Background: an optimization exercise with open tools, aiming at small area, a short achievable clock period and few clock cycles per item. Do not read the settings as production practice.
RTL that was checked went through simulation tests only; none was proved equivalent to the original.
Not every run is shown, and edits may drop behaviour that the tests do not exercise.
No functional check of the RTL was part of runs 1, 2 and 4 to 8.

**design/flow/config.mk**
```make
export PLATFORM = sky130hd
export DESIGN_NAME = cnn_top
export DESIGN_NICKNAME = cnn_top
export VERILOG_FILES = /design/flow/design.v
export SDC_FILE = /design/flow/constraint.sdc
export NUM_CORES = 4
export LEC_CHECK = 0
export CAP_MARGIN = 20
export CORE_MARGIN = 2
export CORE_UTILIZATION = 40
export PLACE_DENSITY = 0.6
export SETUP_SLACK_MARGIN = 4.0
export SLEW_MARGIN = 20
```
**design/flow/constraint.sdc**
```tcl
create_clock -name core_clock -period 7.0 [get_ports {clk}]
set_input_delay 1.4000 -clock core_clock [delete_from_list [all_inputs] [get_ports {clk}]]
set_output_delay 1.4000 -clock core_clock [all_outputs]
set_load 0.01 [all_outputs]
```
**design/flow/design.v**
```verilog
module conv_s1 (
    input [7:0] x0,
    input [7:0] x1,
    input [7:0] x2,
    input [11:0] k0,
    input [11:0] k1,
    input [11:0] k2,
    output [60:0] r
);
  wire p1 = (k0[0] & x0[0]) ^ k0[2];
  wire p2 = ((k0[0] & x0[1]) | (k0[1] & x0[0])) ^ k0[2];
  wire p3 = ((k0[0] & x0[2]) | (k0[1] & x0[1])) ^ k0[2];
  wire p4 = ((k0[0] & x0[3]) | (k0[1] & x0[2])) ^ k0[2];
  wire p5 = ((k0[0] & x0[4]) | (k0[1] & x0[3])) ^ k0[2];
  wire p6 = ((k0[0] & x0[5]) | (k0[1] & x0[4])) ^ k0[2];
  wire p7 = ((k0[0] & x0[6]) | (k0[1] & x0[5])) ^ k0[2];
  wire p8 = ((k0[0] & x0[7]) | (k0[1] & x0[6])) ^ k0[2];
  wire p9 = ((k0[0] & x0[7]) | (k0[1] & x0[7])) ^ k0[2];
  wire p10 = ~p9;
  wire p11 = (k0[3] & x0[0]) ^ k0[5];
  wire p12 = ((k0[3] & x0[1]) | (k0[4] & x0[0])) ^ k0[5];
  wire p13 = ((k0[3] & x0[2]) | (k0[4] & x0[1])) ^ k0[5];
  wire p14 = ((k0[3] & x0[3]) | (k0[4] & x0[2])) ^ k0[5];
  wire p15 = ((k0[3] & x0[4]) | (k0[4] & x0[3])) ^ k0[5];
  wire p16 = ((k0[3] & x0[5]) | (k0[4] & x0[4])) ^ k0[5];
  wire p17 = ((k0[3] & x0[6]) | (k0[4] & x0[5])) ^ k0[5];
  wire p18 = ((k0[3] & x0[7]) | (k0[4] & x0[6])) ^ k0[5];
  wire p19 = ((k0[3] & x0[7]) | (k0[4] & x0[7])) ^ k0[5];
  wire p20 = ~p19;
  wire p21 = (k0[6] & x0[0]) ^ k0[8];
  wire p22 = ((k0[6] & x0[1]) | (k0[7] & x0[0])) ^ k0[8];
  wire p23 = ((k0[6] & x0[2]) | (k0[7] & x0[1])) ^ k0[8];
  wire p24 = ((k0[6] & x0[3]) | (k0[7] & x0[2])) ^ k0[8];
  wire p25 = ((k0[6] & x0[4]) | (k0[7] & x0[3])) ^ k0[8];
  wire p26 = ((k0[6] & x0[5]) | (k0[7] & x0[4])) ^ k0[8];
  wire p27 = ((k0[6] & x0[6]) | (k0[7] & x0[5])) ^ k0[8];
  wire p28 = ((k0[6] & x0[7]) | (k0[7] & x0[6])) ^ k0[8];
  wire p29 = ((k0[6] & x0[7]) | (k0[7] & x0[7])) ^ k0[8];
  wire p30 = ~p29;
  wire p31 = (k0[9] & x0[0]) ^ k0[11];
  wire p32 = ((k0[9] & x0[1]) | (k0[10] & x0[0])) ^ k0[11];
  wire p33 = ((k0[9] & x0[2]) | (k0[10] & x0[1])) ^ k0[11];
  wire p34 = ((k0[9] & x0[3]) | (k0[10] & x0[2])) ^ k0[11];
  wire p35 = ((k0[9] & x0[4]) | (k0[10] & x0[3])) ^ k0[11];
  wire p36 = ((k0[9] & x0[5]) | (k0[10] & x0[4])) ^ k0[11];
  wire p37 = ((k0[9] & x0[6]) | (k0[10] & x0[5])) ^ k0[11];
  wire p38 = ((k0[9] & x0[7]) | (k0[10] & x0[6])) ^ k0[11];
  wire p39 = ((k0[9] & x0[7]) | (k0[10] & x0[7])) ^ k0[11];
  wire p40 = ~p39;
  wire p41 = (k1[0] & x1[0]) ^ k1[2];
  wire p42 = ((k1[0] & x1[1]) | (k1[1] & x1[0])) ^ k1[2];
  wire p43 = ((k1[0] & x1[2]) | (k1[1] & x1[1])) ^ k1[2];
  wire p44 = ((k1[0] & x1[3]) | (k1[1] & x1[2])) ^ k1[2];
  wire p45 = ((k1[0] & x1[4]) | (k1[1] & x1[3])) ^ k1[2];
  wire p46 = ((k1[0] & x1[5]) | (k1[1] & x1[4])) ^ k1[2];
  wire p47 = ((k1[0] & x1[6]) | (k1[1] & x1[5])) ^ k1[2];
  wire p48 = ((k1[0] & x1[7]) | (k1[1] & x1[6])) ^ k1[2];
  wire p49 = ((k1[0] & x1[7]) | (k1[1] & x1[7])) ^ k1[2];
  wire p50 = ~p49;
  wire p51 = (k1[3] & x1[0]) ^ k1[5];
  wire p52 = ((k1[3] & x1[1]) | (k1[4] & x1[0])) ^ k1[5];
  wire p53 = ((k1[3] & x1[2]) | (k1[4] & x1[1])) ^ k1[5];
  wire p54 = ((k1[3] & x1[3]) | (k1[4] & x1[2])) ^ k1[5];
  wire p55 = ((k1[3] & x1[4]) | (k1[4] & x1[3])) ^ k1[5];
  wire p56 = ((k1[3] & x1[5]) | (k1[4] & x1[4])) ^ k1[5];
  wire p57 = ((k1[3] & x1[6]) | (k1[4] & x1[5])) ^ k1[5];
  wire p58 = ((k1[3] & x1[7]) | (k1[4] & x1[6])) ^ k1[5];
  wire p59 = ((k1[3] & x1[7]) | (k1[4] & x1[7])) ^ k1[5];
  wire p60 = ~p59;
  wire p61 = (k1[6] & x1[0]) ^ k1[8];
  wire p62 = ((k1[6] & x1[1]) | (k1[7] & x1[0])) ^ k1[8];
  wire p63 = ((k1[6] & x1[2]) | (k1[7] & x1[1])) ^ k1[8];
  wire p64 = ((k1[6] & x1[3]) | (k1[7] & x1[2])) ^ k1[8];
  wire p65 = ((k1[6] & x1[4]) | (k1[7] & x1[3])) ^ k1[8];
  wire p66 = ((k1[6] & x1[5]) | (k1[7] & x1[4])) ^ k1[8];
  wire p67 = ((k1[6] & x1[6]) | (k1[7] & x1[5])) ^ k1[8];
  wire p68 = ((k1[6] & x1[7]) | (k1[7] & x1[6])) ^ k1[8];
  wire p69 = ((k1[6] & x1[7]) | (k1[7] & x1[7])) ^ k1[8];
  wire p70 = ~p69;
  wire p71 = (k1[9] & x1[0]) ^ k1[11];
  wire p72 = ((k1[9] & x1[1]) | (k1[10] & x1[0])) ^ k1[11];
  wire p73 = ((k1[9] & x1[2]) | (k1[10] & x1[1])) ^ k1[11];
  wire p74 = ((k1[9] & x1[3]) | (k1[10] & x1[2])) ^ k1[11];
  wire p75 = ((k1[9] & x1[4]) | (k1[10] & x1[3])) ^ k1[11];
  wire p76 = ((k1[9] & x1[5]) | (k1[10] & x1[4])) ^ k1[11];
  wire p77 = ((k1[9] & x1[6]) | (k1[10] & x1[5])) ^ k1[11];
  wire p78 = ((k1[9] & x1[7]) | (k1[10] & x1[6])) ^ k1[11];
  wire p79 = ((k1[9] & x1[7]) | (k1[10] & x1[7])) ^ k1[11];
  wire p80 = ~p79;
  wire p81 = (k2[0] & x2[0]) ^ k2[2];
  wire p82 = ((k2[0] & x2[1]) | (k2[1] & x2[0])) ^ k2[2];
  wire p83 = ((k2[0] & x2[2]) | (k2[1] & x2[1])) ^ k2[2];
  wire p84 = ((k2[0] & x2[3]) | (k2[1] & x2[2])) ^ k2[2];
  wire p85 = ((k2[0] & x2[4]) | (k2[1] & x2[3])) ^ k2[2];
  wire p86 = ((k2[0] & x2[5]) | (k2[1] & x2[4])) ^ k2[2];
  wire p87 = ((k2[0] & x2[6]) | (k2[1] & x2[5])) ^ k2[2];
  wire p88 = ((k2[0] & x2[7]) | (k2[1] & x2[6])) ^ k2[2];
  wire p89 = ((k2[0] & x2[7]) | (k2[1] & x2[7])) ^ k2[2];
  wire p90 = ~p89;
  wire p91 = (k2[3] & x2[0]) ^ k2[5];
  wire p92 = ((k2[3] & x2[1]) | (k2[4] & x2[0])) ^ k2[5];
  wire p93 = ((k2[3] & x2[2]) | (k2[4] & x2[1])) ^ k2[5];
  wire p94 = ((k2[3] & x2[3]) | (k2[4] & x2[2])) ^ k2[5];
  wire p95 = ((k2[3] & x2[4]) | (k2[4] & x2[3])) ^ k2[5];
  wire p96 = ((k2[3] & x2[5]) | (k2[4] & x2[4])) ^ k2[5];
  wire p97 = ((k2[3] & x2[6]) | (k2[4] & x2[5])) ^ k2[5];
  wire p98 = ((k2[3] & x2[7]) | (k2[4] & x2[6])) ^ k2[5];
  wire p99 = ((k2[3] & x2[7]) | (k2[4] & x2[7])) ^ k2[5];
  wire p100 = ~p99;
  wire p101 = (k2[6] & x2[0]) ^ k2[8];
  wire p102 = ((k2[6] & x2[1]) | (k2[7] & x2[0])) ^ k2[8];
  wire p103 = ((k2[6] & x2[2]) | (k2[7] & x2[1])) ^ k2[8];
  wire p104 = ((k2[6] & x2[3]) | (k2[7] & x2[2])) ^ k2[8];
  wire p105 = ((k2[6] & x2[4]) | (k2[7] & x2[3])) ^ k2[8];
  wire p106 = ((k2[6] & x2[5]) | (k2[7] & x2[4])) ^ k2[8];
  wire p107 = ((k2[6] & x2[6]) | (k2[7] & x2[5])) ^ k2[8];
  wire p108 = ((k2[6] & x2[7]) | (k2[7] & x2[6])) ^ k2[8];
  wire p109 = ((k2[6] & x2[7]) | (k2[7] & x2[7])) ^ k2[8];
  wire p110 = ~p109;
  wire p111 = (k2[9] & x2[0]) ^ k2[11];
  wire p112 = ((k2[9] & x2[1]) | (k2[10] & x2[0])) ^ k2[11];
  wire p113 = ((k2[9] & x2[2]) | (k2[10] & x2[1])) ^ k2[11];
  wire p114 = ((k2[9] & x2[3]) | (k2[10] & x2[2])) ^ k2[11];
  wire p115 = ((k2[9] & x2[4]) | (k2[10] & x2[3])) ^ k2[11];
  wire p116 = ((k2[9] & x2[5]) | (k2[10] & x2[4])) ^ k2[11];
  wire p117 = ((k2[9] & x2[6]) | (k2[10] & x2[5])) ^ k2[11];
  wire p118 = ((k2[9] & x2[7]) | (k2[10] & x2[6])) ^ k2[11];
  wire p119 = ((k2[9] & x2[7]) | (k2[10] & x2[7])) ^ k2[11];
  wire p120 = ~p119;
  wire s121 = k0[11] ^ k1[11] ^ k2[11];
  wire c122 = (k0[11] & k1[11]) | (k0[11] & k2[11]) | (k1[11] & k2[11]);
  wire s123 = k0[8] ^ k1[8] ^ k2[8];
  wire c124 = (k0[8] & k1[8]) | (k0[8] & k2[8]) | (k1[8] & k2[8]);
  wire s125 = p5 ^ p13;
  wire c126 = p5 & p13;
  wire s127 = p6 ^ p14 ^ p22;
  wire c128 = (p6 & p14) | (p6 & p22) | (p14 & p22);
  wire s129 = p7 ^ p15 ^ p23;
  wire c130 = (p7 & p15) | (p7 & p23) | (p15 & p23);
  wire s131 = p31 ^ p47 ^ p55;
  wire c132 = (p31 & p47) | (p31 & p55) | (p47 & p55);
  wire s133 = p63 ^ p71;
  wire c134 = p63 & p71;
  wire s135 = p8 ^ p16 ^ p24;
  wire c136 = (p8 & p16) | (p8 & p24) | (p16 & p24);
  wire s137 = p32 ^ p48 ^ p56;
  wire c138 = (p32 & p48) | (p32 & p56) | (p48 & p56);
  wire s139 = p64 ^ p72 ^ p88;
  wire c140 = (p64 & p72) | (p64 & p88) | (p72 & p88);
  wire s141 = p96 ^ p104;
  wire c142 = p96 & p104;
  wire s143 = 1'b1 ^ p10 ^ p17;
  wire c144 = (1'b1 & p10) | (1'b1 & p17) | (p10 & p17);
  wire s145 = p25 ^ p33 ^ p50;
  wire c146 = (p25 & p33) | (p25 & p50) | (p33 & p50);
  wire s147 = p57 ^ p65 ^ p73;
  wire c148 = (p57 & p65) | (p57 & p73) | (p65 & p73);
  wire s149 = p90 ^ p97 ^ p105;
  wire c150 = (p90 & p97) | (p90 & p105) | (p97 & p105);
  wire s151 = p18 ^ p26 ^ p34;
  wire c152 = (p18 & p26) | (p18 & p34) | (p26 & p34);
  wire s153 = p58 ^ p66 ^ p74;
  wire c154 = (p58 & p66) | (p58 & p74) | (p66 & p74);
  wire s155 = p20 ^ p27 ^ p35;
  wire c156 = (p20 & p27) | (p20 & p35) | (p27 & p35);
  wire s157 = k0[5] ^ k1[5] ^ k2[5];
  wire c158 = (k0[5] & k1[5]) | (k0[5] & k2[5]) | (k1[5] & k2[5]);
  wire s159 = p3 ^ p11;
  wire c160 = p3 & p11;
  wire s161 = p4 ^ p12 ^ p44;
  wire c162 = (p4 & p12) | (p4 & p44) | (p12 & p44);
  wire s163 = p21 ^ p45 ^ p53;
  wire c164 = (p21 & p45) | (p21 & p53) | (p45 & p53);
  wire s165 = p61 ^ p85 ^ p93;
  wire c166 = (p61 & p85) | (p61 & p93) | (p85 & p93);
  wire s167 = p46 ^ p54 ^ p62;
  wire c168 = (p46 & p54) | (p46 & p62) | (p54 & p62);
  wire s169 = p86 ^ p94 ^ p102;
  wire c170 = (p86 & p94) | (p86 & p102) | (p94 & p102);
  wire s171 = c126 ^ c124;
  wire c172 = c126 & c124;
  wire s173 = p87 ^ p95 ^ p103;
  wire c174 = (p87 & p95) | (p87 & p103) | (p95 & p103);
  wire s175 = p111 ^ s133 ^ s121;
  wire c176 = (p111 & s133) | (p111 & s121) | (s133 & s121);
  wire s177 = c128 ^ s129 ^ s131;
  wire c178 = (c128 & s129) | (c128 & s131) | (s129 & s131);
  wire s179 = p112 ^ c134 ^ c122;
  wire c180 = (p112 & c134) | (p112 & c122) | (c134 & c122);
  wire s181 = s141 ^ c130 ^ c132;
  wire c182 = (s141 & c130) | (s141 & c132) | (c130 & c132);
  wire s183 = s135 ^ s137 ^ s139;
  wire c184 = (s135 & s137) | (s135 & s139) | (s137 & s139);
  wire s185 = p113 ^ c142 ^ c136;
  wire c186 = (p113 & c142) | (p113 & c136) | (c142 & c136);
  wire s187 = c138 ^ c140 ^ s143;
  wire c188 = (c138 & c140) | (c138 & s143) | (c140 & s143);
  wire s189 = s145 ^ s147 ^ s149;
  wire c190 = (s145 & s147) | (s145 & s149) | (s147 & s149);
  wire s191 = p98 ^ p106 ^ p114;
  wire c192 = (p98 & p106) | (p98 & p114) | (p106 & p114);
  wire s193 = c144 ^ c146 ^ c148;
  wire c194 = (c144 & c146) | (c144 & c148) | (c146 & c148);
  wire s195 = c150 ^ s151 ^ s153;
  wire c196 = (c150 & s151) | (c150 & s153) | (s151 & s153);
  wire s197 = p60 ^ p67 ^ p75;
  wire c198 = (p60 & p67) | (p60 & p75) | (p67 & p75);
  wire s199 = p100 ^ p107 ^ p115;
  wire c200 = (p100 & p107) | (p100 & p115) | (p107 & p115);
  wire s201 = c152 ^ c154 ^ s155;
  wire c202 = (c152 & c154) | (c152 & s155) | (c154 & s155);
  wire s203 = p28 ^ p36 ^ p68;
  wire c204 = (p28 & p36) | (p28 & p68) | (p36 & p68);
  wire s205 = p76 ^ p108 ^ p116;
  wire c206 = (p76 & p108) | (p76 & p116) | (p108 & p116);
  wire s207 = p30 ^ p37 ^ p70;
  wire c208 = (p30 & p37) | (p30 & p70) | (p37 & p70);
  wire s209 = k0[2] ^ k1[2] ^ k2[2];
  wire c210 = (k0[2] & k1[2]) | (k0[2] & k2[2]) | (k1[2] & k2[2]);
  wire s211 = p43 ^ p51 ^ p83;
  wire c212 = (p43 & p51) | (p43 & p83) | (p51 & p83);
  wire s213 = p52 ^ p84 ^ p92;
  wire c214 = (p52 & p84) | (p52 & p92) | (p84 & p92);
  wire s215 = c160 ^ c158;
  wire c216 = c160 & c158;
  wire s217 = p101 ^ s123 ^ s125;
  wire c218 = (p101 & s123) | (p101 & s125) | (s123 & s125);
  wire s219 = c162 ^ s163 ^ s165;
  wire c220 = (c162 & s163) | (c162 & s165) | (s163 & s165);
  wire s221 = c164 ^ c166 ^ s167;
  wire c222 = (c164 & c166) | (c164 & s167) | (c166 & s167);
  wire s223 = s169 ^ s127 ^ s171;
  wire c224 = (s169 & s127) | (s169 & s171) | (s127 & s171);
  wire s225 = c168 ^ c170 ^ s173;
  wire c226 = (c168 & c170) | (c168 & s173) | (c170 & s173);
  wire s227 = c172 ^ s175 ^ s177;
  wire c228 = (c172 & s175) | (c172 & s177) | (s175 & s177);
  wire s229 = c174 ^ c176 ^ s179;
  wire c230 = (c174 & c176) | (c174 & s179) | (c176 & s179);
  wire s231 = c178 ^ s181 ^ s183;
  wire c232 = (c178 & s181) | (c178 & s183) | (s181 & s183);
  wire s233 = c180 ^ c182 ^ c184;
  wire c234 = (c180 & c182) | (c180 & c184) | (c182 & c184);
  wire s235 = s185 ^ s187 ^ s189;
  wire c236 = (s185 & s187) | (s185 & s189) | (s187 & s189);
  wire s237 = s191 ^ c186 ^ c188;
  wire c238 = (s191 & c186) | (s191 & c188) | (c186 & c188);
  wire s239 = c190 ^ s193 ^ s195;
  wire c240 = (c190 & s193) | (c190 & s195) | (s193 & s195);
  wire s241 = c192 ^ s197 ^ s199;
  wire c242 = (c192 & s197) | (c192 & s199) | (s197 & s199);
  wire s243 = c194 ^ c196 ^ s201;
  wire c244 = (c194 & c196) | (c194 & s201) | (c196 & s201);
  wire s245 = c198 ^ c200 ^ c156;
  wire c246 = (c198 & c200) | (c198 & c156) | (c200 & c156);
  wire s247 = s203 ^ s205 ^ c202;
  wire c248 = (s203 & s205) | (s203 & c202) | (s205 & c202);
  wire s249 = p77 ^ p110 ^ p117;
  wire c250 = (p77 & p110) | (p77 & p117) | (p110 & p117);
  wire s251 = c204 ^ c206 ^ s207;
  wire c252 = (c204 & c206) | (c204 & s207) | (c206 & s207);
  wire s253 = p38 ^ p78 ^ p118;
  wire c254 = (p38 & p78) | (p38 & p118) | (p78 & p118);
  assign r[0] = s209;
  assign r[1] = p1;
  assign r[2] = p41;
  assign r[3] = p81;
  assign r[4] = c210;
  assign r[5] = p2;
  assign r[6] = p42;
  assign r[7] = p82;
  assign r[8] = s211;
  assign r[9] = p91;
  assign r[10] = s157;
  assign r[11] = s159;
  assign r[12] = c212;
  assign r[13] = s213;
  assign r[14] = s215;
  assign r[15] = s161;
  assign r[16] = c214;
  assign r[17] = c216;
  assign r[18] = s217;
  assign r[19] = s219;
  assign r[20] = c218;
  assign r[21] = c220;
  assign r[22] = s221;
  assign r[23] = s223;
  assign r[24] = c222;
  assign r[25] = c224;
  assign r[26] = s225;
  assign r[27] = s227;
  assign r[28] = c226;
  assign r[29] = c228;
  assign r[30] = s229;
  assign r[31] = s231;
  assign r[32] = c230;
  assign r[33] = c232;
  assign r[34] = s233;
  assign r[35] = s235;
  assign r[36] = c234;
  assign r[37] = c236;
  assign r[38] = s237;
  assign r[39] = s239;
  assign r[40] = c238;
  assign r[41] = c240;
  assign r[42] = s241;
  assign r[43] = s243;
  assign r[44] = c242;
  assign r[45] = c244;
  assign r[46] = s245;
  assign r[47] = s247;
  assign r[48] = c246;
  assign r[49] = c248;
  assign r[50] = s249;
  assign r[51] = s251;
  assign r[52] = c250;
  assign r[53] = c252;
  assign r[54] = s253;
  assign r[55] = c208;
  assign r[56] = c254;
  assign r[57] = p40;
  assign r[58] = p80;
  assign r[59] = p120;
  assign r[60] = 1'b1;
endmodule
module conv_s2 (
    input [60:0] r,
    output [15:0] feat
);
  wire s255 = r[0] ^ r[1];
  wire c256 = r[0] & r[1];
  wire s257 = r[4] ^ r[5] ^ r[6];
  wire c258 = (r[4] & r[5]) | (r[4] & r[6]) | (r[5] & r[6]);
  wire s259 = r[8] ^ r[9] ^ r[10];
  wire c260 = (r[8] & r[9]) | (r[8] & r[10]) | (r[9] & r[10]);
  wire s261 = r[12] ^ r[13] ^ r[14];
  wire c262 = (r[12] & r[13]) | (r[12] & r[14]) | (r[13] & r[14]);
  wire s263 = r[16] ^ r[17] ^ r[18];
  wire c264 = (r[16] & r[17]) | (r[16] & r[18]) | (r[17] & r[18]);
  wire s265 = r[20] ^ r[21] ^ r[22];
  wire c266 = (r[20] & r[21]) | (r[20] & r[22]) | (r[21] & r[22]);
  wire s267 = r[24] ^ r[25] ^ r[26];
  wire c268 = (r[24] & r[25]) | (r[24] & r[26]) | (r[25] & r[26]);
  wire s269 = r[28] ^ r[29] ^ r[30];
  wire c270 = (r[28] & r[29]) | (r[28] & r[30]) | (r[29] & r[30]);
  wire s271 = r[32] ^ r[33] ^ r[34];
  wire c272 = (r[32] & r[33]) | (r[32] & r[34]) | (r[33] & r[34]);
  wire s273 = r[36] ^ r[37] ^ r[38];
  wire c274 = (r[36] & r[37]) | (r[36] & r[38]) | (r[37] & r[38]);
  wire s275 = r[40] ^ r[41] ^ r[42];
  wire c276 = (r[40] & r[41]) | (r[40] & r[42]) | (r[41] & r[42]);
  wire s277 = r[44] ^ r[45] ^ r[46];
  wire c278 = (r[44] & r[45]) | (r[44] & r[46]) | (r[45] & r[46]);
  wire s279 = r[48] ^ r[49] ^ r[50];
  wire c280 = (r[48] & r[49]) | (r[48] & r[50]) | (r[49] & r[50]);
  wire s281 = r[52] ^ r[53] ^ r[54];
  wire c282 = (r[52] & r[53]) | (r[52] & r[54]) | (r[53] & r[54]);
  wire s283 = r[56] ^ r[57] ^ r[58];
  wire c284 = (r[56] & r[57]) | (r[56] & r[58]) | (r[57] & r[58]);
  wire s285 = r[2] ^ r[3];
  wire c286 = r[2] & r[3];
  wire s287 = r[7] ^ c256 ^ s257;
  wire c288 = (r[7] & c256) | (r[7] & s257) | (c256 & s257);
  wire s289 = r[11] ^ c258 ^ s259;
  wire c290 = (r[11] & c258) | (r[11] & s259) | (c258 & s259);
  wire s291 = r[15] ^ c260 ^ s261;
  wire c292 = (r[15] & c260) | (r[15] & s261) | (c260 & s261);
  wire s293 = r[19] ^ c262 ^ s263;
  wire c294 = (r[19] & c262) | (r[19] & s263) | (c262 & s263);
  wire s295 = r[23] ^ c264 ^ s265;
  wire c296 = (r[23] & c264) | (r[23] & s265) | (c264 & s265);
  wire s297 = r[27] ^ c266 ^ s267;
  wire c298 = (r[27] & c266) | (r[27] & s267) | (c266 & s267);
  wire s299 = r[31] ^ c268 ^ s269;
  wire c300 = (r[31] & c268) | (r[31] & s269) | (c268 & s269);
  wire s301 = r[35] ^ c270 ^ s271;
  wire c302 = (r[35] & c270) | (r[35] & s271) | (c270 & s271);
  wire s303 = r[39] ^ c272 ^ s273;
  wire c304 = (r[39] & c272) | (r[39] & s273) | (c272 & s273);
  wire s305 = r[43] ^ c274 ^ s275;
  wire c306 = (r[43] & c274) | (r[43] & s275) | (c274 & s275);
  wire s307 = r[47] ^ c276 ^ s277;
  wire c308 = (r[47] & c276) | (r[47] & s277) | (c276 & s277);
  wire s309 = r[51] ^ c278 ^ s279;
  wire c310 = (r[51] & c278) | (r[51] & s279) | (c278 & s279);
  wire s311 = r[55] ^ c280 ^ s281;
  wire c312 = (r[55] & c280) | (r[55] & s281) | (c280 & s281);
  wire s313 = r[59] ^ c282 ^ s283;
  wire c314 = (r[59] & c282) | (r[59] & s283) | (c282 & s283);
  wire [16:0] ra = {r[60], c314, c312, c310, c308, c306, c304, c302, c300, c298, c296, c294, c292, c290, c288, c286, s285};
  wire [16:0] rb = {1'b0, c284, s313, s311, s309, s307, s305, s303, s301, s299, s297, s295, s293, s291, s289, s287, s255};
  wire [16:0] sum = ra + rb;
  assign feat = sum[16] ? 16'd0 : sum[15:0];
endmodule
module conv_pipe (
    input clk,
    input [7:0] x0,
    input [7:0] x1,
    input [7:0] x2,
    input [11:0] k0,
    input [11:0] k1,
    input [11:0] k2,
    output reg [15:0] feat
);
  wire [60:0] r;
  reg [60:0] r_q;
  wire [15:0] feat_d;
  conv_s1 u_s1 (.x0(x0), .x1(x1), .x2(x2), .k0(k0), .k1(k1), .k2(k2), .r(r));
  conv_s2 u_s2 (.r(r_q), .feat(feat_d));
  always @(posedge clk) begin
    r_q <= r;
    feat <= feat_d;
  end
endmodule
module final_cmp (
    input [27:0] s1,
    input [27:0] c1,
    input [27:0] s2,
    input [27:0] c2,
    output [1:0] cls
);
  wire s315 = s2[0] ^ c2[0];
  wire c316 = s2[0] & c2[0];
  wire s317 = s2[1] ^ c2[1] ^ s1[1];
  wire c318 = (s2[1] & c2[1]) | (s2[1] & s1[1]) | (c2[1] & s1[1]);
  wire s319 = s2[2] ^ c2[2] ^ s1[2];
  wire c320 = (s2[2] & c2[2]) | (s2[2] & s1[2]) | (c2[2] & s1[2]);
  wire s321 = s2[3] ^ c2[3] ^ s1[3];
  wire c322 = (s2[3] & c2[3]) | (s2[3] & s1[3]) | (c2[3] & s1[3]);
  wire s323 = s2[4] ^ c2[4] ^ s1[4];
  wire c324 = (s2[4] & c2[4]) | (s2[4] & s1[4]) | (c2[4] & s1[4]);
  wire s325 = s2[5] ^ c2[5] ^ s1[5];
  wire c326 = (s2[5] & c2[5]) | (s2[5] & s1[5]) | (c2[5] & s1[5]);
  wire s327 = s2[6] ^ c2[6] ^ s1[6];
  wire c328 = (s2[6] & c2[6]) | (s2[6] & s1[6]) | (c2[6] & s1[6]);
  wire s329 = s2[7] ^ c2[7] ^ s1[7];
  wire c330 = (s2[7] & c2[7]) | (s2[7] & s1[7]) | (c2[7] & s1[7]);
  wire s331 = s2[8] ^ c2[8] ^ s1[8];
  wire c332 = (s2[8] & c2[8]) | (s2[8] & s1[8]) | (c2[8] & s1[8]);
  wire s333 = s2[9] ^ c2[9] ^ s1[9];
  wire c334 = (s2[9] & c2[9]) | (s2[9] & s1[9]) | (c2[9] & s1[9]);
  wire s335 = s2[10] ^ c2[10] ^ s1[10];
  wire c336 = (s2[10] & c2[10]) | (s2[10] & s1[10]) | (c2[10] & s1[10]);
  wire s337 = s2[11] ^ c2[11] ^ s1[11];
  wire c338 = (s2[11] & c2[11]) | (s2[11] & s1[11]) | (c2[11] & s1[11]);
  wire s339 = s2[12] ^ c2[12] ^ s1[12];
  wire c340 = (s2[12] & c2[12]) | (s2[12] & s1[12]) | (c2[12] & s1[12]);
  wire s341 = s2[13] ^ c2[13] ^ s1[13];
  wire c342 = (s2[13] & c2[13]) | (s2[13] & s1[13]) | (c2[13] & s1[13]);
  wire s343 = s2[14] ^ c2[14] ^ s1[14];
  wire c344 = (s2[14] & c2[14]) | (s2[14] & s1[14]) | (c2[14] & s1[14]);
  wire s345 = s2[15] ^ c2[15] ^ s1[15];
  wire c346 = (s2[15] & c2[15]) | (s2[15] & s1[15]) | (c2[15] & s1[15]);
  wire s347 = s2[16] ^ c2[16] ^ s1[16];
  wire c348 = (s2[16] & c2[16]) | (s2[16] & s1[16]) | (c2[16] & s1[16]);
  wire s349 = s2[17] ^ c2[17] ^ s1[17];
  wire c350 = (s2[17] & c2[17]) | (s2[17] & s1[17]) | (c2[17] & s1[17]);
  wire s351 = s2[18] ^ c2[18] ^ s1[18];
  wire c352 = (s2[18] & c2[18]) | (s2[18] & s1[18]) | (c2[18] & s1[18]);
  wire s353 = s2[19] ^ c2[19] ^ s1[19];
  wire c354 = (s2[19] & c2[19]) | (s2[19] & s1[19]) | (c2[19] & s1[19]);
  wire s355 = s2[20] ^ c2[20] ^ s1[20];
  wire c356 = (s2[20] & c2[20]) | (s2[20] & s1[20]) | (c2[20] & s1[20]);
  wire s357 = s2[21] ^ c2[21] ^ s1[21];
  wire c358 = (s2[21] & c2[21]) | (s2[21] & s1[21]) | (c2[21] & s1[21]);
  wire s359 = s2[22] ^ c2[22] ^ s1[22];
  wire c360 = (s2[22] & c2[22]) | (s2[22] & s1[22]) | (c2[22] & s1[22]);
  wire s361 = s2[23] ^ c2[23] ^ s1[23];
  wire c362 = (s2[23] & c2[23]) | (s2[23] & s1[23]) | (c2[23] & s1[23]);
  wire s363 = s2[24] ^ c2[24] ^ s1[24];
  wire c364 = (s2[24] & c2[24]) | (s2[24] & s1[24]) | (c2[24] & s1[24]);
  wire s365 = s2[25] ^ c2[25] ^ s1[25];
  wire c366 = (s2[25] & c2[25]) | (s2[25] & s1[25]) | (c2[25] & s1[25]);
  wire s367 = s2[26] ^ c2[26] ^ s1[26];
  wire c368 = (s2[26] & c2[26]) | (s2[26] & s1[26]) | (c2[26] & s1[26]);
  wire s369 = s2[27] ^ c2[27] ^ s1[27];
  wire c370 = (s2[27] & c2[27]) | (s2[27] & s1[27]) | (c2[27] & s1[27]);
  wire s371 = s1[0] ^ c1[0];
  wire c372 = s1[0] & c1[0];
  wire s373 = c1[1] ^ c316 ^ s317;
  wire c374 = (c1[1] & c316) | (c1[1] & s317) | (c316 & s317);
  wire s375 = c1[2] ^ c318 ^ s319;
  wire c376 = (c1[2] & c318) | (c1[2] & s319) | (c318 & s319);
  wire s377 = c1[3] ^ c320 ^ s321;
  wire c378 = (c1[3] & c320) | (c1[3] & s321) | (c320 & s321);
  wire s379 = c1[4] ^ c322 ^ s323;
  wire c380 = (c1[4] & c322) | (c1[4] & s323) | (c322 & s323);
  wire s381 = c1[5] ^ c324 ^ s325;
  wire c382 = (c1[5] & c324) | (c1[5] & s325) | (c324 & s325);
  wire s383 = c1[6] ^ c326 ^ s327;
  wire c384 = (c1[6] & c326) | (c1[6] & s327) | (c326 & s327);
  wire s385 = c1[7] ^ c328 ^ s329;
  wire c386 = (c1[7] & c328) | (c1[7] & s329) | (c328 & s329);
  wire s387 = c1[8] ^ c330 ^ s331;
  wire c388 = (c1[8] & c330) | (c1[8] & s331) | (c330 & s331);
  wire s389 = c1[9] ^ c332 ^ s333;
  wire c390 = (c1[9] & c332) | (c1[9] & s333) | (c332 & s333);
  wire s391 = c1[10] ^ c334 ^ s335;
  wire c392 = (c1[10] & c334) | (c1[10] & s335) | (c334 & s335);
  wire s393 = c1[11] ^ c336 ^ s337;
  wire c394 = (c1[11] & c336) | (c1[11] & s337) | (c336 & s337);
  wire s395 = c1[12] ^ c338 ^ s339;
  wire c396 = (c1[12] & c338) | (c1[12] & s339) | (c338 & s339);
  wire s397 = c1[13] ^ c340 ^ s341;
  wire c398 = (c1[13] & c340) | (c1[13] & s341) | (c340 & s341);
  wire s399 = c1[14] ^ c342 ^ s343;
  wire c400 = (c1[14] & c342) | (c1[14] & s343) | (c342 & s343);
  wire s401 = c1[15] ^ c344 ^ s345;
  wire c402 = (c1[15] & c344) | (c1[15] & s345) | (c344 & s345);
  wire s403 = c1[16] ^ c346 ^ s347;
  wire c404 = (c1[16] & c346) | (c1[16] & s347) | (c346 & s347);
  wire s405 = c1[17] ^ c348 ^ s349;
  wire c406 = (c1[17] & c348) | (c1[17] & s349) | (c348 & s349);
  wire s407 = c1[18] ^ c350 ^ s351;
  wire c408 = (c1[18] & c350) | (c1[18] & s351) | (c350 & s351);
  wire s409 = c1[19] ^ c352 ^ s353;
  wire c410 = (c1[19] & c352) | (c1[19] & s353) | (c352 & s353);
  wire s411 = c1[20] ^ c354 ^ s355;
  wire c412 = (c1[20] & c354) | (c1[20] & s355) | (c354 & s355);
  wire s413 = c1[21] ^ c356 ^ s357;
  wire c414 = (c1[21] & c356) | (c1[21] & s357) | (c356 & s357);
  wire s415 = c1[22] ^ c358 ^ s359;
  wire c416 = (c1[22] & c358) | (c1[22] & s359) | (c358 & s359);
  wire s417 = c1[23] ^ c360 ^ s361;
  wire c418 = (c1[23] & c360) | (c1[23] & s361) | (c360 & s361);
  wire s419 = c1[24] ^ c362 ^ s363;
  wire c420 = (c1[24] & c362) | (c1[24] & s363) | (c362 & s363);
  wire s421 = c1[25] ^ c364 ^ s365;
  wire c422 = (c1[25] & c364) | (c1[25] & s365) | (c364 & s365);
  wire s423 = c1[26] ^ c366 ^ s367;
  wire c424 = (c1[26] & c366) | (c1[26] & s367) | (c366 & s367);
  wire s425 = c1[27] ^ c368 ^ s369;
  wire c426 = (c1[27] & c368) | (c1[27] & s369) | (c368 & s369);
  wire [27:0] ra = {c424, c422, c420, c418, c416, c414, c412, c410, c408, c406, c404, c402, c400, c398, c396, c394, c392, c390, c388, c386, c384, c382, c380, c378, c376, c374, c372, s371};
  wire [27:0] rb = {s425, s423, s421, s419, s417, s415, s413, s411, s409, s407, s405, s403, s401, s399, s397, s395, s393, s391, s389, s387, s385, s383, s381, s379, s377, s375, s373, s315};
  wire [27:0] t1 = s1 + c1;
  wire [27:0] t2 = s2 + c2;
  wire [27:0] u = ra + rb;
  wire ge01 = t1[27];
  wire ge02 = !t2[27];
  wire ge12 = !u[27] | (&(ra ^ rb));
  assign cls = (ge01 && ge02) ? 2'd0 : ge12 ? 2'd1 : 2'd2;
endmodule
module dense_mac (
    input [15:0] f,
    input [14:0] de,
    input first,
    input [27:0] as,
    input [27:0] ac,
    output [27:0] ns,
    output [27:0] nc
);
  parameter INIT = 0;
  wire [27:0] as_g = first ? (28'd262144 + INIT) : as;
  wire [27:0] ac_g = first ? 28'd0 : ac;
  wire p427 = (de[0] & f[0]) ^ de[2];
  wire p428 = ((de[0] & f[1]) | (de[1] & f[0])) ^ de[2];
  wire p429 = ((de[0] & f[2]) | (de[1] & f[1])) ^ de[2];
  wire p430 = ((de[0] & f[3]) | (de[1] & f[2])) ^ de[2];
  wire p431 = ((de[0] & f[4]) | (de[1] & f[3])) ^ de[2];
  wire p432 = ((de[0] & f[5]) | (de[1] & f[4])) ^ de[2];
  wire p433 = ((de[0] & f[6]) | (de[1] & f[5])) ^ de[2];
  wire p434 = ((de[0] & f[7]) | (de[1] & f[6])) ^ de[2];
  wire p435 = ((de[0] & f[8]) | (de[1] & f[7])) ^ de[2];
  wire p436 = ((de[0] & f[9]) | (de[1] & f[8])) ^ de[2];
  wire p437 = ((de[0] & f[10]) | (de[1] & f[9])) ^ de[2];
  wire p438 = ((de[0] & f[11]) | (de[1] & f[10])) ^ de[2];
  wire p439 = ((de[0] & f[12]) | (de[1] & f[11])) ^ de[2];
  wire p440 = ((de[0] & f[13]) | (de[1] & f[12])) ^ de[2];
  wire p441 = ((de[0] & f[14]) | (de[1] & f[13])) ^ de[2];
  wire p442 = ((de[0] & f[15]) | (de[1] & f[14])) ^ de[2];
  wire p443 = ((de[0] & 1'b0) | (de[1] & f[15])) ^ de[2];
  wire p444 = ((de[0] & 1'b0) | (de[1] & 1'b0)) ^ de[2];
  wire p445 = ~p444;
  wire p446 = (de[3] & f[0]) ^ de[5];
  wire p447 = ((de[3] & f[1]) | (de[4] & f[0])) ^ de[5];
  wire p448 = ((de[3] & f[2]) | (de[4] & f[1])) ^ de[5];
  wire p449 = ((de[3] & f[3]) | (de[4] & f[2])) ^ de[5];
  wire p450 = ((de[3] & f[4]) | (de[4] & f[3])) ^ de[5];
  wire p451 = ((de[3] & f[5]) | (de[4] & f[4])) ^ de[5];
  wire p452 = ((de[3] & f[6]) | (de[4] & f[5])) ^ de[5];
  wire p453 = ((de[3] & f[7]) | (de[4] & f[6])) ^ de[5];
  wire p454 = ((de[3] & f[8]) | (de[4] & f[7])) ^ de[5];
  wire p455 = ((de[3] & f[9]) | (de[4] & f[8])) ^ de[5];
  wire p456 = ((de[3] & f[10]) | (de[4] & f[9])) ^ de[5];
  wire p457 = ((de[3] & f[11]) | (de[4] & f[10])) ^ de[5];
  wire p458 = ((de[3] & f[12]) | (de[4] & f[11])) ^ de[5];
  wire p459 = ((de[3] & f[13]) | (de[4] & f[12])) ^ de[5];
  wire p460 = ((de[3] & f[14]) | (de[4] & f[13])) ^ de[5];
  wire p461 = ((de[3] & f[15]) | (de[4] & f[14])) ^ de[5];
  wire p462 = ((de[3] & 1'b0) | (de[4] & f[15])) ^ de[5];
  wire p463 = ((de[3] & 1'b0) | (de[4] & 1'b0)) ^ de[5];
  wire p464 = ~p463;
  wire p465 = (de[6] & f[0]) ^ de[8];
  wire p466 = ((de[6] & f[1]) | (de[7] & f[0])) ^ de[8];
  wire p467 = ((de[6] & f[2]) | (de[7] & f[1])) ^ de[8];
  wire p468 = ((de[6] & f[3]) | (de[7] & f[2])) ^ de[8];
  wire p469 = ((de[6] & f[4]) | (de[7] & f[3])) ^ de[8];
  wire p470 = ((de[6] & f[5]) | (de[7] & f[4])) ^ de[8];
  wire p471 = ((de[6] & f[6]) | (de[7] & f[5])) ^ de[8];
  wire p472 = ((de[6] & f[7]) | (de[7] & f[6])) ^ de[8];
  wire p473 = ((de[6] & f[8]) | (de[7] & f[7])) ^ de[8];
  wire p474 = ((de[6] & f[9]) | (de[7] & f[8])) ^ de[8];
  wire p475 = ((de[6] & f[10]) | (de[7] & f[9])) ^ de[8];
  wire p476 = ((de[6] & f[11]) | (de[7] & f[10])) ^ de[8];
  wire p477 = ((de[6] & f[12]) | (de[7] & f[11])) ^ de[8];
  wire p478 = ((de[6] & f[13]) | (de[7] & f[12])) ^ de[8];
  wire p479 = ((de[6] & f[14]) | (de[7] & f[13])) ^ de[8];
  wire p480 = ((de[6] & f[15]) | (de[7] & f[14])) ^ de[8];
  wire p481 = ((de[6] & 1'b0) | (de[7] & f[15])) ^ de[8];
  wire p482 = ((de[6] & 1'b0) | (de[7] & 1'b0)) ^ de[8];
  wire p483 = ~p482;
  wire p484 = (de[9] & f[0]) ^ de[11];
  wire p485 = ((de[9] & f[1]) | (de[10] & f[0])) ^ de[11];
  wire p486 = ((de[9] & f[2]) | (de[10] & f[1])) ^ de[11];
  wire p487 = ((de[9] & f[3]) | (de[10] & f[2])) ^ de[11];
  wire p488 = ((de[9] & f[4]) | (de[10] & f[3])) ^ de[11];
  wire p489 = ((de[9] & f[5]) | (de[10] & f[4])) ^ de[11];
  wire p490 = ((de[9] & f[6]) | (de[10] & f[5])) ^ de[11];
  wire p491 = ((de[9] & f[7]) | (de[10] & f[6])) ^ de[11];
  wire p492 = ((de[9] & f[8]) | (de[10] & f[7])) ^ de[11];
  wire p493 = ((de[9] & f[9]) | (de[10] & f[8])) ^ de[11];
  wire p494 = ((de[9] & f[10]) | (de[10] & f[9])) ^ de[11];
  wire p495 = ((de[9] & f[11]) | (de[10] & f[10])) ^ de[11];
  wire p496 = ((de[9] & f[12]) | (de[10] & f[11])) ^ de[11];
  wire p497 = ((de[9] & f[13]) | (de[10] & f[12])) ^ de[11];
  wire p498 = ((de[9] & f[14]) | (de[10] & f[13])) ^ de[11];
  wire p499 = ((de[9] & f[15]) | (de[10] & f[14])) ^ de[11];
  wire p500 = ((de[9] & 1'b0) | (de[10] & f[15])) ^ de[11];
  wire p501 = ((de[9] & 1'b0) | (de[10] & 1'b0)) ^ de[11];
  wire p502 = ~p501;
  wire p503 = (de[12] & f[0]) ^ de[14];
  wire p504 = ((de[12] & f[1]) | (de[13] & f[0])) ^ de[14];
  wire p505 = ((de[12] & f[2]) | (de[13] & f[1])) ^ de[14];
  wire p506 = ((de[12] & f[3]) | (de[13] & f[2])) ^ de[14];
  wire p507 = ((de[12] & f[4]) | (de[13] & f[3])) ^ de[14];
  wire p508 = ((de[12] & f[5]) | (de[13] & f[4])) ^ de[14];
  wire p509 = ((de[12] & f[6]) | (de[13] & f[5])) ^ de[14];
  wire p510 = ((de[12] & f[7]) | (de[13] & f[6])) ^ de[14];
  wire p511 = ((de[12] & f[8]) | (de[13] & f[7])) ^ de[14];
  wire p512 = ((de[12] & f[9]) | (de[13] & f[8])) ^ de[14];
  wire p513 = ((de[12] & f[10]) | (de[13] & f[9])) ^ de[14];
  wire p514 = ((de[12] & f[11]) | (de[13] & f[10])) ^ de[14];
  wire p515 = ((de[12] & f[12]) | (de[13] & f[11])) ^ de[14];
  wire p516 = ((de[12] & f[13]) | (de[13] & f[12])) ^ de[14];
  wire p517 = ((de[12] & f[14]) | (de[13] & f[13])) ^ de[14];
  wire p518 = ((de[12] & f[15]) | (de[13] & f[14])) ^ de[14];
  wire p519 = ((de[12] & 1'b0) | (de[13] & f[15])) ^ de[14];
  wire p520 = ((de[12] & 1'b0) | (de[13] & 1'b0)) ^ de[14];
  wire p521 = ~p520;
  wire s522 = as_g[6] ^ ac_g[6];
  wire c523 = as_g[6] & ac_g[6];
  wire s524 = as_g[7] ^ ac_g[7];
  wire c525 = as_g[7] & ac_g[7];
  wire s526 = as_g[8] ^ ac_g[8] ^ de[14];
  wire c527 = (as_g[8] & ac_g[8]) | (as_g[8] & de[14]) | (ac_g[8] & de[14]);
  wire s528 = p435 ^ p452;
  wire c529 = p435 & p452;
  wire s530 = as_g[9] ^ ac_g[9] ^ p436;
  wire c531 = (as_g[9] & ac_g[9]) | (as_g[9] & p436) | (ac_g[9] & p436);
  wire s532 = p453 ^ p470;
  wire c533 = p453 & p470;
  wire s534 = as_g[10] ^ ac_g[10] ^ p437;
  wire c535 = (as_g[10] & ac_g[10]) | (as_g[10] & p437) | (ac_g[10] & p437);
  wire s536 = p454 ^ p471;
  wire c537 = p454 & p471;
  wire s538 = as_g[11] ^ ac_g[11] ^ p438;
  wire c539 = (as_g[11] & ac_g[11]) | (as_g[11] & p438) | (ac_g[11] & p438);
  wire s540 = p455 ^ p472;
  wire c541 = p455 & p472;
  wire s542 = as_g[12] ^ ac_g[12] ^ p439;
  wire c543 = (as_g[12] & ac_g[12]) | (as_g[12] & p439) | (ac_g[12] & p439);
  wire s544 = p456 ^ p473;
  wire c545 = p456 & p473;
  wire s546 = as_g[13] ^ ac_g[13] ^ p440;
  wire c547 = (as_g[13] & ac_g[13]) | (as_g[13] & p440) | (ac_g[13] & p440);
  wire s548 = p457 ^ p474;
  wire c549 = p457 & p474;
  wire s550 = as_g[14] ^ ac_g[14] ^ p441;
  wire c551 = (as_g[14] & ac_g[14]) | (as_g[14] & p441) | (ac_g[14] & p441);
  wire s552 = p458 ^ p475;
  wire c553 = p458 & p475;
  wire s554 = as_g[15] ^ ac_g[15] ^ p442;
  wire c555 = (as_g[15] & ac_g[15]) | (as_g[15] & p442) | (ac_g[15] & p442);
  wire s556 = p459 ^ p476;
  wire c557 = p459 & p476;
  wire s558 = as_g[16] ^ ac_g[16] ^ p443;
  wire c559 = (as_g[16] & ac_g[16]) | (as_g[16] & p443) | (ac_g[16] & p443);
  wire s560 = p460 ^ p477;
  wire c561 = p460 & p477;
  wire s562 = as_g[17] ^ ac_g[17] ^ p445;
  wire c563 = (as_g[17] & ac_g[17]) | (as_g[17] & p445) | (ac_g[17] & p445);
  wire s564 = p461 ^ p478;
  wire c565 = p461 & p478;
  wire s566 = as_g[18] ^ ac_g[18] ^ p462;
  wire c567 = (as_g[18] & ac_g[18]) | (as_g[18] & p462) | (ac_g[18] & p462);
  wire s568 = as_g[19] ^ ac_g[19];
  wire c569 = as_g[19] & ac_g[19];
  wire s570 = as_g[2] ^ ac_g[2];
  wire c571 = as_g[2] & ac_g[2];
  wire s572 = as_g[3] ^ ac_g[3];
  wire c573 = as_g[3] & ac_g[3];
  wire s574 = as_g[4] ^ ac_g[4] ^ de[8];
  wire c575 = (as_g[4] & ac_g[4]) | (as_g[4] & de[8]) | (ac_g[4] & de[8]);
  wire s576 = p431 ^ p448;
  wire c577 = p431 & p448;
  wire s578 = as_g[5] ^ ac_g[5] ^ p432;
  wire c579 = (as_g[5] & ac_g[5]) | (as_g[5] & p432) | (ac_g[5] & p432);
  wire s580 = p449 ^ p466;
  wire c581 = p449 & p466;
  wire s582 = de[11] ^ p433 ^ p450;
  wire c583 = (de[11] & p433) | (de[11] & p450) | (p433 & p450);
  wire s584 = p467 ^ p484 ^ s522;
  wire c585 = (p467 & p484) | (p467 & s522) | (p484 & s522);
  wire s586 = p434 ^ p451 ^ p468;
  wire c587 = (p434 & p451) | (p434 & p468) | (p451 & p468);
  wire s588 = p485 ^ c523 ^ s524;
  wire c589 = (p485 & c523) | (p485 & s524) | (c523 & s524);
  wire s590 = p469 ^ p486 ^ p503;
  wire c591 = (p469 & p486) | (p469 & p503) | (p486 & p503);
  wire s592 = c525 ^ s526 ^ s528;
  wire c593 = (c525 & s526) | (c525 & s528) | (s526 & s528);
  wire s594 = p487 ^ p504 ^ c529;
  wire c595 = (p487 & p504) | (p487 & c529) | (p504 & c529);
  wire s596 = c527 ^ s532 ^ s530;
  wire c597 = (c527 & s532) | (c527 & s530) | (s532 & s530);
  wire s598 = p488 ^ p505 ^ c533;
  wire c599 = (p488 & p505) | (p488 & c533) | (p505 & c533);
  wire s600 = s536 ^ c531 ^ s534;
  wire c601 = (s536 & c531) | (s536 & s534) | (c531 & s534);
  wire s602 = p489 ^ p506 ^ c537;
  wire c603 = (p489 & p506) | (p489 & c537) | (p506 & c537);
  wire s604 = s540 ^ c535 ^ s538;
  wire c605 = (s540 & c535) | (s540 & s538) | (c535 & s538);
  wire s606 = p490 ^ p507 ^ c541;
  wire c607 = (p490 & p507) | (p490 & c541) | (p507 & c541);
  wire s608 = s544 ^ c539 ^ s542;
  wire c609 = (s544 & c539) | (s544 & s542) | (c539 & s542);
  wire s610 = p491 ^ p508 ^ c545;
  wire c611 = (p491 & p508) | (p491 & c545) | (p508 & c545);
  wire s612 = s548 ^ c543 ^ s546;
  wire c613 = (s548 & c543) | (s548 & s546) | (c543 & s546);
  wire s614 = p492 ^ p509 ^ c549;
  wire c615 = (p492 & p509) | (p492 & c549) | (p509 & c549);
  wire s616 = s552 ^ c547 ^ s550;
  wire c617 = (s552 & c547) | (s552 & s550) | (c547 & s550);
  wire s618 = p493 ^ p510 ^ c553;
  wire c619 = (p493 & p510) | (p493 & c553) | (p510 & c553);
  wire s620 = s556 ^ c551 ^ s554;
  wire c621 = (s556 & c551) | (s556 & s554) | (c551 & s554);
  wire s622 = p494 ^ p511 ^ c557;
  wire c623 = (p494 & p511) | (p494 & c557) | (p511 & c557);
  wire s624 = s560 ^ c555 ^ s558;
  wire c625 = (s560 & c555) | (s560 & s558) | (c555 & s558);
  wire s626 = p495 ^ p512 ^ c561;
  wire c627 = (p495 & p512) | (p495 & c561) | (p512 & c561);
  wire s628 = s564 ^ c559 ^ s562;
  wire c629 = (s564 & c559) | (s564 & s562) | (c559 & s562);
  wire s630 = p479 ^ p496 ^ p513;
  wire c631 = (p479 & p496) | (p479 & p513) | (p496 & p513);
  wire s632 = c565 ^ c563 ^ s566;
  wire c633 = (c565 & c563) | (c565 & s566) | (c563 & s566);
  wire s634 = p464 ^ p480 ^ p497;
  wire c635 = (p464 & p480) | (p464 & p497) | (p480 & p497);
  wire s636 = p514 ^ s568 ^ c567;
  wire c637 = (p514 & s568) | (p514 & c567) | (s568 & c567);
  wire s638 = as_g[20] ^ ac_g[20] ^ p481;
  wire c639 = (as_g[20] & ac_g[20]) | (as_g[20] & p481) | (ac_g[20] & p481);
  wire s640 = p498 ^ p515 ^ c569;
  wire c641 = (p498 & p515) | (p498 & c569) | (p515 & c569);
  wire s642 = as_g[21] ^ ac_g[21] ^ p483;
  wire c643 = (as_g[21] & ac_g[21]) | (as_g[21] & p483) | (ac_g[21] & p483);
  wire s644 = p499 ^ p516;
  wire c645 = p499 & p516;
  wire s646 = as_g[22] ^ ac_g[22] ^ p500;
  wire c647 = (as_g[22] & ac_g[22]) | (as_g[22] & p500) | (ac_g[22] & p500);
  wire s648 = as_g[23] ^ ac_g[23];
  wire c649 = as_g[23] & ac_g[23];
  wire s650 = as_g[0] ^ ac_g[0];
  wire c651 = as_g[0] & ac_g[0];
  wire s652 = as_g[1] ^ ac_g[1];
  wire c653 = as_g[1] & ac_g[1];
  wire s654 = de[5] ^ p429 ^ p446;
  wire c655 = (de[5] & p429) | (de[5] & p446) | (p429 & p446);
  wire s656 = p430 ^ p447 ^ c571;
  wire c657 = (p430 & p447) | (p430 & c571) | (p447 & c571);
  wire s658 = p465 ^ c573 ^ s574;
  wire c659 = (p465 & c573) | (p465 & s574) | (c573 & s574);
  wire s660 = c577 ^ c575 ^ s580;
  wire c661 = (c577 & c575) | (c577 & s580) | (c575 & s580);
  wire s662 = c581 ^ c579 ^ s582;
  wire c663 = (c581 & c579) | (c581 & s582) | (c579 & s582);
  wire s664 = c583 ^ s586 ^ c585;
  wire c665 = (c583 & s586) | (c583 & c585) | (s586 & c585);
  wire s666 = c587 ^ s590 ^ c589;
  wire c667 = (c587 & s590) | (c587 & c589) | (s590 & c589);
  wire s668 = c591 ^ s594 ^ c593;
  wire c669 = (c591 & s594) | (c591 & c593) | (s594 & c593);
  wire s670 = c595 ^ s598 ^ c597;
  wire c671 = (c595 & s598) | (c595 & c597) | (s598 & c597);
  wire s672 = c599 ^ s602 ^ c601;
  wire c673 = (c599 & s602) | (c599 & c601) | (s602 & c601);
  wire s674 = c603 ^ s606 ^ c605;
  wire c675 = (c603 & s606) | (c603 & c605) | (s606 & c605);
  wire s676 = c607 ^ s610 ^ c609;
  wire c677 = (c607 & s610) | (c607 & c609) | (s610 & c609);
  wire s678 = c611 ^ s614 ^ c613;
  wire c679 = (c611 & s614) | (c611 & c613) | (s614 & c613);
  wire s680 = c615 ^ s618 ^ c617;
  wire c681 = (c615 & s618) | (c615 & c617) | (s618 & c617);
  wire s682 = c619 ^ s622 ^ c621;
  wire c683 = (c619 & s622) | (c619 & c621) | (s622 & c621);
  wire s684 = c623 ^ s626 ^ c625;
  wire c685 = (c623 & s626) | (c623 & c625) | (s626 & c625);
  wire s686 = s630 ^ c627 ^ c629;
  wire c687 = (s630 & c627) | (s630 & c629) | (c627 & c629);
  wire s688 = c631 ^ s634 ^ c633;
  wire c689 = (c631 & s634) | (c631 & c633) | (s634 & c633);
  wire s690 = c635 ^ s638 ^ s640;
  wire c691 = (c635 & s638) | (c635 & s640) | (s638 & s640);
  wire s692 = s644 ^ c639 ^ c641;
  wire c693 = (s644 & c639) | (s644 & c641) | (c639 & c641);
  wire s694 = p517 ^ c645 ^ c643;
  wire c695 = (p517 & c645) | (p517 & c643) | (c645 & c643);
  wire s696 = p502 ^ p518 ^ s648;
  wire c697 = (p502 & p518) | (p502 & s648) | (p518 & s648);
  wire s698 = as_g[24] ^ ac_g[24] ^ p519;
  wire c699 = (as_g[24] & ac_g[24]) | (as_g[24] & p519) | (ac_g[24] & p519);
  wire s700 = as_g[25] ^ ac_g[25];
  wire c701 = as_g[25] & ac_g[25];
  wire s702 = de[2] ^ p427;
  wire c703 = de[2] & p427;
  wire s704 = p428 ^ c651 ^ s652;
  wire c705 = (p428 & c651) | (p428 & s652) | (c651 & s652);
  wire s706 = c653 ^ s570 ^ s654;
  wire c707 = (c653 & s570) | (c653 & s654) | (s570 & s654);
  wire s708 = s572 ^ c655 ^ s656;
  wire c709 = (s572 & c655) | (s572 & s656) | (c655 & s656);
  wire s710 = s576 ^ c657 ^ s658;
  wire c711 = (s576 & c657) | (s576 & s658) | (c657 & s658);
  wire s712 = s578 ^ c659 ^ s660;
  wire c713 = (s578 & c659) | (s578 & s660) | (c659 & s660);
  wire s714 = s584 ^ c661 ^ s662;
  wire c715 = (s584 & c661) | (s584 & s662) | (c661 & s662);
  wire s716 = s588 ^ c663 ^ s664;
  wire c717 = (s588 & c663) | (s588 & s664) | (c663 & s664);
  wire s718 = s592 ^ c665 ^ s666;
  wire c719 = (s592 & c665) | (s592 & s666) | (c665 & s666);
  wire s720 = s596 ^ c667 ^ s668;
  wire c721 = (s596 & c667) | (s596 & s668) | (c667 & s668);
  wire s722 = s600 ^ c669 ^ s670;
  wire c723 = (s600 & c669) | (s600 & s670) | (c669 & s670);
  wire s724 = s604 ^ c671 ^ s672;
  wire c725 = (s604 & c671) | (s604 & s672) | (c671 & s672);
  wire s726 = s608 ^ c673 ^ s674;
  wire c727 = (s608 & c673) | (s608 & s674) | (c673 & s674);
  wire s728 = s612 ^ c675 ^ s676;
  wire c729 = (s612 & c675) | (s612 & s676) | (c675 & s676);
  wire s730 = s616 ^ c677 ^ s678;
  wire c731 = (s616 & c677) | (s616 & s678) | (c677 & s678);
  wire s732 = s620 ^ c679 ^ s680;
  wire c733 = (s620 & c679) | (s620 & s680) | (c679 & s680);
  wire s734 = s624 ^ c681 ^ s682;
  wire c735 = (s624 & c681) | (s624 & s682) | (c681 & s682);
  wire s736 = s628 ^ c683 ^ s684;
  wire c737 = (s628 & c683) | (s628 & s684) | (c683 & s684);
  wire s738 = s632 ^ c685 ^ s686;
  wire c739 = (s632 & c685) | (s632 & s686) | (c685 & s686);
  wire s740 = s636 ^ c687 ^ s688;
  wire c741 = (s636 & c687) | (s636 & s688) | (c687 & s688);
  wire s742 = c637 ^ s690 ^ c689;
  wire c743 = (c637 & s690) | (c637 & c689) | (s690 & c689);
  wire s744 = s642 ^ c691 ^ s692;
  wire c745 = (s642 & c691) | (s642 & s692) | (c691 & s692);
  wire s746 = s646 ^ c693 ^ s694;
  wire c747 = (s646 & c693) | (s646 & s694) | (c693 & s694);
  wire s748 = c647 ^ s696 ^ c695;
  wire c749 = (c647 & s696) | (c647 & c695) | (s696 & c695);
  wire s750 = c649 ^ s698 ^ c697;
  wire c751 = (c649 & s698) | (c649 & c697) | (s698 & c697);
  wire s752 = p521 ^ s700 ^ c699;
  wire c753 = (p521 & s700) | (p521 & c699) | (s700 & c699);
  wire s754 = as_g[26] ^ ac_g[26] ^ c701;
  wire c755 = (as_g[26] & ac_g[26]) | (as_g[26] & c701) | (ac_g[26] & c701);
  wire s756 = as_g[27] ^ ac_g[27];
  wire c757 = as_g[27] & ac_g[27];
  assign ns = {c755, c753, c751, c749, c747, c745, c743, c741, c739, c737, c735, c733, c731, c729, c727, c725, c723, c721, c719, c717, c715, c713, c711, c709, c707, c705, c703, s702};
  assign nc = {s756, s754, s752, s750, s748, s746, s744, s742, s740, s738, s736, s734, s732, s730, s728, s726, s724, s722, s720, s718, s716, s714, s712, s710, s708, s706, s704, s650};
endmodule
`timescale 1ns / 1ps
module cnn_top (
    clk,
    rst_n,
    start,
    done,
    data_bram_wen, data_bram_addr, data_bram_din,
    weight_bram_wen, weight_bram_addr, weight_bram_din,
    feature_bram_wen, feature_bram_addr, feature_bram_din,
    dense_w_bram_wen, dense_w_bram_addr, dense_w_bram_din,
    final_class_out
);
    input             clk;
    input             rst_n;
    input             start;
    output reg        done;
    input             data_bram_wen;
    input      [3:0]  data_bram_addr;
    input      [7:0]  data_bram_din;
    input             weight_bram_wen;
    input      [3:0]  weight_bram_addr;
    input      [7:0]  weight_bram_din;
    input             feature_bram_wen;
    input      [4:0]  feature_bram_addr;
    input      [23:0] feature_bram_din;
    input             dense_w_bram_wen;
    input      [4:0]  dense_w_bram_addr;
    input      [7:0]  dense_w_bram_din;
    output reg [1:0]  final_class_out;
    reg [3:0] cnt;                  
    wire busy = (cnt != 4'd0);
    always @(posedge clk or negedge rst_n) begin
        if (!rst_n) begin
            cnt  <= 4'd0;
            done <= 1'b0;
        end else begin
            if (!busy)
                cnt <= start ? 4'd1 : 4'd0;
            else
                cnt <= (cnt == 4'd10) ? 4'd0 : cnt + 4'd1;
            done <= (cnt == 4'd9);
        end
    end
    wire rot_x = busy && (cnt <= 4'd8);
    function [11:0] benc8;
        input [7:0] v;
        reg [8:0] b;
        integer j;
        begin
            b = {v, 1'b0};
            for (j = 0; j < 4; j = j + 1) begin
                benc8[3*j]   = b[2*j+1] ^ b[2*j];
                benc8[3*j+1] = (b[2*j+2] & ~b[2*j+1] & ~b[2*j]) |
                               (~b[2*j+2] & b[2*j+1] & b[2*j]);
                benc8[3*j+2] = b[2*j+2];
            end
        end
    endfunction
    reg [7:0] x [0:7];
    reg [11:0] k [0:2];             
    reg [7:0] w0 [0:5];
    reg [7:0] w1 [0:5];
    reg [7:0] w2 [0:5];
    integer i;
    always @(posedge clk) begin
        for (i = 0; i < 8; i = i + 1)
            if (data_bram_wen && data_bram_addr == i)
                x[i] <= data_bram_din;
            else if (rot_x)
                x[i] <= x[(i + 1) % 8];
        for (i = 0; i < 3; i = i + 1)
            if (weight_bram_wen && weight_bram_addr == i)
                k[i] <= benc8(weight_bram_din);
        for (i = 0; i < 6; i = i + 1) begin
            if (dense_w_bram_wen && dense_w_bram_addr == i)
                w0[i] <= dense_w_bram_din;
            if (dense_w_bram_wen && dense_w_bram_addr == i + 6)
                w1[i] <= dense_w_bram_din;
            if (dense_w_bram_wen && dense_w_bram_addr == i + 12)
                w2[i] <= dense_w_bram_din;
        end
    end
    wire [15:0] feat;
    conv_pipe u_conv (.clk(clk), .x0(x[0]), .x1(x[1]), .x2(x[2]),
                      .k0(k[0]), .k1(k[1]), .k2(k[2]), .feat(feat));
    reg [5:0] wsel;                 
    always @(posedge clk)
        for (i = 0; i < 6; i = i + 1)
            wsel[i] <= (cnt == i);
    reg [7:0] a0, a1, a2;
    always @(posedge clk) begin : colsel
        reg [7:0] m0, m1, m2;
        m0 = 8'd0; m1 = 8'd0; m2 = 8'd0;
        for (i = 0; i < 6; i = i + 1) begin
            m0 = m0 | ({8{wsel[i]}} & w0[i]);
            m1 = m1 | ({8{wsel[i]}} & w1[i]);
            m2 = m2 | ({8{wsel[i]}} & w2[i]);
        end
        a0 <= m0; a1 <= m1; a2 <= m2;
    end
    wire [8:0] da = {a1[7], a1} - {a0[7], a0};
    wire [8:0] db = {a0[7], a0} - {a2[7], a2};
    function [14:0] benc;           
        input [8:0] v;
        reg [10:0] b;
        integer j;
        begin
            b = {v[8], v, 1'b0};
            for (j = 0; j < 5; j = j + 1) begin
                benc[3*j]   = b[2*j+1] ^ b[2*j];
                benc[3*j+1] = (b[2*j+2] & ~b[2*j+1] & ~b[2*j]) |
                              (~b[2*j+2] & b[2*j+1] & b[2*j]);
                benc[3*j+2] = b[2*j+2];
            end
        end
    endfunction
    reg [14:0] ea, eb;
    always @(posedge clk) begin
        ea <= benc(da);
        eb <= benc(db);
    end
    reg  [27:0] s1, c1a, s2, c2a;
    wire [27:0] ns1, nc1, ns2, nc2;
    reg first;                      
    always @(posedge clk)
        first <= (cnt == 4'd2);
    dense_mac #(.INIT(-1)) u_d1 (.f(feat), .de(ea), .first(first), .as(s1), .ac(c1a), .ns(ns1), .nc(nc1));
    dense_mac u_d2 (.f(feat), .de(eb), .first(first), .as(s2), .ac(c2a), .ns(ns2), .nc(nc2));
    always @(posedge clk) begin
        s1 <= ns1; c1a <= nc1;
        s2 <= ns2; c2a <= nc2;
    end
    wire [1:0] cls;
    final_cmp u_f (.s1(s1), .c1(c1a), .s2(s2), .c2(c2a), .cls(cls));
    always @(posedge clk)           
        final_class_out <= cls;
endmodule
```
**design/flow/run.sh**
```bash
#!/bin/bash
# synth_recipe.tcl (not shown) runs the flow's synth.tcl, then flattens the netlist and writes it again
# the make line also repeats each setting of config.mk as NAME=value (left out here)
make -C /OpenROAD-flow-scripts/flow DESIGN_CONFIG=/design/flow/config.mk WORK_HOME=/design/flow/orfs CLKGATE_MAP_FILE= SYNTH_SCRIPT=/design/flow/synth_recipe.tcl finish
```
**Run 1: floorplan with the power grid**

(1.5 px per µm) Pins as bars on the die edge. Tap cells in grey.
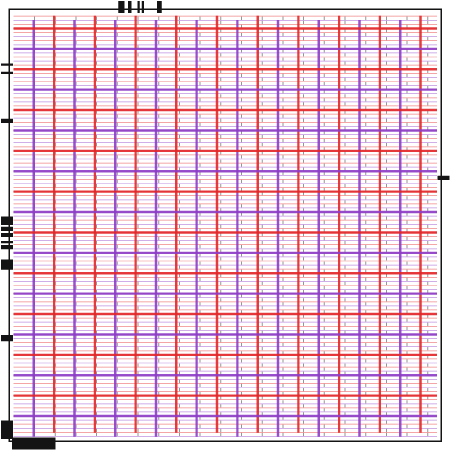
- VDD: red
- VSS: purple
- signal pins: 76
- tap cells: 1050
- met5 straps: 20
die width: 287 µm
Die Y: 287 µm
Core ar.: 79100 µm²

**Run 1: placed cells, one colour a class**

(1.5 px per µm) Fill, decap, tap and diode cells in grey.
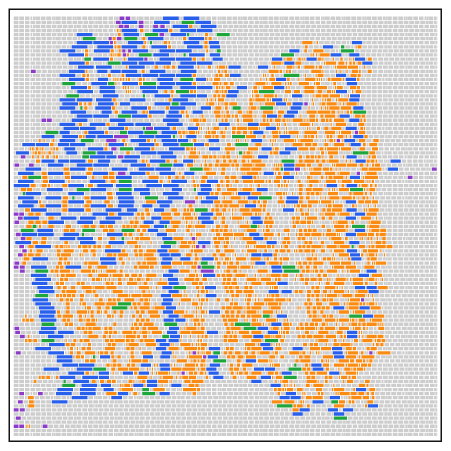
- all other logic: orange (cells 2150)
- clock drivers and dummy loads: green (cells 102)
- flops: blue (cells 497)
- other buffers and delay cells: purple (cells 73)
Rows: 103
final core occ: 45.4%
Seq/total area: 34.9%
Design Area, Final: 35900 µm²

==> flow_summary_export.csv, run 1 <==
group,metric,value,unit
outcome,status,"no timing/DRC/antenna violations",
sta,skew,42.8,ps
detailed_routing,drt_iter0_drc,1239,
logic_synthesis,synth_top_cell_by_area,"edfxtp_1",
logic_synthesis,ys_types,63,
finish,clock_buffers,76,
finish,n_antenna_cell,0,
cts,cts_max_level,2,
detailed_routing,avgRoutedWirePerCell,18.8,µm
logic_synthesis,yosysMostFrequentCell,"inv_1",
sta,fin_crit_sh,45.3,%
die,die_area,82400,µm²
min_path,min_from,"w2[0][4]$_DFFE_PP_",
sta,setup_violations,0,
finish,layout-drive-gt1-share,12.2,%
sta,fmax,315,MHz
critical_path,cpMaxStageDelayCell,"fa_1",
cts,clkSinkCount,497,
global_routing,busiest_layer,"met2",
critical_path,required,7480,ps
cts,cts.clk_slew.worst_paths,60,ps
critical_path,path_cells,"inv_2, fa_2, fa_1, inv_2, fa_2, a211oi_4, o211ai_2, nand3_2, a31o_4, a21oi_4, a21oi_4, buf_12, nor3_2",
critical_path,startpoint_type,"flip-flop",
logic_synthesis,async_flop_share,1.01,%
logic_synthesis,ys_seq_area_share,38.8,%
min_path,holdPathEnd,"a2[4]$_DFF_P_",
detailed_routing,ant_nets,0,
cts,clk_path_buf_depth,3,
logic_synthesis,synth_commonest_cells,"449 x inv_1, 329 x fa_1, 276 x a22oi_1",
detailed_routing,dr_wl_met2,35300,µm
logic_synthesis,synth_compound_area_share,9.38,%
detailed_routing,top_layer,"met4",
cts,cts_tree,"yes",
finish,multi_input_area_share,49.0,%
logic_synthesis,synthFlopType,"dfxtp_1",
global_routing,use_met3,2.26,%
critical_path,cp.depth,13,
logic_synthesis,syn_avg_cell_area,11.3,µm²
die,initial_utilization,40.5,%
logic_synthesis,synthAdderAreaFrac,27.0,%
critical_path,r2r_end,"u_conv.feat[4]$_SDFF_PN0_",
finish,buffers,73,
logic_synthesis,synth_edf_count,244,
critical_path,rr_startpoint,"u_conv.r_q[6]$_DFF_P_",
placed_design,dpl.hpwl,53200,µm
logic_synthesis,synth.top_cell.area_share,22.9,%
detailed_routing,route.detailed.drc,0,
critical_path,arrival,3650,ps
finish,num-nets-final,3344,
logic_synthesis,syn_area,32000,µm²
logic_synthesis,synth_top_family_by_area,"adder cells",
critical_path,worst-path-buf-inv,3,
detailed_routing,vias_per_cell,5.11,
logic_synthesis,synth_mux_area_share,2.48,%
detailed_routing,dr_wl_met3,3280,µm
cts,cts-root-buf,"clkbuf_16",
global_routing,grt_pass1_wl,117000,µm
placed_design,place_congestion,0.880,
global_routing,grt_util_all_layers,17.9,%
finish,clk_share,5.61,%
finish,final_cell_mix,"440 x inv_1, 324 x fa_1, 276 x a22oi_1",
logic_synthesis,synth-simple-area-share,6.33,%
global_routing,grt_remaining_overflow,0,
critical_path,startpoint,"u_conv.r_q[6]$_DFF_P_",
cts,clk_latency,630,ps
critical_path,crit_path_end,"u_conv.feat[4]$_SDFF_PN0_",
detailed_routing,num_vias,19800,
detailed_routing,first_pass_iters,7,
placed_design,port_buffers,45,
global_routing,grt_max_degree,59,
die,ioPinCount,76,
min_path,hold_class,"reg2reg",
critical_path,critPathMaxFanout,8,
critical_path,max_stage_delay,530,ps
cts,numCtsBuffers,54,
finish,final_common_cell,"inv_1",
sta,slew_violations,0,
finish,buffer_area_share,2.09,%
critical_path,r2r_cells,13,
finish,largest_cell_class,"multi-input gates",
sta,hold_viol,0,
critical_path,crit_path_end_kind,"flip-flop",
sta,finalSetupTns,0,ps
logic_synthesis,syn_inst,2827,
finish,comb.multi_input.count,1698,
critical_path,critical_path_class,"reg2reg",
cts,cts_setup_buffers,13,
finish,multi_input_area,17600,µm²
global_routing,antenna_found_initial,1,
placed_design,dp.cells,3752,
global_routing,grt_pass1_vias,21200,
min_path,holdPathStages,2,
run,drv_cap,0,
critical_path,reg2reg_slack,3830,ps
sta,min_period,3170,ps
sta,tightest_slew,1020,ps
finish,syn2layout_area_growth,12.0,%
finish,nNonClkInverters,452,
global_routing,grtUsageMet1,23.7,%
sta,max_slew_margin,31.8,%
logic_synthesis,synth_xor_area_share,8.55,%
detailed_routing,drt-met1-wl,32000,µm
critical_path,critical-path-top-delay-family,"adder cells",
sta,rsz0062_at_grt,"true",
cts,postCtsHoldBufs,0,
logic_synthesis,synth_area_leaders,"edfxtp_1 23%, fa_1 21%, dfxtp_1 15%, xnor2_1 6.5%, ha_1 6.5%",
**Run 1: sequential cells coloured by netlist name**

(1.5 px per µm)
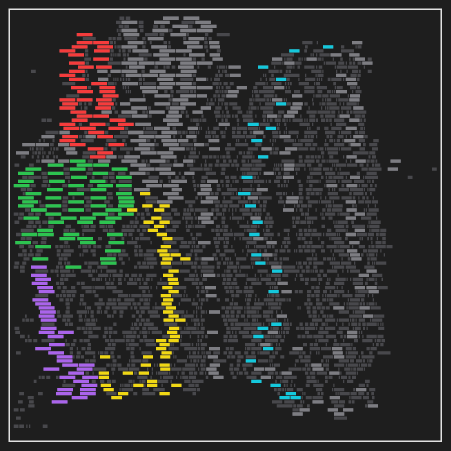
- k: purple (placed flops 36; where lower left)
- w2: red (placed flops 48; where upper left)
- s2: cyan (placed flops 28)
- x: green (placed flops 64; where middle left)
- u_conv.r_q: yellow (placed flops 60)
Register Area: 12500 µm²

**Run 1: cell placement**

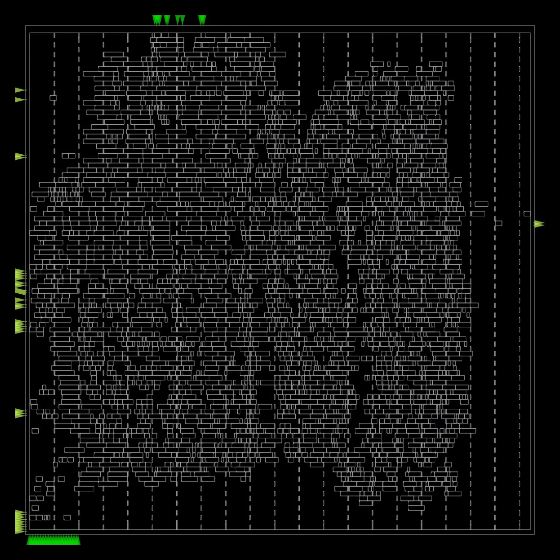
final std cells w/o fill: 3872
Seq cells: 497
Well Taps: 1050
Fillers: 7165

-- run 1: state kept, by name, indices dropped and copies added (netlist names) --
name / count
s2: 28
w0: 48
k: 36
w1: 48
a0: 8
s1: 28
done: 1
c1a: 28
c2a: 28
eb: 14
wsel: 6
u_conv.feat: 16
a1: 8
w2: 48
a2: 8
x: 64
ea: 14
u_conv.r_q: 60
cnt: 4
final_class_out: 2
-- run 1: per-stage QoR --
| stage | instance area, µm² | setup WS, ps | hold WS, ps | util [%] |
|---|---|---|---|---|
| 2_1_floorplan | 32100 | 3990 | 438 | - |
| 3_5_place_dp | 33200 | 3370 | 450 | 42.0 |
| 4_1_cts | 35500 | 3760 | 464 | 44.9 |
| 3_3_place_gp | 33200 | 3430 | 451 | 42.0 |
| 6_report | 35900 | 3830 | 463 | 45.4 |
| 5_1_grt | 35900 | 3720 | 491 | 45.4 |
-- run 1: worst reg2reg max path: cells and delay by family (launching register included) --
kind                       cells  cell delay, ps
AOI/OAI and AO/OA              5             870
adders and majority gates      3            1360
buffers and inverters          3             280
DFF                            1             320
and+or+nand+nor                2             190
**Run 1: clock distribution**

(1.5 px per µm)
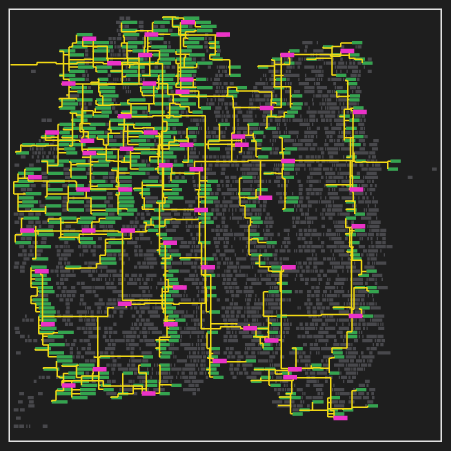

## Run 2: what changed since run 1
--- a/design/flow/config.mk
+++ b/design/flow/config.mk
@@ -9,4 +9,4 @@
 export CORE_MARGIN = 2
-export CORE_UTILIZATION = 40
-export PLACE_DENSITY = 0.6
+export CORE_UTILIZATION = 60
+export PLACE_DENSITY = 0.75
 export SETUP_SLACK_MARGIN = 4.0
**Run 2: clock distribution**

(2 px per µm)
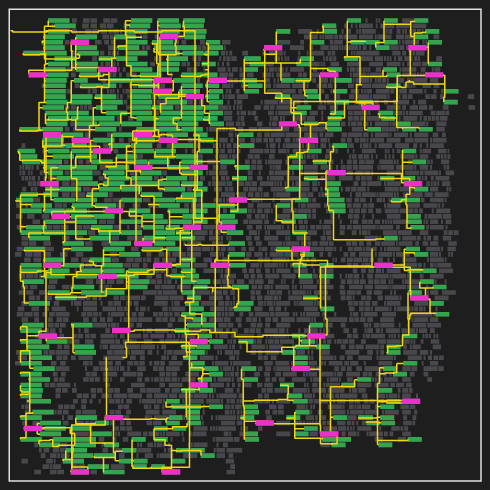
- cells driving clock nets: magenta (count 51)
- flip-flops: green (count 497)
- clock wires: yellow (length 5930 µm)
- routed clock nets: 52
- flops lie: all over the die
worst skew pair latency: 640 ps

**Run 2: sequential cells coloured by netlist name**

(2 px per µm)
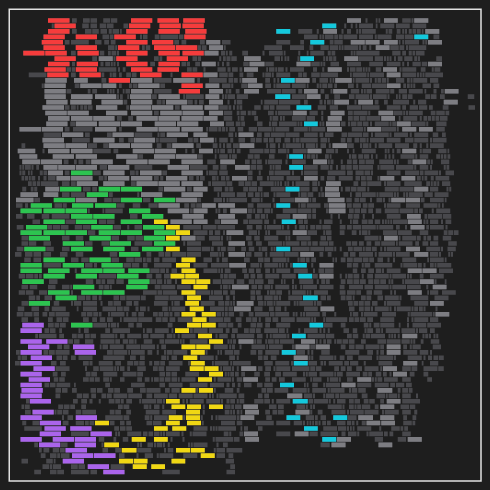
- s2: cyan (placed flops 28)
- u_conv.r_q: yellow (placed flops 60)
- k: purple (placed flops 36; where lower left)
- x: green (placed flops 64; where middle left)
- w2: red (placed flops 48)
- not coloured: 261
final core occ: 66.6%
Register Area: 12500 µm²

==> run 2 against run 1 <==
  * Still clean on timing, DRC and antenna
  * Via count grew 1.4%
  * First-iteration DRC count grew 16%
  * Final area fell by 2.2%
  * Worst setup slack got worse by 52 ps
  * Critical path depth unchanged
  * Sequential share of layout area is 0.78 points higher
==> flow_summary_export.csv, run 2 <==
group,metric,value,unit
finish,final_cell_mix,"441 x inv_1, 325 x fa_1, 276 x a22oi_1",
critical_path,path_cells,"inv_2, fa_1, fa_1, inv_2, fa_2, a211oi_4, o211ai_2, nand3_2, a31o_4, a21oi_4, a21oi_4, buf_12, nor3_1",
min_path,holdPathEnd,"a0[4]$_DFF_P_",
sta,rsz0062_at_grt,"true",
outcome,status,"no timing/DRC/antenna violations",
detailed_routing,dr_wl_met3,4410,µm
detailed_routing,vias_per_cell,5.71,
critical_path,max_stage_delay,540,ps
critical_path,critical_path_class,"reg2reg",
critical_path,critical-path-top-delay-family,"adder cells",
critical_path,reg2reg_slack,3780,ps
finish,fin_cells,3512,
cts,cts_setup_buffers,12,
cts,clkSinkCount,497,
detailed_routing,drt-met1-wl,29000,µm
critical_path,startpoint,"u_conv.r_q[6]$_DFF_P_",
critical_path,startpoint_type,"flip-flop",
detailed_routing,drt_iter0_drc,1441,
finish,fill_cells,3810,
die,dieWidth,235,µm
detailed_routing,ant_nets,0,
critical_path,r2r_end,"u_conv.feat[3]$_SDFF_PN0_",
cts,postCtsHoldBufs,0,
critical_path,critPathMaxFanout,8,
detailed_routing,dr_wl_met2,35500,µm
critical_path,crit_path_end_kind,"flip-flop",
finish,layout-drive-gt1-share,11.1,%
min_path,min_from,"w0[2][4]$_DFFE_PP_",
global_routing,antenna_found_initial,0,
sta,setup_slack,3780,ps
finish,syn2layout_area_growth,9.52,%
global_routing,grt_max_degree,38,
placed_design,dp.cells,3390,
placed_design,place_congestion,0.905,
critical_path,rr_startpoint,"u_conv.r_q[6]$_DFF_P_",
die,die_area,55300,µm²
sta,skew,53.3,ps
cts,numCtsBuffers,51,
critical_path,arrival,3690,ps
logic_synthesis,syn_area,32000,µm²
critical_path,r2r_cells,13,
logic_synthesis,synth_area_leaders,"edfxtp_1 23%, fa_1 21%, dfxtp_1 15%, xnor2_1 6.5%, ha_1 6.5%",
detailed_routing,avgRoutedWirePerCell,20.1,µm
cts,post_cts_resized,55,
sta,tightest_slew,1150,ps
cts,cts_tree,"yes",
sta,finalSetupTns,0,ps
cts,cts.clk_slew.worst_paths,70,ps
sta,slew_violations,0,
sta,hold_viol,0,
placed_design,dp_slack,3290,ps
sta,setup_violations,0,
sta,max_slew_margin,23.4,%
logic_synthesis,yosysMostFrequentCell,"inv_1",
logic_synthesis,synth_compound_area_share,9.38,%
logic_synthesis,syn_inst,2827,
logic_synthesis,synth_top_family_by_area,"adder cells",
finish,n_antenna_cell,0,
detailed_routing,first_pass_iters,6,
global_routing,grt_remaining_overflow,0,
finish,largest_reg_flops,64,
critical_path,crit_path_end,"u_conv.feat[3]$_SDFF_PN0_",
finish,multi_input_area,17500,µm²
detailed_routing,route.detailed.drc,0,
detailed_routing,num_vias,20100,
global_routing,grt_util_all_layers,25.7,%
logic_synthesis,syn_avg_cell_area,11.3,µm²
logic_synthesis,async_flop_share,1.01,%
critical_path,required,7470,ps
cts,cts-root-buf,"clkbuf_16",
critical_path,cp.depth,13,
logic_synthesis,synth_top_cell_by_area,"edfxtp_1",
cts,cts_max_level,2,
critical_path,worst-path-buf-inv,3,
run,drv_cap,0,
logic_synthesis,ys_types,63,
global_routing,grt_pass1_wl,113000,µm
logic_synthesis,synthFlopType,"dfxtp_1",
die,initial_utilization,60.8,%
min_path,holdPathStages,2,
logic_synthesis,synth_xor_area_share,8.55,%
detailed_routing,top_layer,"met4",
logic_synthesis,synth_edf_count,244,
critical_path,cpMaxStageDelayCell,"fa_1",
die,die_h,235,µm
logic_synthesis,synth_mux_area_share,2.48,%
logic_synthesis,synth-simple-area-share,6.33,%
finish,num-nets-final,3349,
sta,fin_crit_sh,46.0,%
logic_synthesis,synthAdderAreaFrac,27.0,%
finish,largest-register,"x",
min_path,hold_class,"reg2reg",
finish,largestRegisters,"x: 64 flops, u_conv.r_q: 60 flops",
placed_design,port_buffers,45,
**Run 2: placed cells, one colour a class**

(2 px per µm) Fill, decap, tap and diode cells in grey.
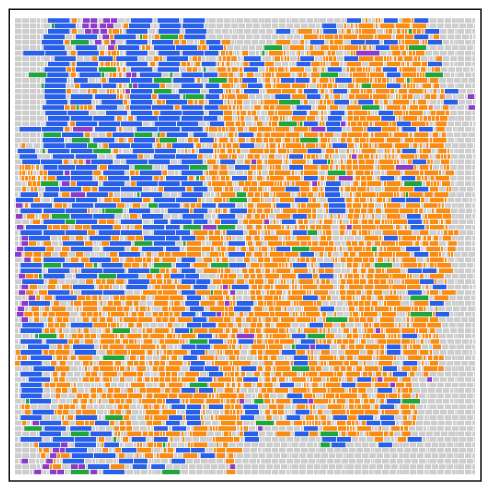
- all other logic: orange (cells 2150)
- other buffers and delay cells: purple (cells 81)
- clock drivers and dummy loads: green (cells 96)
- flops: blue (cells 497)
Rows: 84
Core ar.: 52700 µm²
Seq/total area: 35.7%
Design Area, Final: 35100 µm²

## run 2: cell counts after synthesis
No cell type changed its count.
## run 2: final cells by class
class,instances,area share (%)
clock buffer,82,4.30
multi-input combinational,1698,49.8
clock inverter,14,0.492
timing repair buffer,81,2.44
sequential,497,35.7
tap,688,2.45
inverter,452,4.87
## run 2: cells by family (layout without fill, tap and decap cells)
family,after synthesis,count (layout)
simple gates,400,400
mux,71,71
flops,497,497
compound gates,420,420
fa+ha+maj,495,495
xor+xnor,312,312
buf+inv,632,629
## run 2: stage by stage
step | instance area, µm²
floorplan | 32100
global placement | 32700
detailed placement | 32800
CTS | 34700
global route | 35100
finish | 35100
## run 2: routing by layer
layer | vias to the layer above | GRT usage (%)
li1 | 9188 | -
met3 | 110 | 3.74
met2 | 703 | 43.9
met4 | 0 | 7.86
met1 | 10100 | 34.1
met5 | - | 0
**Run 2: floorplan with the power grid**

(2 px per µm) Pins as bars on the die edge. Tap cells in grey.
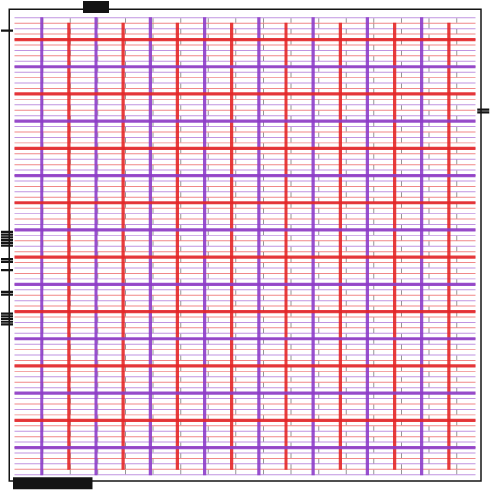

## Run 3: what changed since run 2
--- a/design/flow/design.v
+++ b/design/flow/design.v
@@ -394,22 +394,2 @@
 endmodule
-module conv_pipe (
-    input clk,
-    input [7:0] x0,
-    input [7:0] x1,
-    input [7:0] x2,
-    input [11:0] k0,
-    input [11:0] k1,
-    input [11:0] k2,
-    output reg [15:0] feat
-);
-  wire [60:0] r;
-  reg [60:0] r_q;
-  wire [15:0] feat_d;
-  conv_s1 u_s1 (.x0(x0), .x1(x1), .x2(x2), .k0(k0), .k1(k1), .k2(k2), .r(r));
-  conv_s2 u_s2 (.r(r_q), .feat(feat_d));
-  always @(posedge clk) begin
-    r_q <= r;
-    feat <= feat_d;
-  end
-endmodule
 module final_cmp (
@@ -971,5 +951,14 @@
     end
-    wire [15:0] feat;
-    conv_pipe u_conv (.clk(clk), .x0(x[0]), .x1(x[1]), .x2(x[2]),
-                      .k0(k[0]), .k1(k[1]), .k2(k[2]), .feat(feat));
+    localparam C1_W = 61;           
+    wire [C1_W-1:0] c1;
+    reg  [C1_W-1:0] c1_q;
+    wire [15:0] feat_d;
+    reg  [15:0] feat;
+    conv_s1 u_c1 (.x0(x[0]), .x1(x[1]), .x2(x[2]),
+                  .k0(k[0]), .k1(k[1]), .k2(k[2]), .r(c1));
+    conv_s2 u_c2 (.r(c1_q), .feat(feat_d));
+    always @(posedge clk) begin
+        c1_q <= c1;
+        feat <= feat_d;
+    end
     reg [5:0] wsel;                 
**Run 3: floorplan with the power grid**

(2 px per µm) Pins as bars on the die edge. Tap cells in grey.
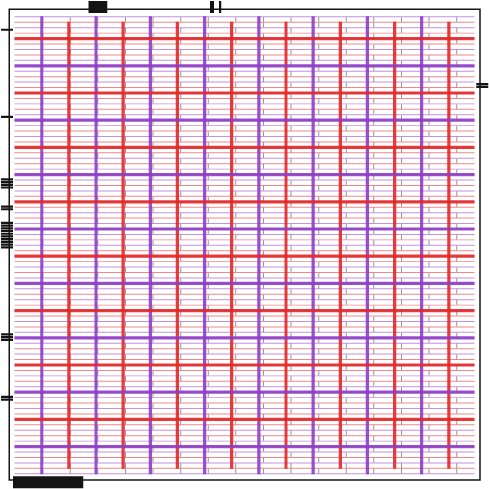
- VDD: red
- VSS: purple
- met4 straps: 16
- met5 straps: 16
Die Y: 235 µm
Core ar.: 52600 µm²
die width: 235 µm

**Run 3: clock distribution**

(2 px per µm)
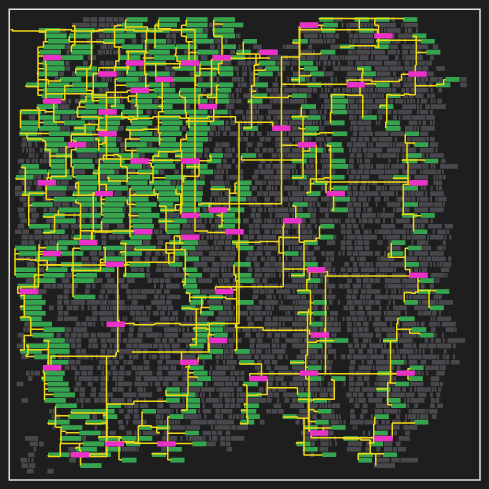
- cells driving clock nets: magenta (count 51)
- clock wires: yellow (length 5860 µm)
- flip-flops: green (count 497)
- routed clock nets: 52
clock skew: 37.8 ps
worst skew pair latency: 630 ps

==> run 3 against run 2 <==
  * Still clean on timing, DRC and antenna
  * Hold slack improved by 8.9 ps
  * Area after synthesis fell by 0.41%
  * Clock skew fell by 15 ps
  * Final cell count rose by 0.34%
  * Synthesized cell count fell by 0.11%
  * Via count rose by 0.14%
  * Count of clock-buffer cells in the layout fell by 13
  * Global-route usage rose by 0.065 points
  * Maximum frequency fell by 1.2%
==> flow_summary_export.csv, run 3 <==
group,metric,value,unit
detailed_routing,first_pass_iters,5,
finish,clk_share,5.03,%
cts,cts-root-buf,"clkbuf_16",
cts,postCtsHoldBufs,0,
min_path,hold_class,"reg2reg",
logic_synthesis,syn_area,31900,µm²
finish,num-nets-final,3363,
critical_path,max_stage_delay,490,ps
logic_synthesis,synthFlopType,"dfxtp_1",
finish,buffer_area_share,2.66,%
min_path,holdPathEnd,"a0[3]$_DFF_P_",
detailed_routing,ant_nets,0,
finish,largest-register,"x",
finish,seq_cells,497,
finish,largestRegisters,"x: 64 flops, c1_q: 60 flops",
global_routing,grt_util_all_layers,25.8,%
finish,layout-drive-gt1-share,12.8,%
placed_design,dpl.hpwl,50200,µm
logic_synthesis,syn_avg_cell_area,11.3,µm²
critical_path,r2r_end,"final_class_out[1]$_SDFF_PP0_",
logic_synthesis,synth_area_leaders,"edfxtp_1 23%, fa_1 21%, dfxtp_1 16%, xnor2_1 6.6%, ha_1 6.5%",
critical_path,crit_path_end_kind,"flip-flop",
sta,hold_viol,0,
critical_path,r2r_cells,12,
critical_path,path_cells,"inv_1, fa_1, fa_1, inv_1, ha_1, nand3_4, nor4_4, and2_4, o31a_1, o31ai_2, o21a_1, a21boi_2",
sta,setup_violations,0,
logic_synthesis,synth_compound_area_share,9.28,%
finish,largest_reg_flops,64,
global_routing,antenna_found_initial,0,
critical_path,reg2reg_slack,3740,ps
logic_synthesis,synth_mux_area_share,2.42,%
die,rows,84,
cts,clk_path_buf_depth,3,
logic_synthesis,async_flop_share,1.01,%
finish,final_cell_mix,"435 x inv_1, 324 x fa_1, 276 x a22oi_1",
detailed_routing,num_vias,20100,
logic_synthesis,yosysWarningCount,11,
logic_synthesis,synth_top_cell_by_area,"edfxtp_1",
logic_synthesis,synth_xor_area_share,8.67,%
min_path,min_from,"w0[2][3]$_DFFE_PP_",
global_routing,grt_pass1_wl,113000,µm
critical_path,crit_path_end,"final_class_out[1]$_SDFF_PP0_",
run,drv_cap,0,
critical_path,critical_path_class,"reg2reg",
finish,largest_cell_class,"multi-input gates",
finish,seqCellArea,12600,µm²
cts,cts.clk_slew.worst_paths,60,ps
global_routing,grt_max_degree,57,
min_path,holdPathStages,2,
finish,comb.multi_input.count,1696,
sta,rsz0062_at_grt,"true",
critical_path,cpMaxStageDelayCell,"fa_1",
outcome,status,"no timing/DRC/antenna violations",
critical_path,arrival,3780,ps
logic_synthesis,synth_edf_count,244,
critical_path,startpoint_type,"flip-flop",
detailed_routing,avgRoutedWirePerCell,20.1,µm
detailed_routing,drt_iter0_drc,1626,
sta,slew_violations,0,
placed_design,port_buffers,45,
logic_synthesis,synth-simple-area-share,6.12,%
sta,holdWs,475,ps
logic_synthesis,syn_inst,2824,
die,initial_utilization,60.7,%
logic_synthesis,ys_seq_area_share,38.9,%
sta,tightest_slew,1140,ps
cts,cts_tree,"yes",
finish,syn2layout_area_growth,10.7,%
finish,n_antenna_cell,0,
detailed_routing,route.detailed.drc,0,
cts,clkSinkCount,497,
logic_synthesis,synth.top_cell.area_share,23.0,%
global_routing,grt_remaining_overflow,0,
critical_path,required,7510,ps
sta,fin_crit_sh,46.6,%
logic_synthesis,synth_top_family_by_area,"adder cells",
detailed_routing,vias_per_cell,5.70,
logic_synthesis,yosysMostFrequentCell,"inv_1",
logic_synthesis,ys_types,56,
finish,clock_buffers,69,
critical_path,startpoint,"s1[26]$_DFF_P_",
critical_path,rr_startpoint,"s1[26]$_DFF_P_",
logic_synthesis,synth_commonest_cells,"450 x inv_1, 329 x fa_1, 276 x a22oi_1",
cts,numCtsBuffers,51,
die,die_area,55000,µm²
finish,buffers,96,
sta,fmax,307,MHz
placed_design,place_congestion,0.916,
sta,finalSetupTns,0,ps
cts,cts_max_level,2,
finish,nNonClkInverters,453,
finish,multi_input_area,17500,µm²
global_routing,grt_pass1_vias,21500,
logic_synthesis,synthAdderAreaFrac,27.1,%
critical_path,critPathMaxFanout,3,
finish,multi_input_area_share,49.5,%
sta,max_slew_margin,23.7,%
Testbench counts for the RTL of run 3, summed over its fixed seeds: cycles 5,760, inferences 320.
**Run 3: cell placement**

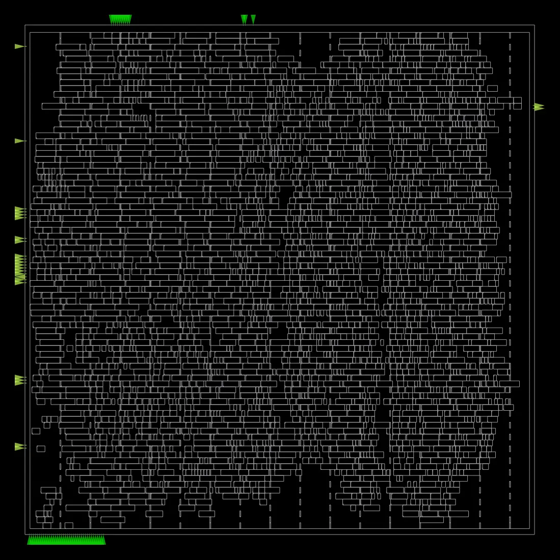
Seq/total area: 35.6%
Fillers: 3791
Well Taps: 688
final core occ: 67.2%

## run 3: metal layers
layer  track usage, %  share of wire [%]
met1             32.6                 40
met2             44.9                 51
met3             4.49                6.4
met4             8.46                3.1
met5                0                  0
## run 3: through the flow
stage	utilization (%)	area [µm²]	std cells	worst slack, ps
after floorplan	-	32000	2824	3940
after global placement	62.1	32700	3387	3290
after detailed placement	62.1	32700	3387	3280
after CTS	66.3	34900	3504	3650
after global routing	67.2	35300	3524	3610
final	67.2	35300	3524	3740
## run 3: critical path, delay by kind of cell, from the launching register on
kind | cells | cell delay (ps)
AO/OA/AOI/OAI | 4 | 670
adder cells (fa/ha/maj) | 3 | 1300
flip-flops | 1 | 350
buffers and inverters | 2 | 110
AND/OR/NAND/NOR | 3 | 700
## run 3: repair_timing
item	in CTS	in global routing
buffers inserted	22	17
gates resized for setup	86	78
pin swaps	34	33
endpoints found under the setup margin	93	55
cloned	1	2
**Run 3: sequential cells coloured by netlist name**

(2 px per µm)
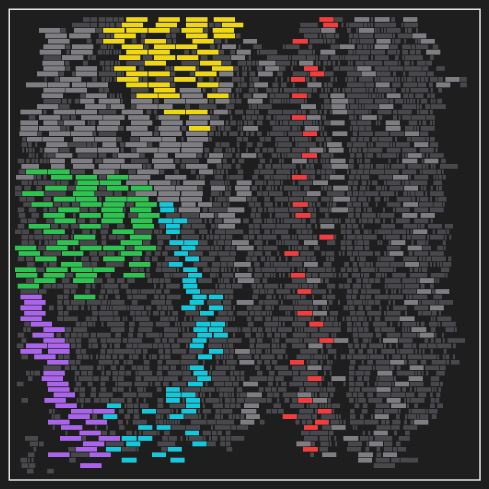

## Run 4: what changed since run 3
--- a/design/flow/design.v
+++ b/design/flow/design.v
@@ -7,3 +7,3 @@
     input [11:0] k2,
-    output [60:0] r
+    output [46:0] r
 );
@@ -263,130 +263,116 @@
   wire c254 = (p38 & p78) | (p38 & p118) | (p78 & p118);
-  assign r[0] = s209;
-  assign r[1] = p1;
-  assign r[2] = p41;
-  assign r[3] = p81;
-  assign r[4] = c210;
-  assign r[5] = p2;
-  assign r[6] = p42;
-  assign r[7] = p82;
+  wire s255 = p1 ^ p41;
+  wire c256 = p1 & p41;
+  wire s257 = p2 ^ p42 ^ p82;
+  wire c258 = (p2 & p42) | (p2 & p82) | (p42 & p82);
+  wire s259 = p91 ^ s157 ^ s159;
+  wire c260 = (p91 & s157) | (p91 & s159) | (s157 & s159);
+  wire s261 = c212 ^ s213 ^ s161;
+  wire c262 = (c212 & s213) | (c212 & s161) | (s213 & s161);
+  wire s263 = c214 ^ c216 ^ s217;
+  wire c264 = (c214 & c216) | (c214 & s217) | (c216 & s217);
+  wire s265 = c218 ^ c220 ^ s221;
+  wire c266 = (c218 & c220) | (c218 & s221) | (c220 & s221);
+  wire s267 = c222 ^ s225 ^ c224;
+  wire c268 = (c222 & s225) | (c222 & c224) | (s225 & c224);
+  wire s269 = c226 ^ s229 ^ c228;
+  wire c270 = (c226 & s229) | (c226 & c228) | (s229 & c228);
+  wire s271 = c230 ^ c232 ^ s233;
+  wire c272 = (c230 & c232) | (c230 & s233) | (c232 & s233);
+  wire s273 = c234 ^ c236 ^ s237;
+  wire c274 = (c234 & c236) | (c234 & s237) | (c236 & s237);
+  wire s275 = s241 ^ c238 ^ c240;
+  wire c276 = (s241 & c238) | (s241 & c240) | (c238 & c240);
+  wire s277 = c242 ^ s245 ^ c244;
+  wire c278 = (c242 & s245) | (c242 & c244) | (s245 & c244);
+  wire s279 = s249 ^ c246 ^ s251;
+  wire c280 = (s249 & c246) | (s249 & s251) | (c246 & s251);
+  wire s281 = c250 ^ c208 ^ s253;
+  wire c282 = (c250 & c208) | (c250 & s253) | (c208 & s253);
+  wire s283 = p40 ^ p80 ^ p120;
+  wire c284 = (p40 & p80) | (p40 & p120) | (p80 & p120);
+  assign r[0] = s255;
+  assign r[1] = p81;
+  assign r[2] = s209;
+  assign r[3] = c256;
+  assign r[4] = s257;
+  assign r[5] = c210;
+  assign r[6] = c258;
+  assign r[7] = s259;
   assign r[8] = s211;
-  assign r[9] = p91;
-  assign r[10] = s157;
-  assign r[11] = s159;
-  assign r[12] = c212;
-  assign r[13] = s213;
-  assign r[14] = s215;
-  assign r[15] = s161;
-  assign r[16] = c214;
-  assign r[17] = c216;
-  assign r[18] = s217;
-  assign r[19] = s219;
-  assign r[20] = c218;
-  assign r[21] = c220;
-  assign r[22] = s221;
-  assign r[23] = s223;
-  assign r[24] = c222;
-  assign r[25] = c224;
-  assign r[26] = s225;
-  assign r[27] = s227;
-  assign r[28] = c226;
-  assign r[29] = c228;
-  assign r[30] = s229;
-  assign r[31] = s231;
-  assign r[32] = c230;
-  assign r[33] = c232;
-  assign r[34] = s233;
-  assign r[35] = s235;
-  assign r[36] = c234;
-  assign r[37] = c236;
-  assign r[38] = s237;
-  assign r[39] = s239;
-  assign r[40] = c238;
-  assign r[41] = c240;
-  assign r[42] = s241;
-  assign r[43] = s243;
-  assign r[44] = c242;
-  assign r[45] = c244;
-  assign r[46] = s245;
-  assign r[47] = s247;
-  assign r[48] = c246;
-  assign r[49] = c248;
-  assign r[50] = s249;
-  assign r[51] = s251;
-  assign r[52] = c250;
-  assign r[53] = c252;
-  assign r[54] = s253;
-  assign r[55] = c208;
-  assign r[56] = c254;
-  assign r[57] = p40;
-  assign r[58] = p80;
-  assign r[59] = p120;
-  assign r[60] = 1'b1;
+  assign r[9] = c260;
+  assign r[10] = s261;
+  assign r[11] = s215;
+  assign r[12] = c262;
+  assign r[13] = s263;
+  assign r[14] = s219;
+  assign r[15] = c264;
+  assign r[16] = s265;
+  assign r[17] = s223;
+  assign r[18] = c266;
+  assign r[19] = s267;
+  assign r[20] = s227;
+  assign r[21] = c268;
+  assign r[22] = s269;
+  assign r[23] = s231;
+  assign r[24] = c270;
+  assign r[25] = s271;
+  assign r[26] = s235;
+  assign r[27] = c272;
+  assign r[28] = s273;
+  assign r[29] = s239;
+  assign r[30] = c274;
+  assign r[31] = s275;
+  assign r[32] = s243;
+  assign r[33] = c276;
+  assign r[34] = s277;
+  assign r[35] = s247;
+  assign r[36] = c278;
+  assign r[37] = s279;
+  assign r[38] = c248;
+  assign r[39] = c280;
+  assign r[40] = s281;
+  assign r[41] = c252;
+  assign r[42] = c282;
+  assign r[43] = s283;
+  assign r[44] = c254;
+  assign r[45] = c284;
+  assign r[46] = 1'b1;
 endmodule
 module conv_s2 (
-    input [60:0] r,
+    input [46:0] r,
     output [15:0] feat
 );
-  wire s255 = r[0] ^ r[1];
-  wire c256 = r[0] & r[1];
-  wire s257 = r[4] ^ r[5] ^ r[6];
-  wire c258 = (r[4] & r[5]) | (r[4] & r[6]) | (r[5] & r[6]);
-  wire s259 = r[8] ^ r[9] ^ r[10];
-  wire c260 = (r[8] & r[9]) | (r[8] & r[10]) | (r[9] & r[10]);
-  wire s261 = r[12] ^ r[13] ^ r[14];
-  wire c262 = (r[12] & r[13]) | (r[12] & r[14]) | (r[13] & r[14]);
-  wire s263 = r[16] ^ r[17] ^ r[18];
-  wire c264 = (r[16] & r[17]) | (r[16] & r[18]) | (r[17] & r[18]);
-  wire s265 = r[20] ^ r[21] ^ r[22];
-  wire c266 = (r[20] & r[21]) | (r[20] & r[22]) | (r[21] & r[22]);
-  wire s267 = r[24] ^ r[25] ^ r[26];
-  wire c268 = (r[24] & r[25]) | (r[24] & r[26]) | (r[25] & r[26]);
-  wire s269 = r[28] ^ r[29] ^ r[30];
-  wire c270 = (r[28] & r[29]) | (r[28] & r[30]) | (r[29] & r[30]);
-  wire s271 = r[32] ^ r[33] ^ r[34];
-  wire c272 = (r[32] & r[33]) | (r[32] & r[34]) | (r[33] & r[34]);
-  wire s273 = r[36] ^ r[37] ^ r[38];
-  wire c274 = (r[36] & r[37]) | (r[36] & r[38]) | (r[37] & r[38]);
-  wire s275 = r[40] ^ r[41] ^ r[42];
-  wire c276 = (r[40] & r[41]) | (r[40] & r[42]) | (r[41] & r[42]);
-  wire s277 = r[44] ^ r[45] ^ r[46];
-  wire c278 = (r[44] & r[45]) | (r[44] & r[46]) | (r[45] & r[46]);
-  wire s279 = r[48] ^ r[49] ^ r[50];
-  wire c280 = (r[48] & r[49]) | (r[48] & r[50]) | (r[49] & r[50]);
-  wire s281 = r[52] ^ r[53] ^ r[54];
-  wire c282 = (r[52] & r[53]) | (r[52] & r[54]) | (r[53] & r[54]);
-  wire s283 = r[56] ^ r[57] ^ r[58];
-  wire c284 = (r[56] & r[57]) | (r[56] & r[58]) | (r[57] & r[58]);
-  wire s285 = r[2] ^ r[3];
-  wire c286 = r[2] & r[3];
-  wire s287 = r[7] ^ c256 ^ s257;
-  wire c288 = (r[7] & c256) | (r[7] & s257) | (c256 & s257);
-  wire s289 = r[11] ^ c258 ^ s259;
-  wire c290 = (r[11] & c258) | (r[11] & s259) | (c258 & s259);
-  wire s291 = r[15] ^ c260 ^ s261;
-  wire c292 = (r[15] & c260) | (r[15] & s261) | (c260 & s261);
-  wire s293 = r[19] ^ c262 ^ s263;
-  wire c294 = (r[19] & c262) | (r[19] & s263) | (c262 & s263);
-  wire s295 = r[23] ^ c264 ^ s265;
-  wire c296 = (r[23] & c264) | (r[23] & s265) | (c264 & s265);
-  wire s297 = r[27] ^ c266 ^ s267;
-  wire c298 = (r[27] & c266) | (r[27] & s267) | (c266 & s267);
-  wire s299 = r[31] ^ c268 ^ s269;
-  wire c300 = (r[31] & c268) | (r[31] & s269) | (c268 & s269);
-  wire s301 = r[35] ^ c270 ^ s271;
-  wire c302 = (r[35] & c270) | (r[35] & s271) | (c270 & s271);
-  wire s303 = r[39] ^ c272 ^ s273;
-  wire c304 = (r[39] & c272) | (r[39] & s273) | (c272 & s273);
-  wire s305 = r[43] ^ c274 ^ s275;
-  wire c306 = (r[43] & c274) | (r[43] & s275) | (c274 & s275);
-  wire s307 = r[47] ^ c276 ^ s277;
-  wire c308 = (r[47] & c276) | (r[47] & s277) | (c276 & s277);
-  wire s309 = r[51] ^ c278 ^ s279;
-  wire c310 = (r[51] & c278) | (r[51] & s279) | (c278 & s279);
-  wire s311 = r[55] ^ c280 ^ s281;
-  wire c312 = (r[55] & c280) | (r[55] & s281) | (c280 & s281);
-  wire s313 = r[59] ^ c282 ^ s283;
-  wire c314 = (r[59] & c282) | (r[59] & s283) | (c282 & s283);
-  wire [16:0] ra = {r[60], c314, c312, c310, c308, c306, c304, c302, c300, c298, c296, c294, c292, c290, c288, c286, s285};
-  wire [16:0] rb = {1'b0, c284, s313, s311, s309, s307, s305, s303, s301, s299, s297, s295, s293, s291, s289, s287, s255};
+  wire s285 = r[0] ^ r[1];
+  wire c286 = r[0] & r[1];
+  wire s287 = r[3] ^ r[4] ^ r[5];
+  wire c288 = (r[3] & r[4]) | (r[3] & r[5]) | (r[4] & r[5]);
+  wire s289 = r[6] ^ r[7] ^ r[8];
+  wire c290 = (r[6] & r[7]) | (r[6] & r[8]) | (r[7] & r[8]);
+  wire s291 = r[9] ^ r[10] ^ r[11];
+  wire c292 = (r[9] & r[10]) | (r[9] & r[11]) | (r[10] & r[11]);
+  wire s293 = r[12] ^ r[13] ^ r[14];
+  wire c294 = (r[12] & r[13]) | (r[12] & r[14]) | (r[13] & r[14]);
+  wire s295 = r[15] ^ r[16] ^ r[17];
+  wire c296 = (r[15] & r[16]) | (r[15] & r[17]) | (r[16] & r[17]);
+  wire s297 = r[18] ^ r[19] ^ r[20];
+  wire c298 = (r[18] & r[19]) | (r[18] & r[20]) | (r[19] & r[20]);
+  wire s299 = r[21] ^ r[22] ^ r[23];
+  wire c300 = (r[21] & r[22]) | (r[21] & r[23]) | (r[22] & r[23]);
+  wire s301 = r[24] ^ r[25] ^ r[26];
+  wire c302 = (r[24] & r[25]) | (r[24] & r[26]) | (r[25] & r[26]);
+  wire s303 = r[27] ^ r[28] ^ r[29];
+  wire c304 = (r[27] & r[28]) | (r[27] & r[29]) | (r[28] & r[29]);
+  wire s305 = r[30] ^ r[31] ^ r[32];
+  wire c306 = (r[30] & r[31]) | (r[30] & r[32]) | (r[31] & r[32]);
+  wire s307 = r[33] ^ r[34] ^ r[35];
+  wire c308 = (r[33] & r[34]) | (r[33] & r[35]) | (r[34] & r[35]);
+  wire s309 = r[36] ^ r[37] ^ r[38];
+  wire c310 = (r[36] & r[37]) | (r[36] & r[38]) | (r[37] & r[38]);
+  wire s311 = r[39] ^ r[40] ^ r[41];
+  wire c312 = (r[39] & r[40]) | (r[39] & r[41]) | (r[40] & r[41]);
+  wire s313 = r[42] ^ r[43] ^ r[44];
+  wire c314 = (r[42] & r[43]) | (r[42] & r[44]) | (r[43] & r[44]);
+  wire [16:0] ra = {r[46], c314, c312, c310, c308, c306, c304, c302, c300, c298, c296, c294, c292, c290, c288, c286, s285};
+  wire [16:0] rb = {1'b0, r[45], s313, s311, s309, s307, s305, s303, s301, s299, s297, s295, s293, s291, s289, s287, r[2]};
   wire [16:0] sum = ra + rb;
@@ -951,3 +937,3 @@
     end
-    localparam C1_W = 61;           
+    localparam C1_W = 47;           
     wire [C1_W-1:0] c1;
**Run 4: sequential cells coloured by netlist name**

(2 px per µm)
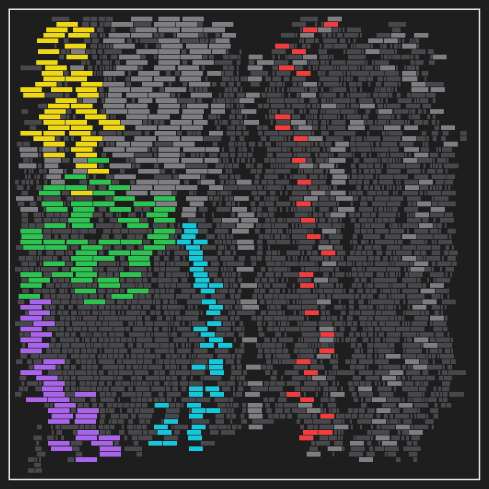
- x: green (placed flops 64; where middle left)
- w2: yellow (placed flops 48; where upper left)
- c1_q: cyan (placed flops 46)
- k: purple (placed flops 36; where lower left)
- s2: red (placed flops 28)
- not coloured: 261
Register Area: 12300 µm²
final core occ: 69.3%

**Run 4: clock distribution**

(2 px per µm)
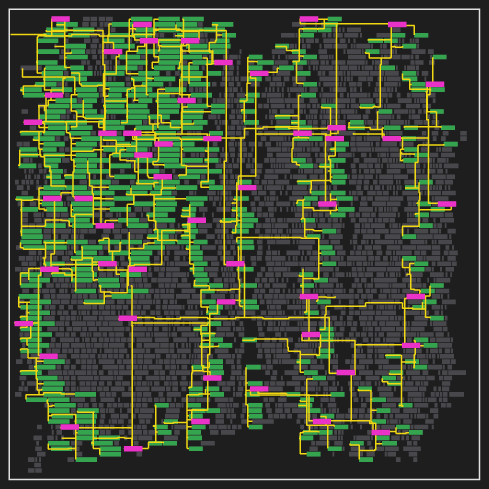
- clock wires: yellow (length 6000 µm)
- flip-flops: green (count 483)
- cells driving clock nets: magenta (count 50)
- flops lie: all over the die
worst skew pair latency: 650 ps
clock skew: 73.8 ps

**Run 4: placed cells, one colour a class**

(2 px per µm) Fill, decap, tap and diode cells in grey.
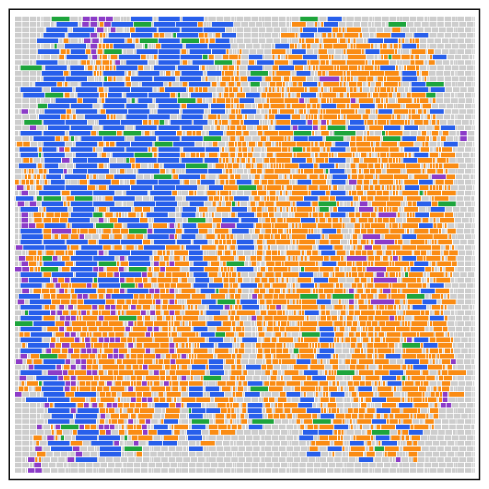
- clock drivers and dummy loads: green (cells 94)
- all other logic: orange (cells 2148)
- other buffers and delay cells: purple (cells 220)
- flops: blue (cells 483)
Seq/total area: 33.6%
Design Area, Final: 36400 µm²

==> run 4 against run 3 <==
  * Wire length rose by 8.6%
  * Core utilization rose by 2.1 points
  * Sequential cell count fell by 14
  * Synthesized cell count down 0.42%
  * Register-to-register slack improved by 90 ps
  * Critical path type unchanged
  * Final area increased by 3.2%
  * Count of clock-buffer cells in the layout down 1
  * First-iteration DRC count up 15%
  * Area after synthesis shrank 0.25%
  * Hold slack got worse by 4.7 ps
  * Die area decreased by 0.24%
==> flow_summary_export.csv, run 4 <==
group,metric,value,unit
finish,largest_reg_flops,64,
critical_path,crit_path_end_kind,"flip-flop",
global_routing,busiest_layer,"met2",
global_routing,grt_util_all_layers,27.4,%
global_routing,grt_max_degree,25,
sta,slew_violations,0,
sta,holdWs,471,ps
run,drv_cap,0,
detailed_routing,top_layer,"met4",
critical_path,critical-path-top-delay-family,"adder cells",
logic_synthesis,synth.top_cell.area_share,23.0,%
critical_path,crit_path_end,"final_class_out[1]$_SDFF_PP0_",
logic_synthesis,ys_seq_area_share,38.1,%
logic_synthesis,synth_mux_area_share,2.43,%
logic_synthesis,synth_compound_area_share,10.2,%
critical_path,arrival,3720,ps
detailed_routing,vias_per_cell,5.90,
die,initial_utilization,60.6,%
die,die_h,234,µm
sta,setup_violations,0,
critical_path,rr_startpoint,"s1[22]$_DFF_P_",
sta,setup_slack,3830,ps
finish,num-nets-final,3471,
finish,final_cell_mix,"401 x inv_1, 296 x fa_1, 253 x a22oi_1",
cts,clkSinkCount,483,
detailed_routing,drt-met1-wl,29400,µm
logic_synthesis,syn_inst,2812,
finish,layout-drive-gt1-share,18.8,%
die,dieWidth,234,µm
logic_synthesis,syn_avg_cell_area,11.3,µm²
critical_path,required,7550,ps
critical_path,path_cells,"inv_2, fa_2, inv_1, fa_1, ha_4, nand2_2, or3_4, nor4_4, nand2_1, o2bb2ai_2, a2bb2oi_1",
die,ioPinCount,76,
critical_path,cpMaxStageDelayCell,"fa_2",
detailed_routing,first_pass_iters,8,
placed_design,port_buffers,45,
min_path,holdPathStages,2,
min_path,hold_class,"reg2reg",
sta,max_slew_margin,22.4,%
cts,cts_tree,"yes",
cts,cts.clk_slew.worst_paths,60,ps
finish,final_common_cell,"inv_1",
global_routing,grt_pass1_wl,117000,µm
critical_path,r2r_cells,11,
logic_synthesis,synth_top_cell_by_area,"edfxtp_1",
critical_path,critical_path_class,"reg2reg",
finish,largest-register,"x",
logic_synthesis,async_flop_share,1.04,%
logic_synthesis,synth_commonest_cells,"430 x inv_1, 329 x fa_1, 276 x a22oi_1",
detailed_routing,route.detailed.drc,0,
critical_path,startpoint,"s1[22]$_DFF_P_",
cts,cts-root-buf,"clkbuf_16",
critical_path,startpoint_type,"flip-flop",
cts,cts_max_level,2,
logic_synthesis,synthAdderAreaFrac,27.2,%
finish,n_antenna_cell,0,
sta,rsz0062_at_grt,"true",
cts,clk_path_buf_depth,3,
global_routing,grtUsageMet1,34.8,%
placed_design,dp_slack,3220,ps
logic_synthesis,synth_seq_cells,483,
sta,fmax,316,MHz
sta,tightest_slew,1160,ps
min_path,holdPathEnd,"a0[4]$_DFF_P_",
global_routing,grt_pass1_vias,21900,
logic_synthesis,synth_top_family_by_area,"adder cells",
sta,fin_crit_sh,45.3,%
critical_path,cp.depth,11,
detailed_routing,dr_wl_met3,5660,µm
logic_synthesis,yosysWarningCount,11,
die,coreArea,52600,µm²
logic_synthesis,synth_xor_area_share,8.42,%
global_routing,met2_usage,47.0,%
detailed_routing,avgRoutedWirePerCell,21.1,µm
global_routing,grt_remaining_overflow,0,
global_routing,use_met3,4.54,%
logic_synthesis,yosysMostFrequentCell,"inv_1",
logic_synthesis,synthFlopType,"edfxtp_1",
critical_path,critPathMaxFanout,3,
cts,numCtsBuffers,50,
logic_synthesis,synth_area_leaders,"edfxtp_1 23%, fa_1 21%, dfxtp_1 15%, ha_1 6.5%, a22oi_1 6.5%",
logic_synthesis,synth-simple-area-share,6.31,%
sta,finalSetupTns,0,ps
detailed_routing,num_vias,21400,
critical_path,max_stage_delay,540,ps
detailed_routing,dr_wl_met2,38200,µm
placed_design,place_congestion,0.887,
detailed_routing,ant_nets,0,
die,die_area,54900,µm²
die,rows,84,
sta,min_period,3170,ps
critical_path,worst-path-buf-inv,2,
min_path,min_from,"w0[2][4]$_DFFE_PP_",
critical_path,r2r_end,"final_class_out[1]$_SDFF_PP0_",
global_routing,antenna_found_initial,0,
logic_synthesis,ys_types,70,
detailed_routing,routed_wl,76800,µm
placed_design,dpl-instance-area,32500,µm²
outcome,status,"no timing/DRC/antenna violations",
finish,fill_cells,3579,
finish,syn2layout_area_growth,14.5,%
placed_design,dpl.hpwl,50500,µm
logic_synthesis,synth_edf_count,244,
critical_path,reg2reg_slack,3830,ps
detailed_routing,drt_iter0_drc,1877,
logic_synthesis,syn_area,31800,µm²
sta,hold_viol,0,
## run 4: cell type report
type	count	area [µm²]	area share, %
clock buffer	68	1440	3.94
clock inverter	26	277	0.759
inverter	431	1620	4.44
multi-input combinational	1717	18000	49.3
sequential	483	12300	33.6
tap	688	861	2.36
timing repair buffer	220	2020	5.55
## run 4: metrics by stage
step / util (%) / std cells
6_report: 69.3 / 3633
5_1_grt: 69.3 / 3633
3_3_place_gp: 61.9 / 3371
4_1_cts: 67.0 / 3548
3_5_place_dp: 61.9 / 3371
2_1_floorplan: - / 2812
## run 4: kinds of logic after synthesis
kind of cell,Yosys count
AO/OA/AOI/OAI,449
XOR/XNOR,306
adder cells (fa/ha/maj),495
buffers and inverters,612
flip-flops,483
multiplexers,69
AND/OR/NAND/NOR,398
## run 4: worst min-delay path, delay by kind of cell (launching register included)
kind,cells,cell delay [ps]
compound gates,1,60
simple gates,1,60
flops,1,320
## run 4: timing repair
action | 4_1_cts | 5_1_grt
gates cloned | 5 | 3
hold buffers | 0 | 0
setup buffers | 78 | 82
endpoints found under the setup margin | 110 | 53
pin swaps | 14 | 66
resized for setup | 76 | 153
**Run 4: floorplan with the power grid**

(2 px per µm) Pins as bars on the die edge. Tap cells in grey.
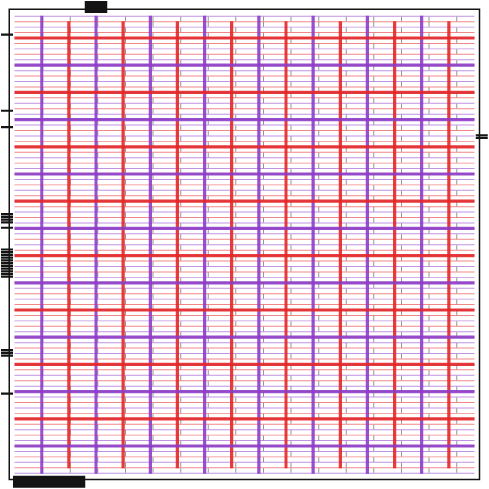

## Run 5: files that changed since run 4, shown whole
==> design/flow/design.v <==
module conv_s1 (
    input [7:0] x0,
    input [7:0] x1,
    input [7:0] x2,
    input [11:0] k0,
    input [11:0] k1,
    input [11:0] k2,
    output [60:0] r
);
  wire p1 = (k0[0] & x0[0]) ^ k0[2];
  wire p2 = ((k0[0] & x0[1]) | (k0[1] & x0[0])) ^ k0[2];
  wire p3 = ((k0[0] & x0[2]) | (k0[1] & x0[1])) ^ k0[2];
  wire p4 = ((k0[0] & x0[3]) | (k0[1] & x0[2])) ^ k0[2];
  wire p5 = ((k0[0] & x0[4]) | (k0[1] & x0[3])) ^ k0[2];
  wire p6 = ((k0[0] & x0[5]) | (k0[1] & x0[4])) ^ k0[2];
  wire p7 = ((k0[0] & x0[6]) | (k0[1] & x0[5])) ^ k0[2];
  wire p8 = ((k0[0] & x0[7]) | (k0[1] & x0[6])) ^ k0[2];
  wire p9 = ((k0[0] & x0[7]) | (k0[1] & x0[7])) ^ k0[2];
  wire p10 = ~p9;
  wire p11 = (k0[3] & x0[0]) ^ k0[5];
  wire p12 = ((k0[3] & x0[1]) | (k0[4] & x0[0])) ^ k0[5];
  wire p13 = ((k0[3] & x0[2]) | (k0[4] & x0[1])) ^ k0[5];
  wire p14 = ((k0[3] & x0[3]) | (k0[4] & x0[2])) ^ k0[5];
  wire p15 = ((k0[3] & x0[4]) | (k0[4] & x0[3])) ^ k0[5];
  wire p16 = ((k0[3] & x0[5]) | (k0[4] & x0[4])) ^ k0[5];
  wire p17 = ((k0[3] & x0[6]) | (k0[4] & x0[5])) ^ k0[5];
  wire p18 = ((k0[3] & x0[7]) | (k0[4] & x0[6])) ^ k0[5];
  wire p19 = ((k0[3] & x0[7]) | (k0[4] & x0[7])) ^ k0[5];
  wire p20 = ~p19;
  wire p21 = (k0[6] & x0[0]) ^ k0[8];
  wire p22 = ((k0[6] & x0[1]) | (k0[7] & x0[0])) ^ k0[8];
  wire p23 = ((k0[6] & x0[2]) | (k0[7] & x0[1])) ^ k0[8];
  wire p24 = ((k0[6] & x0[3]) | (k0[7] & x0[2])) ^ k0[8];
  wire p25 = ((k0[6] & x0[4]) | (k0[7] & x0[3])) ^ k0[8];
  wire p26 = ((k0[6] & x0[5]) | (k0[7] & x0[4])) ^ k0[8];
  wire p27 = ((k0[6] & x0[6]) | (k0[7] & x0[5])) ^ k0[8];
  wire p28 = ((k0[6] & x0[7]) | (k0[7] & x0[6])) ^ k0[8];
  wire p29 = ((k0[6] & x0[7]) | (k0[7] & x0[7])) ^ k0[8];
  wire p30 = ~p29;
  wire p31 = (k0[9] & x0[0]) ^ k0[11];
  wire p32 = ((k0[9] & x0[1]) | (k0[10] & x0[0])) ^ k0[11];
  wire p33 = ((k0[9] & x0[2]) | (k0[10] & x0[1])) ^ k0[11];
  wire p34 = ((k0[9] & x0[3]) | (k0[10] & x0[2])) ^ k0[11];
  wire p35 = ((k0[9] & x0[4]) | (k0[10] & x0[3])) ^ k0[11];
  wire p36 = ((k0[9] & x0[5]) | (k0[10] & x0[4])) ^ k0[11];
  wire p37 = ((k0[9] & x0[6]) | (k0[10] & x0[5])) ^ k0[11];
  wire p38 = ((k0[9] & x0[7]) | (k0[10] & x0[6])) ^ k0[11];
  wire p39 = ((k0[9] & x0[7]) | (k0[10] & x0[7])) ^ k0[11];
  wire p40 = ~p39;
  wire p41 = (k1[0] & x1[0]) ^ k1[2];
  wire p42 = ((k1[0] & x1[1]) | (k1[1] & x1[0])) ^ k1[2];
  wire p43 = ((k1[0] & x1[2]) | (k1[1] & x1[1])) ^ k1[2];
  wire p44 = ((k1[0] & x1[3]) | (k1[1] & x1[2])) ^ k1[2];
  wire p45 = ((k1[0] & x1[4]) | (k1[1] & x1[3])) ^ k1[2];
  wire p46 = ((k1[0] & x1[5]) | (k1[1] & x1[4])) ^ k1[2];
  wire p47 = ((k1[0] & x1[6]) | (k1[1] & x1[5])) ^ k1[2];
  wire p48 = ((k1[0] & x1[7]) | (k1[1] & x1[6])) ^ k1[2];
  wire p49 = ((k1[0] & x1[7]) | (k1[1] & x1[7])) ^ k1[2];
  wire p50 = ~p49;
  wire p51 = (k1[3] & x1[0]) ^ k1[5];
  wire p52 = ((k1[3] & x1[1]) | (k1[4] & x1[0])) ^ k1[5];
  wire p53 = ((k1[3] & x1[2]) | (k1[4] & x1[1])) ^ k1[5];
  wire p54 = ((k1[3] & x1[3]) | (k1[4] & x1[2])) ^ k1[5];
  wire p55 = ((k1[3] & x1[4]) | (k1[4] & x1[3])) ^ k1[5];
  wire p56 = ((k1[3] & x1[5]) | (k1[4] & x1[4])) ^ k1[5];
  wire p57 = ((k1[3] & x1[6]) | (k1[4] & x1[5])) ^ k1[5];
  wire p58 = ((k1[3] & x1[7]) | (k1[4] & x1[6])) ^ k1[5];
  wire p59 = ((k1[3] & x1[7]) | (k1[4] & x1[7])) ^ k1[5];
  wire p60 = ~p59;
  wire p61 = (k1[6] & x1[0]) ^ k1[8];
  wire p62 = ((k1[6] & x1[1]) | (k1[7] & x1[0])) ^ k1[8];
  wire p63 = ((k1[6] & x1[2]) | (k1[7] & x1[1])) ^ k1[8];
  wire p64 = ((k1[6] & x1[3]) | (k1[7] & x1[2])) ^ k1[8];
  wire p65 = ((k1[6] & x1[4]) | (k1[7] & x1[3])) ^ k1[8];
  wire p66 = ((k1[6] & x1[5]) | (k1[7] & x1[4])) ^ k1[8];
  wire p67 = ((k1[6] & x1[6]) | (k1[7] & x1[5])) ^ k1[8];
  wire p68 = ((k1[6] & x1[7]) | (k1[7] & x1[6])) ^ k1[8];
  wire p69 = ((k1[6] & x1[7]) | (k1[7] & x1[7])) ^ k1[8];
  wire p70 = ~p69;
  wire p71 = (k1[9] & x1[0]) ^ k1[11];
  wire p72 = ((k1[9] & x1[1]) | (k1[10] & x1[0])) ^ k1[11];
  wire p73 = ((k1[9] & x1[2]) | (k1[10] & x1[1])) ^ k1[11];
  wire p74 = ((k1[9] & x1[3]) | (k1[10] & x1[2])) ^ k1[11];
  wire p75 = ((k1[9] & x1[4]) | (k1[10] & x1[3])) ^ k1[11];
  wire p76 = ((k1[9] & x1[5]) | (k1[10] & x1[4])) ^ k1[11];
  wire p77 = ((k1[9] & x1[6]) | (k1[10] & x1[5])) ^ k1[11];
  wire p78 = ((k1[9] & x1[7]) | (k1[10] & x1[6])) ^ k1[11];
  wire p79 = ((k1[9] & x1[7]) | (k1[10] & x1[7])) ^ k1[11];
  wire p80 = ~p79;
  wire p81 = (k2[0] & x2[0]) ^ k2[2];
  wire p82 = ((k2[0] & x2[1]) | (k2[1] & x2[0])) ^ k2[2];
  wire p83 = ((k2[0] & x2[2]) | (k2[1] & x2[1])) ^ k2[2];
  wire p84 = ((k2[0] & x2[3]) | (k2[1] & x2[2])) ^ k2[2];
  wire p85 = ((k2[0] & x2[4]) | (k2[1] & x2[3])) ^ k2[2];
  wire p86 = ((k2[0] & x2[5]) | (k2[1] & x2[4])) ^ k2[2];
  wire p87 = ((k2[0] & x2[6]) | (k2[1] & x2[5])) ^ k2[2];
  wire p88 = ((k2[0] & x2[7]) | (k2[1] & x2[6])) ^ k2[2];
  wire p89 = ((k2[0] & x2[7]) | (k2[1] & x2[7])) ^ k2[2];
  wire p90 = ~p89;
  wire p91 = (k2[3] & x2[0]) ^ k2[5];
  wire p92 = ((k2[3] & x2[1]) | (k2[4] & x2[0])) ^ k2[5];
  wire p93 = ((k2[3] & x2[2]) | (k2[4] & x2[1])) ^ k2[5];
  wire p94 = ((k2[3] & x2[3]) | (k2[4] & x2[2])) ^ k2[5];
  wire p95 = ((k2[3] & x2[4]) | (k2[4] & x2[3])) ^ k2[5];
  wire p96 = ((k2[3] & x2[5]) | (k2[4] & x2[4])) ^ k2[5];
  wire p97 = ((k2[3] & x2[6]) | (k2[4] & x2[5])) ^ k2[5];
  wire p98 = ((k2[3] & x2[7]) | (k2[4] & x2[6])) ^ k2[5];
  wire p99 = ((k2[3] & x2[7]) | (k2[4] & x2[7])) ^ k2[5];
  wire p100 = ~p99;
  wire p101 = (k2[6] & x2[0]) ^ k2[8];
  wire p102 = ((k2[6] & x2[1]) | (k2[7] & x2[0])) ^ k2[8];
  wire p103 = ((k2[6] & x2[2]) | (k2[7] & x2[1])) ^ k2[8];
  wire p104 = ((k2[6] & x2[3]) | (k2[7] & x2[2])) ^ k2[8];
  wire p105 = ((k2[6] & x2[4]) | (k2[7] & x2[3])) ^ k2[8];
  wire p106 = ((k2[6] & x2[5]) | (k2[7] & x2[4])) ^ k2[8];
  wire p107 = ((k2[6] & x2[6]) | (k2[7] & x2[5])) ^ k2[8];
  wire p108 = ((k2[6] & x2[7]) | (k2[7] & x2[6])) ^ k2[8];
  wire p109 = ((k2[6] & x2[7]) | (k2[7] & x2[7])) ^ k2[8];
  wire p110 = ~p109;
  wire p111 = (k2[9] & x2[0]) ^ k2[11];
  wire p112 = ((k2[9] & x2[1]) | (k2[10] & x2[0])) ^ k2[11];
  wire p113 = ((k2[9] & x2[2]) | (k2[10] & x2[1])) ^ k2[11];
  wire p114 = ((k2[9] & x2[3]) | (k2[10] & x2[2])) ^ k2[11];
  wire p115 = ((k2[9] & x2[4]) | (k2[10] & x2[3])) ^ k2[11];
  wire p116 = ((k2[9] & x2[5]) | (k2[10] & x2[4])) ^ k2[11];
  wire p117 = ((k2[9] & x2[6]) | (k2[10] & x2[5])) ^ k2[11];
  wire p118 = ((k2[9] & x2[7]) | (k2[10] & x2[6])) ^ k2[11];
  wire p119 = ((k2[9] & x2[7]) | (k2[10] & x2[7])) ^ k2[11];
  wire p120 = ~p119;
  wire s121, c122;
  fa3 us121 (.a(k0[11]), .b(k1[11]), .c(k2[11]), .s(s121), .co(c122));
  wire s123, c124;
  fa3 us123 (.a(k0[8]), .b(k1[8]), .c(k2[8]), .s(s123), .co(c124));
  wire s125, c126;
  ha2 us125 (.a(p5), .b(p13), .s(s125), .co(c126));
  wire s127, c128;
  fa3 us127 (.a(p6), .b(p14), .c(p22), .s(s127), .co(c128));
  wire s129, c130;
  fa3 us129 (.a(p7), .b(p15), .c(p23), .s(s129), .co(c130));
  wire s131, c132;
  fa3 us131 (.a(p31), .b(p47), .c(p55), .s(s131), .co(c132));
  wire s133, c134;
  ha2 us133 (.a(p63), .b(p71), .s(s133), .co(c134));
  wire s135, c136;
  fa3 us135 (.a(p8), .b(p16), .c(p24), .s(s135), .co(c136));
  wire s137, c138;
  fa3 us137 (.a(p32), .b(p48), .c(p56), .s(s137), .co(c138));
  wire s139, c140;
  fa3 us139 (.a(p64), .b(p72), .c(p88), .s(s139), .co(c140));
  wire s141, c142;
  ha2 us141 (.a(p96), .b(p104), .s(s141), .co(c142));
  wire s143 = ~(p10 ^ p17);
  wire c144 = p10 | p17;
  wire s145, c146;
  fa3 us145 (.a(p25), .b(p33), .c(p50), .s(s145), .co(c146));
  wire s147, c148;
  fa3 us147 (.a(p57), .b(p65), .c(p73), .s(s147), .co(c148));
  wire s149, c150;
  fa3 us149 (.a(p90), .b(p97), .c(p105), .s(s149), .co(c150));
  wire s151, c152;
  fa3 us151 (.a(p18), .b(p26), .c(p34), .s(s151), .co(c152));
  wire s153, c154;
  fa3 us153 (.a(p58), .b(p66), .c(p74), .s(s153), .co(c154));
  wire s155, c156;
  fa3 us155 (.a(p20), .b(p27), .c(p35), .s(s155), .co(c156));
  wire s157, c158;
  fa3 us157 (.a(k0[5]), .b(k1[5]), .c(k2[5]), .s(s157), .co(c158));
  wire s159, c160;
  ha2 us159 (.a(p3), .b(p11), .s(s159), .co(c160));
  wire s161, c162;
  fa3 us161 (.a(p4), .b(p12), .c(p44), .s(s161), .co(c162));
  wire s163, c164;
  fa3 us163 (.a(p21), .b(p45), .c(p53), .s(s163), .co(c164));
  wire s165, c166;
  fa3 us165 (.a(p61), .b(p85), .c(p93), .s(s165), .co(c166));
  wire s167, c168;
  fa3 us167 (.a(p46), .b(p54), .c(p62), .s(s167), .co(c168));
  wire s169, c170;
  fa3 us169 (.a(p86), .b(p94), .c(p102), .s(s169), .co(c170));
  wire s171, c172;
  ha2 us171 (.a(c126), .b(c124), .s(s171), .co(c172));
  wire s173, c174;
  fa3 us173 (.a(p87), .b(p95), .c(p103), .s(s173), .co(c174));
  wire s175, c176;
  fa3 us175 (.a(p111), .b(s133), .c(s121), .s(s175), .co(c176));
  wire s177, c178;
  fa3 us177 (.a(c128), .b(s129), .c(s131), .s(s177), .co(c178));
  wire s179, c180;
  fa3 us179 (.a(p112), .b(c134), .c(c122), .s(s179), .co(c180));
  wire s181, c182;
  fa3 us181 (.a(s141), .b(c130), .c(c132), .s(s181), .co(c182));
  wire s183, c184;
  fa3 us183 (.a(s135), .b(s137), .c(s139), .s(s183), .co(c184));
  wire s185, c186;
  fa3 us185 (.a(p113), .b(c142), .c(c136), .s(s185), .co(c186));
  wire s187, c188;
  fa3 us187 (.a(c138), .b(c140), .c(s143), .s(s187), .co(c188));
  wire s189, c190;
  fa3 us189 (.a(s145), .b(s147), .c(s149), .s(s189), .co(c190));
  wire s191, c192;
  fa3 us191 (.a(p98), .b(p106), .c(p114), .s(s191), .co(c192));
  wire s193, c194;
  fa3 us193 (.a(c144), .b(c146), .c(c148), .s(s193), .co(c194));
  wire s195, c196;
  fa3 us195 (.a(c150), .b(s151), .c(s153), .s(s195), .co(c196));
  wire s197, c198;
  fa3 us197 (.a(p60), .b(p67), .c(p75), .s(s197), .co(c198));
  wire s199, c200;
  fa3 us199 (.a(p100), .b(p107), .c(p115), .s(s199), .co(c200));
  wire s201, c202;
  fa3 us201 (.a(c152), .b(c154), .c(s155), .s(s201), .co(c202));
  wire s203, c204;
  fa3 us203 (.a(p28), .b(p36), .c(p68), .s(s203), .co(c204));
  wire s205, c206;
  fa3 us205 (.a(p76), .b(p108), .c(p116), .s(s205), .co(c206));
  wire s207, c208;
  fa3 us207 (.a(p30), .b(p37), .c(p70), .s(s207), .co(c208));
  wire s209, c210;
  fa3 us209 (.a(k0[2]), .b(k1[2]), .c(k2[2]), .s(s209), .co(c210));
  wire s211, c212;
  fa3 us211 (.a(p43), .b(p51), .c(p83), .s(s211), .co(c212));
  wire s213, c214;
  fa3 us213 (.a(p52), .b(p84), .c(p92), .s(s213), .co(c214));
  wire s215, c216;
  ha2 us215 (.a(c160), .b(c158), .s(s215), .co(c216));
  wire s217, c218;
  fa3 us217 (.a(p101), .b(s123), .c(s125), .s(s217), .co(c218));
  wire s219, c220;
  fa3 us219 (.a(c162), .b(s163), .c(s165), .s(s219), .co(c220));
  wire s221, c222;
  fa3 us221 (.a(c164), .b(c166), .c(s167), .s(s221), .co(c222));
  wire s223, c224;
  fa3 us223 (.a(s169), .b(s127), .c(s171), .s(s223), .co(c224));
  wire s225, c226;
  fa3 us225 (.a(c168), .b(c170), .c(s173), .s(s225), .co(c226));
  wire s227, c228;
  fa3 us227 (.a(c172), .b(s175), .c(s177), .s(s227), .co(c228));
  wire s229, c230;
  fa3 us229 (.a(c174), .b(c176), .c(s179), .s(s229), .co(c230));
  wire s231, c232;
  fa3 us231 (.a(c178), .b(s181), .c(s183), .s(s231), .co(c232));
  wire s233, c234;
  fa3 us233 (.a(c180), .b(c182), .c(c184), .s(s233), .co(c234));
  wire s235, c236;
  fa3 us235 (.a(s185), .b(s187), .c(s189), .s(s235), .co(c236));
  wire s237, c238;
  fa3 us237 (.a(s191), .b(c186), .c(c188), .s(s237), .co(c238));
  wire s239, c240;
  fa3 us239 (.a(c190), .b(s193), .c(s195), .s(s239), .co(c240));
  wire s241, c242;
  fa3 us241 (.a(c192), .b(s197), .c(s199), .s(s241), .co(c242));
  wire s243, c244;
  fa3 us243 (.a(c194), .b(c196), .c(s201), .s(s243), .co(c244));
  wire s245, c246;
  fa3 us245 (.a(c198), .b(c200), .c(c156), .s(s245), .co(c246));
  wire s247, c248;
  fa3 us247 (.a(s203), .b(s205), .c(c202), .s(s247), .co(c248));
  wire s249, c250;
  fa3 us249 (.a(p77), .b(p110), .c(p117), .s(s249), .co(c250));
  wire s251, c252;
  fa3 us251 (.a(c204), .b(c206), .c(s207), .s(s251), .co(c252));
  wire s253, c254;
  fa3 us253 (.a(p38), .b(p78), .c(p118), .s(s253), .co(c254));
  assign r[0] = s209;
  assign r[1] = p1;
  assign r[2] = p41;
  assign r[3] = p81;
  assign r[4] = c210;
  assign r[5] = p2;
  assign r[6] = p42;
  assign r[7] = p82;
  assign r[8] = s211;
  assign r[9] = p91;
  assign r[10] = s157;
  assign r[11] = s159;
  assign r[12] = c212;
  assign r[13] = s213;
  assign r[14] = s215;
  assign r[15] = s161;
  assign r[16] = c214;
  assign r[17] = c216;
  assign r[18] = s217;
  assign r[19] = s219;
  assign r[20] = c218;
  assign r[21] = c220;
  assign r[22] = s221;
  assign r[23] = s223;
  assign r[24] = c222;
  assign r[25] = c224;
  assign r[26] = s225;
  assign r[27] = s227;
  assign r[28] = c226;
  assign r[29] = c228;
  assign r[30] = s229;
  assign r[31] = s231;
  assign r[32] = c230;
  assign r[33] = c232;
  assign r[34] = s233;
  assign r[35] = s235;
  assign r[36] = c234;
  assign r[37] = c236;
  assign r[38] = s237;
  assign r[39] = s239;
  assign r[40] = c238;
  assign r[41] = c240;
  assign r[42] = s241;
  assign r[43] = s243;
  assign r[44] = c242;
  assign r[45] = c244;
  assign r[46] = s245;
  assign r[47] = s247;
  assign r[48] = c246;
  assign r[49] = c248;
  assign r[50] = s249;
  assign r[51] = s251;
  assign r[52] = c250;
  assign r[53] = c252;
  assign r[54] = s253;
  assign r[55] = c208;
  assign r[56] = c254;
  assign r[57] = p40;
  assign r[58] = p80;
  assign r[59] = p120;
  assign r[60] = 1'b1;
endmodule
module conv_s2 (
    input [60:0] r,
    output [15:0] feat
);
  wire s255, c256;
  ha2 us255 (.a(r[0]), .b(r[1]), .s(s255), .co(c256));
  wire s257, c258;
  fa3 us257 (.a(r[4]), .b(r[5]), .c(r[6]), .s(s257), .co(c258));
  wire s259, c260;
  fa3 us259 (.a(r[8]), .b(r[9]), .c(r[10]), .s(s259), .co(c260));
  wire s261, c262;
  fa3 us261 (.a(r[12]), .b(r[13]), .c(r[14]), .s(s261), .co(c262));
  wire s263, c264;
  fa3 us263 (.a(r[16]), .b(r[17]), .c(r[18]), .s(s263), .co(c264));
  wire s265, c266;
  fa3 us265 (.a(r[20]), .b(r[21]), .c(r[22]), .s(s265), .co(c266));
  wire s267, c268;
  fa3 us267 (.a(r[24]), .b(r[25]), .c(r[26]), .s(s267), .co(c268));
  wire s269, c270;
  fa3 us269 (.a(r[28]), .b(r[29]), .c(r[30]), .s(s269), .co(c270));
  wire s271, c272;
  fa3 us271 (.a(r[32]), .b(r[33]), .c(r[34]), .s(s271), .co(c272));
  wire s273, c274;
  fa3 us273 (.a(r[36]), .b(r[37]), .c(r[38]), .s(s273), .co(c274));
  wire s275, c276;
  fa3 us275 (.a(r[40]), .b(r[41]), .c(r[42]), .s(s275), .co(c276));
  wire s277, c278;
  fa3 us277 (.a(r[44]), .b(r[45]), .c(r[46]), .s(s277), .co(c278));
  wire s279, c280;
  fa3 us279 (.a(r[48]), .b(r[49]), .c(r[50]), .s(s279), .co(c280));
  wire s281, c282;
  fa3 us281 (.a(r[52]), .b(r[53]), .c(r[54]), .s(s281), .co(c282));
  wire s283, c284;
  fa3 us283 (.a(r[56]), .b(r[57]), .c(r[58]), .s(s283), .co(c284));
  wire s285, c286;
  ha2 us285 (.a(r[2]), .b(r[3]), .s(s285), .co(c286));
  wire s287, c288;
  fa3 us287 (.a(r[7]), .b(c256), .c(s257), .s(s287), .co(c288));
  wire s289, c290;
  fa3 us289 (.a(r[11]), .b(c258), .c(s259), .s(s289), .co(c290));
  wire s291, c292;
  fa3 us291 (.a(r[15]), .b(c260), .c(s261), .s(s291), .co(c292));
  wire s293, c294;
  fa3 us293 (.a(r[19]), .b(c262), .c(s263), .s(s293), .co(c294));
  wire s295, c296;
  fa3 us295 (.a(r[23]), .b(c264), .c(s265), .s(s295), .co(c296));
  wire s297, c298;
  fa3 us297 (.a(r[27]), .b(c266), .c(s267), .s(s297), .co(c298));
  wire s299, c300;
  fa3 us299 (.a(r[31]), .b(c268), .c(s269), .s(s299), .co(c300));
  wire s301, c302;
  fa3 us301 (.a(r[35]), .b(c270), .c(s271), .s(s301), .co(c302));
  wire s303, c304;
  fa3 us303 (.a(r[39]), .b(c272), .c(s273), .s(s303), .co(c304));
  wire s305, c306;
  fa3 us305 (.a(r[43]), .b(c274), .c(s275), .s(s305), .co(c306));
  wire s307, c308;
  fa3 us307 (.a(r[47]), .b(c276), .c(s277), .s(s307), .co(c308));
  wire s309, c310;
  fa3 us309 (.a(r[51]), .b(c278), .c(s279), .s(s309), .co(c310));
  wire s311, c312;
  fa3 us311 (.a(r[55]), .b(c280), .c(s281), .s(s311), .co(c312));
  wire s313, c314;
  fa3 us313 (.a(r[59]), .b(c282), .c(s283), .s(s313), .co(c314));
  wire [16:0] ra = {r[60], c314, c312, c310, c308, c306, c304, c302, c300, c298, c296, c294, c292, c290, c288, c286, s285};
  wire [16:0] rb = {1'b0, c284, s313, s311, s309, s307, s305, s303, s301, s299, s297, s295, s293, s291, s289, s287, s255};
  wire [16:0] sum = ra + rb;
  assign feat = sum[16] ? 16'd0 : sum[15:0];
endmodule
module final_cmp (
    input [27:0] s1,
    input [27:0] c1,
    input [27:0] s2,
    input [27:0] c2,
    output [1:0] cls
);
  wire s315, c316;
  ha2 us315 (.a(s2[0]), .b(c2[0]), .s(s315), .co(c316));
  wire s317, c318;
  fa3 us317 (.a(s2[1]), .b(c2[1]), .c(s1[1]), .s(s317), .co(c318));
  wire s319, c320;
  fa3 us319 (.a(s2[2]), .b(c2[2]), .c(s1[2]), .s(s319), .co(c320));
  wire s321, c322;
  fa3 us321 (.a(s2[3]), .b(c2[3]), .c(s1[3]), .s(s321), .co(c322));
  wire s323, c324;
  fa3 us323 (.a(s2[4]), .b(c2[4]), .c(s1[4]), .s(s323), .co(c324));
  wire s325, c326;
  fa3 us325 (.a(s2[5]), .b(c2[5]), .c(s1[5]), .s(s325), .co(c326));
  wire s327, c328;
  fa3 us327 (.a(s2[6]), .b(c2[6]), .c(s1[6]), .s(s327), .co(c328));
  wire s329, c330;
  fa3 us329 (.a(s2[7]), .b(c2[7]), .c(s1[7]), .s(s329), .co(c330));
  wire s331, c332;
  fa3 us331 (.a(s2[8]), .b(c2[8]), .c(s1[8]), .s(s331), .co(c332));
  wire s333, c334;
  fa3 us333 (.a(s2[9]), .b(c2[9]), .c(s1[9]), .s(s333), .co(c334));
  wire s335, c336;
  fa3 us335 (.a(s2[10]), .b(c2[10]), .c(s1[10]), .s(s335), .co(c336));
  wire s337, c338;
  fa3 us337 (.a(s2[11]), .b(c2[11]), .c(s1[11]), .s(s337), .co(c338));
  wire s339, c340;
  fa3 us339 (.a(s2[12]), .b(c2[12]), .c(s1[12]), .s(s339), .co(c340));
  wire s341, c342;
  fa3 us341 (.a(s2[13]), .b(c2[13]), .c(s1[13]), .s(s341), .co(c342));
  wire s343, c344;
  fa3 us343 (.a(s2[14]), .b(c2[14]), .c(s1[14]), .s(s343), .co(c344));
  wire s345, c346;
  fa3 us345 (.a(s2[15]), .b(c2[15]), .c(s1[15]), .s(s345), .co(c346));
  wire s347, c348;
  fa3 us347 (.a(s2[16]), .b(c2[16]), .c(s1[16]), .s(s347), .co(c348));
  wire s349, c350;
  fa3 us349 (.a(s2[17]), .b(c2[17]), .c(s1[17]), .s(s349), .co(c350));
  wire s351, c352;
  fa3 us351 (.a(s2[18]), .b(c2[18]), .c(s1[18]), .s(s351), .co(c352));
  wire s353, c354;
  fa3 us353 (.a(s2[19]), .b(c2[19]), .c(s1[19]), .s(s353), .co(c354));
  wire s355, c356;
  fa3 us355 (.a(s2[20]), .b(c2[20]), .c(s1[20]), .s(s355), .co(c356));
  wire s357, c358;
  fa3 us357 (.a(s2[21]), .b(c2[21]), .c(s1[21]), .s(s357), .co(c358));
  wire s359, c360;
  fa3 us359 (.a(s2[22]), .b(c2[22]), .c(s1[22]), .s(s359), .co(c360));
  wire s361, c362;
  fa3 us361 (.a(s2[23]), .b(c2[23]), .c(s1[23]), .s(s361), .co(c362));
  wire s363, c364;
  fa3 us363 (.a(s2[24]), .b(c2[24]), .c(s1[24]), .s(s363), .co(c364));
  wire s365, c366;
  fa3 us365 (.a(s2[25]), .b(c2[25]), .c(s1[25]), .s(s365), .co(c366));
  wire s367, c368;
  fa3 us367 (.a(s2[26]), .b(c2[26]), .c(s1[26]), .s(s367), .co(c368));
  wire s369, c370;
  fa3 us369 (.a(s2[27]), .b(c2[27]), .c(s1[27]), .s(s369), .co(c370));
  wire s371, c372;
  ha2 us371 (.a(s1[0]), .b(c1[0]), .s(s371), .co(c372));
  wire s373, c374;
  fa3 us373 (.a(c1[1]), .b(c316), .c(s317), .s(s373), .co(c374));
  wire s375, c376;
  fa3 us375 (.a(c1[2]), .b(c318), .c(s319), .s(s375), .co(c376));
  wire s377, c378;
  fa3 us377 (.a(c1[3]), .b(c320), .c(s321), .s(s377), .co(c378));
  wire s379, c380;
  fa3 us379 (.a(c1[4]), .b(c322), .c(s323), .s(s379), .co(c380));
  wire s381, c382;
  fa3 us381 (.a(c1[5]), .b(c324), .c(s325), .s(s381), .co(c382));
  wire s383, c384;
  fa3 us383 (.a(c1[6]), .b(c326), .c(s327), .s(s383), .co(c384));
  wire s385, c386;
  fa3 us385 (.a(c1[7]), .b(c328), .c(s329), .s(s385), .co(c386));
  wire s387, c388;
  fa3 us387 (.a(c1[8]), .b(c330), .c(s331), .s(s387), .co(c388));
  wire s389, c390;
  fa3 us389 (.a(c1[9]), .b(c332), .c(s333), .s(s389), .co(c390));
  wire s391, c392;
  fa3 us391 (.a(c1[10]), .b(c334), .c(s335), .s(s391), .co(c392));
  wire s393, c394;
  fa3 us393 (.a(c1[11]), .b(c336), .c(s337), .s(s393), .co(c394));
  wire s395, c396;
  fa3 us395 (.a(c1[12]), .b(c338), .c(s339), .s(s395), .co(c396));
  wire s397, c398;
  fa3 us397 (.a(c1[13]), .b(c340), .c(s341), .s(s397), .co(c398));
  wire s399, c400;
  fa3 us399 (.a(c1[14]), .b(c342), .c(s343), .s(s399), .co(c400));
  wire s401, c402;
  fa3 us401 (.a(c1[15]), .b(c344), .c(s345), .s(s401), .co(c402));
  wire s403, c404;
  fa3 us403 (.a(c1[16]), .b(c346), .c(s347), .s(s403), .co(c404));
  wire s405, c406;
  fa3 us405 (.a(c1[17]), .b(c348), .c(s349), .s(s405), .co(c406));
  wire s407, c408;
  fa3 us407 (.a(c1[18]), .b(c350), .c(s351), .s(s407), .co(c408));
  wire s409, c410;
  fa3 us409 (.a(c1[19]), .b(c352), .c(s353), .s(s409), .co(c410));
  wire s411, c412;
  fa3 us411 (.a(c1[20]), .b(c354), .c(s355), .s(s411), .co(c412));
  wire s413, c414;
  fa3 us413 (.a(c1[21]), .b(c356), .c(s357), .s(s413), .co(c414));
  wire s415, c416;
  fa3 us415 (.a(c1[22]), .b(c358), .c(s359), .s(s415), .co(c416));
  wire s417, c418;
  fa3 us417 (.a(c1[23]), .b(c360), .c(s361), .s(s417), .co(c418));
  wire s419, c420;
  fa3 us419 (.a(c1[24]), .b(c362), .c(s363), .s(s419), .co(c420));
  wire s421, c422;
  fa3 us421 (.a(c1[25]), .b(c364), .c(s365), .s(s421), .co(c422));
  wire s423, c424;
  fa3 us423 (.a(c1[26]), .b(c366), .c(s367), .s(s423), .co(c424));
  wire s425, c426;
  fa3 us425 (.a(c1[27]), .b(c368), .c(s369), .s(s425), .co(c426));
  wire [27:0] ra = {c424, c422, c420, c418, c416, c414, c412, c410, c408, c406, c404, c402, c400, c398, c396, c394, c392, c390, c388, c386, c384, c382, c380, c378, c376, c374, c372, s371};
  wire [27:0] rb = {s425, s423, s421, s419, s417, s415, s413, s411, s409, s407, s405, s403, s401, s399, s397, s395, s393, s391, s389, s387, s385, s383, s381, s379, s377, s375, s373, s315};
  wire [27:0] t1 = s1 + c1;
  wire [27:0] t2 = s2 + c2;
  wire [27:0] u = ra + rb;
  wire ge01 = t1[27];
  wire ge02 = !t2[27];
  wire ge12 = !u[27] | (&(ra ^ rb));
  assign cls = (ge01 && ge02) ? 2'd0 : ge12 ? 2'd1 : 2'd2;
endmodule
module dense_mac (
    input [15:0] f,
    input [14:0] de,
    input first,
    input [27:0] as,
    input [27:0] ac,
    output [27:0] ns,
    output [27:0] nc
);
  parameter INIT = 0;
  wire [27:0] as_g = first ? (28'd262144 + INIT) : as;
  wire [27:0] ac_g = first ? 28'd0 : ac;
  wire p427 = (de[0] & f[0]) ^ de[2];
  wire p428 = ((de[0] & f[1]) | (de[1] & f[0])) ^ de[2];
  wire p429 = ((de[0] & f[2]) | (de[1] & f[1])) ^ de[2];
  wire p430 = ((de[0] & f[3]) | (de[1] & f[2])) ^ de[2];
  wire p431 = ((de[0] & f[4]) | (de[1] & f[3])) ^ de[2];
  wire p432 = ((de[0] & f[5]) | (de[1] & f[4])) ^ de[2];
  wire p433 = ((de[0] & f[6]) | (de[1] & f[5])) ^ de[2];
  wire p434 = ((de[0] & f[7]) | (de[1] & f[6])) ^ de[2];
  wire p435 = ((de[0] & f[8]) | (de[1] & f[7])) ^ de[2];
  wire p436 = ((de[0] & f[9]) | (de[1] & f[8])) ^ de[2];
  wire p437 = ((de[0] & f[10]) | (de[1] & f[9])) ^ de[2];
  wire p438 = ((de[0] & f[11]) | (de[1] & f[10])) ^ de[2];
  wire p439 = ((de[0] & f[12]) | (de[1] & f[11])) ^ de[2];
  wire p440 = ((de[0] & f[13]) | (de[1] & f[12])) ^ de[2];
  wire p441 = ((de[0] & f[14]) | (de[1] & f[13])) ^ de[2];
  wire p442 = ((de[0] & f[15]) | (de[1] & f[14])) ^ de[2];
  wire p443 = ((de[0] & 1'b0) | (de[1] & f[15])) ^ de[2];
  wire p444 = ((de[0] & 1'b0) | (de[1] & 1'b0)) ^ de[2];
  wire p445 = ~p444;
  wire p446 = (de[3] & f[0]) ^ de[5];
  wire p447 = ((de[3] & f[1]) | (de[4] & f[0])) ^ de[5];
  wire p448 = ((de[3] & f[2]) | (de[4] & f[1])) ^ de[5];
  wire p449 = ((de[3] & f[3]) | (de[4] & f[2])) ^ de[5];
  wire p450 = ((de[3] & f[4]) | (de[4] & f[3])) ^ de[5];
  wire p451 = ((de[3] & f[5]) | (de[4] & f[4])) ^ de[5];
  wire p452 = ((de[3] & f[6]) | (de[4] & f[5])) ^ de[5];
  wire p453 = ((de[3] & f[7]) | (de[4] & f[6])) ^ de[5];
  wire p454 = ((de[3] & f[8]) | (de[4] & f[7])) ^ de[5];
  wire p455 = ((de[3] & f[9]) | (de[4] & f[8])) ^ de[5];
  wire p456 = ((de[3] & f[10]) | (de[4] & f[9])) ^ de[5];
  wire p457 = ((de[3] & f[11]) | (de[4] & f[10])) ^ de[5];
  wire p458 = ((de[3] & f[12]) | (de[4] & f[11])) ^ de[5];
  wire p459 = ((de[3] & f[13]) | (de[4] & f[12])) ^ de[5];
  wire p460 = ((de[3] & f[14]) | (de[4] & f[13])) ^ de[5];
  wire p461 = ((de[3] & f[15]) | (de[4] & f[14])) ^ de[5];
  wire p462 = ((de[3] & 1'b0) | (de[4] & f[15])) ^ de[5];
  wire p463 = ((de[3] & 1'b0) | (de[4] & 1'b0)) ^ de[5];
  wire p464 = ~p463;
  wire p465 = (de[6] & f[0]) ^ de[8];
  wire p466 = ((de[6] & f[1]) | (de[7] & f[0])) ^ de[8];
  wire p467 = ((de[6] & f[2]) | (de[7] & f[1])) ^ de[8];
  wire p468 = ((de[6] & f[3]) | (de[7] & f[2])) ^ de[8];
  wire p469 = ((de[6] & f[4]) | (de[7] & f[3])) ^ de[8];
  wire p470 = ((de[6] & f[5]) | (de[7] & f[4])) ^ de[8];
  wire p471 = ((de[6] & f[6]) | (de[7] & f[5])) ^ de[8];
  wire p472 = ((de[6] & f[7]) | (de[7] & f[6])) ^ de[8];
  wire p473 = ((de[6] & f[8]) | (de[7] & f[7])) ^ de[8];
  wire p474 = ((de[6] & f[9]) | (de[7] & f[8])) ^ de[8];
  wire p475 = ((de[6] & f[10]) | (de[7] & f[9])) ^ de[8];
  wire p476 = ((de[6] & f[11]) | (de[7] & f[10])) ^ de[8];
  wire p477 = ((de[6] & f[12]) | (de[7] & f[11])) ^ de[8];
  wire p478 = ((de[6] & f[13]) | (de[7] & f[12])) ^ de[8];
  wire p479 = ((de[6] & f[14]) | (de[7] & f[13])) ^ de[8];
  wire p480 = ((de[6] & f[15]) | (de[7] & f[14])) ^ de[8];
  wire p481 = ((de[6] & 1'b0) | (de[7] & f[15])) ^ de[8];
  wire p482 = ((de[6] & 1'b0) | (de[7] & 1'b0)) ^ de[8];
  wire p483 = ~p482;
  wire p484 = (de[9] & f[0]) ^ de[11];
  wire p485 = ((de[9] & f[1]) | (de[10] & f[0])) ^ de[11];
  wire p486 = ((de[9] & f[2]) | (de[10] & f[1])) ^ de[11];
  wire p487 = ((de[9] & f[3]) | (de[10] & f[2])) ^ de[11];
  wire p488 = ((de[9] & f[4]) | (de[10] & f[3])) ^ de[11];
  wire p489 = ((de[9] & f[5]) | (de[10] & f[4])) ^ de[11];
  wire p490 = ((de[9] & f[6]) | (de[10] & f[5])) ^ de[11];
  wire p491 = ((de[9] & f[7]) | (de[10] & f[6])) ^ de[11];
  wire p492 = ((de[9] & f[8]) | (de[10] & f[7])) ^ de[11];
  wire p493 = ((de[9] & f[9]) | (de[10] & f[8])) ^ de[11];
  wire p494 = ((de[9] & f[10]) | (de[10] & f[9])) ^ de[11];
  wire p495 = ((de[9] & f[11]) | (de[10] & f[10])) ^ de[11];
  wire p496 = ((de[9] & f[12]) | (de[10] & f[11])) ^ de[11];
  wire p497 = ((de[9] & f[13]) | (de[10] & f[12])) ^ de[11];
  wire p498 = ((de[9] & f[14]) | (de[10] & f[13])) ^ de[11];
  wire p499 = ((de[9] & f[15]) | (de[10] & f[14])) ^ de[11];
  wire p500 = ((de[9] & 1'b0) | (de[10] & f[15])) ^ de[11];
  wire p501 = ((de[9] & 1'b0) | (de[10] & 1'b0)) ^ de[11];
  wire p502 = ~p501;
  wire p503 = (de[12] & f[0]) ^ de[14];
  wire p504 = ((de[12] & f[1]) | (de[13] & f[0])) ^ de[14];
  wire p505 = ((de[12] & f[2]) | (de[13] & f[1])) ^ de[14];
  wire p506 = ((de[12] & f[3]) | (de[13] & f[2])) ^ de[14];
  wire p507 = ((de[12] & f[4]) | (de[13] & f[3])) ^ de[14];
  wire p508 = ((de[12] & f[5]) | (de[13] & f[4])) ^ de[14];
  wire p509 = ((de[12] & f[6]) | (de[13] & f[5])) ^ de[14];
  wire p510 = ((de[12] & f[7]) | (de[13] & f[6])) ^ de[14];
  wire p511 = ((de[12] & f[8]) | (de[13] & f[7])) ^ de[14];
  wire p512 = ((de[12] & f[9]) | (de[13] & f[8])) ^ de[14];
  wire p513 = ((de[12] & f[10]) | (de[13] & f[9])) ^ de[14];
  wire p514 = ((de[12] & f[11]) | (de[13] & f[10])) ^ de[14];
  wire p515 = ((de[12] & f[12]) | (de[13] & f[11])) ^ de[14];
  wire p516 = ((de[12] & f[13]) | (de[13] & f[12])) ^ de[14];
  wire p517 = ((de[12] & f[14]) | (de[13] & f[13])) ^ de[14];
  wire p518 = ((de[12] & f[15]) | (de[13] & f[14])) ^ de[14];
  wire p519 = ((de[12] & 1'b0) | (de[13] & f[15])) ^ de[14];
  wire p520 = ((de[12] & 1'b0) | (de[13] & 1'b0)) ^ de[14];
  wire p521 = ~p520;
  wire s522, c523;
  ha2 us522 (.a(as_g[6]), .b(ac_g[6]), .s(s522), .co(c523));
  wire s524, c525;
  ha2 us524 (.a(as_g[7]), .b(ac_g[7]), .s(s524), .co(c525));
  wire s526, c527;
  fa3 us526 (.a(as_g[8]), .b(ac_g[8]), .c(de[14]), .s(s526), .co(c527));
  wire s528, c529;
  ha2 us528 (.a(p435), .b(p452), .s(s528), .co(c529));
  wire s530, c531;
  fa3 us530 (.a(as_g[9]), .b(ac_g[9]), .c(p436), .s(s530), .co(c531));
  wire s532, c533;
  ha2 us532 (.a(p453), .b(p470), .s(s532), .co(c533));
  wire s534, c535;
  fa3 us534 (.a(as_g[10]), .b(ac_g[10]), .c(p437), .s(s534), .co(c535));
  wire s536, c537;
  ha2 us536 (.a(p454), .b(p471), .s(s536), .co(c537));
  wire s538, c539;
  fa3 us538 (.a(as_g[11]), .b(ac_g[11]), .c(p438), .s(s538), .co(c539));
  wire s540, c541;
  ha2 us540 (.a(p455), .b(p472), .s(s540), .co(c541));
  wire s542, c543;
  fa3 us542 (.a(as_g[12]), .b(ac_g[12]), .c(p439), .s(s542), .co(c543));
  wire s544, c545;
  ha2 us544 (.a(p456), .b(p473), .s(s544), .co(c545));
  wire s546, c547;
  fa3 us546 (.a(as_g[13]), .b(ac_g[13]), .c(p440), .s(s546), .co(c547));
  wire s548, c549;
  ha2 us548 (.a(p457), .b(p474), .s(s548), .co(c549));
  wire s550, c551;
  fa3 us550 (.a(as_g[14]), .b(ac_g[14]), .c(p441), .s(s550), .co(c551));
  wire s552, c553;
  ha2 us552 (.a(p458), .b(p475), .s(s552), .co(c553));
  wire s554, c555;
  fa3 us554 (.a(as_g[15]), .b(ac_g[15]), .c(p442), .s(s554), .co(c555));
  wire s556, c557;
  ha2 us556 (.a(p459), .b(p476), .s(s556), .co(c557));
  wire s558, c559;
  fa3 us558 (.a(as_g[16]), .b(ac_g[16]), .c(p443), .s(s558), .co(c559));
  wire s560, c561;
  ha2 us560 (.a(p460), .b(p477), .s(s560), .co(c561));
  wire s562, c563;
  fa3 us562 (.a(as_g[17]), .b(ac_g[17]), .c(p445), .s(s562), .co(c563));
  wire s564, c565;
  ha2 us564 (.a(p461), .b(p478), .s(s564), .co(c565));
  wire s566, c567;
  fa3 us566 (.a(as_g[18]), .b(ac_g[18]), .c(p462), .s(s566), .co(c567));
  wire s568, c569;
  ha2 us568 (.a(as_g[19]), .b(ac_g[19]), .s(s568), .co(c569));
  wire s570, c571;
  ha2 us570 (.a(as_g[2]), .b(ac_g[2]), .s(s570), .co(c571));
  wire s572, c573;
  ha2 us572 (.a(as_g[3]), .b(ac_g[3]), .s(s572), .co(c573));
  wire s574, c575;
  fa3 us574 (.a(as_g[4]), .b(ac_g[4]), .c(de[8]), .s(s574), .co(c575));
  wire s576, c577;
  ha2 us576 (.a(p431), .b(p448), .s(s576), .co(c577));
  wire s578, c579;
  fa3 us578 (.a(as_g[5]), .b(ac_g[5]), .c(p432), .s(s578), .co(c579));
  wire s580, c581;
  ha2 us580 (.a(p449), .b(p466), .s(s580), .co(c581));
  wire s582, c583;
  fa3 us582 (.a(de[11]), .b(p433), .c(p450), .s(s582), .co(c583));
  wire s584, c585;
  fa3 us584 (.a(p467), .b(p484), .c(s522), .s(s584), .co(c585));
  wire s586, c587;
  fa3 us586 (.a(p434), .b(p451), .c(p468), .s(s586), .co(c587));
  wire s588, c589;
  fa3 us588 (.a(p485), .b(c523), .c(s524), .s(s588), .co(c589));
  wire s590, c591;
  fa3 us590 (.a(p469), .b(p486), .c(p503), .s(s590), .co(c591));
  wire s592, c593;
  fa3 us592 (.a(c525), .b(s526), .c(s528), .s(s592), .co(c593));
  wire s594, c595;
  fa3 us594 (.a(p487), .b(p504), .c(c529), .s(s594), .co(c595));
  wire s596, c597;
  fa3 us596 (.a(c527), .b(s532), .c(s530), .s(s596), .co(c597));
  wire s598, c599;
  fa3 us598 (.a(p488), .b(p505), .c(c533), .s(s598), .co(c599));
  wire s600, c601;
  fa3 us600 (.a(s536), .b(c531), .c(s534), .s(s600), .co(c601));
  wire s602, c603;
  fa3 us602 (.a(p489), .b(p506), .c(c537), .s(s602), .co(c603));
  wire s604, c605;
  fa3 us604 (.a(s540), .b(c535), .c(s538), .s(s604), .co(c605));
  wire s606, c607;
  fa3 us606 (.a(p490), .b(p507), .c(c541), .s(s606), .co(c607));
  wire s608, c609;
  fa3 us608 (.a(s544), .b(c539), .c(s542), .s(s608), .co(c609));
  wire s610, c611;
  fa3 us610 (.a(p491), .b(p508), .c(c545), .s(s610), .co(c611));
  wire s612, c613;
  fa3 us612 (.a(s548), .b(c543), .c(s546), .s(s612), .co(c613));
  wire s614, c615;
  fa3 us614 (.a(p492), .b(p509), .c(c549), .s(s614), .co(c615));
  wire s616, c617;
  fa3 us616 (.a(s552), .b(c547), .c(s550), .s(s616), .co(c617));
  wire s618, c619;
  fa3 us618 (.a(p493), .b(p510), .c(c553), .s(s618), .co(c619));
  wire s620, c621;
  fa3 us620 (.a(s556), .b(c551), .c(s554), .s(s620), .co(c621));
  wire s622, c623;
  fa3 us622 (.a(p494), .b(p511), .c(c557), .s(s622), .co(c623));
  wire s624, c625;
  fa3 us624 (.a(s560), .b(c555), .c(s558), .s(s624), .co(c625));
  wire s626, c627;
  fa3 us626 (.a(p495), .b(p512), .c(c561), .s(s626), .co(c627));
  wire s628, c629;
  fa3 us628 (.a(s564), .b(c559), .c(s562), .s(s628), .co(c629));
  wire s630, c631;
  fa3 us630 (.a(p479), .b(p496), .c(p513), .s(s630), .co(c631));
  wire s632, c633;
  fa3 us632 (.a(c565), .b(c563), .c(s566), .s(s632), .co(c633));
  wire s634, c635;
  fa3 us634 (.a(p464), .b(p480), .c(p497), .s(s634), .co(c635));
  wire s636, c637;
  fa3 us636 (.a(p514), .b(s568), .c(c567), .s(s636), .co(c637));
  wire s638, c639;
  fa3 us638 (.a(as_g[20]), .b(ac_g[20]), .c(p481), .s(s638), .co(c639));
  wire s640, c641;
  fa3 us640 (.a(p498), .b(p515), .c(c569), .s(s640), .co(c641));
  wire s642, c643;
  fa3 us642 (.a(as_g[21]), .b(ac_g[21]), .c(p483), .s(s642), .co(c643));
  wire s644, c645;
  ha2 us644 (.a(p499), .b(p516), .s(s644), .co(c645));
  wire s646, c647;
  fa3 us646 (.a(as_g[22]), .b(ac_g[22]), .c(p500), .s(s646), .co(c647));
  wire s648, c649;
  ha2 us648 (.a(as_g[23]), .b(ac_g[23]), .s(s648), .co(c649));
  wire s650, c651;
  ha2 us650 (.a(as_g[0]), .b(ac_g[0]), .s(s650), .co(c651));
  wire s652, c653;
  ha2 us652 (.a(as_g[1]), .b(ac_g[1]), .s(s652), .co(c653));
  wire s654, c655;
  fa3 us654 (.a(de[5]), .b(p429), .c(p446), .s(s654), .co(c655));
  wire s656, c657;
  fa3 us656 (.a(p430), .b(p447), .c(c571), .s(s656), .co(c657));
  wire s658, c659;
  fa3 us658 (.a(p465), .b(c573), .c(s574), .s(s658), .co(c659));
  wire s660, c661;
  fa3 us660 (.a(c577), .b(c575), .c(s580), .s(s660), .co(c661));
  wire s662, c663;
  fa3 us662 (.a(c581), .b(c579), .c(s582), .s(s662), .co(c663));
  wire s664, c665;
  fa3 us664 (.a(c583), .b(s586), .c(c585), .s(s664), .co(c665));
  wire s666, c667;
  fa3 us666 (.a(c587), .b(s590), .c(c589), .s(s666), .co(c667));
  wire s668, c669;
  fa3 us668 (.a(c591), .b(s594), .c(c593), .s(s668), .co(c669));
  wire s670, c671;
  fa3 us670 (.a(c595), .b(s598), .c(c597), .s(s670), .co(c671));
  wire s672, c673;
  fa3 us672 (.a(c599), .b(s602), .c(c601), .s(s672), .co(c673));
  wire s674, c675;
  fa3 us674 (.a(c603), .b(s606), .c(c605), .s(s674), .co(c675));
  wire s676, c677;
  fa3 us676 (.a(c607), .b(s610), .c(c609), .s(s676), .co(c677));
  wire s678, c679;
  fa3 us678 (.a(c611), .b(s614), .c(c613), .s(s678), .co(c679));
  wire s680, c681;
  fa3 us680 (.a(c615), .b(s618), .c(c617), .s(s680), .co(c681));
  wire s682, c683;
  fa3 us682 (.a(c619), .b(s622), .c(c621), .s(s682), .co(c683));
  wire s684, c685;
  fa3 us684 (.a(c623), .b(s626), .c(c625), .s(s684), .co(c685));
  wire s686, c687;
  fa3 us686 (.a(s630), .b(c627), .c(c629), .s(s686), .co(c687));
  wire s688, c689;
  fa3 us688 (.a(c631), .b(s634), .c(c633), .s(s688), .co(c689));
  wire s690, c691;
  fa3 us690 (.a(c635), .b(s638), .c(s640), .s(s690), .co(c691));
  wire s692, c693;
  fa3 us692 (.a(s644), .b(c639), .c(c641), .s(s692), .co(c693));
  wire s694, c695;
  fa3 us694 (.a(p517), .b(c645), .c(c643), .s(s694), .co(c695));
  wire s696, c697;
  fa3 us696 (.a(p502), .b(p518), .c(s648), .s(s696), .co(c697));
  wire s698, c699;
  fa3 us698 (.a(as_g[24]), .b(ac_g[24]), .c(p519), .s(s698), .co(c699));
  wire s700, c701;
  ha2 us700 (.a(as_g[25]), .b(ac_g[25]), .s(s700), .co(c701));
  wire s702, c703;
  ha2 us702 (.a(de[2]), .b(p427), .s(s702), .co(c703));
  wire s704, c705;
  fa3 us704 (.a(p428), .b(c651), .c(s652), .s(s704), .co(c705));
  wire s706, c707;
  fa3 us706 (.a(c653), .b(s570), .c(s654), .s(s706), .co(c707));
  wire s708, c709;
  fa3 us708 (.a(s572), .b(c655), .c(s656), .s(s708), .co(c709));
  wire s710, c711;
  fa3 us710 (.a(s576), .b(c657), .c(s658), .s(s710), .co(c711));
  wire s712, c713;
  fa3 us712 (.a(s578), .b(c659), .c(s660), .s(s712), .co(c713));
  wire s714, c715;
  fa3 us714 (.a(s584), .b(c661), .c(s662), .s(s714), .co(c715));
  wire s716, c717;
  fa3 us716 (.a(s588), .b(c663), .c(s664), .s(s716), .co(c717));
  wire s718, c719;
  fa3 us718 (.a(s592), .b(c665), .c(s666), .s(s718), .co(c719));
  wire s720, c721;
  fa3 us720 (.a(s596), .b(c667), .c(s668), .s(s720), .co(c721));
  wire s722, c723;
  fa3 us722 (.a(s600), .b(c669), .c(s670), .s(s722), .co(c723));
  wire s724, c725;
  fa3 us724 (.a(s604), .b(c671), .c(s672), .s(s724), .co(c725));
  wire s726, c727;
  fa3 us726 (.a(s608), .b(c673), .c(s674), .s(s726), .co(c727));
  wire s728, c729;
  fa3 us728 (.a(s612), .b(c675), .c(s676), .s(s728), .co(c729));
  wire s730, c731;
  fa3 us730 (.a(s616), .b(c677), .c(s678), .s(s730), .co(c731));
  wire s732, c733;
  fa3 us732 (.a(s620), .b(c679), .c(s680), .s(s732), .co(c733));
  wire s734, c735;
  fa3 us734 (.a(s624), .b(c681), .c(s682), .s(s734), .co(c735));
  wire s736, c737;
  fa3 us736 (.a(s628), .b(c683), .c(s684), .s(s736), .co(c737));
  wire s738, c739;
  fa3 us738 (.a(s632), .b(c685), .c(s686), .s(s738), .co(c739));
  wire s740, c741;
  fa3 us740 (.a(s636), .b(c687), .c(s688), .s(s740), .co(c741));
  wire s742, c743;
  fa3 us742 (.a(c637), .b(s690), .c(c689), .s(s742), .co(c743));
  wire s744, c745;
  fa3 us744 (.a(s642), .b(c691), .c(s692), .s(s744), .co(c745));
  wire s746, c747;
  fa3 us746 (.a(s646), .b(c693), .c(s694), .s(s746), .co(c747));
  wire s748, c749;
  fa3 us748 (.a(c647), .b(s696), .c(c695), .s(s748), .co(c749));
  wire s750, c751;
  fa3 us750 (.a(c649), .b(s698), .c(c697), .s(s750), .co(c751));
  wire s752, c753;
  fa3 us752 (.a(p521), .b(s700), .c(c699), .s(s752), .co(c753));
  wire s754, c755;
  fa3 us754 (.a(as_g[26]), .b(ac_g[26]), .c(c701), .s(s754), .co(c755));
  wire s756, c757;
  ha2 us756 (.a(as_g[27]), .b(ac_g[27]), .s(s756), .co(c757));
  assign ns = {c755, c753, c751, c749, c747, c745, c743, c741, c739, c737, c735, c733, c731, c729, c727, c725, c723, c721, c719, c717, c715, c713, c711, c709, c707, c705, c703, s702};
  assign nc = {s756, s754, s752, s750, s748, s746, s744, s742, s740, s738, s736, s734, s732, s730, s728, s726, s724, s722, s720, s718, s716, s714, s712, s710, s708, s706, s704, s650};
endmodule
module fa3 (input a, input b, input c, output s, output co);
  assign s = a ^ b ^ c;
  assign co = (a & b) | (a & c) | (b & c);
endmodule
module ha2 (input a, input b, output s, output co);
  assign s = a ^ b;
  assign co = a & b;
endmodule
`timescale 1ns / 1ps
module cnn_top (
    clk,
    rst_n,
    start,
    done,
    data_bram_wen, data_bram_addr, data_bram_din,
    weight_bram_wen, weight_bram_addr, weight_bram_din,
    feature_bram_wen, feature_bram_addr, feature_bram_din,
    dense_w_bram_wen, dense_w_bram_addr, dense_w_bram_din,
    final_class_out
);
    input             clk;
    input             rst_n;
    input             start;
    output reg        done;
    input             data_bram_wen;
    input      [3:0]  data_bram_addr;
    input      [7:0]  data_bram_din;
    input             weight_bram_wen;
    input      [3:0]  weight_bram_addr;
    input      [7:0]  weight_bram_din;
    input             feature_bram_wen;
    input      [4:0]  feature_bram_addr;
    input      [23:0] feature_bram_din;
    input             dense_w_bram_wen;
    input      [4:0]  dense_w_bram_addr;
    input      [7:0]  dense_w_bram_din;
    output reg [1:0]  final_class_out;
    reg [3:0] cnt;                  
    wire busy = (cnt != 4'd0);
    always @(posedge clk or negedge rst_n) begin
        if (!rst_n) begin
            cnt  <= 4'd0;
            done <= 1'b0;
        end else begin
            if (!busy)
                cnt <= start ? 4'd1 : 4'd0;
            else
                cnt <= (cnt == 4'd10) ? 4'd0 : cnt + 4'd1;
            done <= (cnt == 4'd9);
        end
    end
    wire rot_x = busy && (cnt <= 4'd8);
    function [11:0] benc8;
        input [7:0] v;
        reg [8:0] b;
        integer j;
        begin
            b = {v, 1'b0};
            for (j = 0; j < 4; j = j + 1) begin
                benc8[3*j]   = b[2*j+1] ^ b[2*j];
                benc8[3*j+1] = (b[2*j+2] & ~b[2*j+1] & ~b[2*j]) |
                               (~b[2*j+2] & b[2*j+1] & b[2*j]);
                benc8[3*j+2] = b[2*j+2];
            end
        end
    endfunction
    reg [7:0] x [0:7];
    reg [11:0] k [0:2];             
    reg [7:0] w0 [0:5];
    reg [7:0] w1 [0:5];
    reg [7:0] w2 [0:5];
    integer i;
    always @(posedge clk) begin
        for (i = 0; i < 8; i = i + 1)
            if (data_bram_wen && data_bram_addr == i)
                x[i] <= data_bram_din;
            else if (rot_x)
                x[i] <= x[(i + 1) % 8];
        for (i = 0; i < 3; i = i + 1)
            if (weight_bram_wen && weight_bram_addr == i)
                k[i] <= benc8(weight_bram_din);
        for (i = 0; i < 6; i = i + 1) begin
            if (dense_w_bram_wen && dense_w_bram_addr == i)
                w0[i] <= dense_w_bram_din;
            if (dense_w_bram_wen && dense_w_bram_addr == i + 6)
                w1[i] <= dense_w_bram_din;
            if (dense_w_bram_wen && dense_w_bram_addr == i + 12)
                w2[i] <= dense_w_bram_din;
        end
    end
    localparam C1_W = 61;           
    wire [C1_W-1:0] c1;
    reg  [C1_W-1:0] c1_q;
    wire [15:0] feat_d;
    reg  [15:0] feat;
    conv_s1 u_c1 (.x0(x[0]), .x1(x[1]), .x2(x[2]),
                  .k0(k[0]), .k1(k[1]), .k2(k[2]), .r(c1));
    conv_s2 u_c2 (.r(c1_q), .feat(feat_d));
    always @(posedge clk) begin
        c1_q <= c1;
        feat <= feat_d;
    end
    reg [5:0] wsel;                 
    always @(posedge clk)
        for (i = 0; i < 6; i = i + 1)
            wsel[i] <= (cnt == i);
    reg [7:0] a0, a1, a2;
    always @(posedge clk) begin : colsel
        reg [7:0] m0, m1, m2;
        m0 = 8'd0; m1 = 8'd0; m2 = 8'd0;
        for (i = 0; i < 6; i = i + 1) begin
            m0 = m0 | ({8{wsel[i]}} & w0[i]);
            m1 = m1 | ({8{wsel[i]}} & w1[i]);
            m2 = m2 | ({8{wsel[i]}} & w2[i]);
        end
        a0 <= m0; a1 <= m1; a2 <= m2;
    end
    wire [8:0] da = {a1[7], a1} - {a0[7], a0};
    wire [8:0] db = {a0[7], a0} - {a2[7], a2};
    function [14:0] benc;           
        input [8:0] v;
        reg [10:0] b;
        integer j;
        begin
            b = {v[8], v, 1'b0};
            for (j = 0; j < 5; j = j + 1) begin
                benc[3*j]   = b[2*j+1] ^ b[2*j];
                benc[3*j+1] = (b[2*j+2] & ~b[2*j+1] & ~b[2*j]) |
                              (~b[2*j+2] & b[2*j+1] & b[2*j]);
                benc[3*j+2] = b[2*j+2];
            end
        end
    endfunction
    reg [14:0] ea, eb;
    always @(posedge clk) begin
        ea <= benc(da);
        eb <= benc(db);
    end
    reg  [27:0] s1, c1a, s2, c2a;
    wire [27:0] ns1, nc1, ns2, nc2;
    reg first;                      
    always @(posedge clk)
        first <= (cnt == 4'd2);
    dense_mac #(.INIT(-1)) u_d1 (.f(feat), .de(ea), .first(first), .as(s1), .ac(c1a), .ns(ns1), .nc(nc1));
    dense_mac u_d2 (.f(feat), .de(eb), .first(first), .as(s2), .ac(c2a), .ns(ns2), .nc(nc2));
    always @(posedge clk) begin
        s1 <= ns1; c1a <= nc1;
        s2 <= ns2; c2a <= nc2;
    end
    wire [1:0] cls;
    final_cmp u_f (.s1(s1), .c1(c1a), .s2(s2), .c2(c2a), .cls(cls));
    always @(posedge clk)           
        final_class_out <= cls;
endmodule
==> design/flow/config.mk <==
export PLATFORM = sky130hd
export DESIGN_NAME = cnn_top
export DESIGN_NICKNAME = cnn_top
export VERILOG_FILES = /design/flow/design.v
export SDC_FILE = /design/flow/constraint.sdc
export NUM_CORES = 4
export LEC_CHECK = 0
export CAP_MARGIN = 20
export CORE_MARGIN = 2
export CORE_UTILIZATION = 60
export PLACE_DENSITY = 0.75
export SETUP_SLACK_MARGIN = 4.0
export SLEW_MARGIN = 20
export SYNTH_HIERARCHICAL = 1
**Run 5: floorplan with the power grid**

(2 px per µm) Pins as bars on the die edge. Tap cells in grey.
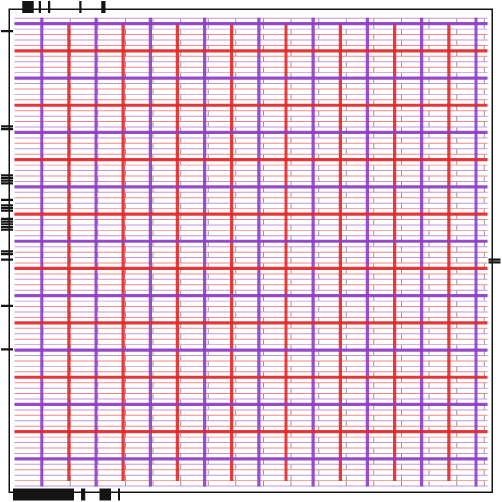
- VSS: purple
- VDD: red
- met5 straps: 17
- rows: 86
- signal pins: 76
- met4 straps: 17
Core ar.: 55300 µm²
Die Y: 241 µm
die width: 241 µm

**Run 5: placed cells, one colour a class**

(2 px per µm) Fill, decap, tap and diode cells in grey.
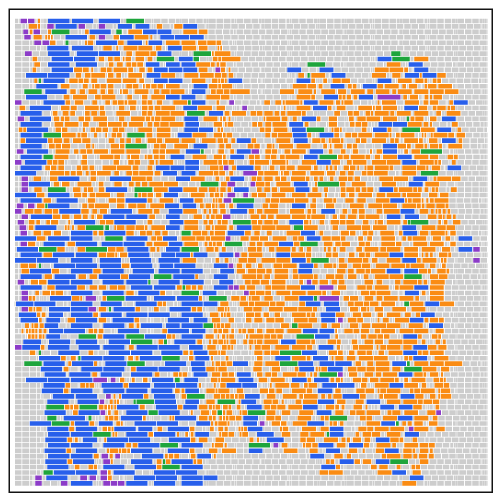
- all other logic: orange (cells 1782)
- clock drivers and dummy loads: green (cells 98)
- other buffers and delay cells: purple (cells 82)
- flops: blue (cells 498)
Rows: 86
Seq/total area: 36.1%
final core occ: 62.8%

==> run 5 against run 4 <==
  * First-iteration DRC count down 19%
  * Final cell count decreased by 12%
  * Non-clock buffer count is 138 lower
  * Clock skew fell by 12 ps
  * Critical path depth up 1
  * Area after synthesis increased by 5.7%
  * Maximum frequency decreased by 7.4%
  * Synthesized cell count shrank 6.3%
  * Count of clock-buffer cells in the layout increased by 3
  * Register-to-register slack got worse by 250 ps
  * Critical endpoint is now feat[6]$_DFF_P_
  * Largest cell class unchanged
==> flow_summary_export.csv, run 5 <==
group,metric,value,unit
outcome,status,"no timing/DRC/antenna violations",
logic_synthesis,synth_commonest_cells,"333 x fa_1, 281 x xnor2_1, 249 x dfxtp_1",
logic_synthesis,ys_types,76,
logic_synthesis,synthFlopType,"dfxtp_1",
finish,clock_buffers,71,
placed_design,place_congestion,0.885,
logic_synthesis,syn_area,33600,µm²
finish,buffer_area_share,2.42,%
logic_synthesis,synth_edf_count,244,
detailed_routing,ant_nets,0,
sta,setup_violations,0,
critical_path,worst-path-buf-inv,3,
finish,n_antenna_cell,0,
logic_synthesis,synth-simple-area-share,6.18,%
sta,min_period,3420,ps
critical_path,crit_path_end_kind,"flip-flop",
finish,largest_reg_flops,64,
logic_synthesis,synth_seq_cells,498,
sta,fmax,292,MHz
finish,nNonClkInverters,40,
detailed_routing,first_pass_iters,7,
critical_path,arrival,3880,ps
detailed_routing,vias_per_cell,6.02,
sta,finalSetupTns,0,ps
detailed_routing,route.detailed.drc,0,
logic_synthesis,synth_top_cell_by_area,"edfxtp_1",
placed_design,port_buffers,45,
cts,clk_latency,640,ps
min_path,hold_class,"reg2reg",
placed_design,dp_slack,3020,ps
logic_synthesis,yosysMostFrequentCell,"fa_1",
min_path,min_from,"w1[4][0]$_DFFE_PP_",
detailed_routing,drt_iter0_drc,1520,
sta,max_slew_margin,22.2,%
logic_synthesis,synth_compound_area_share,11.7,%
logic_synthesis,synth_mux_area_share,2.27,%
finish,largest-register,"x",
logic_synthesis,yosysWarningCount,17,
detailed_routing,avgRoutedWirePerCell,22.0,µm
sta,skew,62.1,ps
finish,buffers,82,
critical_path,required,7460,ps
cts,numCtsBuffers,52,
cts,cts_setup_buffers,14,
logic_synthesis,synth_xor_area_share,8.13,%
finish,finish.instance_area,34700,µm²
global_routing,grt_max_degree,37,
finish,largest_cell_class,"multi-input gates",
global_routing,grt_remaining_overflow,0,
critical_path,critical-path-top-delay-family,"adder cells",
placed_design,dpl.hpwl,50800,µm
critical_path,path_cells,"fa_1, fa_1, inv_1, fa_2, and2b_2, o2111ai_4, a32oi_4, a311oi_2, a211oi_4, buf_6, buf_6, nor2_2",
sta,rsz0062_at_grt,"true",
finish,num-nets-final,2994,
critical_path,startpoint,"c1_q[4]$_DFF_P_",
logic_synthesis,async_flop_share,1.00,%
placed_design,dpl-instance-area,32500,µm²
die,initial_utilization,60.8,%
detailed_routing,num_vias,19300,
cts,postCtsHoldBufs,0,
critical_path,critPathMaxFanout,6,
sta,fin_crit_sh,48.9,%
sta,setup_slack,3580,ps
global_routing,antenna_found_initial,0,
global_routing,grt_pass1_vias,21000,
logic_synthesis,synth.top_cell.area_share,21.8,%
cts,clk_path_buf_depth,3,
logic_synthesis,synth_top_family_by_area,"adder cells",
logic_synthesis,ys_seq_area_share,37.0,%
critical_path,rr_startpoint,"c1_q[4]$_DFF_P_",
finish,clk_share,5.20,%
cts,post_cts_resized,60,
die,die_area,58000,µm²
finish,multi_input_area,18500,µm²
finish,fill_cells,4207,
critical_path,startpoint_type,"flip-flop",
finish,comb.multi_input.count,1742,
cts,cts-root-buf,"clkbuf_16",
placed_design,dp.cells,3093,
detailed_routing,routed_wl,70600,µm
run,drv_cap,0,
logic_synthesis,syn_inst,2634,
logic_synthesis,syn_avg_cell_area,12.8,µm²
sta,slew_violations,0,
cts,clkSinkCount,498,
sta,tightest_slew,1160,ps
finish,syn2layout_area_growth,3.21,%
global_routing,grt_util_all_layers,25.2,%
finish,multi_input_area_share,53.2,%
finish,final_common_cell,"fa_1",
die,ioPinCount,76,
sta,hold_viol,0,
critical_path,max_stage_delay,540,ps
sta,holdWs,482,ps
**Run 5: cell placement**

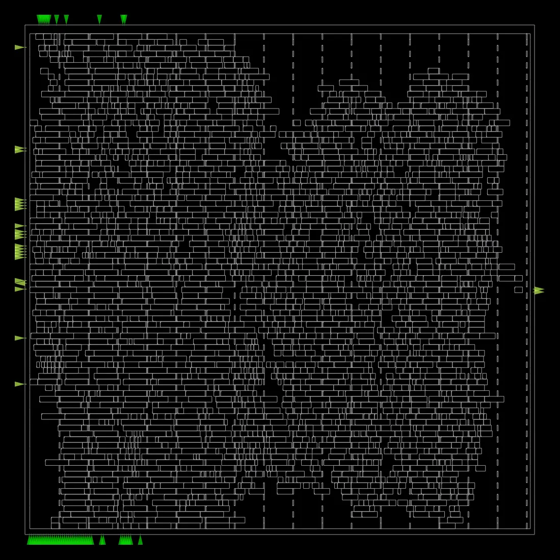
Well Taps: 748
final std cells w/o fill: 3208
Seq cells: 498

## run 5: cell count changes after synthesis, sizes merged, moves of 30 or more
cell / previous run / this run
inv: 430 / 40
nand2b: 54 / 13
a22oi: 276 / 306
nor2: 91 / 56
nor2b: 26 / 103
buf: 25 / 332
xor2: 88 / 31
clkbuf: 156 / 23
xnor2: 218 / 281
## run 5: layer usage
layer	global-route usage, %	wire, µm	share of wire (%)
met5	0	0	0
met2	42.7	34300	49
met1	32.9	29200	41
met3	4.00	4680	6.6
met4	9.20	2350	3.3
## run 5: final timing paths
path | cells past startpoint | slack, ps | to
setup / recovery | 12 | 3580 | feat[6]$_DFF_P_
hold / removal | 2 | 480 | a1[0]$_DFF_P_
setup reg to reg | 12 | 3580 | feat[6]$_DFF_P_
hold reg to reg | 2 | 480 | a1[0]$_DFF_P_
max in group asynchronous | 1 | 5830 | cnt[1]$_DFF_PN0_
min in group asynchronous | 1 | 980 | done$_DFF_PN0_
**Run 5: sequential cells coloured by netlist name**

(2 px per µm)
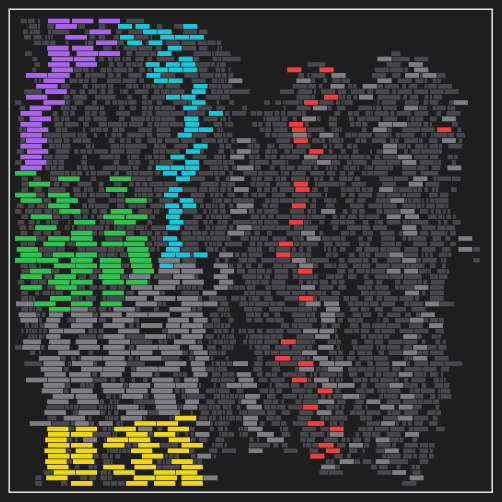

## Run 6: what changed since run 5
--- a/design/flow/design.v
+++ b/design/flow/design.v
@@ -7,3 +7,3 @@
     input [11:0] k2,
-    output [60:0] r
+    output [46:0] r
 );
@@ -263,130 +263,116 @@
   fa3 us253 (.a(p38), .b(p78), .c(p118), .s(s253), .co(c254));
-  assign r[0] = s209;
-  assign r[1] = p1;
-  assign r[2] = p41;
-  assign r[3] = p81;
-  assign r[4] = c210;
-  assign r[5] = p2;
-  assign r[6] = p42;
-  assign r[7] = p82;
-  assign r[8] = s211;
-  assign r[9] = p91;
-  assign r[10] = s157;
-  assign r[11] = s159;
-  assign r[12] = c212;
-  assign r[13] = s213;
-  assign r[14] = s215;
-  assign r[15] = s161;
-  assign r[16] = c214;
-  assign r[17] = c216;
-  assign r[18] = s217;
-  assign r[19] = s219;
-  assign r[20] = c218;
-  assign r[21] = c220;
-  assign r[22] = s221;
-  assign r[23] = s223;
-  assign r[24] = c222;
-  assign r[25] = c224;
-  assign r[26] = s225;
-  assign r[27] = s227;
-  assign r[28] = c226;
-  assign r[29] = c228;
-  assign r[30] = s229;
-  assign r[31] = s231;
-  assign r[32] = c230;
-  assign r[33] = c232;
-  assign r[34] = s233;
-  assign r[35] = s235;
-  assign r[36] = c234;
-  assign r[37] = c236;
-  assign r[38] = s237;
-  assign r[39] = s239;
-  assign r[40] = c238;
-  assign r[41] = c240;
-  assign r[42] = s241;
-  assign r[43] = s243;
-  assign r[44] = c242;
-  assign r[45] = c244;
-  assign r[46] = s245;
-  assign r[47] = s247;
-  assign r[48] = c246;
-  assign r[49] = c248;
-  assign r[50] = s249;
-  assign r[51] = s251;
-  assign r[52] = c250;
-  assign r[53] = c252;
-  assign r[54] = s253;
-  assign r[55] = c208;
-  assign r[56] = c254;
-  assign r[57] = p40;
-  assign r[58] = p80;
-  assign r[59] = p120;
-  assign r[60] = 1'b1;
-endmodule
-module conv_s2 (
-    input [60:0] r,
-    output [15:0] feat
-);
   wire s255, c256;
-  ha2 us255 (.a(r[0]), .b(r[1]), .s(s255), .co(c256));
+  ha2 us255 (.a(p1), .b(p41), .s(s255), .co(c256));
   wire s257, c258;
-  fa3 us257 (.a(r[4]), .b(r[5]), .c(r[6]), .s(s257), .co(c258));
+  fa3 us257 (.a(p2), .b(p42), .c(p82), .s(s257), .co(c258));
   wire s259, c260;
-  fa3 us259 (.a(r[8]), .b(r[9]), .c(r[10]), .s(s259), .co(c260));
+  fa3 us259 (.a(p91), .b(s157), .c(s159), .s(s259), .co(c260));
   wire s261, c262;
-  fa3 us261 (.a(r[12]), .b(r[13]), .c(r[14]), .s(s261), .co(c262));
+  fa3 us261 (.a(c212), .b(s213), .c(s161), .s(s261), .co(c262));
   wire s263, c264;
-  fa3 us263 (.a(r[16]), .b(r[17]), .c(r[18]), .s(s263), .co(c264));
+  fa3 us263 (.a(c214), .b(c216), .c(s217), .s(s263), .co(c264));
   wire s265, c266;
-  fa3 us265 (.a(r[20]), .b(r[21]), .c(r[22]), .s(s265), .co(c266));
+  fa3 us265 (.a(c218), .b(c220), .c(s221), .s(s265), .co(c266));
   wire s267, c268;
-  fa3 us267 (.a(r[24]), .b(r[25]), .c(r[26]), .s(s267), .co(c268));
+  fa3 us267 (.a(c222), .b(s225), .c(c224), .s(s267), .co(c268));
   wire s269, c270;
-  fa3 us269 (.a(r[28]), .b(r[29]), .c(r[30]), .s(s269), .co(c270));
+  fa3 us269 (.a(c226), .b(s229), .c(c228), .s(s269), .co(c270));
   wire s271, c272;
-  fa3 us271 (.a(r[32]), .b(r[33]), .c(r[34]), .s(s271), .co(c272));
+  fa3 us271 (.a(c230), .b(c232), .c(s233), .s(s271), .co(c272));
   wire s273, c274;
-  fa3 us273 (.a(r[36]), .b(r[37]), .c(r[38]), .s(s273), .co(c274));
+  fa3 us273 (.a(c234), .b(c236), .c(s237), .s(s273), .co(c274));
   wire s275, c276;
-  fa3 us275 (.a(r[40]), .b(r[41]), .c(r[42]), .s(s275), .co(c276));
+  fa3 us275 (.a(s241), .b(c238), .c(c240), .s(s275), .co(c276));
   wire s277, c278;
-  fa3 us277 (.a(r[44]), .b(r[45]), .c(r[46]), .s(s277), .co(c278));
+  fa3 us277 (.a(c242), .b(s245), .c(c244), .s(s277), .co(c278));
   wire s279, c280;
-  fa3 us279 (.a(r[48]), .b(r[49]), .c(r[50]), .s(s279), .co(c280));
+  fa3 us279 (.a(s249), .b(c246), .c(s251), .s(s279), .co(c280));
   wire s281, c282;
-  fa3 us281 (.a(r[52]), .b(r[53]), .c(r[54]), .s(s281), .co(c282));
+  fa3 us281 (.a(c250), .b(c208), .c(s253), .s(s281), .co(c282));
   wire s283, c284;
-  fa3 us283 (.a(r[56]), .b(r[57]), .c(r[58]), .s(s283), .co(c284));
+  fa3 us283 (.a(p40), .b(p80), .c(p120), .s(s283), .co(c284));
+  assign r[0] = s255;
+  assign r[1] = p81;
+  assign r[2] = s209;
+  assign r[3] = c256;
+  assign r[4] = s257;
+  assign r[5] = c210;
+  assign r[6] = c258;
+  assign r[7] = s259;
+  assign r[8] = s211;
+  assign r[9] = c260;
+  assign r[10] = s261;
+  assign r[11] = s215;
+  assign r[12] = c262;
+  assign r[13] = s263;
+  assign r[14] = s219;
+  assign r[15] = c264;
+  assign r[16] = s265;
+  assign r[17] = s223;
+  assign r[18] = c266;
+  assign r[19] = s267;
+  assign r[20] = s227;
+  assign r[21] = c268;
+  assign r[22] = s269;
+  assign r[23] = s231;
+  assign r[24] = c270;
+  assign r[25] = s271;
+  assign r[26] = s235;
+  assign r[27] = c272;
+  assign r[28] = s273;
+  assign r[29] = s239;
+  assign r[30] = c274;
+  assign r[31] = s275;
+  assign r[32] = s243;
+  assign r[33] = c276;
+  assign r[34] = s277;
+  assign r[35] = s247;
+  assign r[36] = c278;
+  assign r[37] = s279;
+  assign r[38] = c248;
+  assign r[39] = c280;
+  assign r[40] = s281;
+  assign r[41] = c252;
+  assign r[42] = c282;
+  assign r[43] = s283;
+  assign r[44] = c254;
+  assign r[45] = c284;
+  assign r[46] = 1'b1;
+endmodule
+module conv_s2 (
+    input [46:0] r,
+    output [15:0] feat
+);
   wire s285, c286;
-  ha2 us285 (.a(r[2]), .b(r[3]), .s(s285), .co(c286));
+  ha2 us285 (.a(r[0]), .b(r[1]), .s(s285), .co(c286));
   wire s287, c288;
-  fa3 us287 (.a(r[7]), .b(c256), .c(s257), .s(s287), .co(c288));
+  fa3 us287 (.a(r[3]), .b(r[4]), .c(r[5]), .s(s287), .co(c288));
   wire s289, c290;
-  fa3 us289 (.a(r[11]), .b(c258), .c(s259), .s(s289), .co(c290));
+  fa3 us289 (.a(r[6]), .b(r[7]), .c(r[8]), .s(s289), .co(c290));
   wire s291, c292;
-  fa3 us291 (.a(r[15]), .b(c260), .c(s261), .s(s291), .co(c292));
+  fa3 us291 (.a(r[9]), .b(r[10]), .c(r[11]), .s(s291), .co(c292));
   wire s293, c294;
-  fa3 us293 (.a(r[19]), .b(c262), .c(s263), .s(s293), .co(c294));
+  fa3 us293 (.a(r[12]), .b(r[13]), .c(r[14]), .s(s293), .co(c294));
   wire s295, c296;
-  fa3 us295 (.a(r[23]), .b(c264), .c(s265), .s(s295), .co(c296));
+  fa3 us295 (.a(r[15]), .b(r[16]), .c(r[17]), .s(s295), .co(c296));
   wire s297, c298;
-  fa3 us297 (.a(r[27]), .b(c266), .c(s267), .s(s297), .co(c298));
+  fa3 us297 (.a(r[18]), .b(r[19]), .c(r[20]), .s(s297), .co(c298));
   wire s299, c300;
-  fa3 us299 (.a(r[31]), .b(c268), .c(s269), .s(s299), .co(c300));
+  fa3 us299 (.a(r[21]), .b(r[22]), .c(r[23]), .s(s299), .co(c300));
   wire s301, c302;
-  fa3 us301 (.a(r[35]), .b(c270), .c(s271), .s(s301), .co(c302));
+  fa3 us301 (.a(r[24]), .b(r[25]), .c(r[26]), .s(s301), .co(c302));
   wire s303, c304;
-  fa3 us303 (.a(r[39]), .b(c272), .c(s273), .s(s303), .co(c304));
+  fa3 us303 (.a(r[27]), .b(r[28]), .c(r[29]), .s(s303), .co(c304));
   wire s305, c306;
-  fa3 us305 (.a(r[43]), .b(c274), .c(s275), .s(s305), .co(c306));
+  fa3 us305 (.a(r[30]), .b(r[31]), .c(r[32]), .s(s305), .co(c306));
   wire s307, c308;
-  fa3 us307 (.a(r[47]), .b(c276), .c(s277), .s(s307), .co(c308));
+  fa3 us307 (.a(r[33]), .b(r[34]), .c(r[35]), .s(s307), .co(c308));
   wire s309, c310;
-  fa3 us309 (.a(r[51]), .b(c278), .c(s279), .s(s309), .co(c310));
+  fa3 us309 (.a(r[36]), .b(r[37]), .c(r[38]), .s(s309), .co(c310));
   wire s311, c312;
-  fa3 us311 (.a(r[55]), .b(c280), .c(s281), .s(s311), .co(c312));
+  fa3 us311 (.a(r[39]), .b(r[40]), .c(r[41]), .s(s311), .co(c312));
   wire s313, c314;
-  fa3 us313 (.a(r[59]), .b(c282), .c(s283), .s(s313), .co(c314));
-  wire [16:0] ra = {r[60], c314, c312, c310, c308, c306, c304, c302, c300, c298, c296, c294, c292, c290, c288, c286, s285};
-  wire [16:0] rb = {1'b0, c284, s313, s311, s309, s307, s305, s303, s301, s299, s297, s295, s293, s291, s289, s287, s255};
+  fa3 us313 (.a(r[42]), .b(r[43]), .c(r[44]), .s(s313), .co(c314));
+  wire [16:0] ra = {r[46], c314, c312, c310, c308, c306, c304, c302, c300, c298, c296, c294, c292, c290, c288, c286, s285};
+  wire [16:0] rb = {1'b0, r[45], s313, s311, s309, s307, s305, s303, s301, s299, s297, s295, s293, s291, s289, s287, r[2]};
   wire [16:0] sum = ra + rb;
@@ -959,3 +945,3 @@
     end
-    localparam C1_W = 61;           
+    localparam C1_W = 47;           
     wire [C1_W-1:0] c1;
**Run 6: sequential cells coloured by netlist name**

(2 px per µm)
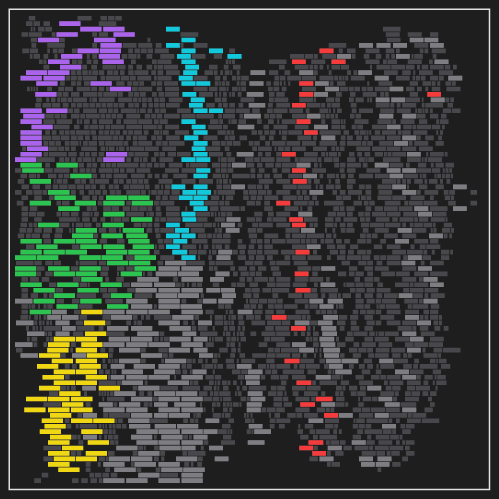
- c1_q: cyan (placed flops 47)
- k: purple (placed flops 36; where upper left)
- w2: yellow (placed flops 48; where lower left)
- s2: red (placed flops 28)
- x: green (placed flops 64; where middle left)
- not coloured: 261
final core occ: 64.1%
Seq/total area: 34.7%
Register Area: 12200 µm²

**Run 6: clock distribution**

(2 px per µm)
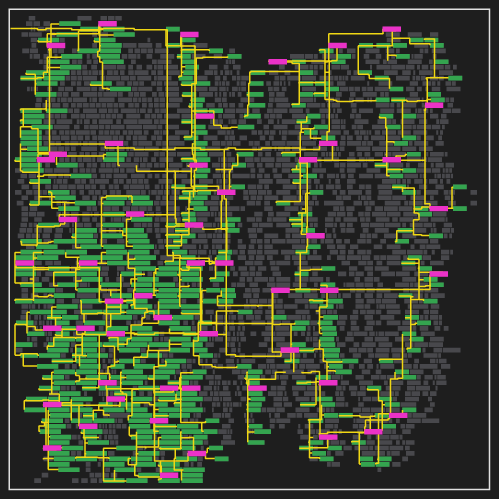
- flip-flops: green (count 484)
- cells driving clock nets: magenta (count 51)
- clock wires: yellow (length 5850 µm)
- routed clock nets: 52
clock skew: 53.3 ps
worst skew pair latency: 630 ps

==> run 6 against run 5 <==
  * Sequential share of layout area fell by 1.4 points
  * Die area fell by 1.1%
  * Still clean on timing, DRC and antenna
  * Clock skew fell by 8.8 ps
  * Maximum frequency rose by 6.8%
  * Register-to-register slack improved by 220 ps
  * Non-clock buffer count rose by 100
  * Worst setup slack improved by 220 ps
==> flow_summary_export.csv, run 6 <==
group,metric,value,unit
global_routing,grt_max_degree,60,
detailed_routing,avgRoutedWirePerCell,21.6,µm
critical_path,max_stage_delay,550,ps
detailed_routing,ant_nets,0,
detailed_routing,drt_iter0_drc,1461,
critical_path,critPathMaxFanout,3,
global_routing,grt_util_all_layers,25.0,%
min_path,hold_class,"reg2reg",
sta,hold_viol,0,
finish,num-nets-final,3079,
critical_path,startpoint_type,"flip-flop",
logic_synthesis,synth_xor_area_share,8.22,%
logic_synthesis,syn_avg_cell_area,12.8,µm²
cts,cts_tree,"yes",
logic_synthesis,synth_top_family_by_area,"adder cells",
detailed_routing,first_pass_iters,6,
cts,clkSinkCount,484,
detailed_routing,num_vias,19600,
die,die_area,57300,µm²
die,dieWidth,239,µm
critical_path,crit_path_end,"final_class_out[1]$_DFF_P_",
logic_synthesis,synth_area_leaders,"edfxtp_1 22%, fa_1 20%, dfxtp_1 14%, xnor2_1 7.4%, ha_1 6.5%",
logic_synthesis,synth_edf_count,244,
critical_path,cp.depth,10,
placed_design,place_congestion,0.885,
min_path,holdPathStages,2,
sta,slew_violations,0,
global_routing,grt_pass1_vias,20900,
detailed_routing,top_layer,"met4",
critical_path,worst-path-buf-inv,0,
finish,layout-drive-gt1-share,20.3,%
critical_path,arrival,3720,ps
critical_path,rr_startpoint,"c2a[4]$_DFF_P_",
finish,syn2layout_area_growth,6.06,%
critical_path,reg2reg_slack,3800,ps
sta,max_slew_margin,20.9,%
logic_synthesis,synth_compound_area_share,11.9,%
cts,cts.clk_slew.worst_paths,70,ps
critical_path,startpoint,"c2a[4]$_DFF_P_",
logic_synthesis,synth_top_cell_by_area,"edfxtp_1",
critical_path,cpMaxStageDelayCell,"fa_1",
critical_path,r2r_cells,10,
logic_synthesis,ys_types,76,
global_routing,grt_remaining_overflow,0,
finish,largest-register,"x",
sta,fin_crit_sh,45.7,%
die,ioPinCount,76,
finish,final_cell_mix,"318 x fa_1, 280 x xnor2_1, 244 x edfxtp_1",
global_routing,met2_usage,43.0,%
cts,clk_path_buf_depth,3,
logic_synthesis,synthFlopType,"edfxtp_1",
global_routing,grt_pass1_wl,112000,µm
logic_synthesis,synth_commonest_cells,"333 x fa_1, 281 x xnor2_1, 244 x edfxtp_1",
detailed_routing,drt-met1-wl,29100,µm
finish,final_common_cell,"fa_1",
detailed_routing,dr_wl_met2,35300,µm
logic_synthesis,async_flop_share,1.03,%
critical_path,r2r_end,"final_class_out[1]$_DFF_P_",
min_path,holdPathEnd,"a1[6]$_DFF_P_",
cts,postCtsHoldBufs,0,
cts,cts-root-buf,"clkbuf_16",
die,die_h,239,µm
outcome,status,"no timing/DRC/antenna violations",
logic_synthesis,ys_seq_area_share,36.6,%
detailed_routing,vias_per_cell,5.95,
critical_path,critical_path_class,"reg2reg",
sta,rsz0062_at_grt,"true",
logic_synthesis,syn_area,33200,µm²
critical_path,critical-path-top-delay-family,"adder cells",
sta,min_period,3200,ps
global_routing,busiest_layer,"met2",
placed_design,port_buffers,45,
sta,finalSetupTns,0,ps
critical_path,crit_path_end_kind,"flip-flop",
finish,n_antenna_cell,0,
logic_synthesis,syn_inst,2606,
critical_path,path_cells,"fa_1, fa_1, ha_4, a21o_1, a221o_1, nand2_1, or4b_4, a21o_1, a21oi_2, a21boi_2",
critical_path,required,7520,ps
logic_synthesis,synth.top_cell.area_share,22.0,%
logic_synthesis,synth-simple-area-share,6.25,%
detailed_routing,routed_wl,71100,µm
finish,largest_reg_flops,64,
logic_synthesis,yosysWarningCount,17,
die,rows,86,
sta,fmax,312,MHz
finish,multi_input_area,18600,µm²
detailed_routing,route.detailed.drc,0,
cts,numCtsBuffers,51,
global_routing,grtUsageMet1,32.0,%
sta,holdWs,463,ps
detailed_routing,dr_wl_met3,4670,µm
logic_synthesis,yosysMostFrequentCell,"fa_1",
logic_synthesis,synthAdderAreaFrac,26.5,%
global_routing,antenna_found_initial,0,
cts,cts_max_level,2,
logic_synthesis,synth_mux_area_share,2.29,%
sta,setup_violations,0,
sta,tightest_slew,1180,ps
run,drv_cap,0,
min_path,min_from,"w1[3][6]$_DFFE_PP_",
global_routing,use_met3,4.58,%
logic_synthesis,synth_seq_cells,484,
placed_design,dpl.hpwl,49700,µm
finish,fill_cells,3947,
die,initial_utilization,60.5,%
**Run 6: placed cells, one colour a class**

(2 px per µm) Fill, decap, tap and diode cells in grey.
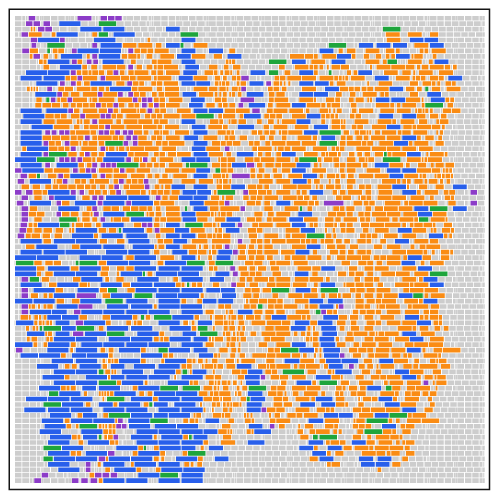
- flops: blue (cells 484)
- other buffers and delay cells: purple (cells 182)
- all other logic: orange (cells 1782)
- clock drivers and dummy loads: green (cells 96)
Core ar.: 55000 µm²
Design Area, Final: 35300 µm²

==> run 6: final cells by class <==
cell class                 count  share of cell area [%]
inverter                      40                   0.426
clock buffer                  70                    4.17
sequential                   484                    34.7
clock inverter                26                   0.774
multi-input combinational   1742                    52.7
tap                          748                    2.65
timing repair buffer         182                    4.53
==> run 6: timing repair <==
item	CTS	global route
resized for setup	47	63
setup buffers	46	66
pin swaps	5	19
gates cloned	0	1
setup endpoints to repair	89	113
==> run 6: stage by stage <==
step                      worst slack [ps]  cell area [µm²]  instances
final                                 3800            35300       3292
after global routing                  3660            35300       3292
after CTS                             3750            34500       3224
after detailed placement              3240            32200       3082
after global placement                3300            32200       3082
after floorplan                       4000            33300       2607
==> run 6: modules after synthesis, one instance, submodules excluded, a selection <==
module	flip-flops and latches	cells	cell area, µm²
dense_mac	0	339	2770
ha2	0	1	12.5
conv_s1	0	324	2640
final_cmp	0	206	1740
conv_s2	0	119	923
fa3	0	1	20.0
cnn_top	484	891	15100
==> run 6: worst register-to-register path, stage by stage (launching register included) <==
cell and delay (ps):
dfxtp_2 350, fa_1 500, fa_1 550, ha_4 220
a21o_1 150, a221o_1 310, nand2_1 80, or4b_4 490
a21o_1 190, a21oi_2 120, a21boi_2 150
**Run 6: floorplan with the power grid**

(2 px per µm) Pins as bars on the die edge. Tap cells in grey.
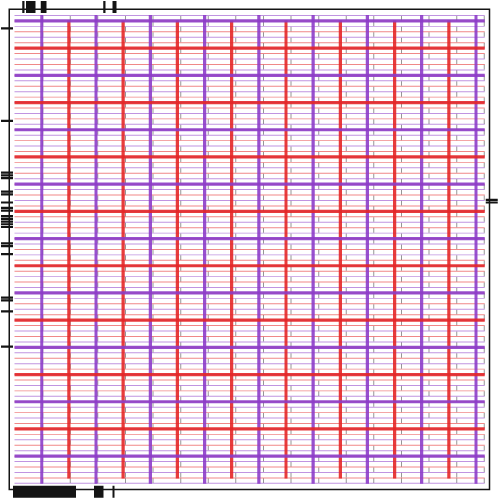

## Run 7: large edit since run 6, in outline
design/flow/design.v: 1009 -> 1390 lines; modules unchanged: 4
  conv_s2: edited, 39 -> 102 lines
  final_cmp: edited, 129 -> 447 lines
  dense_mac: edited, 346 -> 346 lines
==> module conv_s2 as of run 7 <==
module conv_s2 (
    input [46:0] r,
    output [15:0] feat
);
  wire s285, c286;
  ha2 us285 (.a(r[0]), .b(r[1]), .s(s285), .co(c286));
  wire s287, c288;
  fa3 us287 (.a(r[3]), .b(r[4]), .c(r[5]), .s(s287), .co(c288));
  wire s289, c290;
  fa3 us289 (.a(r[6]), .b(r[7]), .c(r[8]), .s(s289), .co(c290));
  wire s291, c292;
  fa3 us291 (.a(r[9]), .b(r[10]), .c(r[11]), .s(s291), .co(c292));
  wire s293, c294;
  fa3 us293 (.a(r[12]), .b(r[13]), .c(r[14]), .s(s293), .co(c294));
  wire s295, c296;
  fa3 us295 (.a(r[15]), .b(r[16]), .c(r[17]), .s(s295), .co(c296));
  wire s297, c298;
  fa3 us297 (.a(r[18]), .b(r[19]), .c(r[20]), .s(s297), .co(c298));
  wire s299, c300;
  fa3 us299 (.a(r[21]), .b(r[22]), .c(r[23]), .s(s299), .co(c300));
  wire s301, c302;
  fa3 us301 (.a(r[24]), .b(r[25]), .c(r[26]), .s(s301), .co(c302));
  wire s303, c304;
  fa3 us303 (.a(r[27]), .b(r[28]), .c(r[29]), .s(s303), .co(c304));
  wire s305, c306;
  fa3 us305 (.a(r[30]), .b(r[31]), .c(r[32]), .s(s305), .co(c306));
  wire s307, c308;
  fa3 us307 (.a(r[33]), .b(r[34]), .c(r[35]), .s(s307), .co(c308));
  wire s309, c310;
  fa3 us309 (.a(r[36]), .b(r[37]), .c(r[38]), .s(s309), .co(c310));
  wire s311, c312;
  fa3 us311 (.a(r[39]), .b(r[40]), .c(r[41]), .s(s311), .co(c312));
  wire s313, c314;
  fa3 us313 (.a(r[42]), .b(r[43]), .c(r[44]), .s(s313), .co(c314));
  wire [16:0] ra = {r[46], c314, c312, c310, c308, c306, c304, c302, c300, c298, c296, c294, c292, c290, c288, c286, s285};
  wire [16:0] rb = {1'b0, r[45], s313, s311, s309, s307, s305, s303, s301, s299, s297, s295, s293, s291, s289, s287, r[2]};
  wire [16:0] sum = ra + rb;
  wire g315 = s285 & r[2];
  wire q316 = s285 ^ r[2];
  wire g317 = c286 & s287;
  wire q318 = c286 ^ s287;
  wire g319 = c288 & s289;
  wire q320 = c288 ^ s289;
  wire g321 = c290 & s291;
  wire q322 = c290 ^ s291;
  wire g323 = c292 & s293;
  wire q324 = c292 ^ s293;
  wire g325 = c294 & s295;
  wire q326 = c294 ^ s295;
  wire g327 = c296 & s297;
  wire q328 = c296 ^ s297;
  wire g329 = c298 & s299;
  wire q330 = c298 ^ s299;
  wire g331 = c300 & s301;
  wire q332 = c300 ^ s301;
  wire g333 = c302 & s303;
  wire q334 = c302 ^ s303;
  wire g335 = c304 & s305;
  wire q336 = c304 ^ s305;
  wire g337 = c306 & s307;
  wire q338 = c306 ^ s307;
  wire g339 = c308 & s309;
  wire q340 = c308 ^ s309;
  wire g341 = c310 & s311;
  wire q342 = c310 ^ s311;
  wire g343 = c312 & s313;
  wire q344 = c312 ^ s313;
  wire g345 = c314 & r[45];
  wire q346 = c314 ^ r[45];
  wire g347 = g317 | (q318 & g315);
  wire q348 = q318 & q316;
  wire g349 = g321 | (q322 & g319);
  wire q350 = q322 & q320;
  wire g351 = g325 | (q326 & g323);
  wire q352 = q326 & q324;
  wire g353 = g329 | (q330 & g327);
  wire q354 = q330 & q328;
  wire g355 = g333 | (q334 & g331);
  wire q356 = q334 & q332;
  wire g357 = g337 | (q338 & g335);
  wire q358 = q338 & q336;
  wire g359 = g341 | (q342 & g339);
  wire q360 = q342 & q340;
  wire g361 = g345 | (q346 & g343);
  wire q362 = q346 & q344;
  wire g363 = g349 | (q350 & g347);
  wire q364 = q350 & q348;
  wire g365 = g353 | (q354 & g351);
  wire q366 = q354 & q352;
  wire g367 = g357 | (q358 & g355);
  wire q368 = q358 & q356;
  wire g369 = g361 | (q362 & g359);
  wire q370 = q362 & q360;
  wire g371 = g365 | (q366 & g363);
  wire q372 = q366 & q364;
  wire g373 = g369 | (q370 & g367);
  wire q374 = q370 & q368;
  wire g375 = g373 | (q374 & g371);
  wire q376 = q374 & q372;
  wire m377 = r[46] ^ 1'b0 ^ g375;
  assign feat = m377 ? 16'd0 : sum[15:0];
endmodule
**Run 7: floorplan with the power grid**

(2 px per µm) Pins as bars on the die edge. Tap cells in grey.
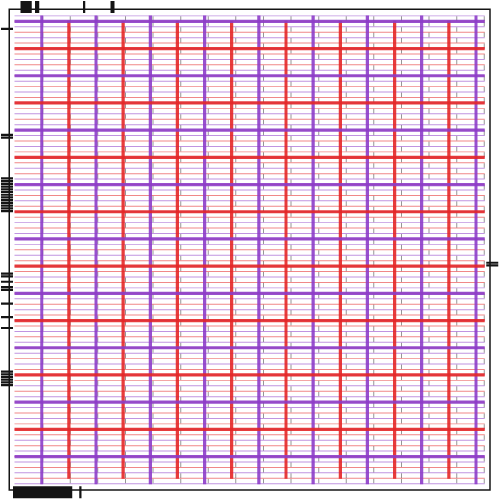
- VDD: red
- VSS: purple
- rows: 86
- met4 straps: 17
die width: 240 µm

**Run 7: cell placement**

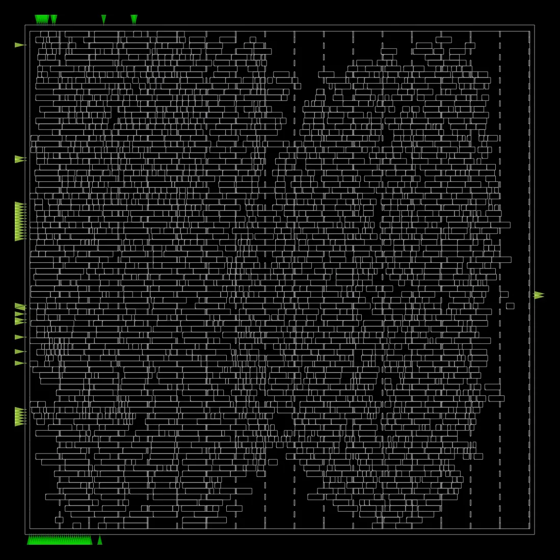
final core occ: 64.4%
final std cells w/o fill: 3311
Seq cells: 484

**Run 7: clock distribution**

(2 px per µm)
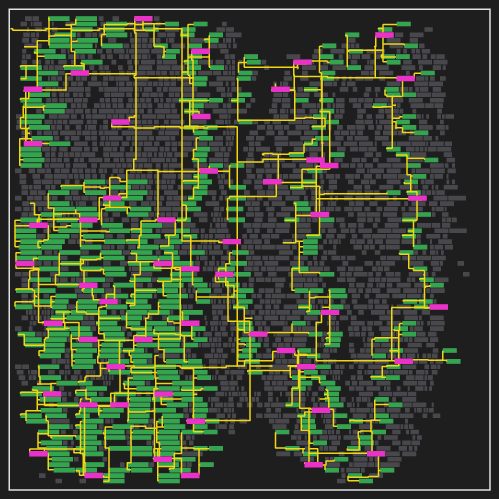
- clock wires: yellow (length 5730 µm)
- flip-flops: green (count 484)
- cells driving clock nets: magenta (count 51)
- routed clock nets: 52

==> run 7 against run 6 <==
  * Non-clock buffer count is 17 higher
  * Core utilization is 0.31 points higher
  * First-iteration DRC count is 7.6% lower
  * Count of clock-buffer cells in the layout stayed put
  * Sequential cell count stayed put
  * Register-to-register slack better by 80 ps
  * Area after synthesis is 0.16% higher
  * Sequential share of layout area is 0.14 points lower
  * Still clean
==> flow_summary_export.csv, run 7 <==
group,metric,value,unit
logic_synthesis,ys_types,74,
critical_path,required,7550,ps
sta,skew,64.5,ps
critical_path,cp.depth,10,
die,die_area,57400,µm²
critical_path,startpoint,"s2[12]$_DFF_P_",
min_path,holdPathStages,2,
logic_synthesis,synth_edf_count,244,
logic_synthesis,synth_seq_cells,484,
placed_design,dp.cells,3079,
logic_synthesis,yosysMostFrequentCell,"fa_1",
critical_path,critical_path_class,"reg2reg",
critical_path,critical-path-top-delay-family,"adder cells",
logic_synthesis,ys_seq_area_share,36.5,%
placed_design,dpl-instance-area,32300,µm²
logic_synthesis,synthFlopType,"edfxtp_1",
sta,setup_slack,3880,ps
logic_synthesis,yosysWarningCount,17,
sta,max_slew_margin,21.5,%
detailed_routing,drt_iter0_drc,1350,
global_routing,grt_pass1_vias,20500,
placed_design,dpl.hpwl,49600,µm
cts,cts.clk_slew.worst_paths,60,ps
logic_synthesis,synth_top_cell_by_area,"edfxtp_1",
sta,setup_violations,0,
min_path,min_from,"w1[3][3]$_DFFE_PP_",
min_path,holdPathEnd,"a1[3]$_DFF_P_",
critical_path,cpMaxStageDelayCell,"fa_1",
finish,num-nets-final,3097,
critical_path,startpoint_type,"flip-flop",
detailed_routing,first_pass_iters,7,
logic_synthesis,synth_area_leaders,"edfxtp_1 22%, fa_1 20%, dfxtp_1 14%, xnor2_1 7.4%, ha_1 6.4%",
global_routing,grt_util_all_layers,24.8,%
cts,cts-root-buf,"clkbuf_16",
critical_path,worst-path-buf-inv,1,
die,initial_utilization,60.6,%
global_routing,grt_pass1_wl,112000,µm
cts,numCtsBuffers,51,
finish,syn2layout_area_growth,6.40,%
finish,largest_reg_flops,64,
die,coreArea,55000,µm²
global_routing,grt_remaining_overflow,0,
cts,cts_tree,"yes",
critical_path,crit_path_end,"final_class_out[1]$_DFF_P_",
critical_path,crit_path_end_kind,"flip-flop",
critical_path,arrival,3670,ps
finish,layout-drive-gt1-share,21.0,%
global_routing,grt_max_degree,48,
logic_synthesis,syn_inst,2608,
sta,fin_crit_sh,44.6,%
sta,fmax,321,MHz
critical_path,path_cells,"fa_1, fa_1, ha_1, nand4_1, inv_1, a221o_1, or3_4, a21oi_2, xnor2_1, a21boi_2",
sta,holdWs,473,ps
logic_synthesis,synth_commonest_cells,"333 x fa_1, 282 x xnor2_1, 244 x edfxtp_1",
detailed_routing,routed_wl,70600,µm
min_path,hold_class,"reg2reg",
die,rows,86,
critical_path,r2r_end,"final_class_out[1]$_DFF_P_",
critical_path,reg2reg_slack,3880,ps
detailed_routing,route.detailed.drc,0,
sta,min_period,3120,ps
placed_design,dp_slack,3410,ps
logic_synthesis,synth.top_cell.area_share,22.0,%
placed_design,place_congestion,0.886,
cts,postCtsHoldBufs,0,
critical_path,max_stage_delay,560,ps
die,ioPinCount,76,
outcome,status,"no timing/DRC/antenna violations",
detailed_routing,vias_per_cell,5.91,
critical_path,critPathMaxFanout,3,
detailed_routing,num_vias,19600,
finish,final_common_cell,"fa_1",
logic_synthesis,syn_avg_cell_area,12.8,µm²
detailed_routing,avgRoutedWirePerCell,21.3,µm
sta,slew_violations,0,
cts,clk_path_buf_depth,3,
run 7: cell types whose count changed after synthesis, sizes merged, moves of 3 or more:
cell	delta
a21oi	-6
nand2	-6
nand3	+6
and4	-3
nor2	-3
nor3	+3
o21a	+3
run 7: final cells by class:
cell class,count,area (µm²)
clock inverter,25,322
multi-input combinational,1745,18600
inverter,39,146
antenna,1,2.50
sequential,484,12300
clock buffer,70,1460
timing repair buffer,199,1680
fill,3927,19600
tap,748,936
run 7: kinds of logic after synthesis:
group / count (synthesis) / share of synthesized area [%]
AOI/OAI and AO/OA: 470 / 11.9
xor gates and xnor gates: 312 / 8.26
adders and majority gates: 504 / 26.4
buffers and inverters: 380 / 8.24
DFF: 484 / 36.5
muxes: 71 / 2.39
other: 2 / 0.0226
and+or+nand+nor: 385 / 6.25
run 7: layer usage:
metal,GRT usage [%],vias up,wire (µm)
met4,7.20,0,1780
met3,3.86,155,4160
met2,41.6,674,34700
met5,0,-,0
li1,-,8820,-
met1,33.6,9922,29900
run 7: what timing repair did:
action                     4_1_cts  5_1_grt
buffers inserted                66       70
setup endpoints to repair      100       90
pin swaps                        8       28
gates cloned                     0        0
gates resized for setup         52       57
**Run 7: placed cells, one colour a class**

(2 px per µm) Fill, decap, tap and diode cells in grey.
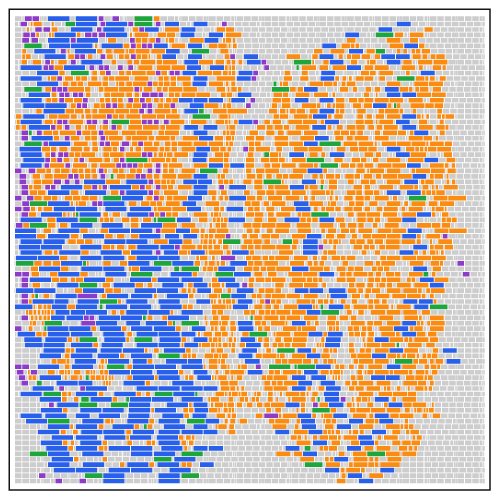

## Run 8: what changed since run 7
--- a/design/flow/config.mk
+++ b/design/flow/config.mk
@@ -9,4 +9,4 @@
 export CORE_MARGIN = 2
-export CORE_UTILIZATION = 60
-export PLACE_DENSITY = 0.75
+export CORE_UTILIZATION = 70
+export PLACE_DENSITY = 0.82
 export SETUP_SLACK_MARGIN = 4.0
**Run 8: placed cells, one colour a class**

(2 px per µm) Fill, decap, tap and diode cells in grey.
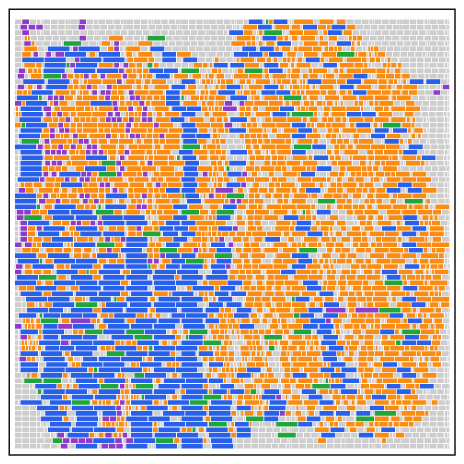
- flops: blue (cells 484)
- clock drivers and dummy loads: green (cells 89)
- all other logic: orange (cells 1784)
- other buffers and delay cells: purple (cells 193)
Design Area, Final: 35100 µm²
Seq/total area: 34.9%
Rows: 79
Core ar.: 46800 µm²
final core occ: 75.1%

**Run 8: floorplan with the power grid**

(2 px per µm) Pins as bars on the die edge. Tap cells in grey.
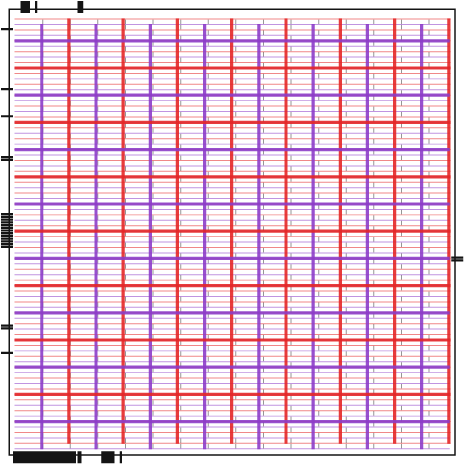
- VDD: red
- VSS: purple
- met5 straps: 15
- tap cells: 607
- rows: 79
- signal pins: 76
die width: 222 µm
Die Y: 222 µm

==> run 8 against run 7 <==
  * Still clean
  * Maximum frequency down 2.3%
  * Non-clock buffer count down 6
  * Hold slack worse by 7.5 ps
==> flow_summary_export.csv, run 8 <==
group,metric,value,unit
critical_path,worst-path-buf-inv,0,
detailed_routing,routed_wl,74300,µm
logic_synthesis,synth_seq_cells,484,
detailed_routing,drt_iter0_drc,1747,
cts,postCtsHoldBufs,0,
detailed_routing,num_vias,20300,
logic_synthesis,yosysWarningCount,17,
cts,clk_path_buf_depth,3,
detailed_routing,avgRoutedWirePerCell,23.5,µm
global_routing,grtUsageMet1,38.3,%
logic_synthesis,synth_area_leaders,"edfxtp_1 22%, fa_1 20%, dfxtp_1 14%, xnor2_1 7.4%, ha_1 6.4%",
placed_design,dp.cells,2937,
critical_path,arrival,3710,ps
global_routing,grt_max_degree,36,
min_path,holdPathEnd,"a2[1]$_DFF_P_",
global_routing,grt_pass1_wl,116000,µm
finish,syn2layout_area_growth,5.49,%
min_path,hold_class,"reg2reg",
critical_path,r2r_end,"final_class_out[1]$_DFF_P_",
logic_synthesis,yosysMostFrequentCell,"fa_1",
placed_design,place_congestion,0.912,
critical_path,startpoint,"c2a[15]$_DFF_P_",
critical_path,required,7520,ps
placed_design,dp_slack,3250,ps
critical_path,max_stage_delay,560,ps
logic_synthesis,synth_commonest_cells,"333 x fa_1, 282 x xnor2_1, 244 x edfxtp_1",
logic_synthesis,ys_types,74,
finish,n_antenna_cell,0,
die,die_area,49300,µm²
die,initial_utilization,71.2,%
detailed_routing,top_layer,"met4",
placed_design,dpl.hpwl,49100,µm
logic_synthesis,synth_edf_count,244,
critical_path,critical_path_class,"reg2reg",
finish,final_common_cell,"fa_1",
global_routing,grt_pass1_vias,21800,
logic_synthesis,syn_inst,2608,
sta,skew,41.3,ps
critical_path,crit_path_end_kind,"flip-flop",
finish,largest_reg_flops,64,
cts,cts-root-buf,"clkbuf_16",
detailed_routing,route.detailed.drc,0,
sta,setup_slack,3810,ps
min_path,holdPathStages,2,
sta,holdWs,465,ps
critical_path,reg2reg_slack,3810,ps
sta,fin_crit_sh,45.6,%
global_routing,use_met3,5.01,%
critical_path,critPathMaxFanout,3,
detailed_routing,dr_wl_met2,37200,µm
global_routing,grt_remaining_overflow,0,
die,ioPinCount,76,
critical_path,cpMaxStageDelayCell,"fa_1",
cts,cts_tree,"yes",
logic_synthesis,synthFlopType,"edfxtp_1",
outcome,status,"no timing/DRC/antenna violations",
detailed_routing,vias_per_cell,6.44,
critical_path,critical-path-top-delay-family,"adder cells",
min_path,min_from,"w2[3][1]$_DFFE_PP_",
critical_path,path_cells,"fa_1, fa_1, ha_4, nand4_1, or3_1, a21oi_2, or3_4, a21oi_2, xnor2_1, a21boi_2",
**Run 8: cell placement**

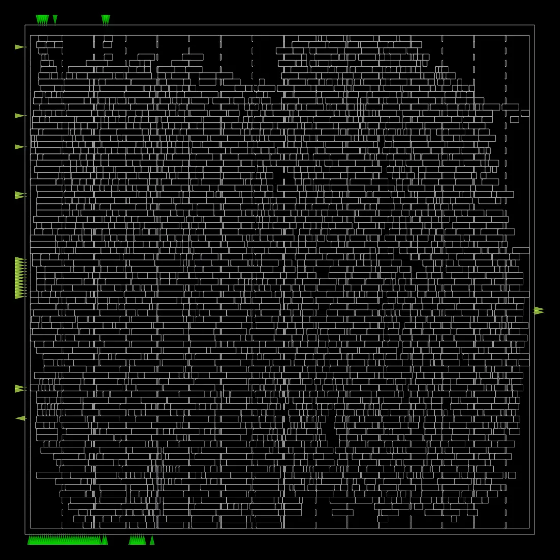
final std cells w/o fill: 3157
Fillers: 2763

## run 8: cell counts after synthesis
No cell type changed its count.
## run 8: Yosys stat by module, one instance, submodules excluded, a selection
module     flip-flops and latches  cell area (µm²)
cnn_top                       484            15100
fa3                             0             20.0
final_cmp                       0             1790
conv_s1                         0             2640
conv_s2                         0              923
ha2                             0             12.5
dense_mac                       0             2770
## run 8: cell type report
type	instances	area, µm²
Clock buffer	64	1350
Tap cell	607	759
Multi-Input combinational cell	1745	18700
Clock inverter	25	279
Sequential cell	484	12200
Inverter	39	146
Fill cell	2763	11600
Timing Repair Buffer	193	1690
## run 8: cell families (layout without fill, tap and decap cells)
group | count (synthesis) | count (layout) | synth area share, %
xor+xnor | 312 | 312 | 8.26
buf+inv | 380 | 321 | 8.24
simple gates | 385 | 385 | 6.25
other cells | 2 | 3 | 0.0226
fa+ha+maj | 504 | 504 | 26.4
mux | 71 | 71 | 2.39
compound gates | 470 | 470 | 11.9
flops | 484 | 484 | 36.5
## run 8: repair_timing
item                                    CTS  global route
gates cloned                              1             1
pin swaps                                 6            33
endpoints found under the setup margin  100            92
resized for setup                        47            63
setup buffers                            76            53
**Run 8: sequential cells coloured by netlist name**

(2 px per µm)
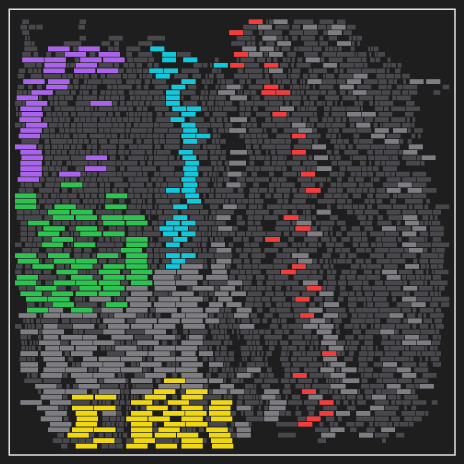

## Run 9: what changed since run 8
--- a/design/flow/design.v
+++ b/design/flow/design.v
@@ -129,92 +129,92 @@
   wire p120 = ~p119;
-  wire s121, c122;
-  fa3 us121 (.a(k0[11]), .b(k1[11]), .c(k2[11]), .s(s121), .co(c122));
-  wire s123, c124;
-  fa3 us123 (.a(k0[8]), .b(k1[8]), .c(k2[8]), .s(s123), .co(c124));
-  wire s125, c126;
-  ha2 us125 (.a(p5), .b(p13), .s(s125), .co(c126));
-  wire s127, c128;
-  fa3 us127 (.a(p6), .b(p14), .c(p22), .s(s127), .co(c128));
+  wire nl121 = k0[2] ^ k1[2] ^ k2[2];
+  wire nh122 = (k0[2] & k1[2]) | (k0[2] & k2[2]) | (k1[2] & k2[2]);
+  wire nl123 = k0[5] ^ k1[5] ^ k2[5];
+  wire nh124 = (k0[5] & k1[5]) | (k0[5] & k2[5]) | (k1[5] & k2[5]);
+  wire nl125 = k0[8] ^ k1[8] ^ k2[8];
+  wire nh126 = (k0[8] & k1[8]) | (k0[8] & k2[8]) | (k1[8] & k2[8]);
+  wire nl127 = k0[11] ^ k1[11] ^ k2[11];
+  wire nh128 = (k0[11] & k1[11]) | (k0[11] & k2[11]) | (k1[11] & k2[11]);
   wire s129, c130;
-  fa3 us129 (.a(p7), .b(p15), .c(p23), .s(s129), .co(c130));
+  ha2 us129 (.a(p5), .b(p13), .s(s129), .co(c130));
   wire s131, c132;
-  fa3 us131 (.a(p31), .b(p47), .c(p55), .s(s131), .co(c132));
+  fa3 us131 (.a(p6), .b(p14), .c(p22), .s(s131), .co(c132));
   wire s133, c134;
-  ha2 us133 (.a(p63), .b(p71), .s(s133), .co(c134));
+  fa3 us133 (.a(p7), .b(p15), .c(p23), .s(s133), .co(c134));
   wire s135, c136;
-  fa3 us135 (.a(p8), .b(p16), .c(p24), .s(s135), .co(c136));
+  fa3 us135 (.a(p31), .b(p47), .c(p55), .s(s135), .co(c136));
   wire s137, c138;
-  fa3 us137 (.a(p32), .b(p48), .c(p56), .s(s137), .co(c138));
+  ha2 us137 (.a(p63), .b(p71), .s(s137), .co(c138));
   wire s139, c140;
-  fa3 us139 (.a(p64), .b(p72), .c(p88), .s(s139), .co(c140));
+  fa3 us139 (.a(p8), .b(p16), .c(p24), .s(s139), .co(c140));
   wire s141, c142;
-  ha2 us141 (.a(p96), .b(p104), .s(s141), .co(c142));
-  wire s143 = ~(p10 ^ p17);
-  wire c144 = p10 | p17;
+  fa3 us141 (.a(p32), .b(p48), .c(p56), .s(s141), .co(c142));
+  wire s143, c144;
+  fa3 us143 (.a(p64), .b(p72), .c(p88), .s(s143), .co(c144));
   wire s145, c146;
-  fa3 us145 (.a(p25), .b(p33), .c(p50), .s(s145), .co(c146));
-  wire s147, c148;
-  fa3 us147 (.a(p57), .b(p65), .c(p73), .s(s147), .co(c148));
+  ha2 us145 (.a(p96), .b(p104), .s(s145), .co(c146));
+  wire s147 = ~(p10 ^ p17);
+  wire c148 = p10 | p17;
   wire s149, c150;
-  fa3 us149 (.a(p90), .b(p97), .c(p105), .s(s149), .co(c150));
+  fa3 us149 (.a(p25), .b(p33), .c(p50), .s(s149), .co(c150));
   wire s151, c152;
-  fa3 us151 (.a(p18), .b(p26), .c(p34), .s(s151), .co(c152));
+  fa3 us151 (.a(p57), .b(p65), .c(p73), .s(s151), .co(c152));
   wire s153, c154;
-  fa3 us153 (.a(p58), .b(p66), .c(p74), .s(s153), .co(c154));
+  fa3 us153 (.a(p90), .b(p97), .c(p105), .s(s153), .co(c154));
   wire s155, c156;
-  fa3 us155 (.a(p20), .b(p27), .c(p35), .s(s155), .co(c156));
+  fa3 us155 (.a(p18), .b(p26), .c(p34), .s(s155), .co(c156));
   wire s157, c158;
-  fa3 us157 (.a(k0[5]), .b(k1[5]), .c(k2[5]), .s(s157), .co(c158));
+  fa3 us157 (.a(p58), .b(p66), .c(p74), .s(s157), .co(c158));
   wire s159, c160;
-  ha2 us159 (.a(p3), .b(p11), .s(s159), .co(c160));
+  fa3 us159 (.a(p20), .b(p27), .c(p35), .s(s159), .co(c160));
   wire s161, c162;
-  fa3 us161 (.a(p4), .b(p12), .c(p44), .s(s161), .co(c162));
+  ha2 us161 (.a(p3), .b(p11), .s(s161), .co(c162));
   wire s163, c164;
-  fa3 us163 (.a(p21), .b(p45), .c(p53), .s(s163), .co(c164));
+  fa3 us163 (.a(p4), .b(p12), .c(p44), .s(s163), .co(c164));
   wire s165, c166;
-  fa3 us165 (.a(p61), .b(p85), .c(p93), .s(s165), .co(c166));
+  fa3 us165 (.a(p21), .b(p45), .c(p53), .s(s165), .co(c166));
   wire s167, c168;
-  fa3 us167 (.a(p46), .b(p54), .c(p62), .s(s167), .co(c168));
+  fa3 us167 (.a(p61), .b(p85), .c(p93), .s(s167), .co(c168));
   wire s169, c170;
-  fa3 us169 (.a(p86), .b(p94), .c(p102), .s(s169), .co(c170));
+  fa3 us169 (.a(p46), .b(p54), .c(p62), .s(s169), .co(c170));
   wire s171, c172;
-  ha2 us171 (.a(c126), .b(c124), .s(s171), .co(c172));
+  fa3 us171 (.a(p86), .b(p94), .c(p102), .s(s171), .co(c172));
   wire s173, c174;
-  fa3 us173 (.a(p87), .b(p95), .c(p103), .s(s173), .co(c174));
+  ha2 us173 (.a(nh126), .b(c130), .s(s173), .co(c174));
   wire s175, c176;
-  fa3 us175 (.a(p111), .b(s133), .c(s121), .s(s175), .co(c176));
+  fa3 us175 (.a(p87), .b(p95), .c(p103), .s(s175), .co(c176));
   wire s177, c178;
-  fa3 us177 (.a(c128), .b(s129), .c(s131), .s(s177), .co(c178));
+  fa3 us177 (.a(p111), .b(nl127), .c(s137), .s(s177), .co(c178));
   wire s179, c180;
-  fa3 us179 (.a(p112), .b(c134), .c(c122), .s(s179), .co(c180));
+  fa3 us179 (.a(c132), .b(s133), .c(s135), .s(s179), .co(c180));
   wire s181, c182;
-  fa3 us181 (.a(s141), .b(c130), .c(c132), .s(s181), .co(c182));
+  fa3 us181 (.a(p112), .b(nh128), .c(c138), .s(s181), .co(c182));
   wire s183, c184;
-  fa3 us183 (.a(s135), .b(s137), .c(s139), .s(s183), .co(c184));
+  fa3 us183 (.a(s145), .b(c134), .c(c136), .s(s183), .co(c184));
   wire s185, c186;
-  fa3 us185 (.a(p113), .b(c142), .c(c136), .s(s185), .co(c186));
+  fa3 us185 (.a(s139), .b(s141), .c(s143), .s(s185), .co(c186));
   wire s187, c188;
-  fa3 us187 (.a(c138), .b(c140), .c(s143), .s(s187), .co(c188));
+  fa3 us187 (.a(p113), .b(c146), .c(c140), .s(s187), .co(c188));
   wire s189, c190;
-  fa3 us189 (.a(s145), .b(s147), .c(s149), .s(s189), .co(c190));
+  fa3 us189 (.a(c142), .b(c144), .c(s147), .s(s189), .co(c190));
   wire s191, c192;
-  fa3 us191 (.a(p98), .b(p106), .c(p114), .s(s191), .co(c192));
+  fa3 us191 (.a(s149), .b(s151), .c(s153), .s(s191), .co(c192));
   wire s193, c194;
-  fa3 us193 (.a(c144), .b(c146), .c(c148), .s(s193), .co(c194));
+  fa3 us193 (.a(p98), .b(p106), .c(p114), .s(s193), .co(c194));
   wire s195, c196;
-  fa3 us195 (.a(c150), .b(s151), .c(s153), .s(s195), .co(c196));
+  fa3 us195 (.a(c148), .b(c150), .c(c152), .s(s195), .co(c196));
   wire s197, c198;
-  fa3 us197 (.a(p60), .b(p67), .c(p75), .s(s197), .co(c198));
+  fa3 us197 (.a(c154), .b(s155), .c(s157), .s(s197), .co(c198));
   wire s199, c200;
-  fa3 us199 (.a(p100), .b(p107), .c(p115), .s(s199), .co(c200));
+  fa3 us199 (.a(p60), .b(p67), .c(p75), .s(s199), .co(c200));
   wire s201, c202;
-  fa3 us201 (.a(c152), .b(c154), .c(s155), .s(s201), .co(c202));
+  fa3 us201 (.a(p100), .b(p107), .c(p115), .s(s201), .co(c202));
   wire s203, c204;
-  fa3 us203 (.a(p28), .b(p36), .c(p68), .s(s203), .co(c204));
+  fa3 us203 (.a(c156), .b(c158), .c(s159), .s(s203), .co(c204));
   wire s205, c206;
-  fa3 us205 (.a(p76), .b(p108), .c(p116), .s(s205), .co(c206));
+  fa3 us205 (.a(p28), .b(p36), .c(p68), .s(s205), .co(c206));
   wire s207, c208;
-  fa3 us207 (.a(p30), .b(p37), .c(p70), .s(s207), .co(c208));
+  fa3 us207 (.a(p76), .b(p108), .c(p116), .s(s207), .co(c208));
   wire s209, c210;
-  fa3 us209 (.a(k0[2]), .b(k1[2]), .c(k2[2]), .s(s209), .co(c210));
+  fa3 us209 (.a(p30), .b(p37), .c(p70), .s(s209), .co(c210));
   wire s211, c212;
@@ -224,35 +224,35 @@
   wire s215, c216;
-  ha2 us215 (.a(c160), .b(c158), .s(s215), .co(c216));
+  ha2 us215 (.a(nh124), .b(c162), .s(s215), .co(c216));
   wire s217, c218;
-  fa3 us217 (.a(p101), .b(s123), .c(s125), .s(s217), .co(c218));
+  fa3 us217 (.a(p101), .b(nl125), .c(s129), .s(s217), .co(c218));
   wire s219, c220;
-  fa3 us219 (.a(c162), .b(s163), .c(s165), .s(s219), .co(c220));
+  fa3 us219 (.a(c164), .b(s165), .c(s167), .s(s219), .co(c220));
   wire s221, c222;
-  fa3 us221 (.a(c164), .b(c166), .c(s167), .s(s221), .co(c222));
+  fa3 us221 (.a(c166), .b(c168), .c(s169), .s(s221), .co(c222));
   wire s223, c224;
-  fa3 us223 (.a(s169), .b(s127), .c(s171), .s(s223), .co(c224));
+  fa3 us223 (.a(s171), .b(s131), .c(s173), .s(s223), .co(c224));
   wire s225, c226;
-  fa3 us225 (.a(c168), .b(c170), .c(s173), .s(s225), .co(c226));
+  fa3 us225 (.a(c170), .b(c172), .c(c174), .s(s225), .co(c226));
   wire s227, c228;
-  fa3 us227 (.a(c172), .b(s175), .c(s177), .s(s227), .co(c228));
+  fa3 us227 (.a(s175), .b(s177), .c(s179), .s(s227), .co(c228));
   wire s229, c230;
-  fa3 us229 (.a(c174), .b(c176), .c(s179), .s(s229), .co(c230));
+  fa3 us229 (.a(c176), .b(s181), .c(c178), .s(s229), .co(c230));
   wire s231, c232;
-  fa3 us231 (.a(c178), .b(s181), .c(s183), .s(s231), .co(c232));
+  fa3 us231 (.a(c180), .b(s183), .c(s185), .s(s231), .co(c232));
   wire s233, c234;
-  fa3 us233 (.a(c180), .b(c182), .c(c184), .s(s233), .co(c234));
+  fa3 us233 (.a(c182), .b(c184), .c(c186), .s(s233), .co(c234));
   wire s235, c236;
-  fa3 us235 (.a(s185), .b(s187), .c(s189), .s(s235), .co(c236));
+  fa3 us235 (.a(s187), .b(s189), .c(s191), .s(s235), .co(c236));
   wire s237, c238;
-  fa3 us237 (.a(s191), .b(c186), .c(c188), .s(s237), .co(c238));
+  fa3 us237 (.a(s193), .b(c188), .c(c190), .s(s237), .co(c238));
   wire s239, c240;
-  fa3 us239 (.a(c190), .b(s193), .c(s195), .s(s239), .co(c240));
+  fa3 us239 (.a(c192), .b(s195), .c(s197), .s(s239), .co(c240));
   wire s241, c242;
-  fa3 us241 (.a(c192), .b(s197), .c(s199), .s(s241), .co(c242));
+  fa3 us241 (.a(c194), .b(s199), .c(s201), .s(s241), .co(c242));
   wire s243, c244;
-  fa3 us243 (.a(c194), .b(c196), .c(s201), .s(s243), .co(c244));
+  fa3 us243 (.a(c196), .b(c198), .c(s203), .s(s243), .co(c244));
   wire s245, c246;
-  fa3 us245 (.a(c198), .b(c200), .c(c156), .s(s245), .co(c246));
+  fa3 us245 (.a(c200), .b(c202), .c(c160), .s(s245), .co(c246));
   wire s247, c248;
-  fa3 us247 (.a(s203), .b(s205), .c(c202), .s(s247), .co(c248));
+  fa3 us247 (.a(s205), .b(s207), .c(c204), .s(s247), .co(c248));
   wire s249, c250;
@@ -260,3 +260,3 @@
   wire s251, c252;
-  fa3 us251 (.a(c204), .b(c206), .c(s207), .s(s251), .co(c252));
+  fa3 us251 (.a(c206), .b(c208), .c(s209), .s(s251), .co(c252));
   wire s253, c254;
@@ -268,5 +268,5 @@
   wire s259, c260;
-  fa3 us259 (.a(p91), .b(s157), .c(s159), .s(s259), .co(c260));
+  fa3 us259 (.a(p91), .b(nl123), .c(s161), .s(s259), .co(c260));
   wire s261, c262;
-  fa3 us261 (.a(c212), .b(s213), .c(s161), .s(s261), .co(c262));
+  fa3 us261 (.a(c212), .b(s213), .c(s163), .s(s261), .co(c262));
   wire s263, c264;
@@ -290,3 +290,3 @@
   wire s281, c282;
-  fa3 us281 (.a(c250), .b(c208), .c(s253), .s(s281), .co(c282));
+  fa3 us281 (.a(c250), .b(c210), .c(s253), .s(s281), .co(c282));
   wire s283, c284;
@@ -295,6 +295,6 @@
   assign r[1] = p81;
-  assign r[2] = s209;
+  assign r[2] = nl121;
   assign r[3] = c256;
   assign r[4] = s257;
-  assign r[5] = c210;
+  assign r[5] = nh122;
   assign r[6] = c258;
--- a/design/flow/config.mk
+++ b/design/flow/config.mk
@@ -9,4 +9,4 @@
 export CORE_MARGIN = 2
-export CORE_UTILIZATION = 70
-export PLACE_DENSITY = 0.82
+export CORE_UTILIZATION = 60
+export PLACE_DENSITY = 0.75
 export SETUP_SLACK_MARGIN = 4.0
**Run 9: sequential cells coloured by netlist name**

(2 px per µm)
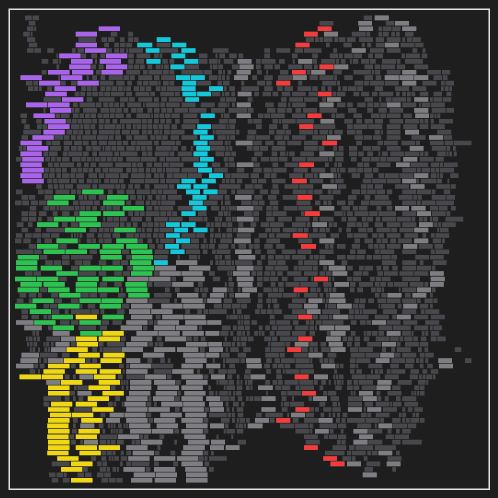
- x: green (placed flops 64; where middle left)
- k: purple (placed flops 36; where upper left)
- w2: yellow (placed flops 48; where lower left)
- s2: red (placed flops 28)
- c1_q: cyan (placed flops 47)
- not coloured: 261
Seq/total area: 34.4%
Register Area: 12300 µm²
final core occ: 64.9%

**Run 9: cell placement**

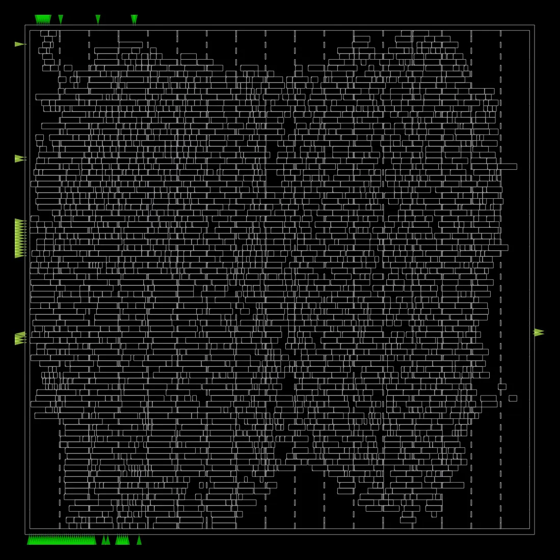
Core ar.: 54900 µm²
Well Taps: 704
Rows: 86

**Run 9: placed cells, one colour a class**

(2 px per µm) Fill, decap, tap and diode cells in grey.
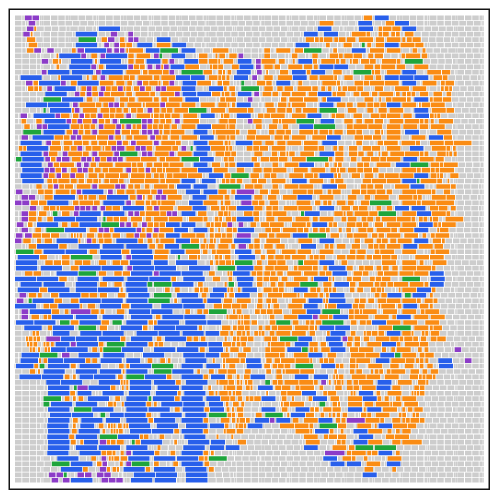
- all other logic: orange (cells 1784)
- other buffers and delay cells: purple (cells 217)
- flops: blue (cells 484)
- clock drivers and dummy loads: green (cells 90)
Design Area, Final: 35600 µm²

==> run 9 against run 8 <==
  * Still clean on timing, DRC and antenna
  * Non-clock buffer count up 24
  * Synthesized cell count unchanged
  * Via count down 1.9%
  * Area after synthesis decreased by 0.32%
  * Worst setup slack better by 28 ps
  * Global-route usage down 5.3 points
  * Die area increased by 16%
  * Hold slack improved by 0.81 ps
==> flow_summary_export.csv, run 9 <==
group,metric,value,unit
outcome,status,"no timing/DRC/antenna violations",
die,dieWidth,239,µm
finish,n_antenna_cell,0,
sta,skew,39.6,ps
finish,buffers,217,
finish,largest_reg_flops,64,
die,die_h,239,µm
detailed_routing,route.detailed.drc,0,
placed_design,dpl-instance-area,32100,µm²
finish,largest_cell_class,"multi-input gates",
detailed_routing,top_layer,"met4",
min_path,min_from,"w2[3][5]$_DFFE_PP_",
detailed_routing,vias_per_cell,6.08,
logic_synthesis,synthAdderAreaFrac,26.5,%
finish,clock_buffers,54,
finish,final_common_cell,"fa_1",
logic_synthesis,synth_seq_cells,484,
finish,seq_cells,484,
logic_synthesis,syn_inst,2608,
sta,fmax,316,MHz
critical_path,critical_path_class,"reg2reg",
global_routing,grt_pass1_vias,20600,
logic_synthesis,synth_xor_area_share,8.29,%
logic_synthesis,async_flop_share,1.03,%
critical_path,crit_path_end,"final_class_out[1]$_DFF_P_",
global_routing,grt_remaining_overflow,0,
cts,cts_max_level,2,
cts,clk_path_buf_depth,3,
detailed_routing,first_pass_iters,6,
sta,fin_crit_sh,45.2,%
critical_path,worst-path-buf-inv,1,
sta,max_slew_margin,22.0,%
logic_synthesis,synth_mux_area_share,2.39,%
placed_design,dp_slack,3300,ps
die,die_area,57200,µm²
critical_path,critical-path-top-delay-family,"adder cells",
finish,clk_share,4.98,%
critical_path,required,7550,ps
detailed_routing,routed_wl,72500,µm
placed_design,dp.cells,3031,
critical_path,cpMaxStageDelayCell,"fa_1",
detailed_routing,avgRoutedWirePerCell,22.1,µm
finish,multi_input_area,18700,µm²
logic_synthesis,synth_compound_area_share,11.8,%
sta,tightest_slew,1170,ps
critical_path,crit_path_end_kind,"flip-flop",
logic_synthesis,yosysMostFrequentCell,"fa_1",
min_path,hold_class,"reg2reg",
detailed_routing,drt_iter0_drc,1366,
logic_synthesis,synthFlopType,"edfxtp_1",
critical_path,max_stage_delay,550,ps
cts,clkSinkCount,484,
sta,setup_slack,3840,ps
global_routing,grt_max_degree,61,
critical_path,arrival,3710,ps
finish,buffer_area_share,5.26,%
critical_path,reg2reg_slack,3840,ps
critical_path,startpoint,"s2[15]$_DFF_P_",
cts,cts_tree,"yes",
die,ioPinCount,76,
sta,setup_violations,0,
critical_path,cp.depth,10,
logic_synthesis,synth_area_leaders,"edfxtp_1 22%, fa_1 20%, dfxtp_1 14%, xnor2_1 7.4%, ha_1 6.4%",
logic_synthesis,yosysWarningCount,17,
sta,holdWs,466,ps
detailed_routing,dr_wl_met2,36600,µm
placed_design,dpl.hpwl,48900,µm
global_routing,use_met3,4.00,%
detailed_routing,num_vias,19900,
critical_path,r2r_end,"final_class_out[1]$_DFF_P_",
finish,syn2layout_area_growth,7.26,%
critical_path,path_cells,"fa_1, fa_1, ha_1, nand4_1, inv_1, a221o_1, or3_4, a21oi_2, xnor2_1, a21boi_2",
global_routing,grt_pass1_wl,110000,µm
finish,multi_input_area_share,52.4,%
cts,cts-root-buf,"clkbuf_16",
finish,nNonClkInverters,39,
logic_synthesis,synth-simple-area-share,6.27,%
placed_design,place_congestion,0.905,
logic_synthesis,synth_top_family_by_area,"adder cells",
logic_synthesis,ys_types,74,
finish,fill_cells,3864,
logic_synthesis,synth_commonest_cells,"333 x fa_1, 282 x xnor2_1, 244 x edfxtp_1",
die,initial_utilization,60.5,%
finish,comb.multi_input.count,1745,
finish,fin_cells,3279,
critical_path,critPathMaxFanout,3,
logic_synthesis,synth_edf_count,244,
min_path,holdPathStages,2,
global_routing,grtUsageMet1,32.0,%
min_path,holdPathEnd,"a2[5]$_DFF_P_",
Testbench counts for the RTL of run 9, summed over its fixed seeds: cycles 5,760, inferences 320.
-- run 9: cell types whose count changed in the layout (fill, tap and decap cells not counted), moves of 3 or more --
cell / delta
buf_4: +22
bufinv_16: +5
clkbuf_1: -8
clkinv_4: +3
clkinvlp_4: +4
dfxtp_2: -3
dfxtp_4: +3
nor2_2: -3
nor2_4: +3
-- run 9: timing repair --
action | in CTS | in global routing
endpoints found under the hold margin | 0 | 0
resized for setup | 51 | 73
endpoints found under the setup margin | 102 | 70
pin swaps | 4 | 32
hold buffers | 0 | 0
cloned | 0 | 2
setup buffers | 52 | 103
-- run 9: cell families after synthesis --
logic type,count (synthesis)
AOI/OAI and AO/OA,470
xor gates and xnor gates,312
adders and majority gates,504
buffers and inverters,380
DFF,484
muxes,71
other,2
and+or+nand+nor,385
**Run 9: floorplan with the power grid**

(2 px per µm) Pins as bars on the die edge. Tap cells in grey.
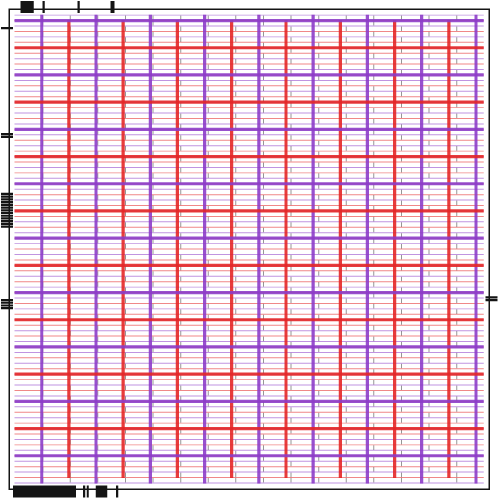

## Run 10: what changed since run 9
--- a/design/flow/config.mk
+++ b/design/flow/config.mk
@@ -10,4 +10,7 @@
 export CORE_UTILIZATION = 60
+export CTS_BUF_LIST = sky130_fd_sc_hd__clkbuf_8
+export CTS_CLUSTER_DIAMETER = 60
+export CTS_CLUSTER_SIZE = 16
 export PLACE_DENSITY = 0.75
-export SETUP_SLACK_MARGIN = 4.0
+export SETUP_SLACK_MARGIN = 3.7
 export SLEW_MARGIN = 20
**Run 10: floorplan with the power grid**

(2 px per µm) Pins as bars on the die edge. Tap cells in grey.
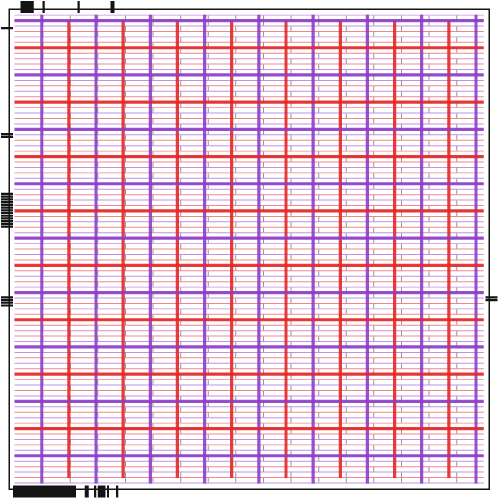
- VSS: purple
- VDD: red
- met1 rails: 87
- met4 straps: 17
die width: 239 µm
Die Y: 239 µm

**Run 10: cell placement**

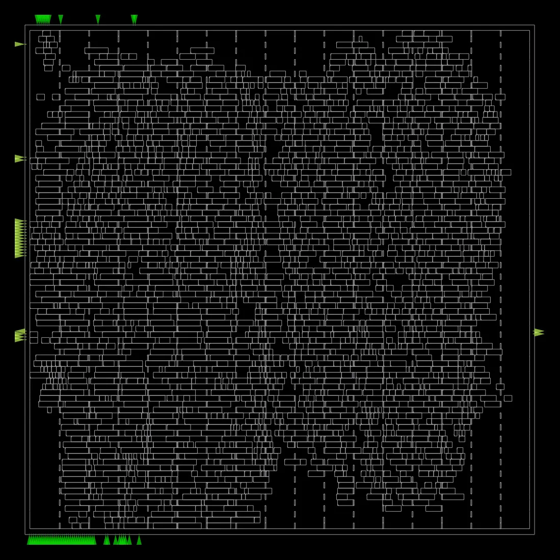
Seq/total area: 36.8%
final std cells w/o fill: 3113

==> run 10 against run 9 <==
  * Still clean on timing, DRC and antenna
  * Core utilization fell by 4.5 points
  * Register-to-register slack got worse by 40 ps
  * Clock skew up 15 ps
  * Critical path type unchanged
  * Highest routed layer unchanged
==> flow_summary_export.csv, run 10 <==
group,metric,value,unit
critical_path,critPathMaxFanout,16,
detailed_routing,num_vias,18800,
sta,skew,54.8,ps
detailed_routing,route.detailed.drc,0,
cts,cts-root-buf,"clkbuf_8",
min_path,holdPathEnd,"a2[3]$_DFF_P_",
logic_synthesis,yosysWarningCount,17,
outcome,status,"no timing/DRC/antenna violations",
logic_synthesis,async_flop_share,1.03,%
min_path,min_from,"w2[5][3]$_DFFE_PP_",
critical_path,startpoint,"ea[6]$_DFF_P_",
cts,clk_path_buf_depth,3,
placed_design,dp_slack,3430,ps
sta,hold_viol,0,
placed_design,dp.cells,3033,
critical_path,r2r_cells,6,
sta,tightest_slew,1150,ps
logic_synthesis,ys_types,74,
detailed_routing,avgRoutedWirePerCell,21.4,µm
detailed_routing,routed_wl,66600,µm
finish,syn2layout_area_growth,-0.0943,%
logic_synthesis,synth_edf_count,244,
sta,fmax,312,MHz
finish,finish.instance_area,33200,µm²
detailed_routing,top_layer,"met4",
critical_path,arrival,3750,ps
logic_synthesis,synthFlopType,"edfxtp_1",
logic_synthesis,syn_inst,2608,
logic_synthesis,synth_area_leaders,"edfxtp_1 22%, fa_1 20%, dfxtp_1 14%, xnor2_1 7.4%, ha_1 6.4%",
logic_synthesis,synth_commonest_cells,"333 x fa_1, 282 x xnor2_1, 244 x edfxtp_1",
global_routing,grt_remaining_overflow,0,
sta,holdWs,470,ps
global_routing,grtUsageMet1,32.3,%
global_routing,grt_pass1_vias,20100,
detailed_routing,dr_wl_met2,32900,µm
die,die_area,57200,µm²
placed_design,place_congestion,0.902,
finish,multi_input_area,18400,µm²
min_path,hold_class,"reg2reg",
detailed_routing,first_pass_iters,8,
critical_path,crit_path_end_kind,"flip-flop",
cts,cts_tree,"yes",
detailed_routing,vias_per_cell,6.05,
detailed_routing,drt_iter0_drc,1310,
logic_synthesis,synth_seq_cells,484,
placed_design,dpl.hpwl,49400,µm
cts,clkSinkCount,484,
critical_path,required,7540,ps
sta,setup_slack,3800,ps
finish,final_common_cell,"fa_1",
run,drv_cap,0,
critical_path,crit_path_end,"c1a[17]$_DFF_P_",
finish,fill_cells,4178,
critical_path,critical_path_class,"reg2reg",
min_path,holdPathStages,2,
die,ioPinCount,76,
critical_path,reg2reg_slack,3800,ps
die,coreArea,54900,µm²
critical_path,r2r_end,"c1a[17]$_DFF_P_",
cts,cts_max_level,2,
global_routing,grt_max_degree,61,
sta,max_slew_margin,23.0,%
die,rows,86,
global_routing,grt_pass1_wl,108000,µm
sta,setup_violations,0,
sta,fin_crit_sh,45.8,%
die,initial_utilization,60.5,%
placed_design,dpl-instance-area,32100,µm²
**Run 10: sequential cells coloured by netlist name**

(2 px per µm)
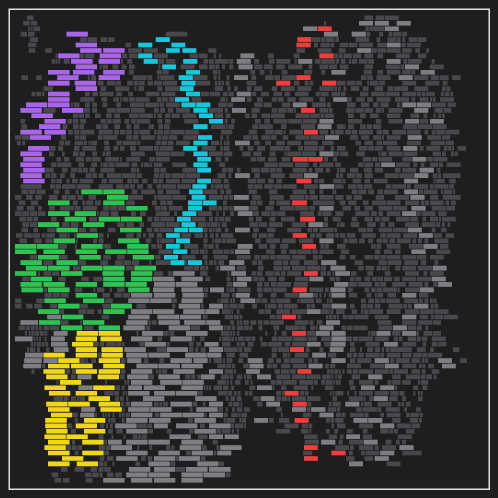
- x: green (placed flops 64; where middle left)
- w2: yellow (placed flops 48; where lower left)
- k: purple (placed flops 36; where upper left)
- c1_q: cyan (placed flops 47)
- s2: red (placed flops 28)
- not coloured: 261
Register Area: 12200 µm²
final core occ: 60.4%

## run 10: cell counts after synthesis
No cell type changed its count.
## run 10: what timing repair did
| action | CTS | global route |
|---|---|---|
| setup endpoints to repair | 47 | 26 |
| pin swaps | 1 | 2 |
| gates resized for setup | 10 | 17 |
| setup buffers | 1 | 0 |
| hold buffers | 0 | 0 |
## run 10: cells by family after synthesis
logic type / share of synthesized area (%)
compound gates: 11.8
xor+xnor: 8.29
fa+ha+maj: 26.5
buf+inv: 8.11
flops: 36.6
mux: 2.39
other cells: 0.0226
simple gates: 6.27
## run 10: critical path: stages, from the launching register on
cell,delay [ps]
dfxtp_1,910
a22oi_1,250
xnor2_1,210
ha_1,360
fa_1,440
fa_1,510
fa_1,410
## run 10: modules after synthesis (local to each module, per instance), excerpt
module / cells inside / times used
cnn_top: 888 / 1
fa3: 1 / 326
final_cmp: 211 / 1
ha2: 1 / 58
conv_s1: 328 / 1
dense_mac: 339 / 1
conv_s2: 119 / 1
## run 10: area by class of cell
class	count	share of cell area, %
multi-input combinational	1745	55.5
sequential	484	36.8
tap	704	2.66
timing repair buffer	62	1.81
clock buffer	43	1.78
clock inverter	35	1.03
inverter	39	0.441
antenna	1	0.00755
**Run 10: clock distribution**

(2 px per µm)
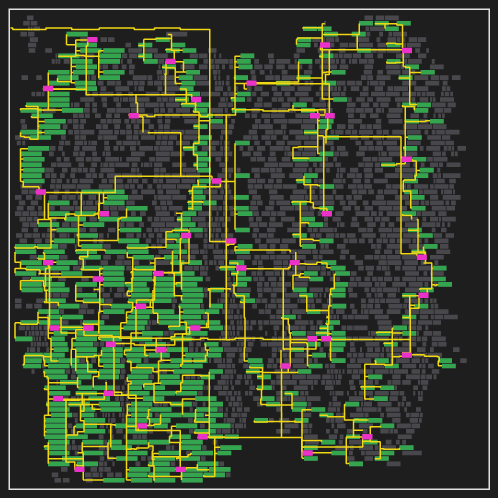

## Run 11: what changed since run 10
--- a/design/flow/config.mk
+++ b/design/flow/config.mk
@@ -14,3 +14,3 @@
 export PLACE_DENSITY = 0.75
-export SETUP_SLACK_MARGIN = 3.7
+export SETUP_SLACK_MARGIN = 3.4
 export SLEW_MARGIN = 20
**Run 11: clock distribution**

(2 px per µm)
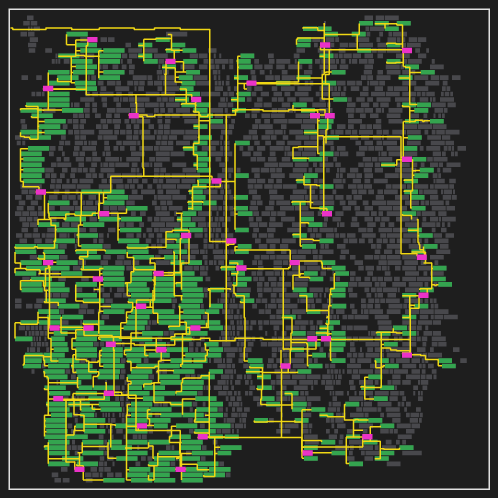
- cells driving clock nets: magenta (count 42)
- flip-flops: green (count 484)
- clock wires: yellow (length 5580 µm)
- flops lie: all over the die
worst skew pair latency: 700 ps

**Run 11: placed cells, one colour a class**

(2 px per µm) Fill, decap, tap and diode cells in grey.
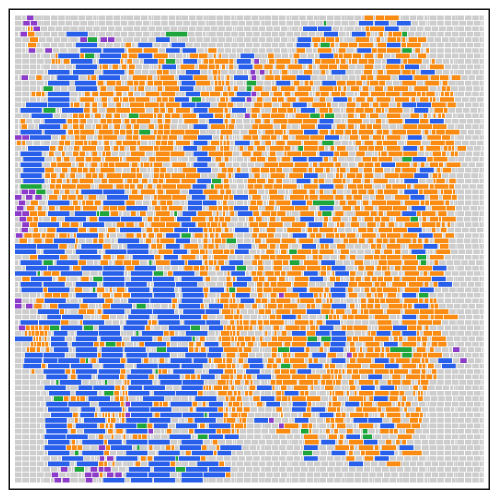
- flops: blue (cells 484)
- other buffers and delay cells: purple (cells 61)
- clock drivers and dummy loads: green (cells 78)
- all other logic: orange (cells 1784)
Seq/total area: 36.8%
final core occ: 60.3%
Design Area, Final: 33100 µm²

**Run 11: cell placement**

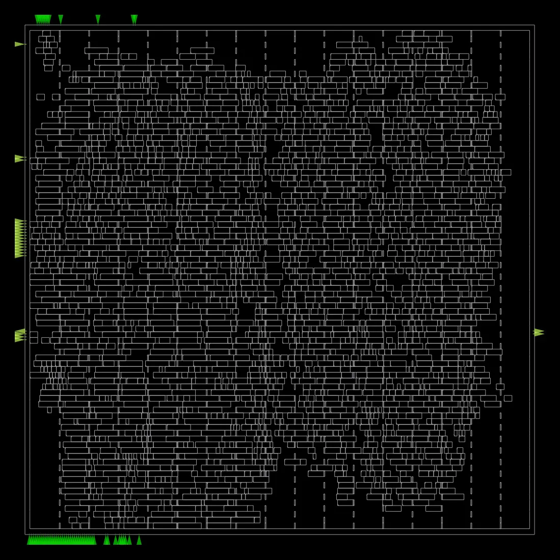
Fillers: 4191
final std cells w/o fill: 3112

==> run 11 against run 10 <==
  * Final area is 0.27% lower
  * Sequential share of layout area hardly changed
  * Area after synthesis stayed put
  * Via count is 0.54% lower
  * Critical endpoint is now c1a[11]$_DFF_P_
  * Synthesized cell count stayed put
  * Worst setup slack worse by 270 ps
  * Critical path depth stayed put
  * Hold slack hardly changed
  * Maximum frequency is 7.8% lower
==> flow_summary_export.csv, run 11 <==
group,metric,value,unit
global_routing,grtUsageMet1,32.2,%
die,dieWidth,239,µm
cts,cts_max_level,2,
detailed_routing,vias_per_cell,6.02,
finish,seqCellArea,12200,µm²
finish,syn2layout_area_growth,-0.362,%
placed_design,place_congestion,0.902,
global_routing,grt_pass1_vias,20100,
logic_synthesis,synthFlopType,"edfxtp_1",
critical_path,path_cells,"a22oi_2, xnor2_1, fa_1, fa_1, fa_1, fa_1",
sta,fin_crit_sh,49.6,%
sta,skew,54.7,ps
sta,fmax,288,MHz
finish,n_antenna_cell,1,
die,die_h,239,µm
critical_path,cp_common_cell,"fa_1",
finish,clock_buffers,43,
finish,largest_cell_class,"multi-input gates",
die,ioPinCount,76,
critical_path,max_stage_delay,1120,ps
cts,clk_path_buf_depth,3,
min_path,min_from,"w2[5][3]$_DFFE_PP_",
min_path,holdPathStages,2,
logic_synthesis,synth_edf_count,244,
detailed_routing,dr_wl_met2,32800,µm
logic_synthesis,synth_seq_cells,484,
finish,clk_share,2.82,%
min_path,holdPathEnd,"a2[3]$_DFF_P_",
die,coreArea,54900,µm²
logic_synthesis,synth_xor_area_share,8.29,%
detailed_routing,routed_wl,66500,µm
finish,multi_input_area_share,55.5,%
detailed_routing,first_pass_iters,6,
critical_path,critical-path-top-delay-family,"adder cells",
global_routing,grt_pass1_wl,108000,µm
critical_path,arrival,4010,ps
logic_synthesis,ys_types,74,
sta,tightest_slew,1190,ps
logic_synthesis,yosysWarningCount,17,
critical_path,cpMaxStageDelayCell,"dfxtp_1",
logic_synthesis,synth-simple-area-share,6.27,%
critical_path,reg2reg_slack,3520,ps
critical_path,required,7540,ps
detailed_routing,num_vias,18700,
finish,buffers,61,
logic_synthesis,synthAdderAreaFrac,26.5,%
logic_synthesis,synth_commonest_cells,"333 x fa_1, 282 x xnor2_1, 244 x edfxtp_1",
run,drv_cap,0,
logic_synthesis,synth_top_family_by_area,"adder cells",
die,die_area,57200,µm²
cts,cts_setup_buffers,0,
min_path,hold_class,"reg2reg",
logic_synthesis,synth_compound_area_share,11.8,%
logic_synthesis,synth_area_leaders,"edfxtp_1 22%, fa_1 20%, dfxtp_1 14%, xnor2_1 7.4%, ha_1 6.4%",
global_routing,grt_remaining_overflow,0,
sta,setup_violations,0,
die,rows,86,
finish,multi_input_area,18400,µm²
sta,setup_slack,3520,ps
outcome,status,"no timing/DRC/antenna violations",
detailed_routing,avgRoutedWirePerCell,21.4,µm
finish,seq_cells,484,
finish,nNonClkInverters,39,
finish,comb.multi_input.count,1745,
die,initial_utilization,60.5,%
cts,clkSinkCount,484,
placed_design,dpl.hpwl,49400,µm
cts,postCtsHoldBufs,0,
critical_path,r2r_end,"c1a[11]$_DFF_P_",
cts,post_cts_resized,0,
logic_synthesis,syn_inst,2608,
sta,max_slew_margin,20.5,%
run 11: cell count changes in the layout (fill, tap and decap cells not counted), sizes merged:
| cell | delta |
|---|---|
| buf | -1 |
run 11: how the worst max path moves through the flow:
stage,startpoint,endpoint,slack [ps],depth (start not counted)
6_report,feat[9]$_DFF_P_,c1a[11]$_DFF_P_,3520,6
5_1_grt,eb[1]$_DFF_P_,c2a[12]$_DFF_P_,3410,6
4_1_cts,c1_q[3]$_DFF_P_,feat[15]$_DFF_P_,3480,9
3_5_place_dp,data_bram_wen,x[3][0]$_DFFE_PP_,3430,4
3_3_place_gp,dense_w_bram_wen,w0[3][3]$_DFFE_PP_,3320,4
2_1_floorplan,wsel[2]$_DFF_P_,c1a[9]$_DFF_P_,4000,8
run 11: through the flow:
step / std cells / hold slack [ps]
6_report: 3112 / 470
5_1_grt: 3112 / 515
4_1_cts: 3111 / 467
3_5_place_dp: 3033 / 460
3_3_place_gp: 3032 / 448
2_1_floorplan: 2609 / 438
run 11: Yosys stat by module (local to each module, per instance), excerpt:
module	cells inside	flip-flops and latches	copies in the design
ha2	1	0	58
cnn_top	888	484	1
conv_s1	328	0	1
dense_mac	339	0	1
final_cmp	211	0	1
conv_s2	119	0	1

==> notes/layouts.md <==
Pictures saved along the way, in no particular order.

Cell placement.
picture 1
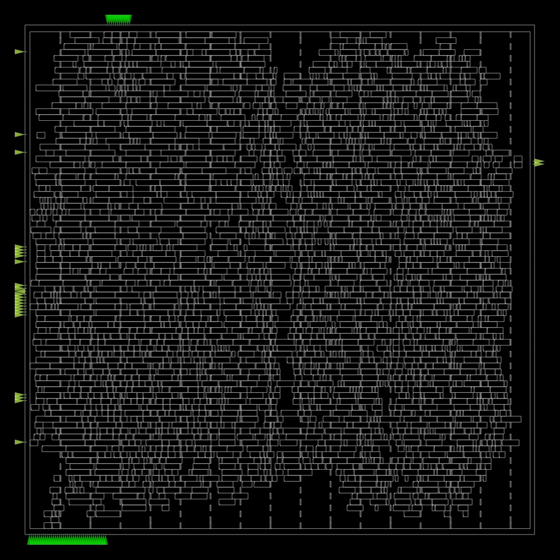
picture 2
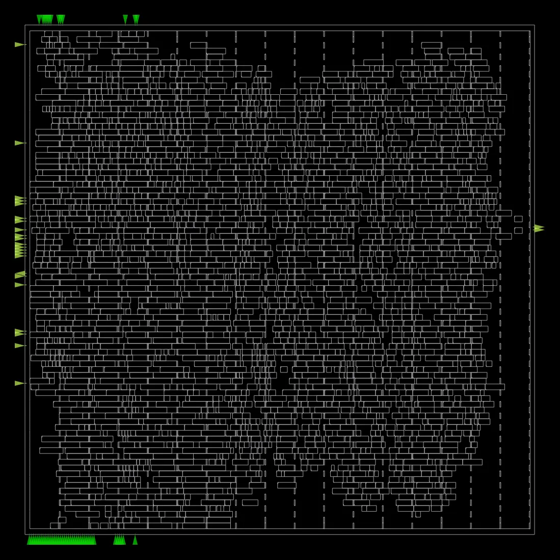
| picture | from |
|---|---|
| picture 2 | run 6 |
| picture 1 | run 4 |

port drivers added, routing unchanged:
No port has a modelled driver above. Below, the same layouts with a new extraction and two added sets of constraints. Step 1: set_driving_cell puts a clkbuf_16 on clk and a buf_2 on each other input, an assumption about the parent block. Step 2 times the ports against the registers' clock, not the clock port: input delays grow and output delays shrink by t, the midpoint of the rising clock arrivals with the driver on. Three values: ideal, step 1, step 2; two values: the first two.
| run | shift t [ns] | setup slack, ns | hold WS [ns] | worst register clock-pin slew, ns |
|---|---|---|---|---|
| run 1 | 0.673 | 3.830 / 3.830 / 3.485 | 0.463 / 0.463 / 0.463 | 0.06 / 0.06 |
| run 2 | 0.666 | 3.778 / 3.778 / 3.466 | 0.466 / 0.466 / 0.466 | 0.07 / 0.07 |
| run 3 | 0.673 | 3.738 / 3.738 / 3.498 | 0.475 / 0.475 / 0.475 | 0.07 / 0.07 |
| run 4 | 0.677 | 3.832 / 3.832 / 3.507 | 0.471 / 0.471 / 0.471 | 0.07 / 0.07 |
| run 5 | 0.666 | 3.580 / 3.580 / 3.474 | 0.482 / 0.482 / 0.482 | 0.07 / 0.07 |
| run 6 | 0.664 | 3.798 / 3.798 / 3.413 | 0.463 / 0.463 / 0.463 | 0.07 / 0.07 |
| run 7 | 0.671 | 3.881 / 3.881 / 3.520 | 0.473 / 0.473 / 0.473 | 0.06 / 0.06 |
| run 8 | 0.655 | 3.809 / 3.809 / 3.440 | 0.465 / 0.465 / 0.465 | 0.07 / 0.07 |
| run 9 | 0.663 | 3.837 / 3.837 / 3.446 | 0.466 / 0.466 / 0.466 | 0.07 / 0.07 |
| run 10 | 0.727 | 3.797 / 3.797 / 3.395 | 0.470 / 0.470 / 0.470 | 0.11 / 0.11 |
| run 11 | 0.726 | 3.525 / 3.525 / 3.404 | 0.470 / 0.470 / 0.470 | 0.11 / 0.11 |
After both steps every run listed still meets setup and hold. The setup slack of run 10, which loses most, moves by 0.000 ns with the drivers and by -0.402 ns with both steps.
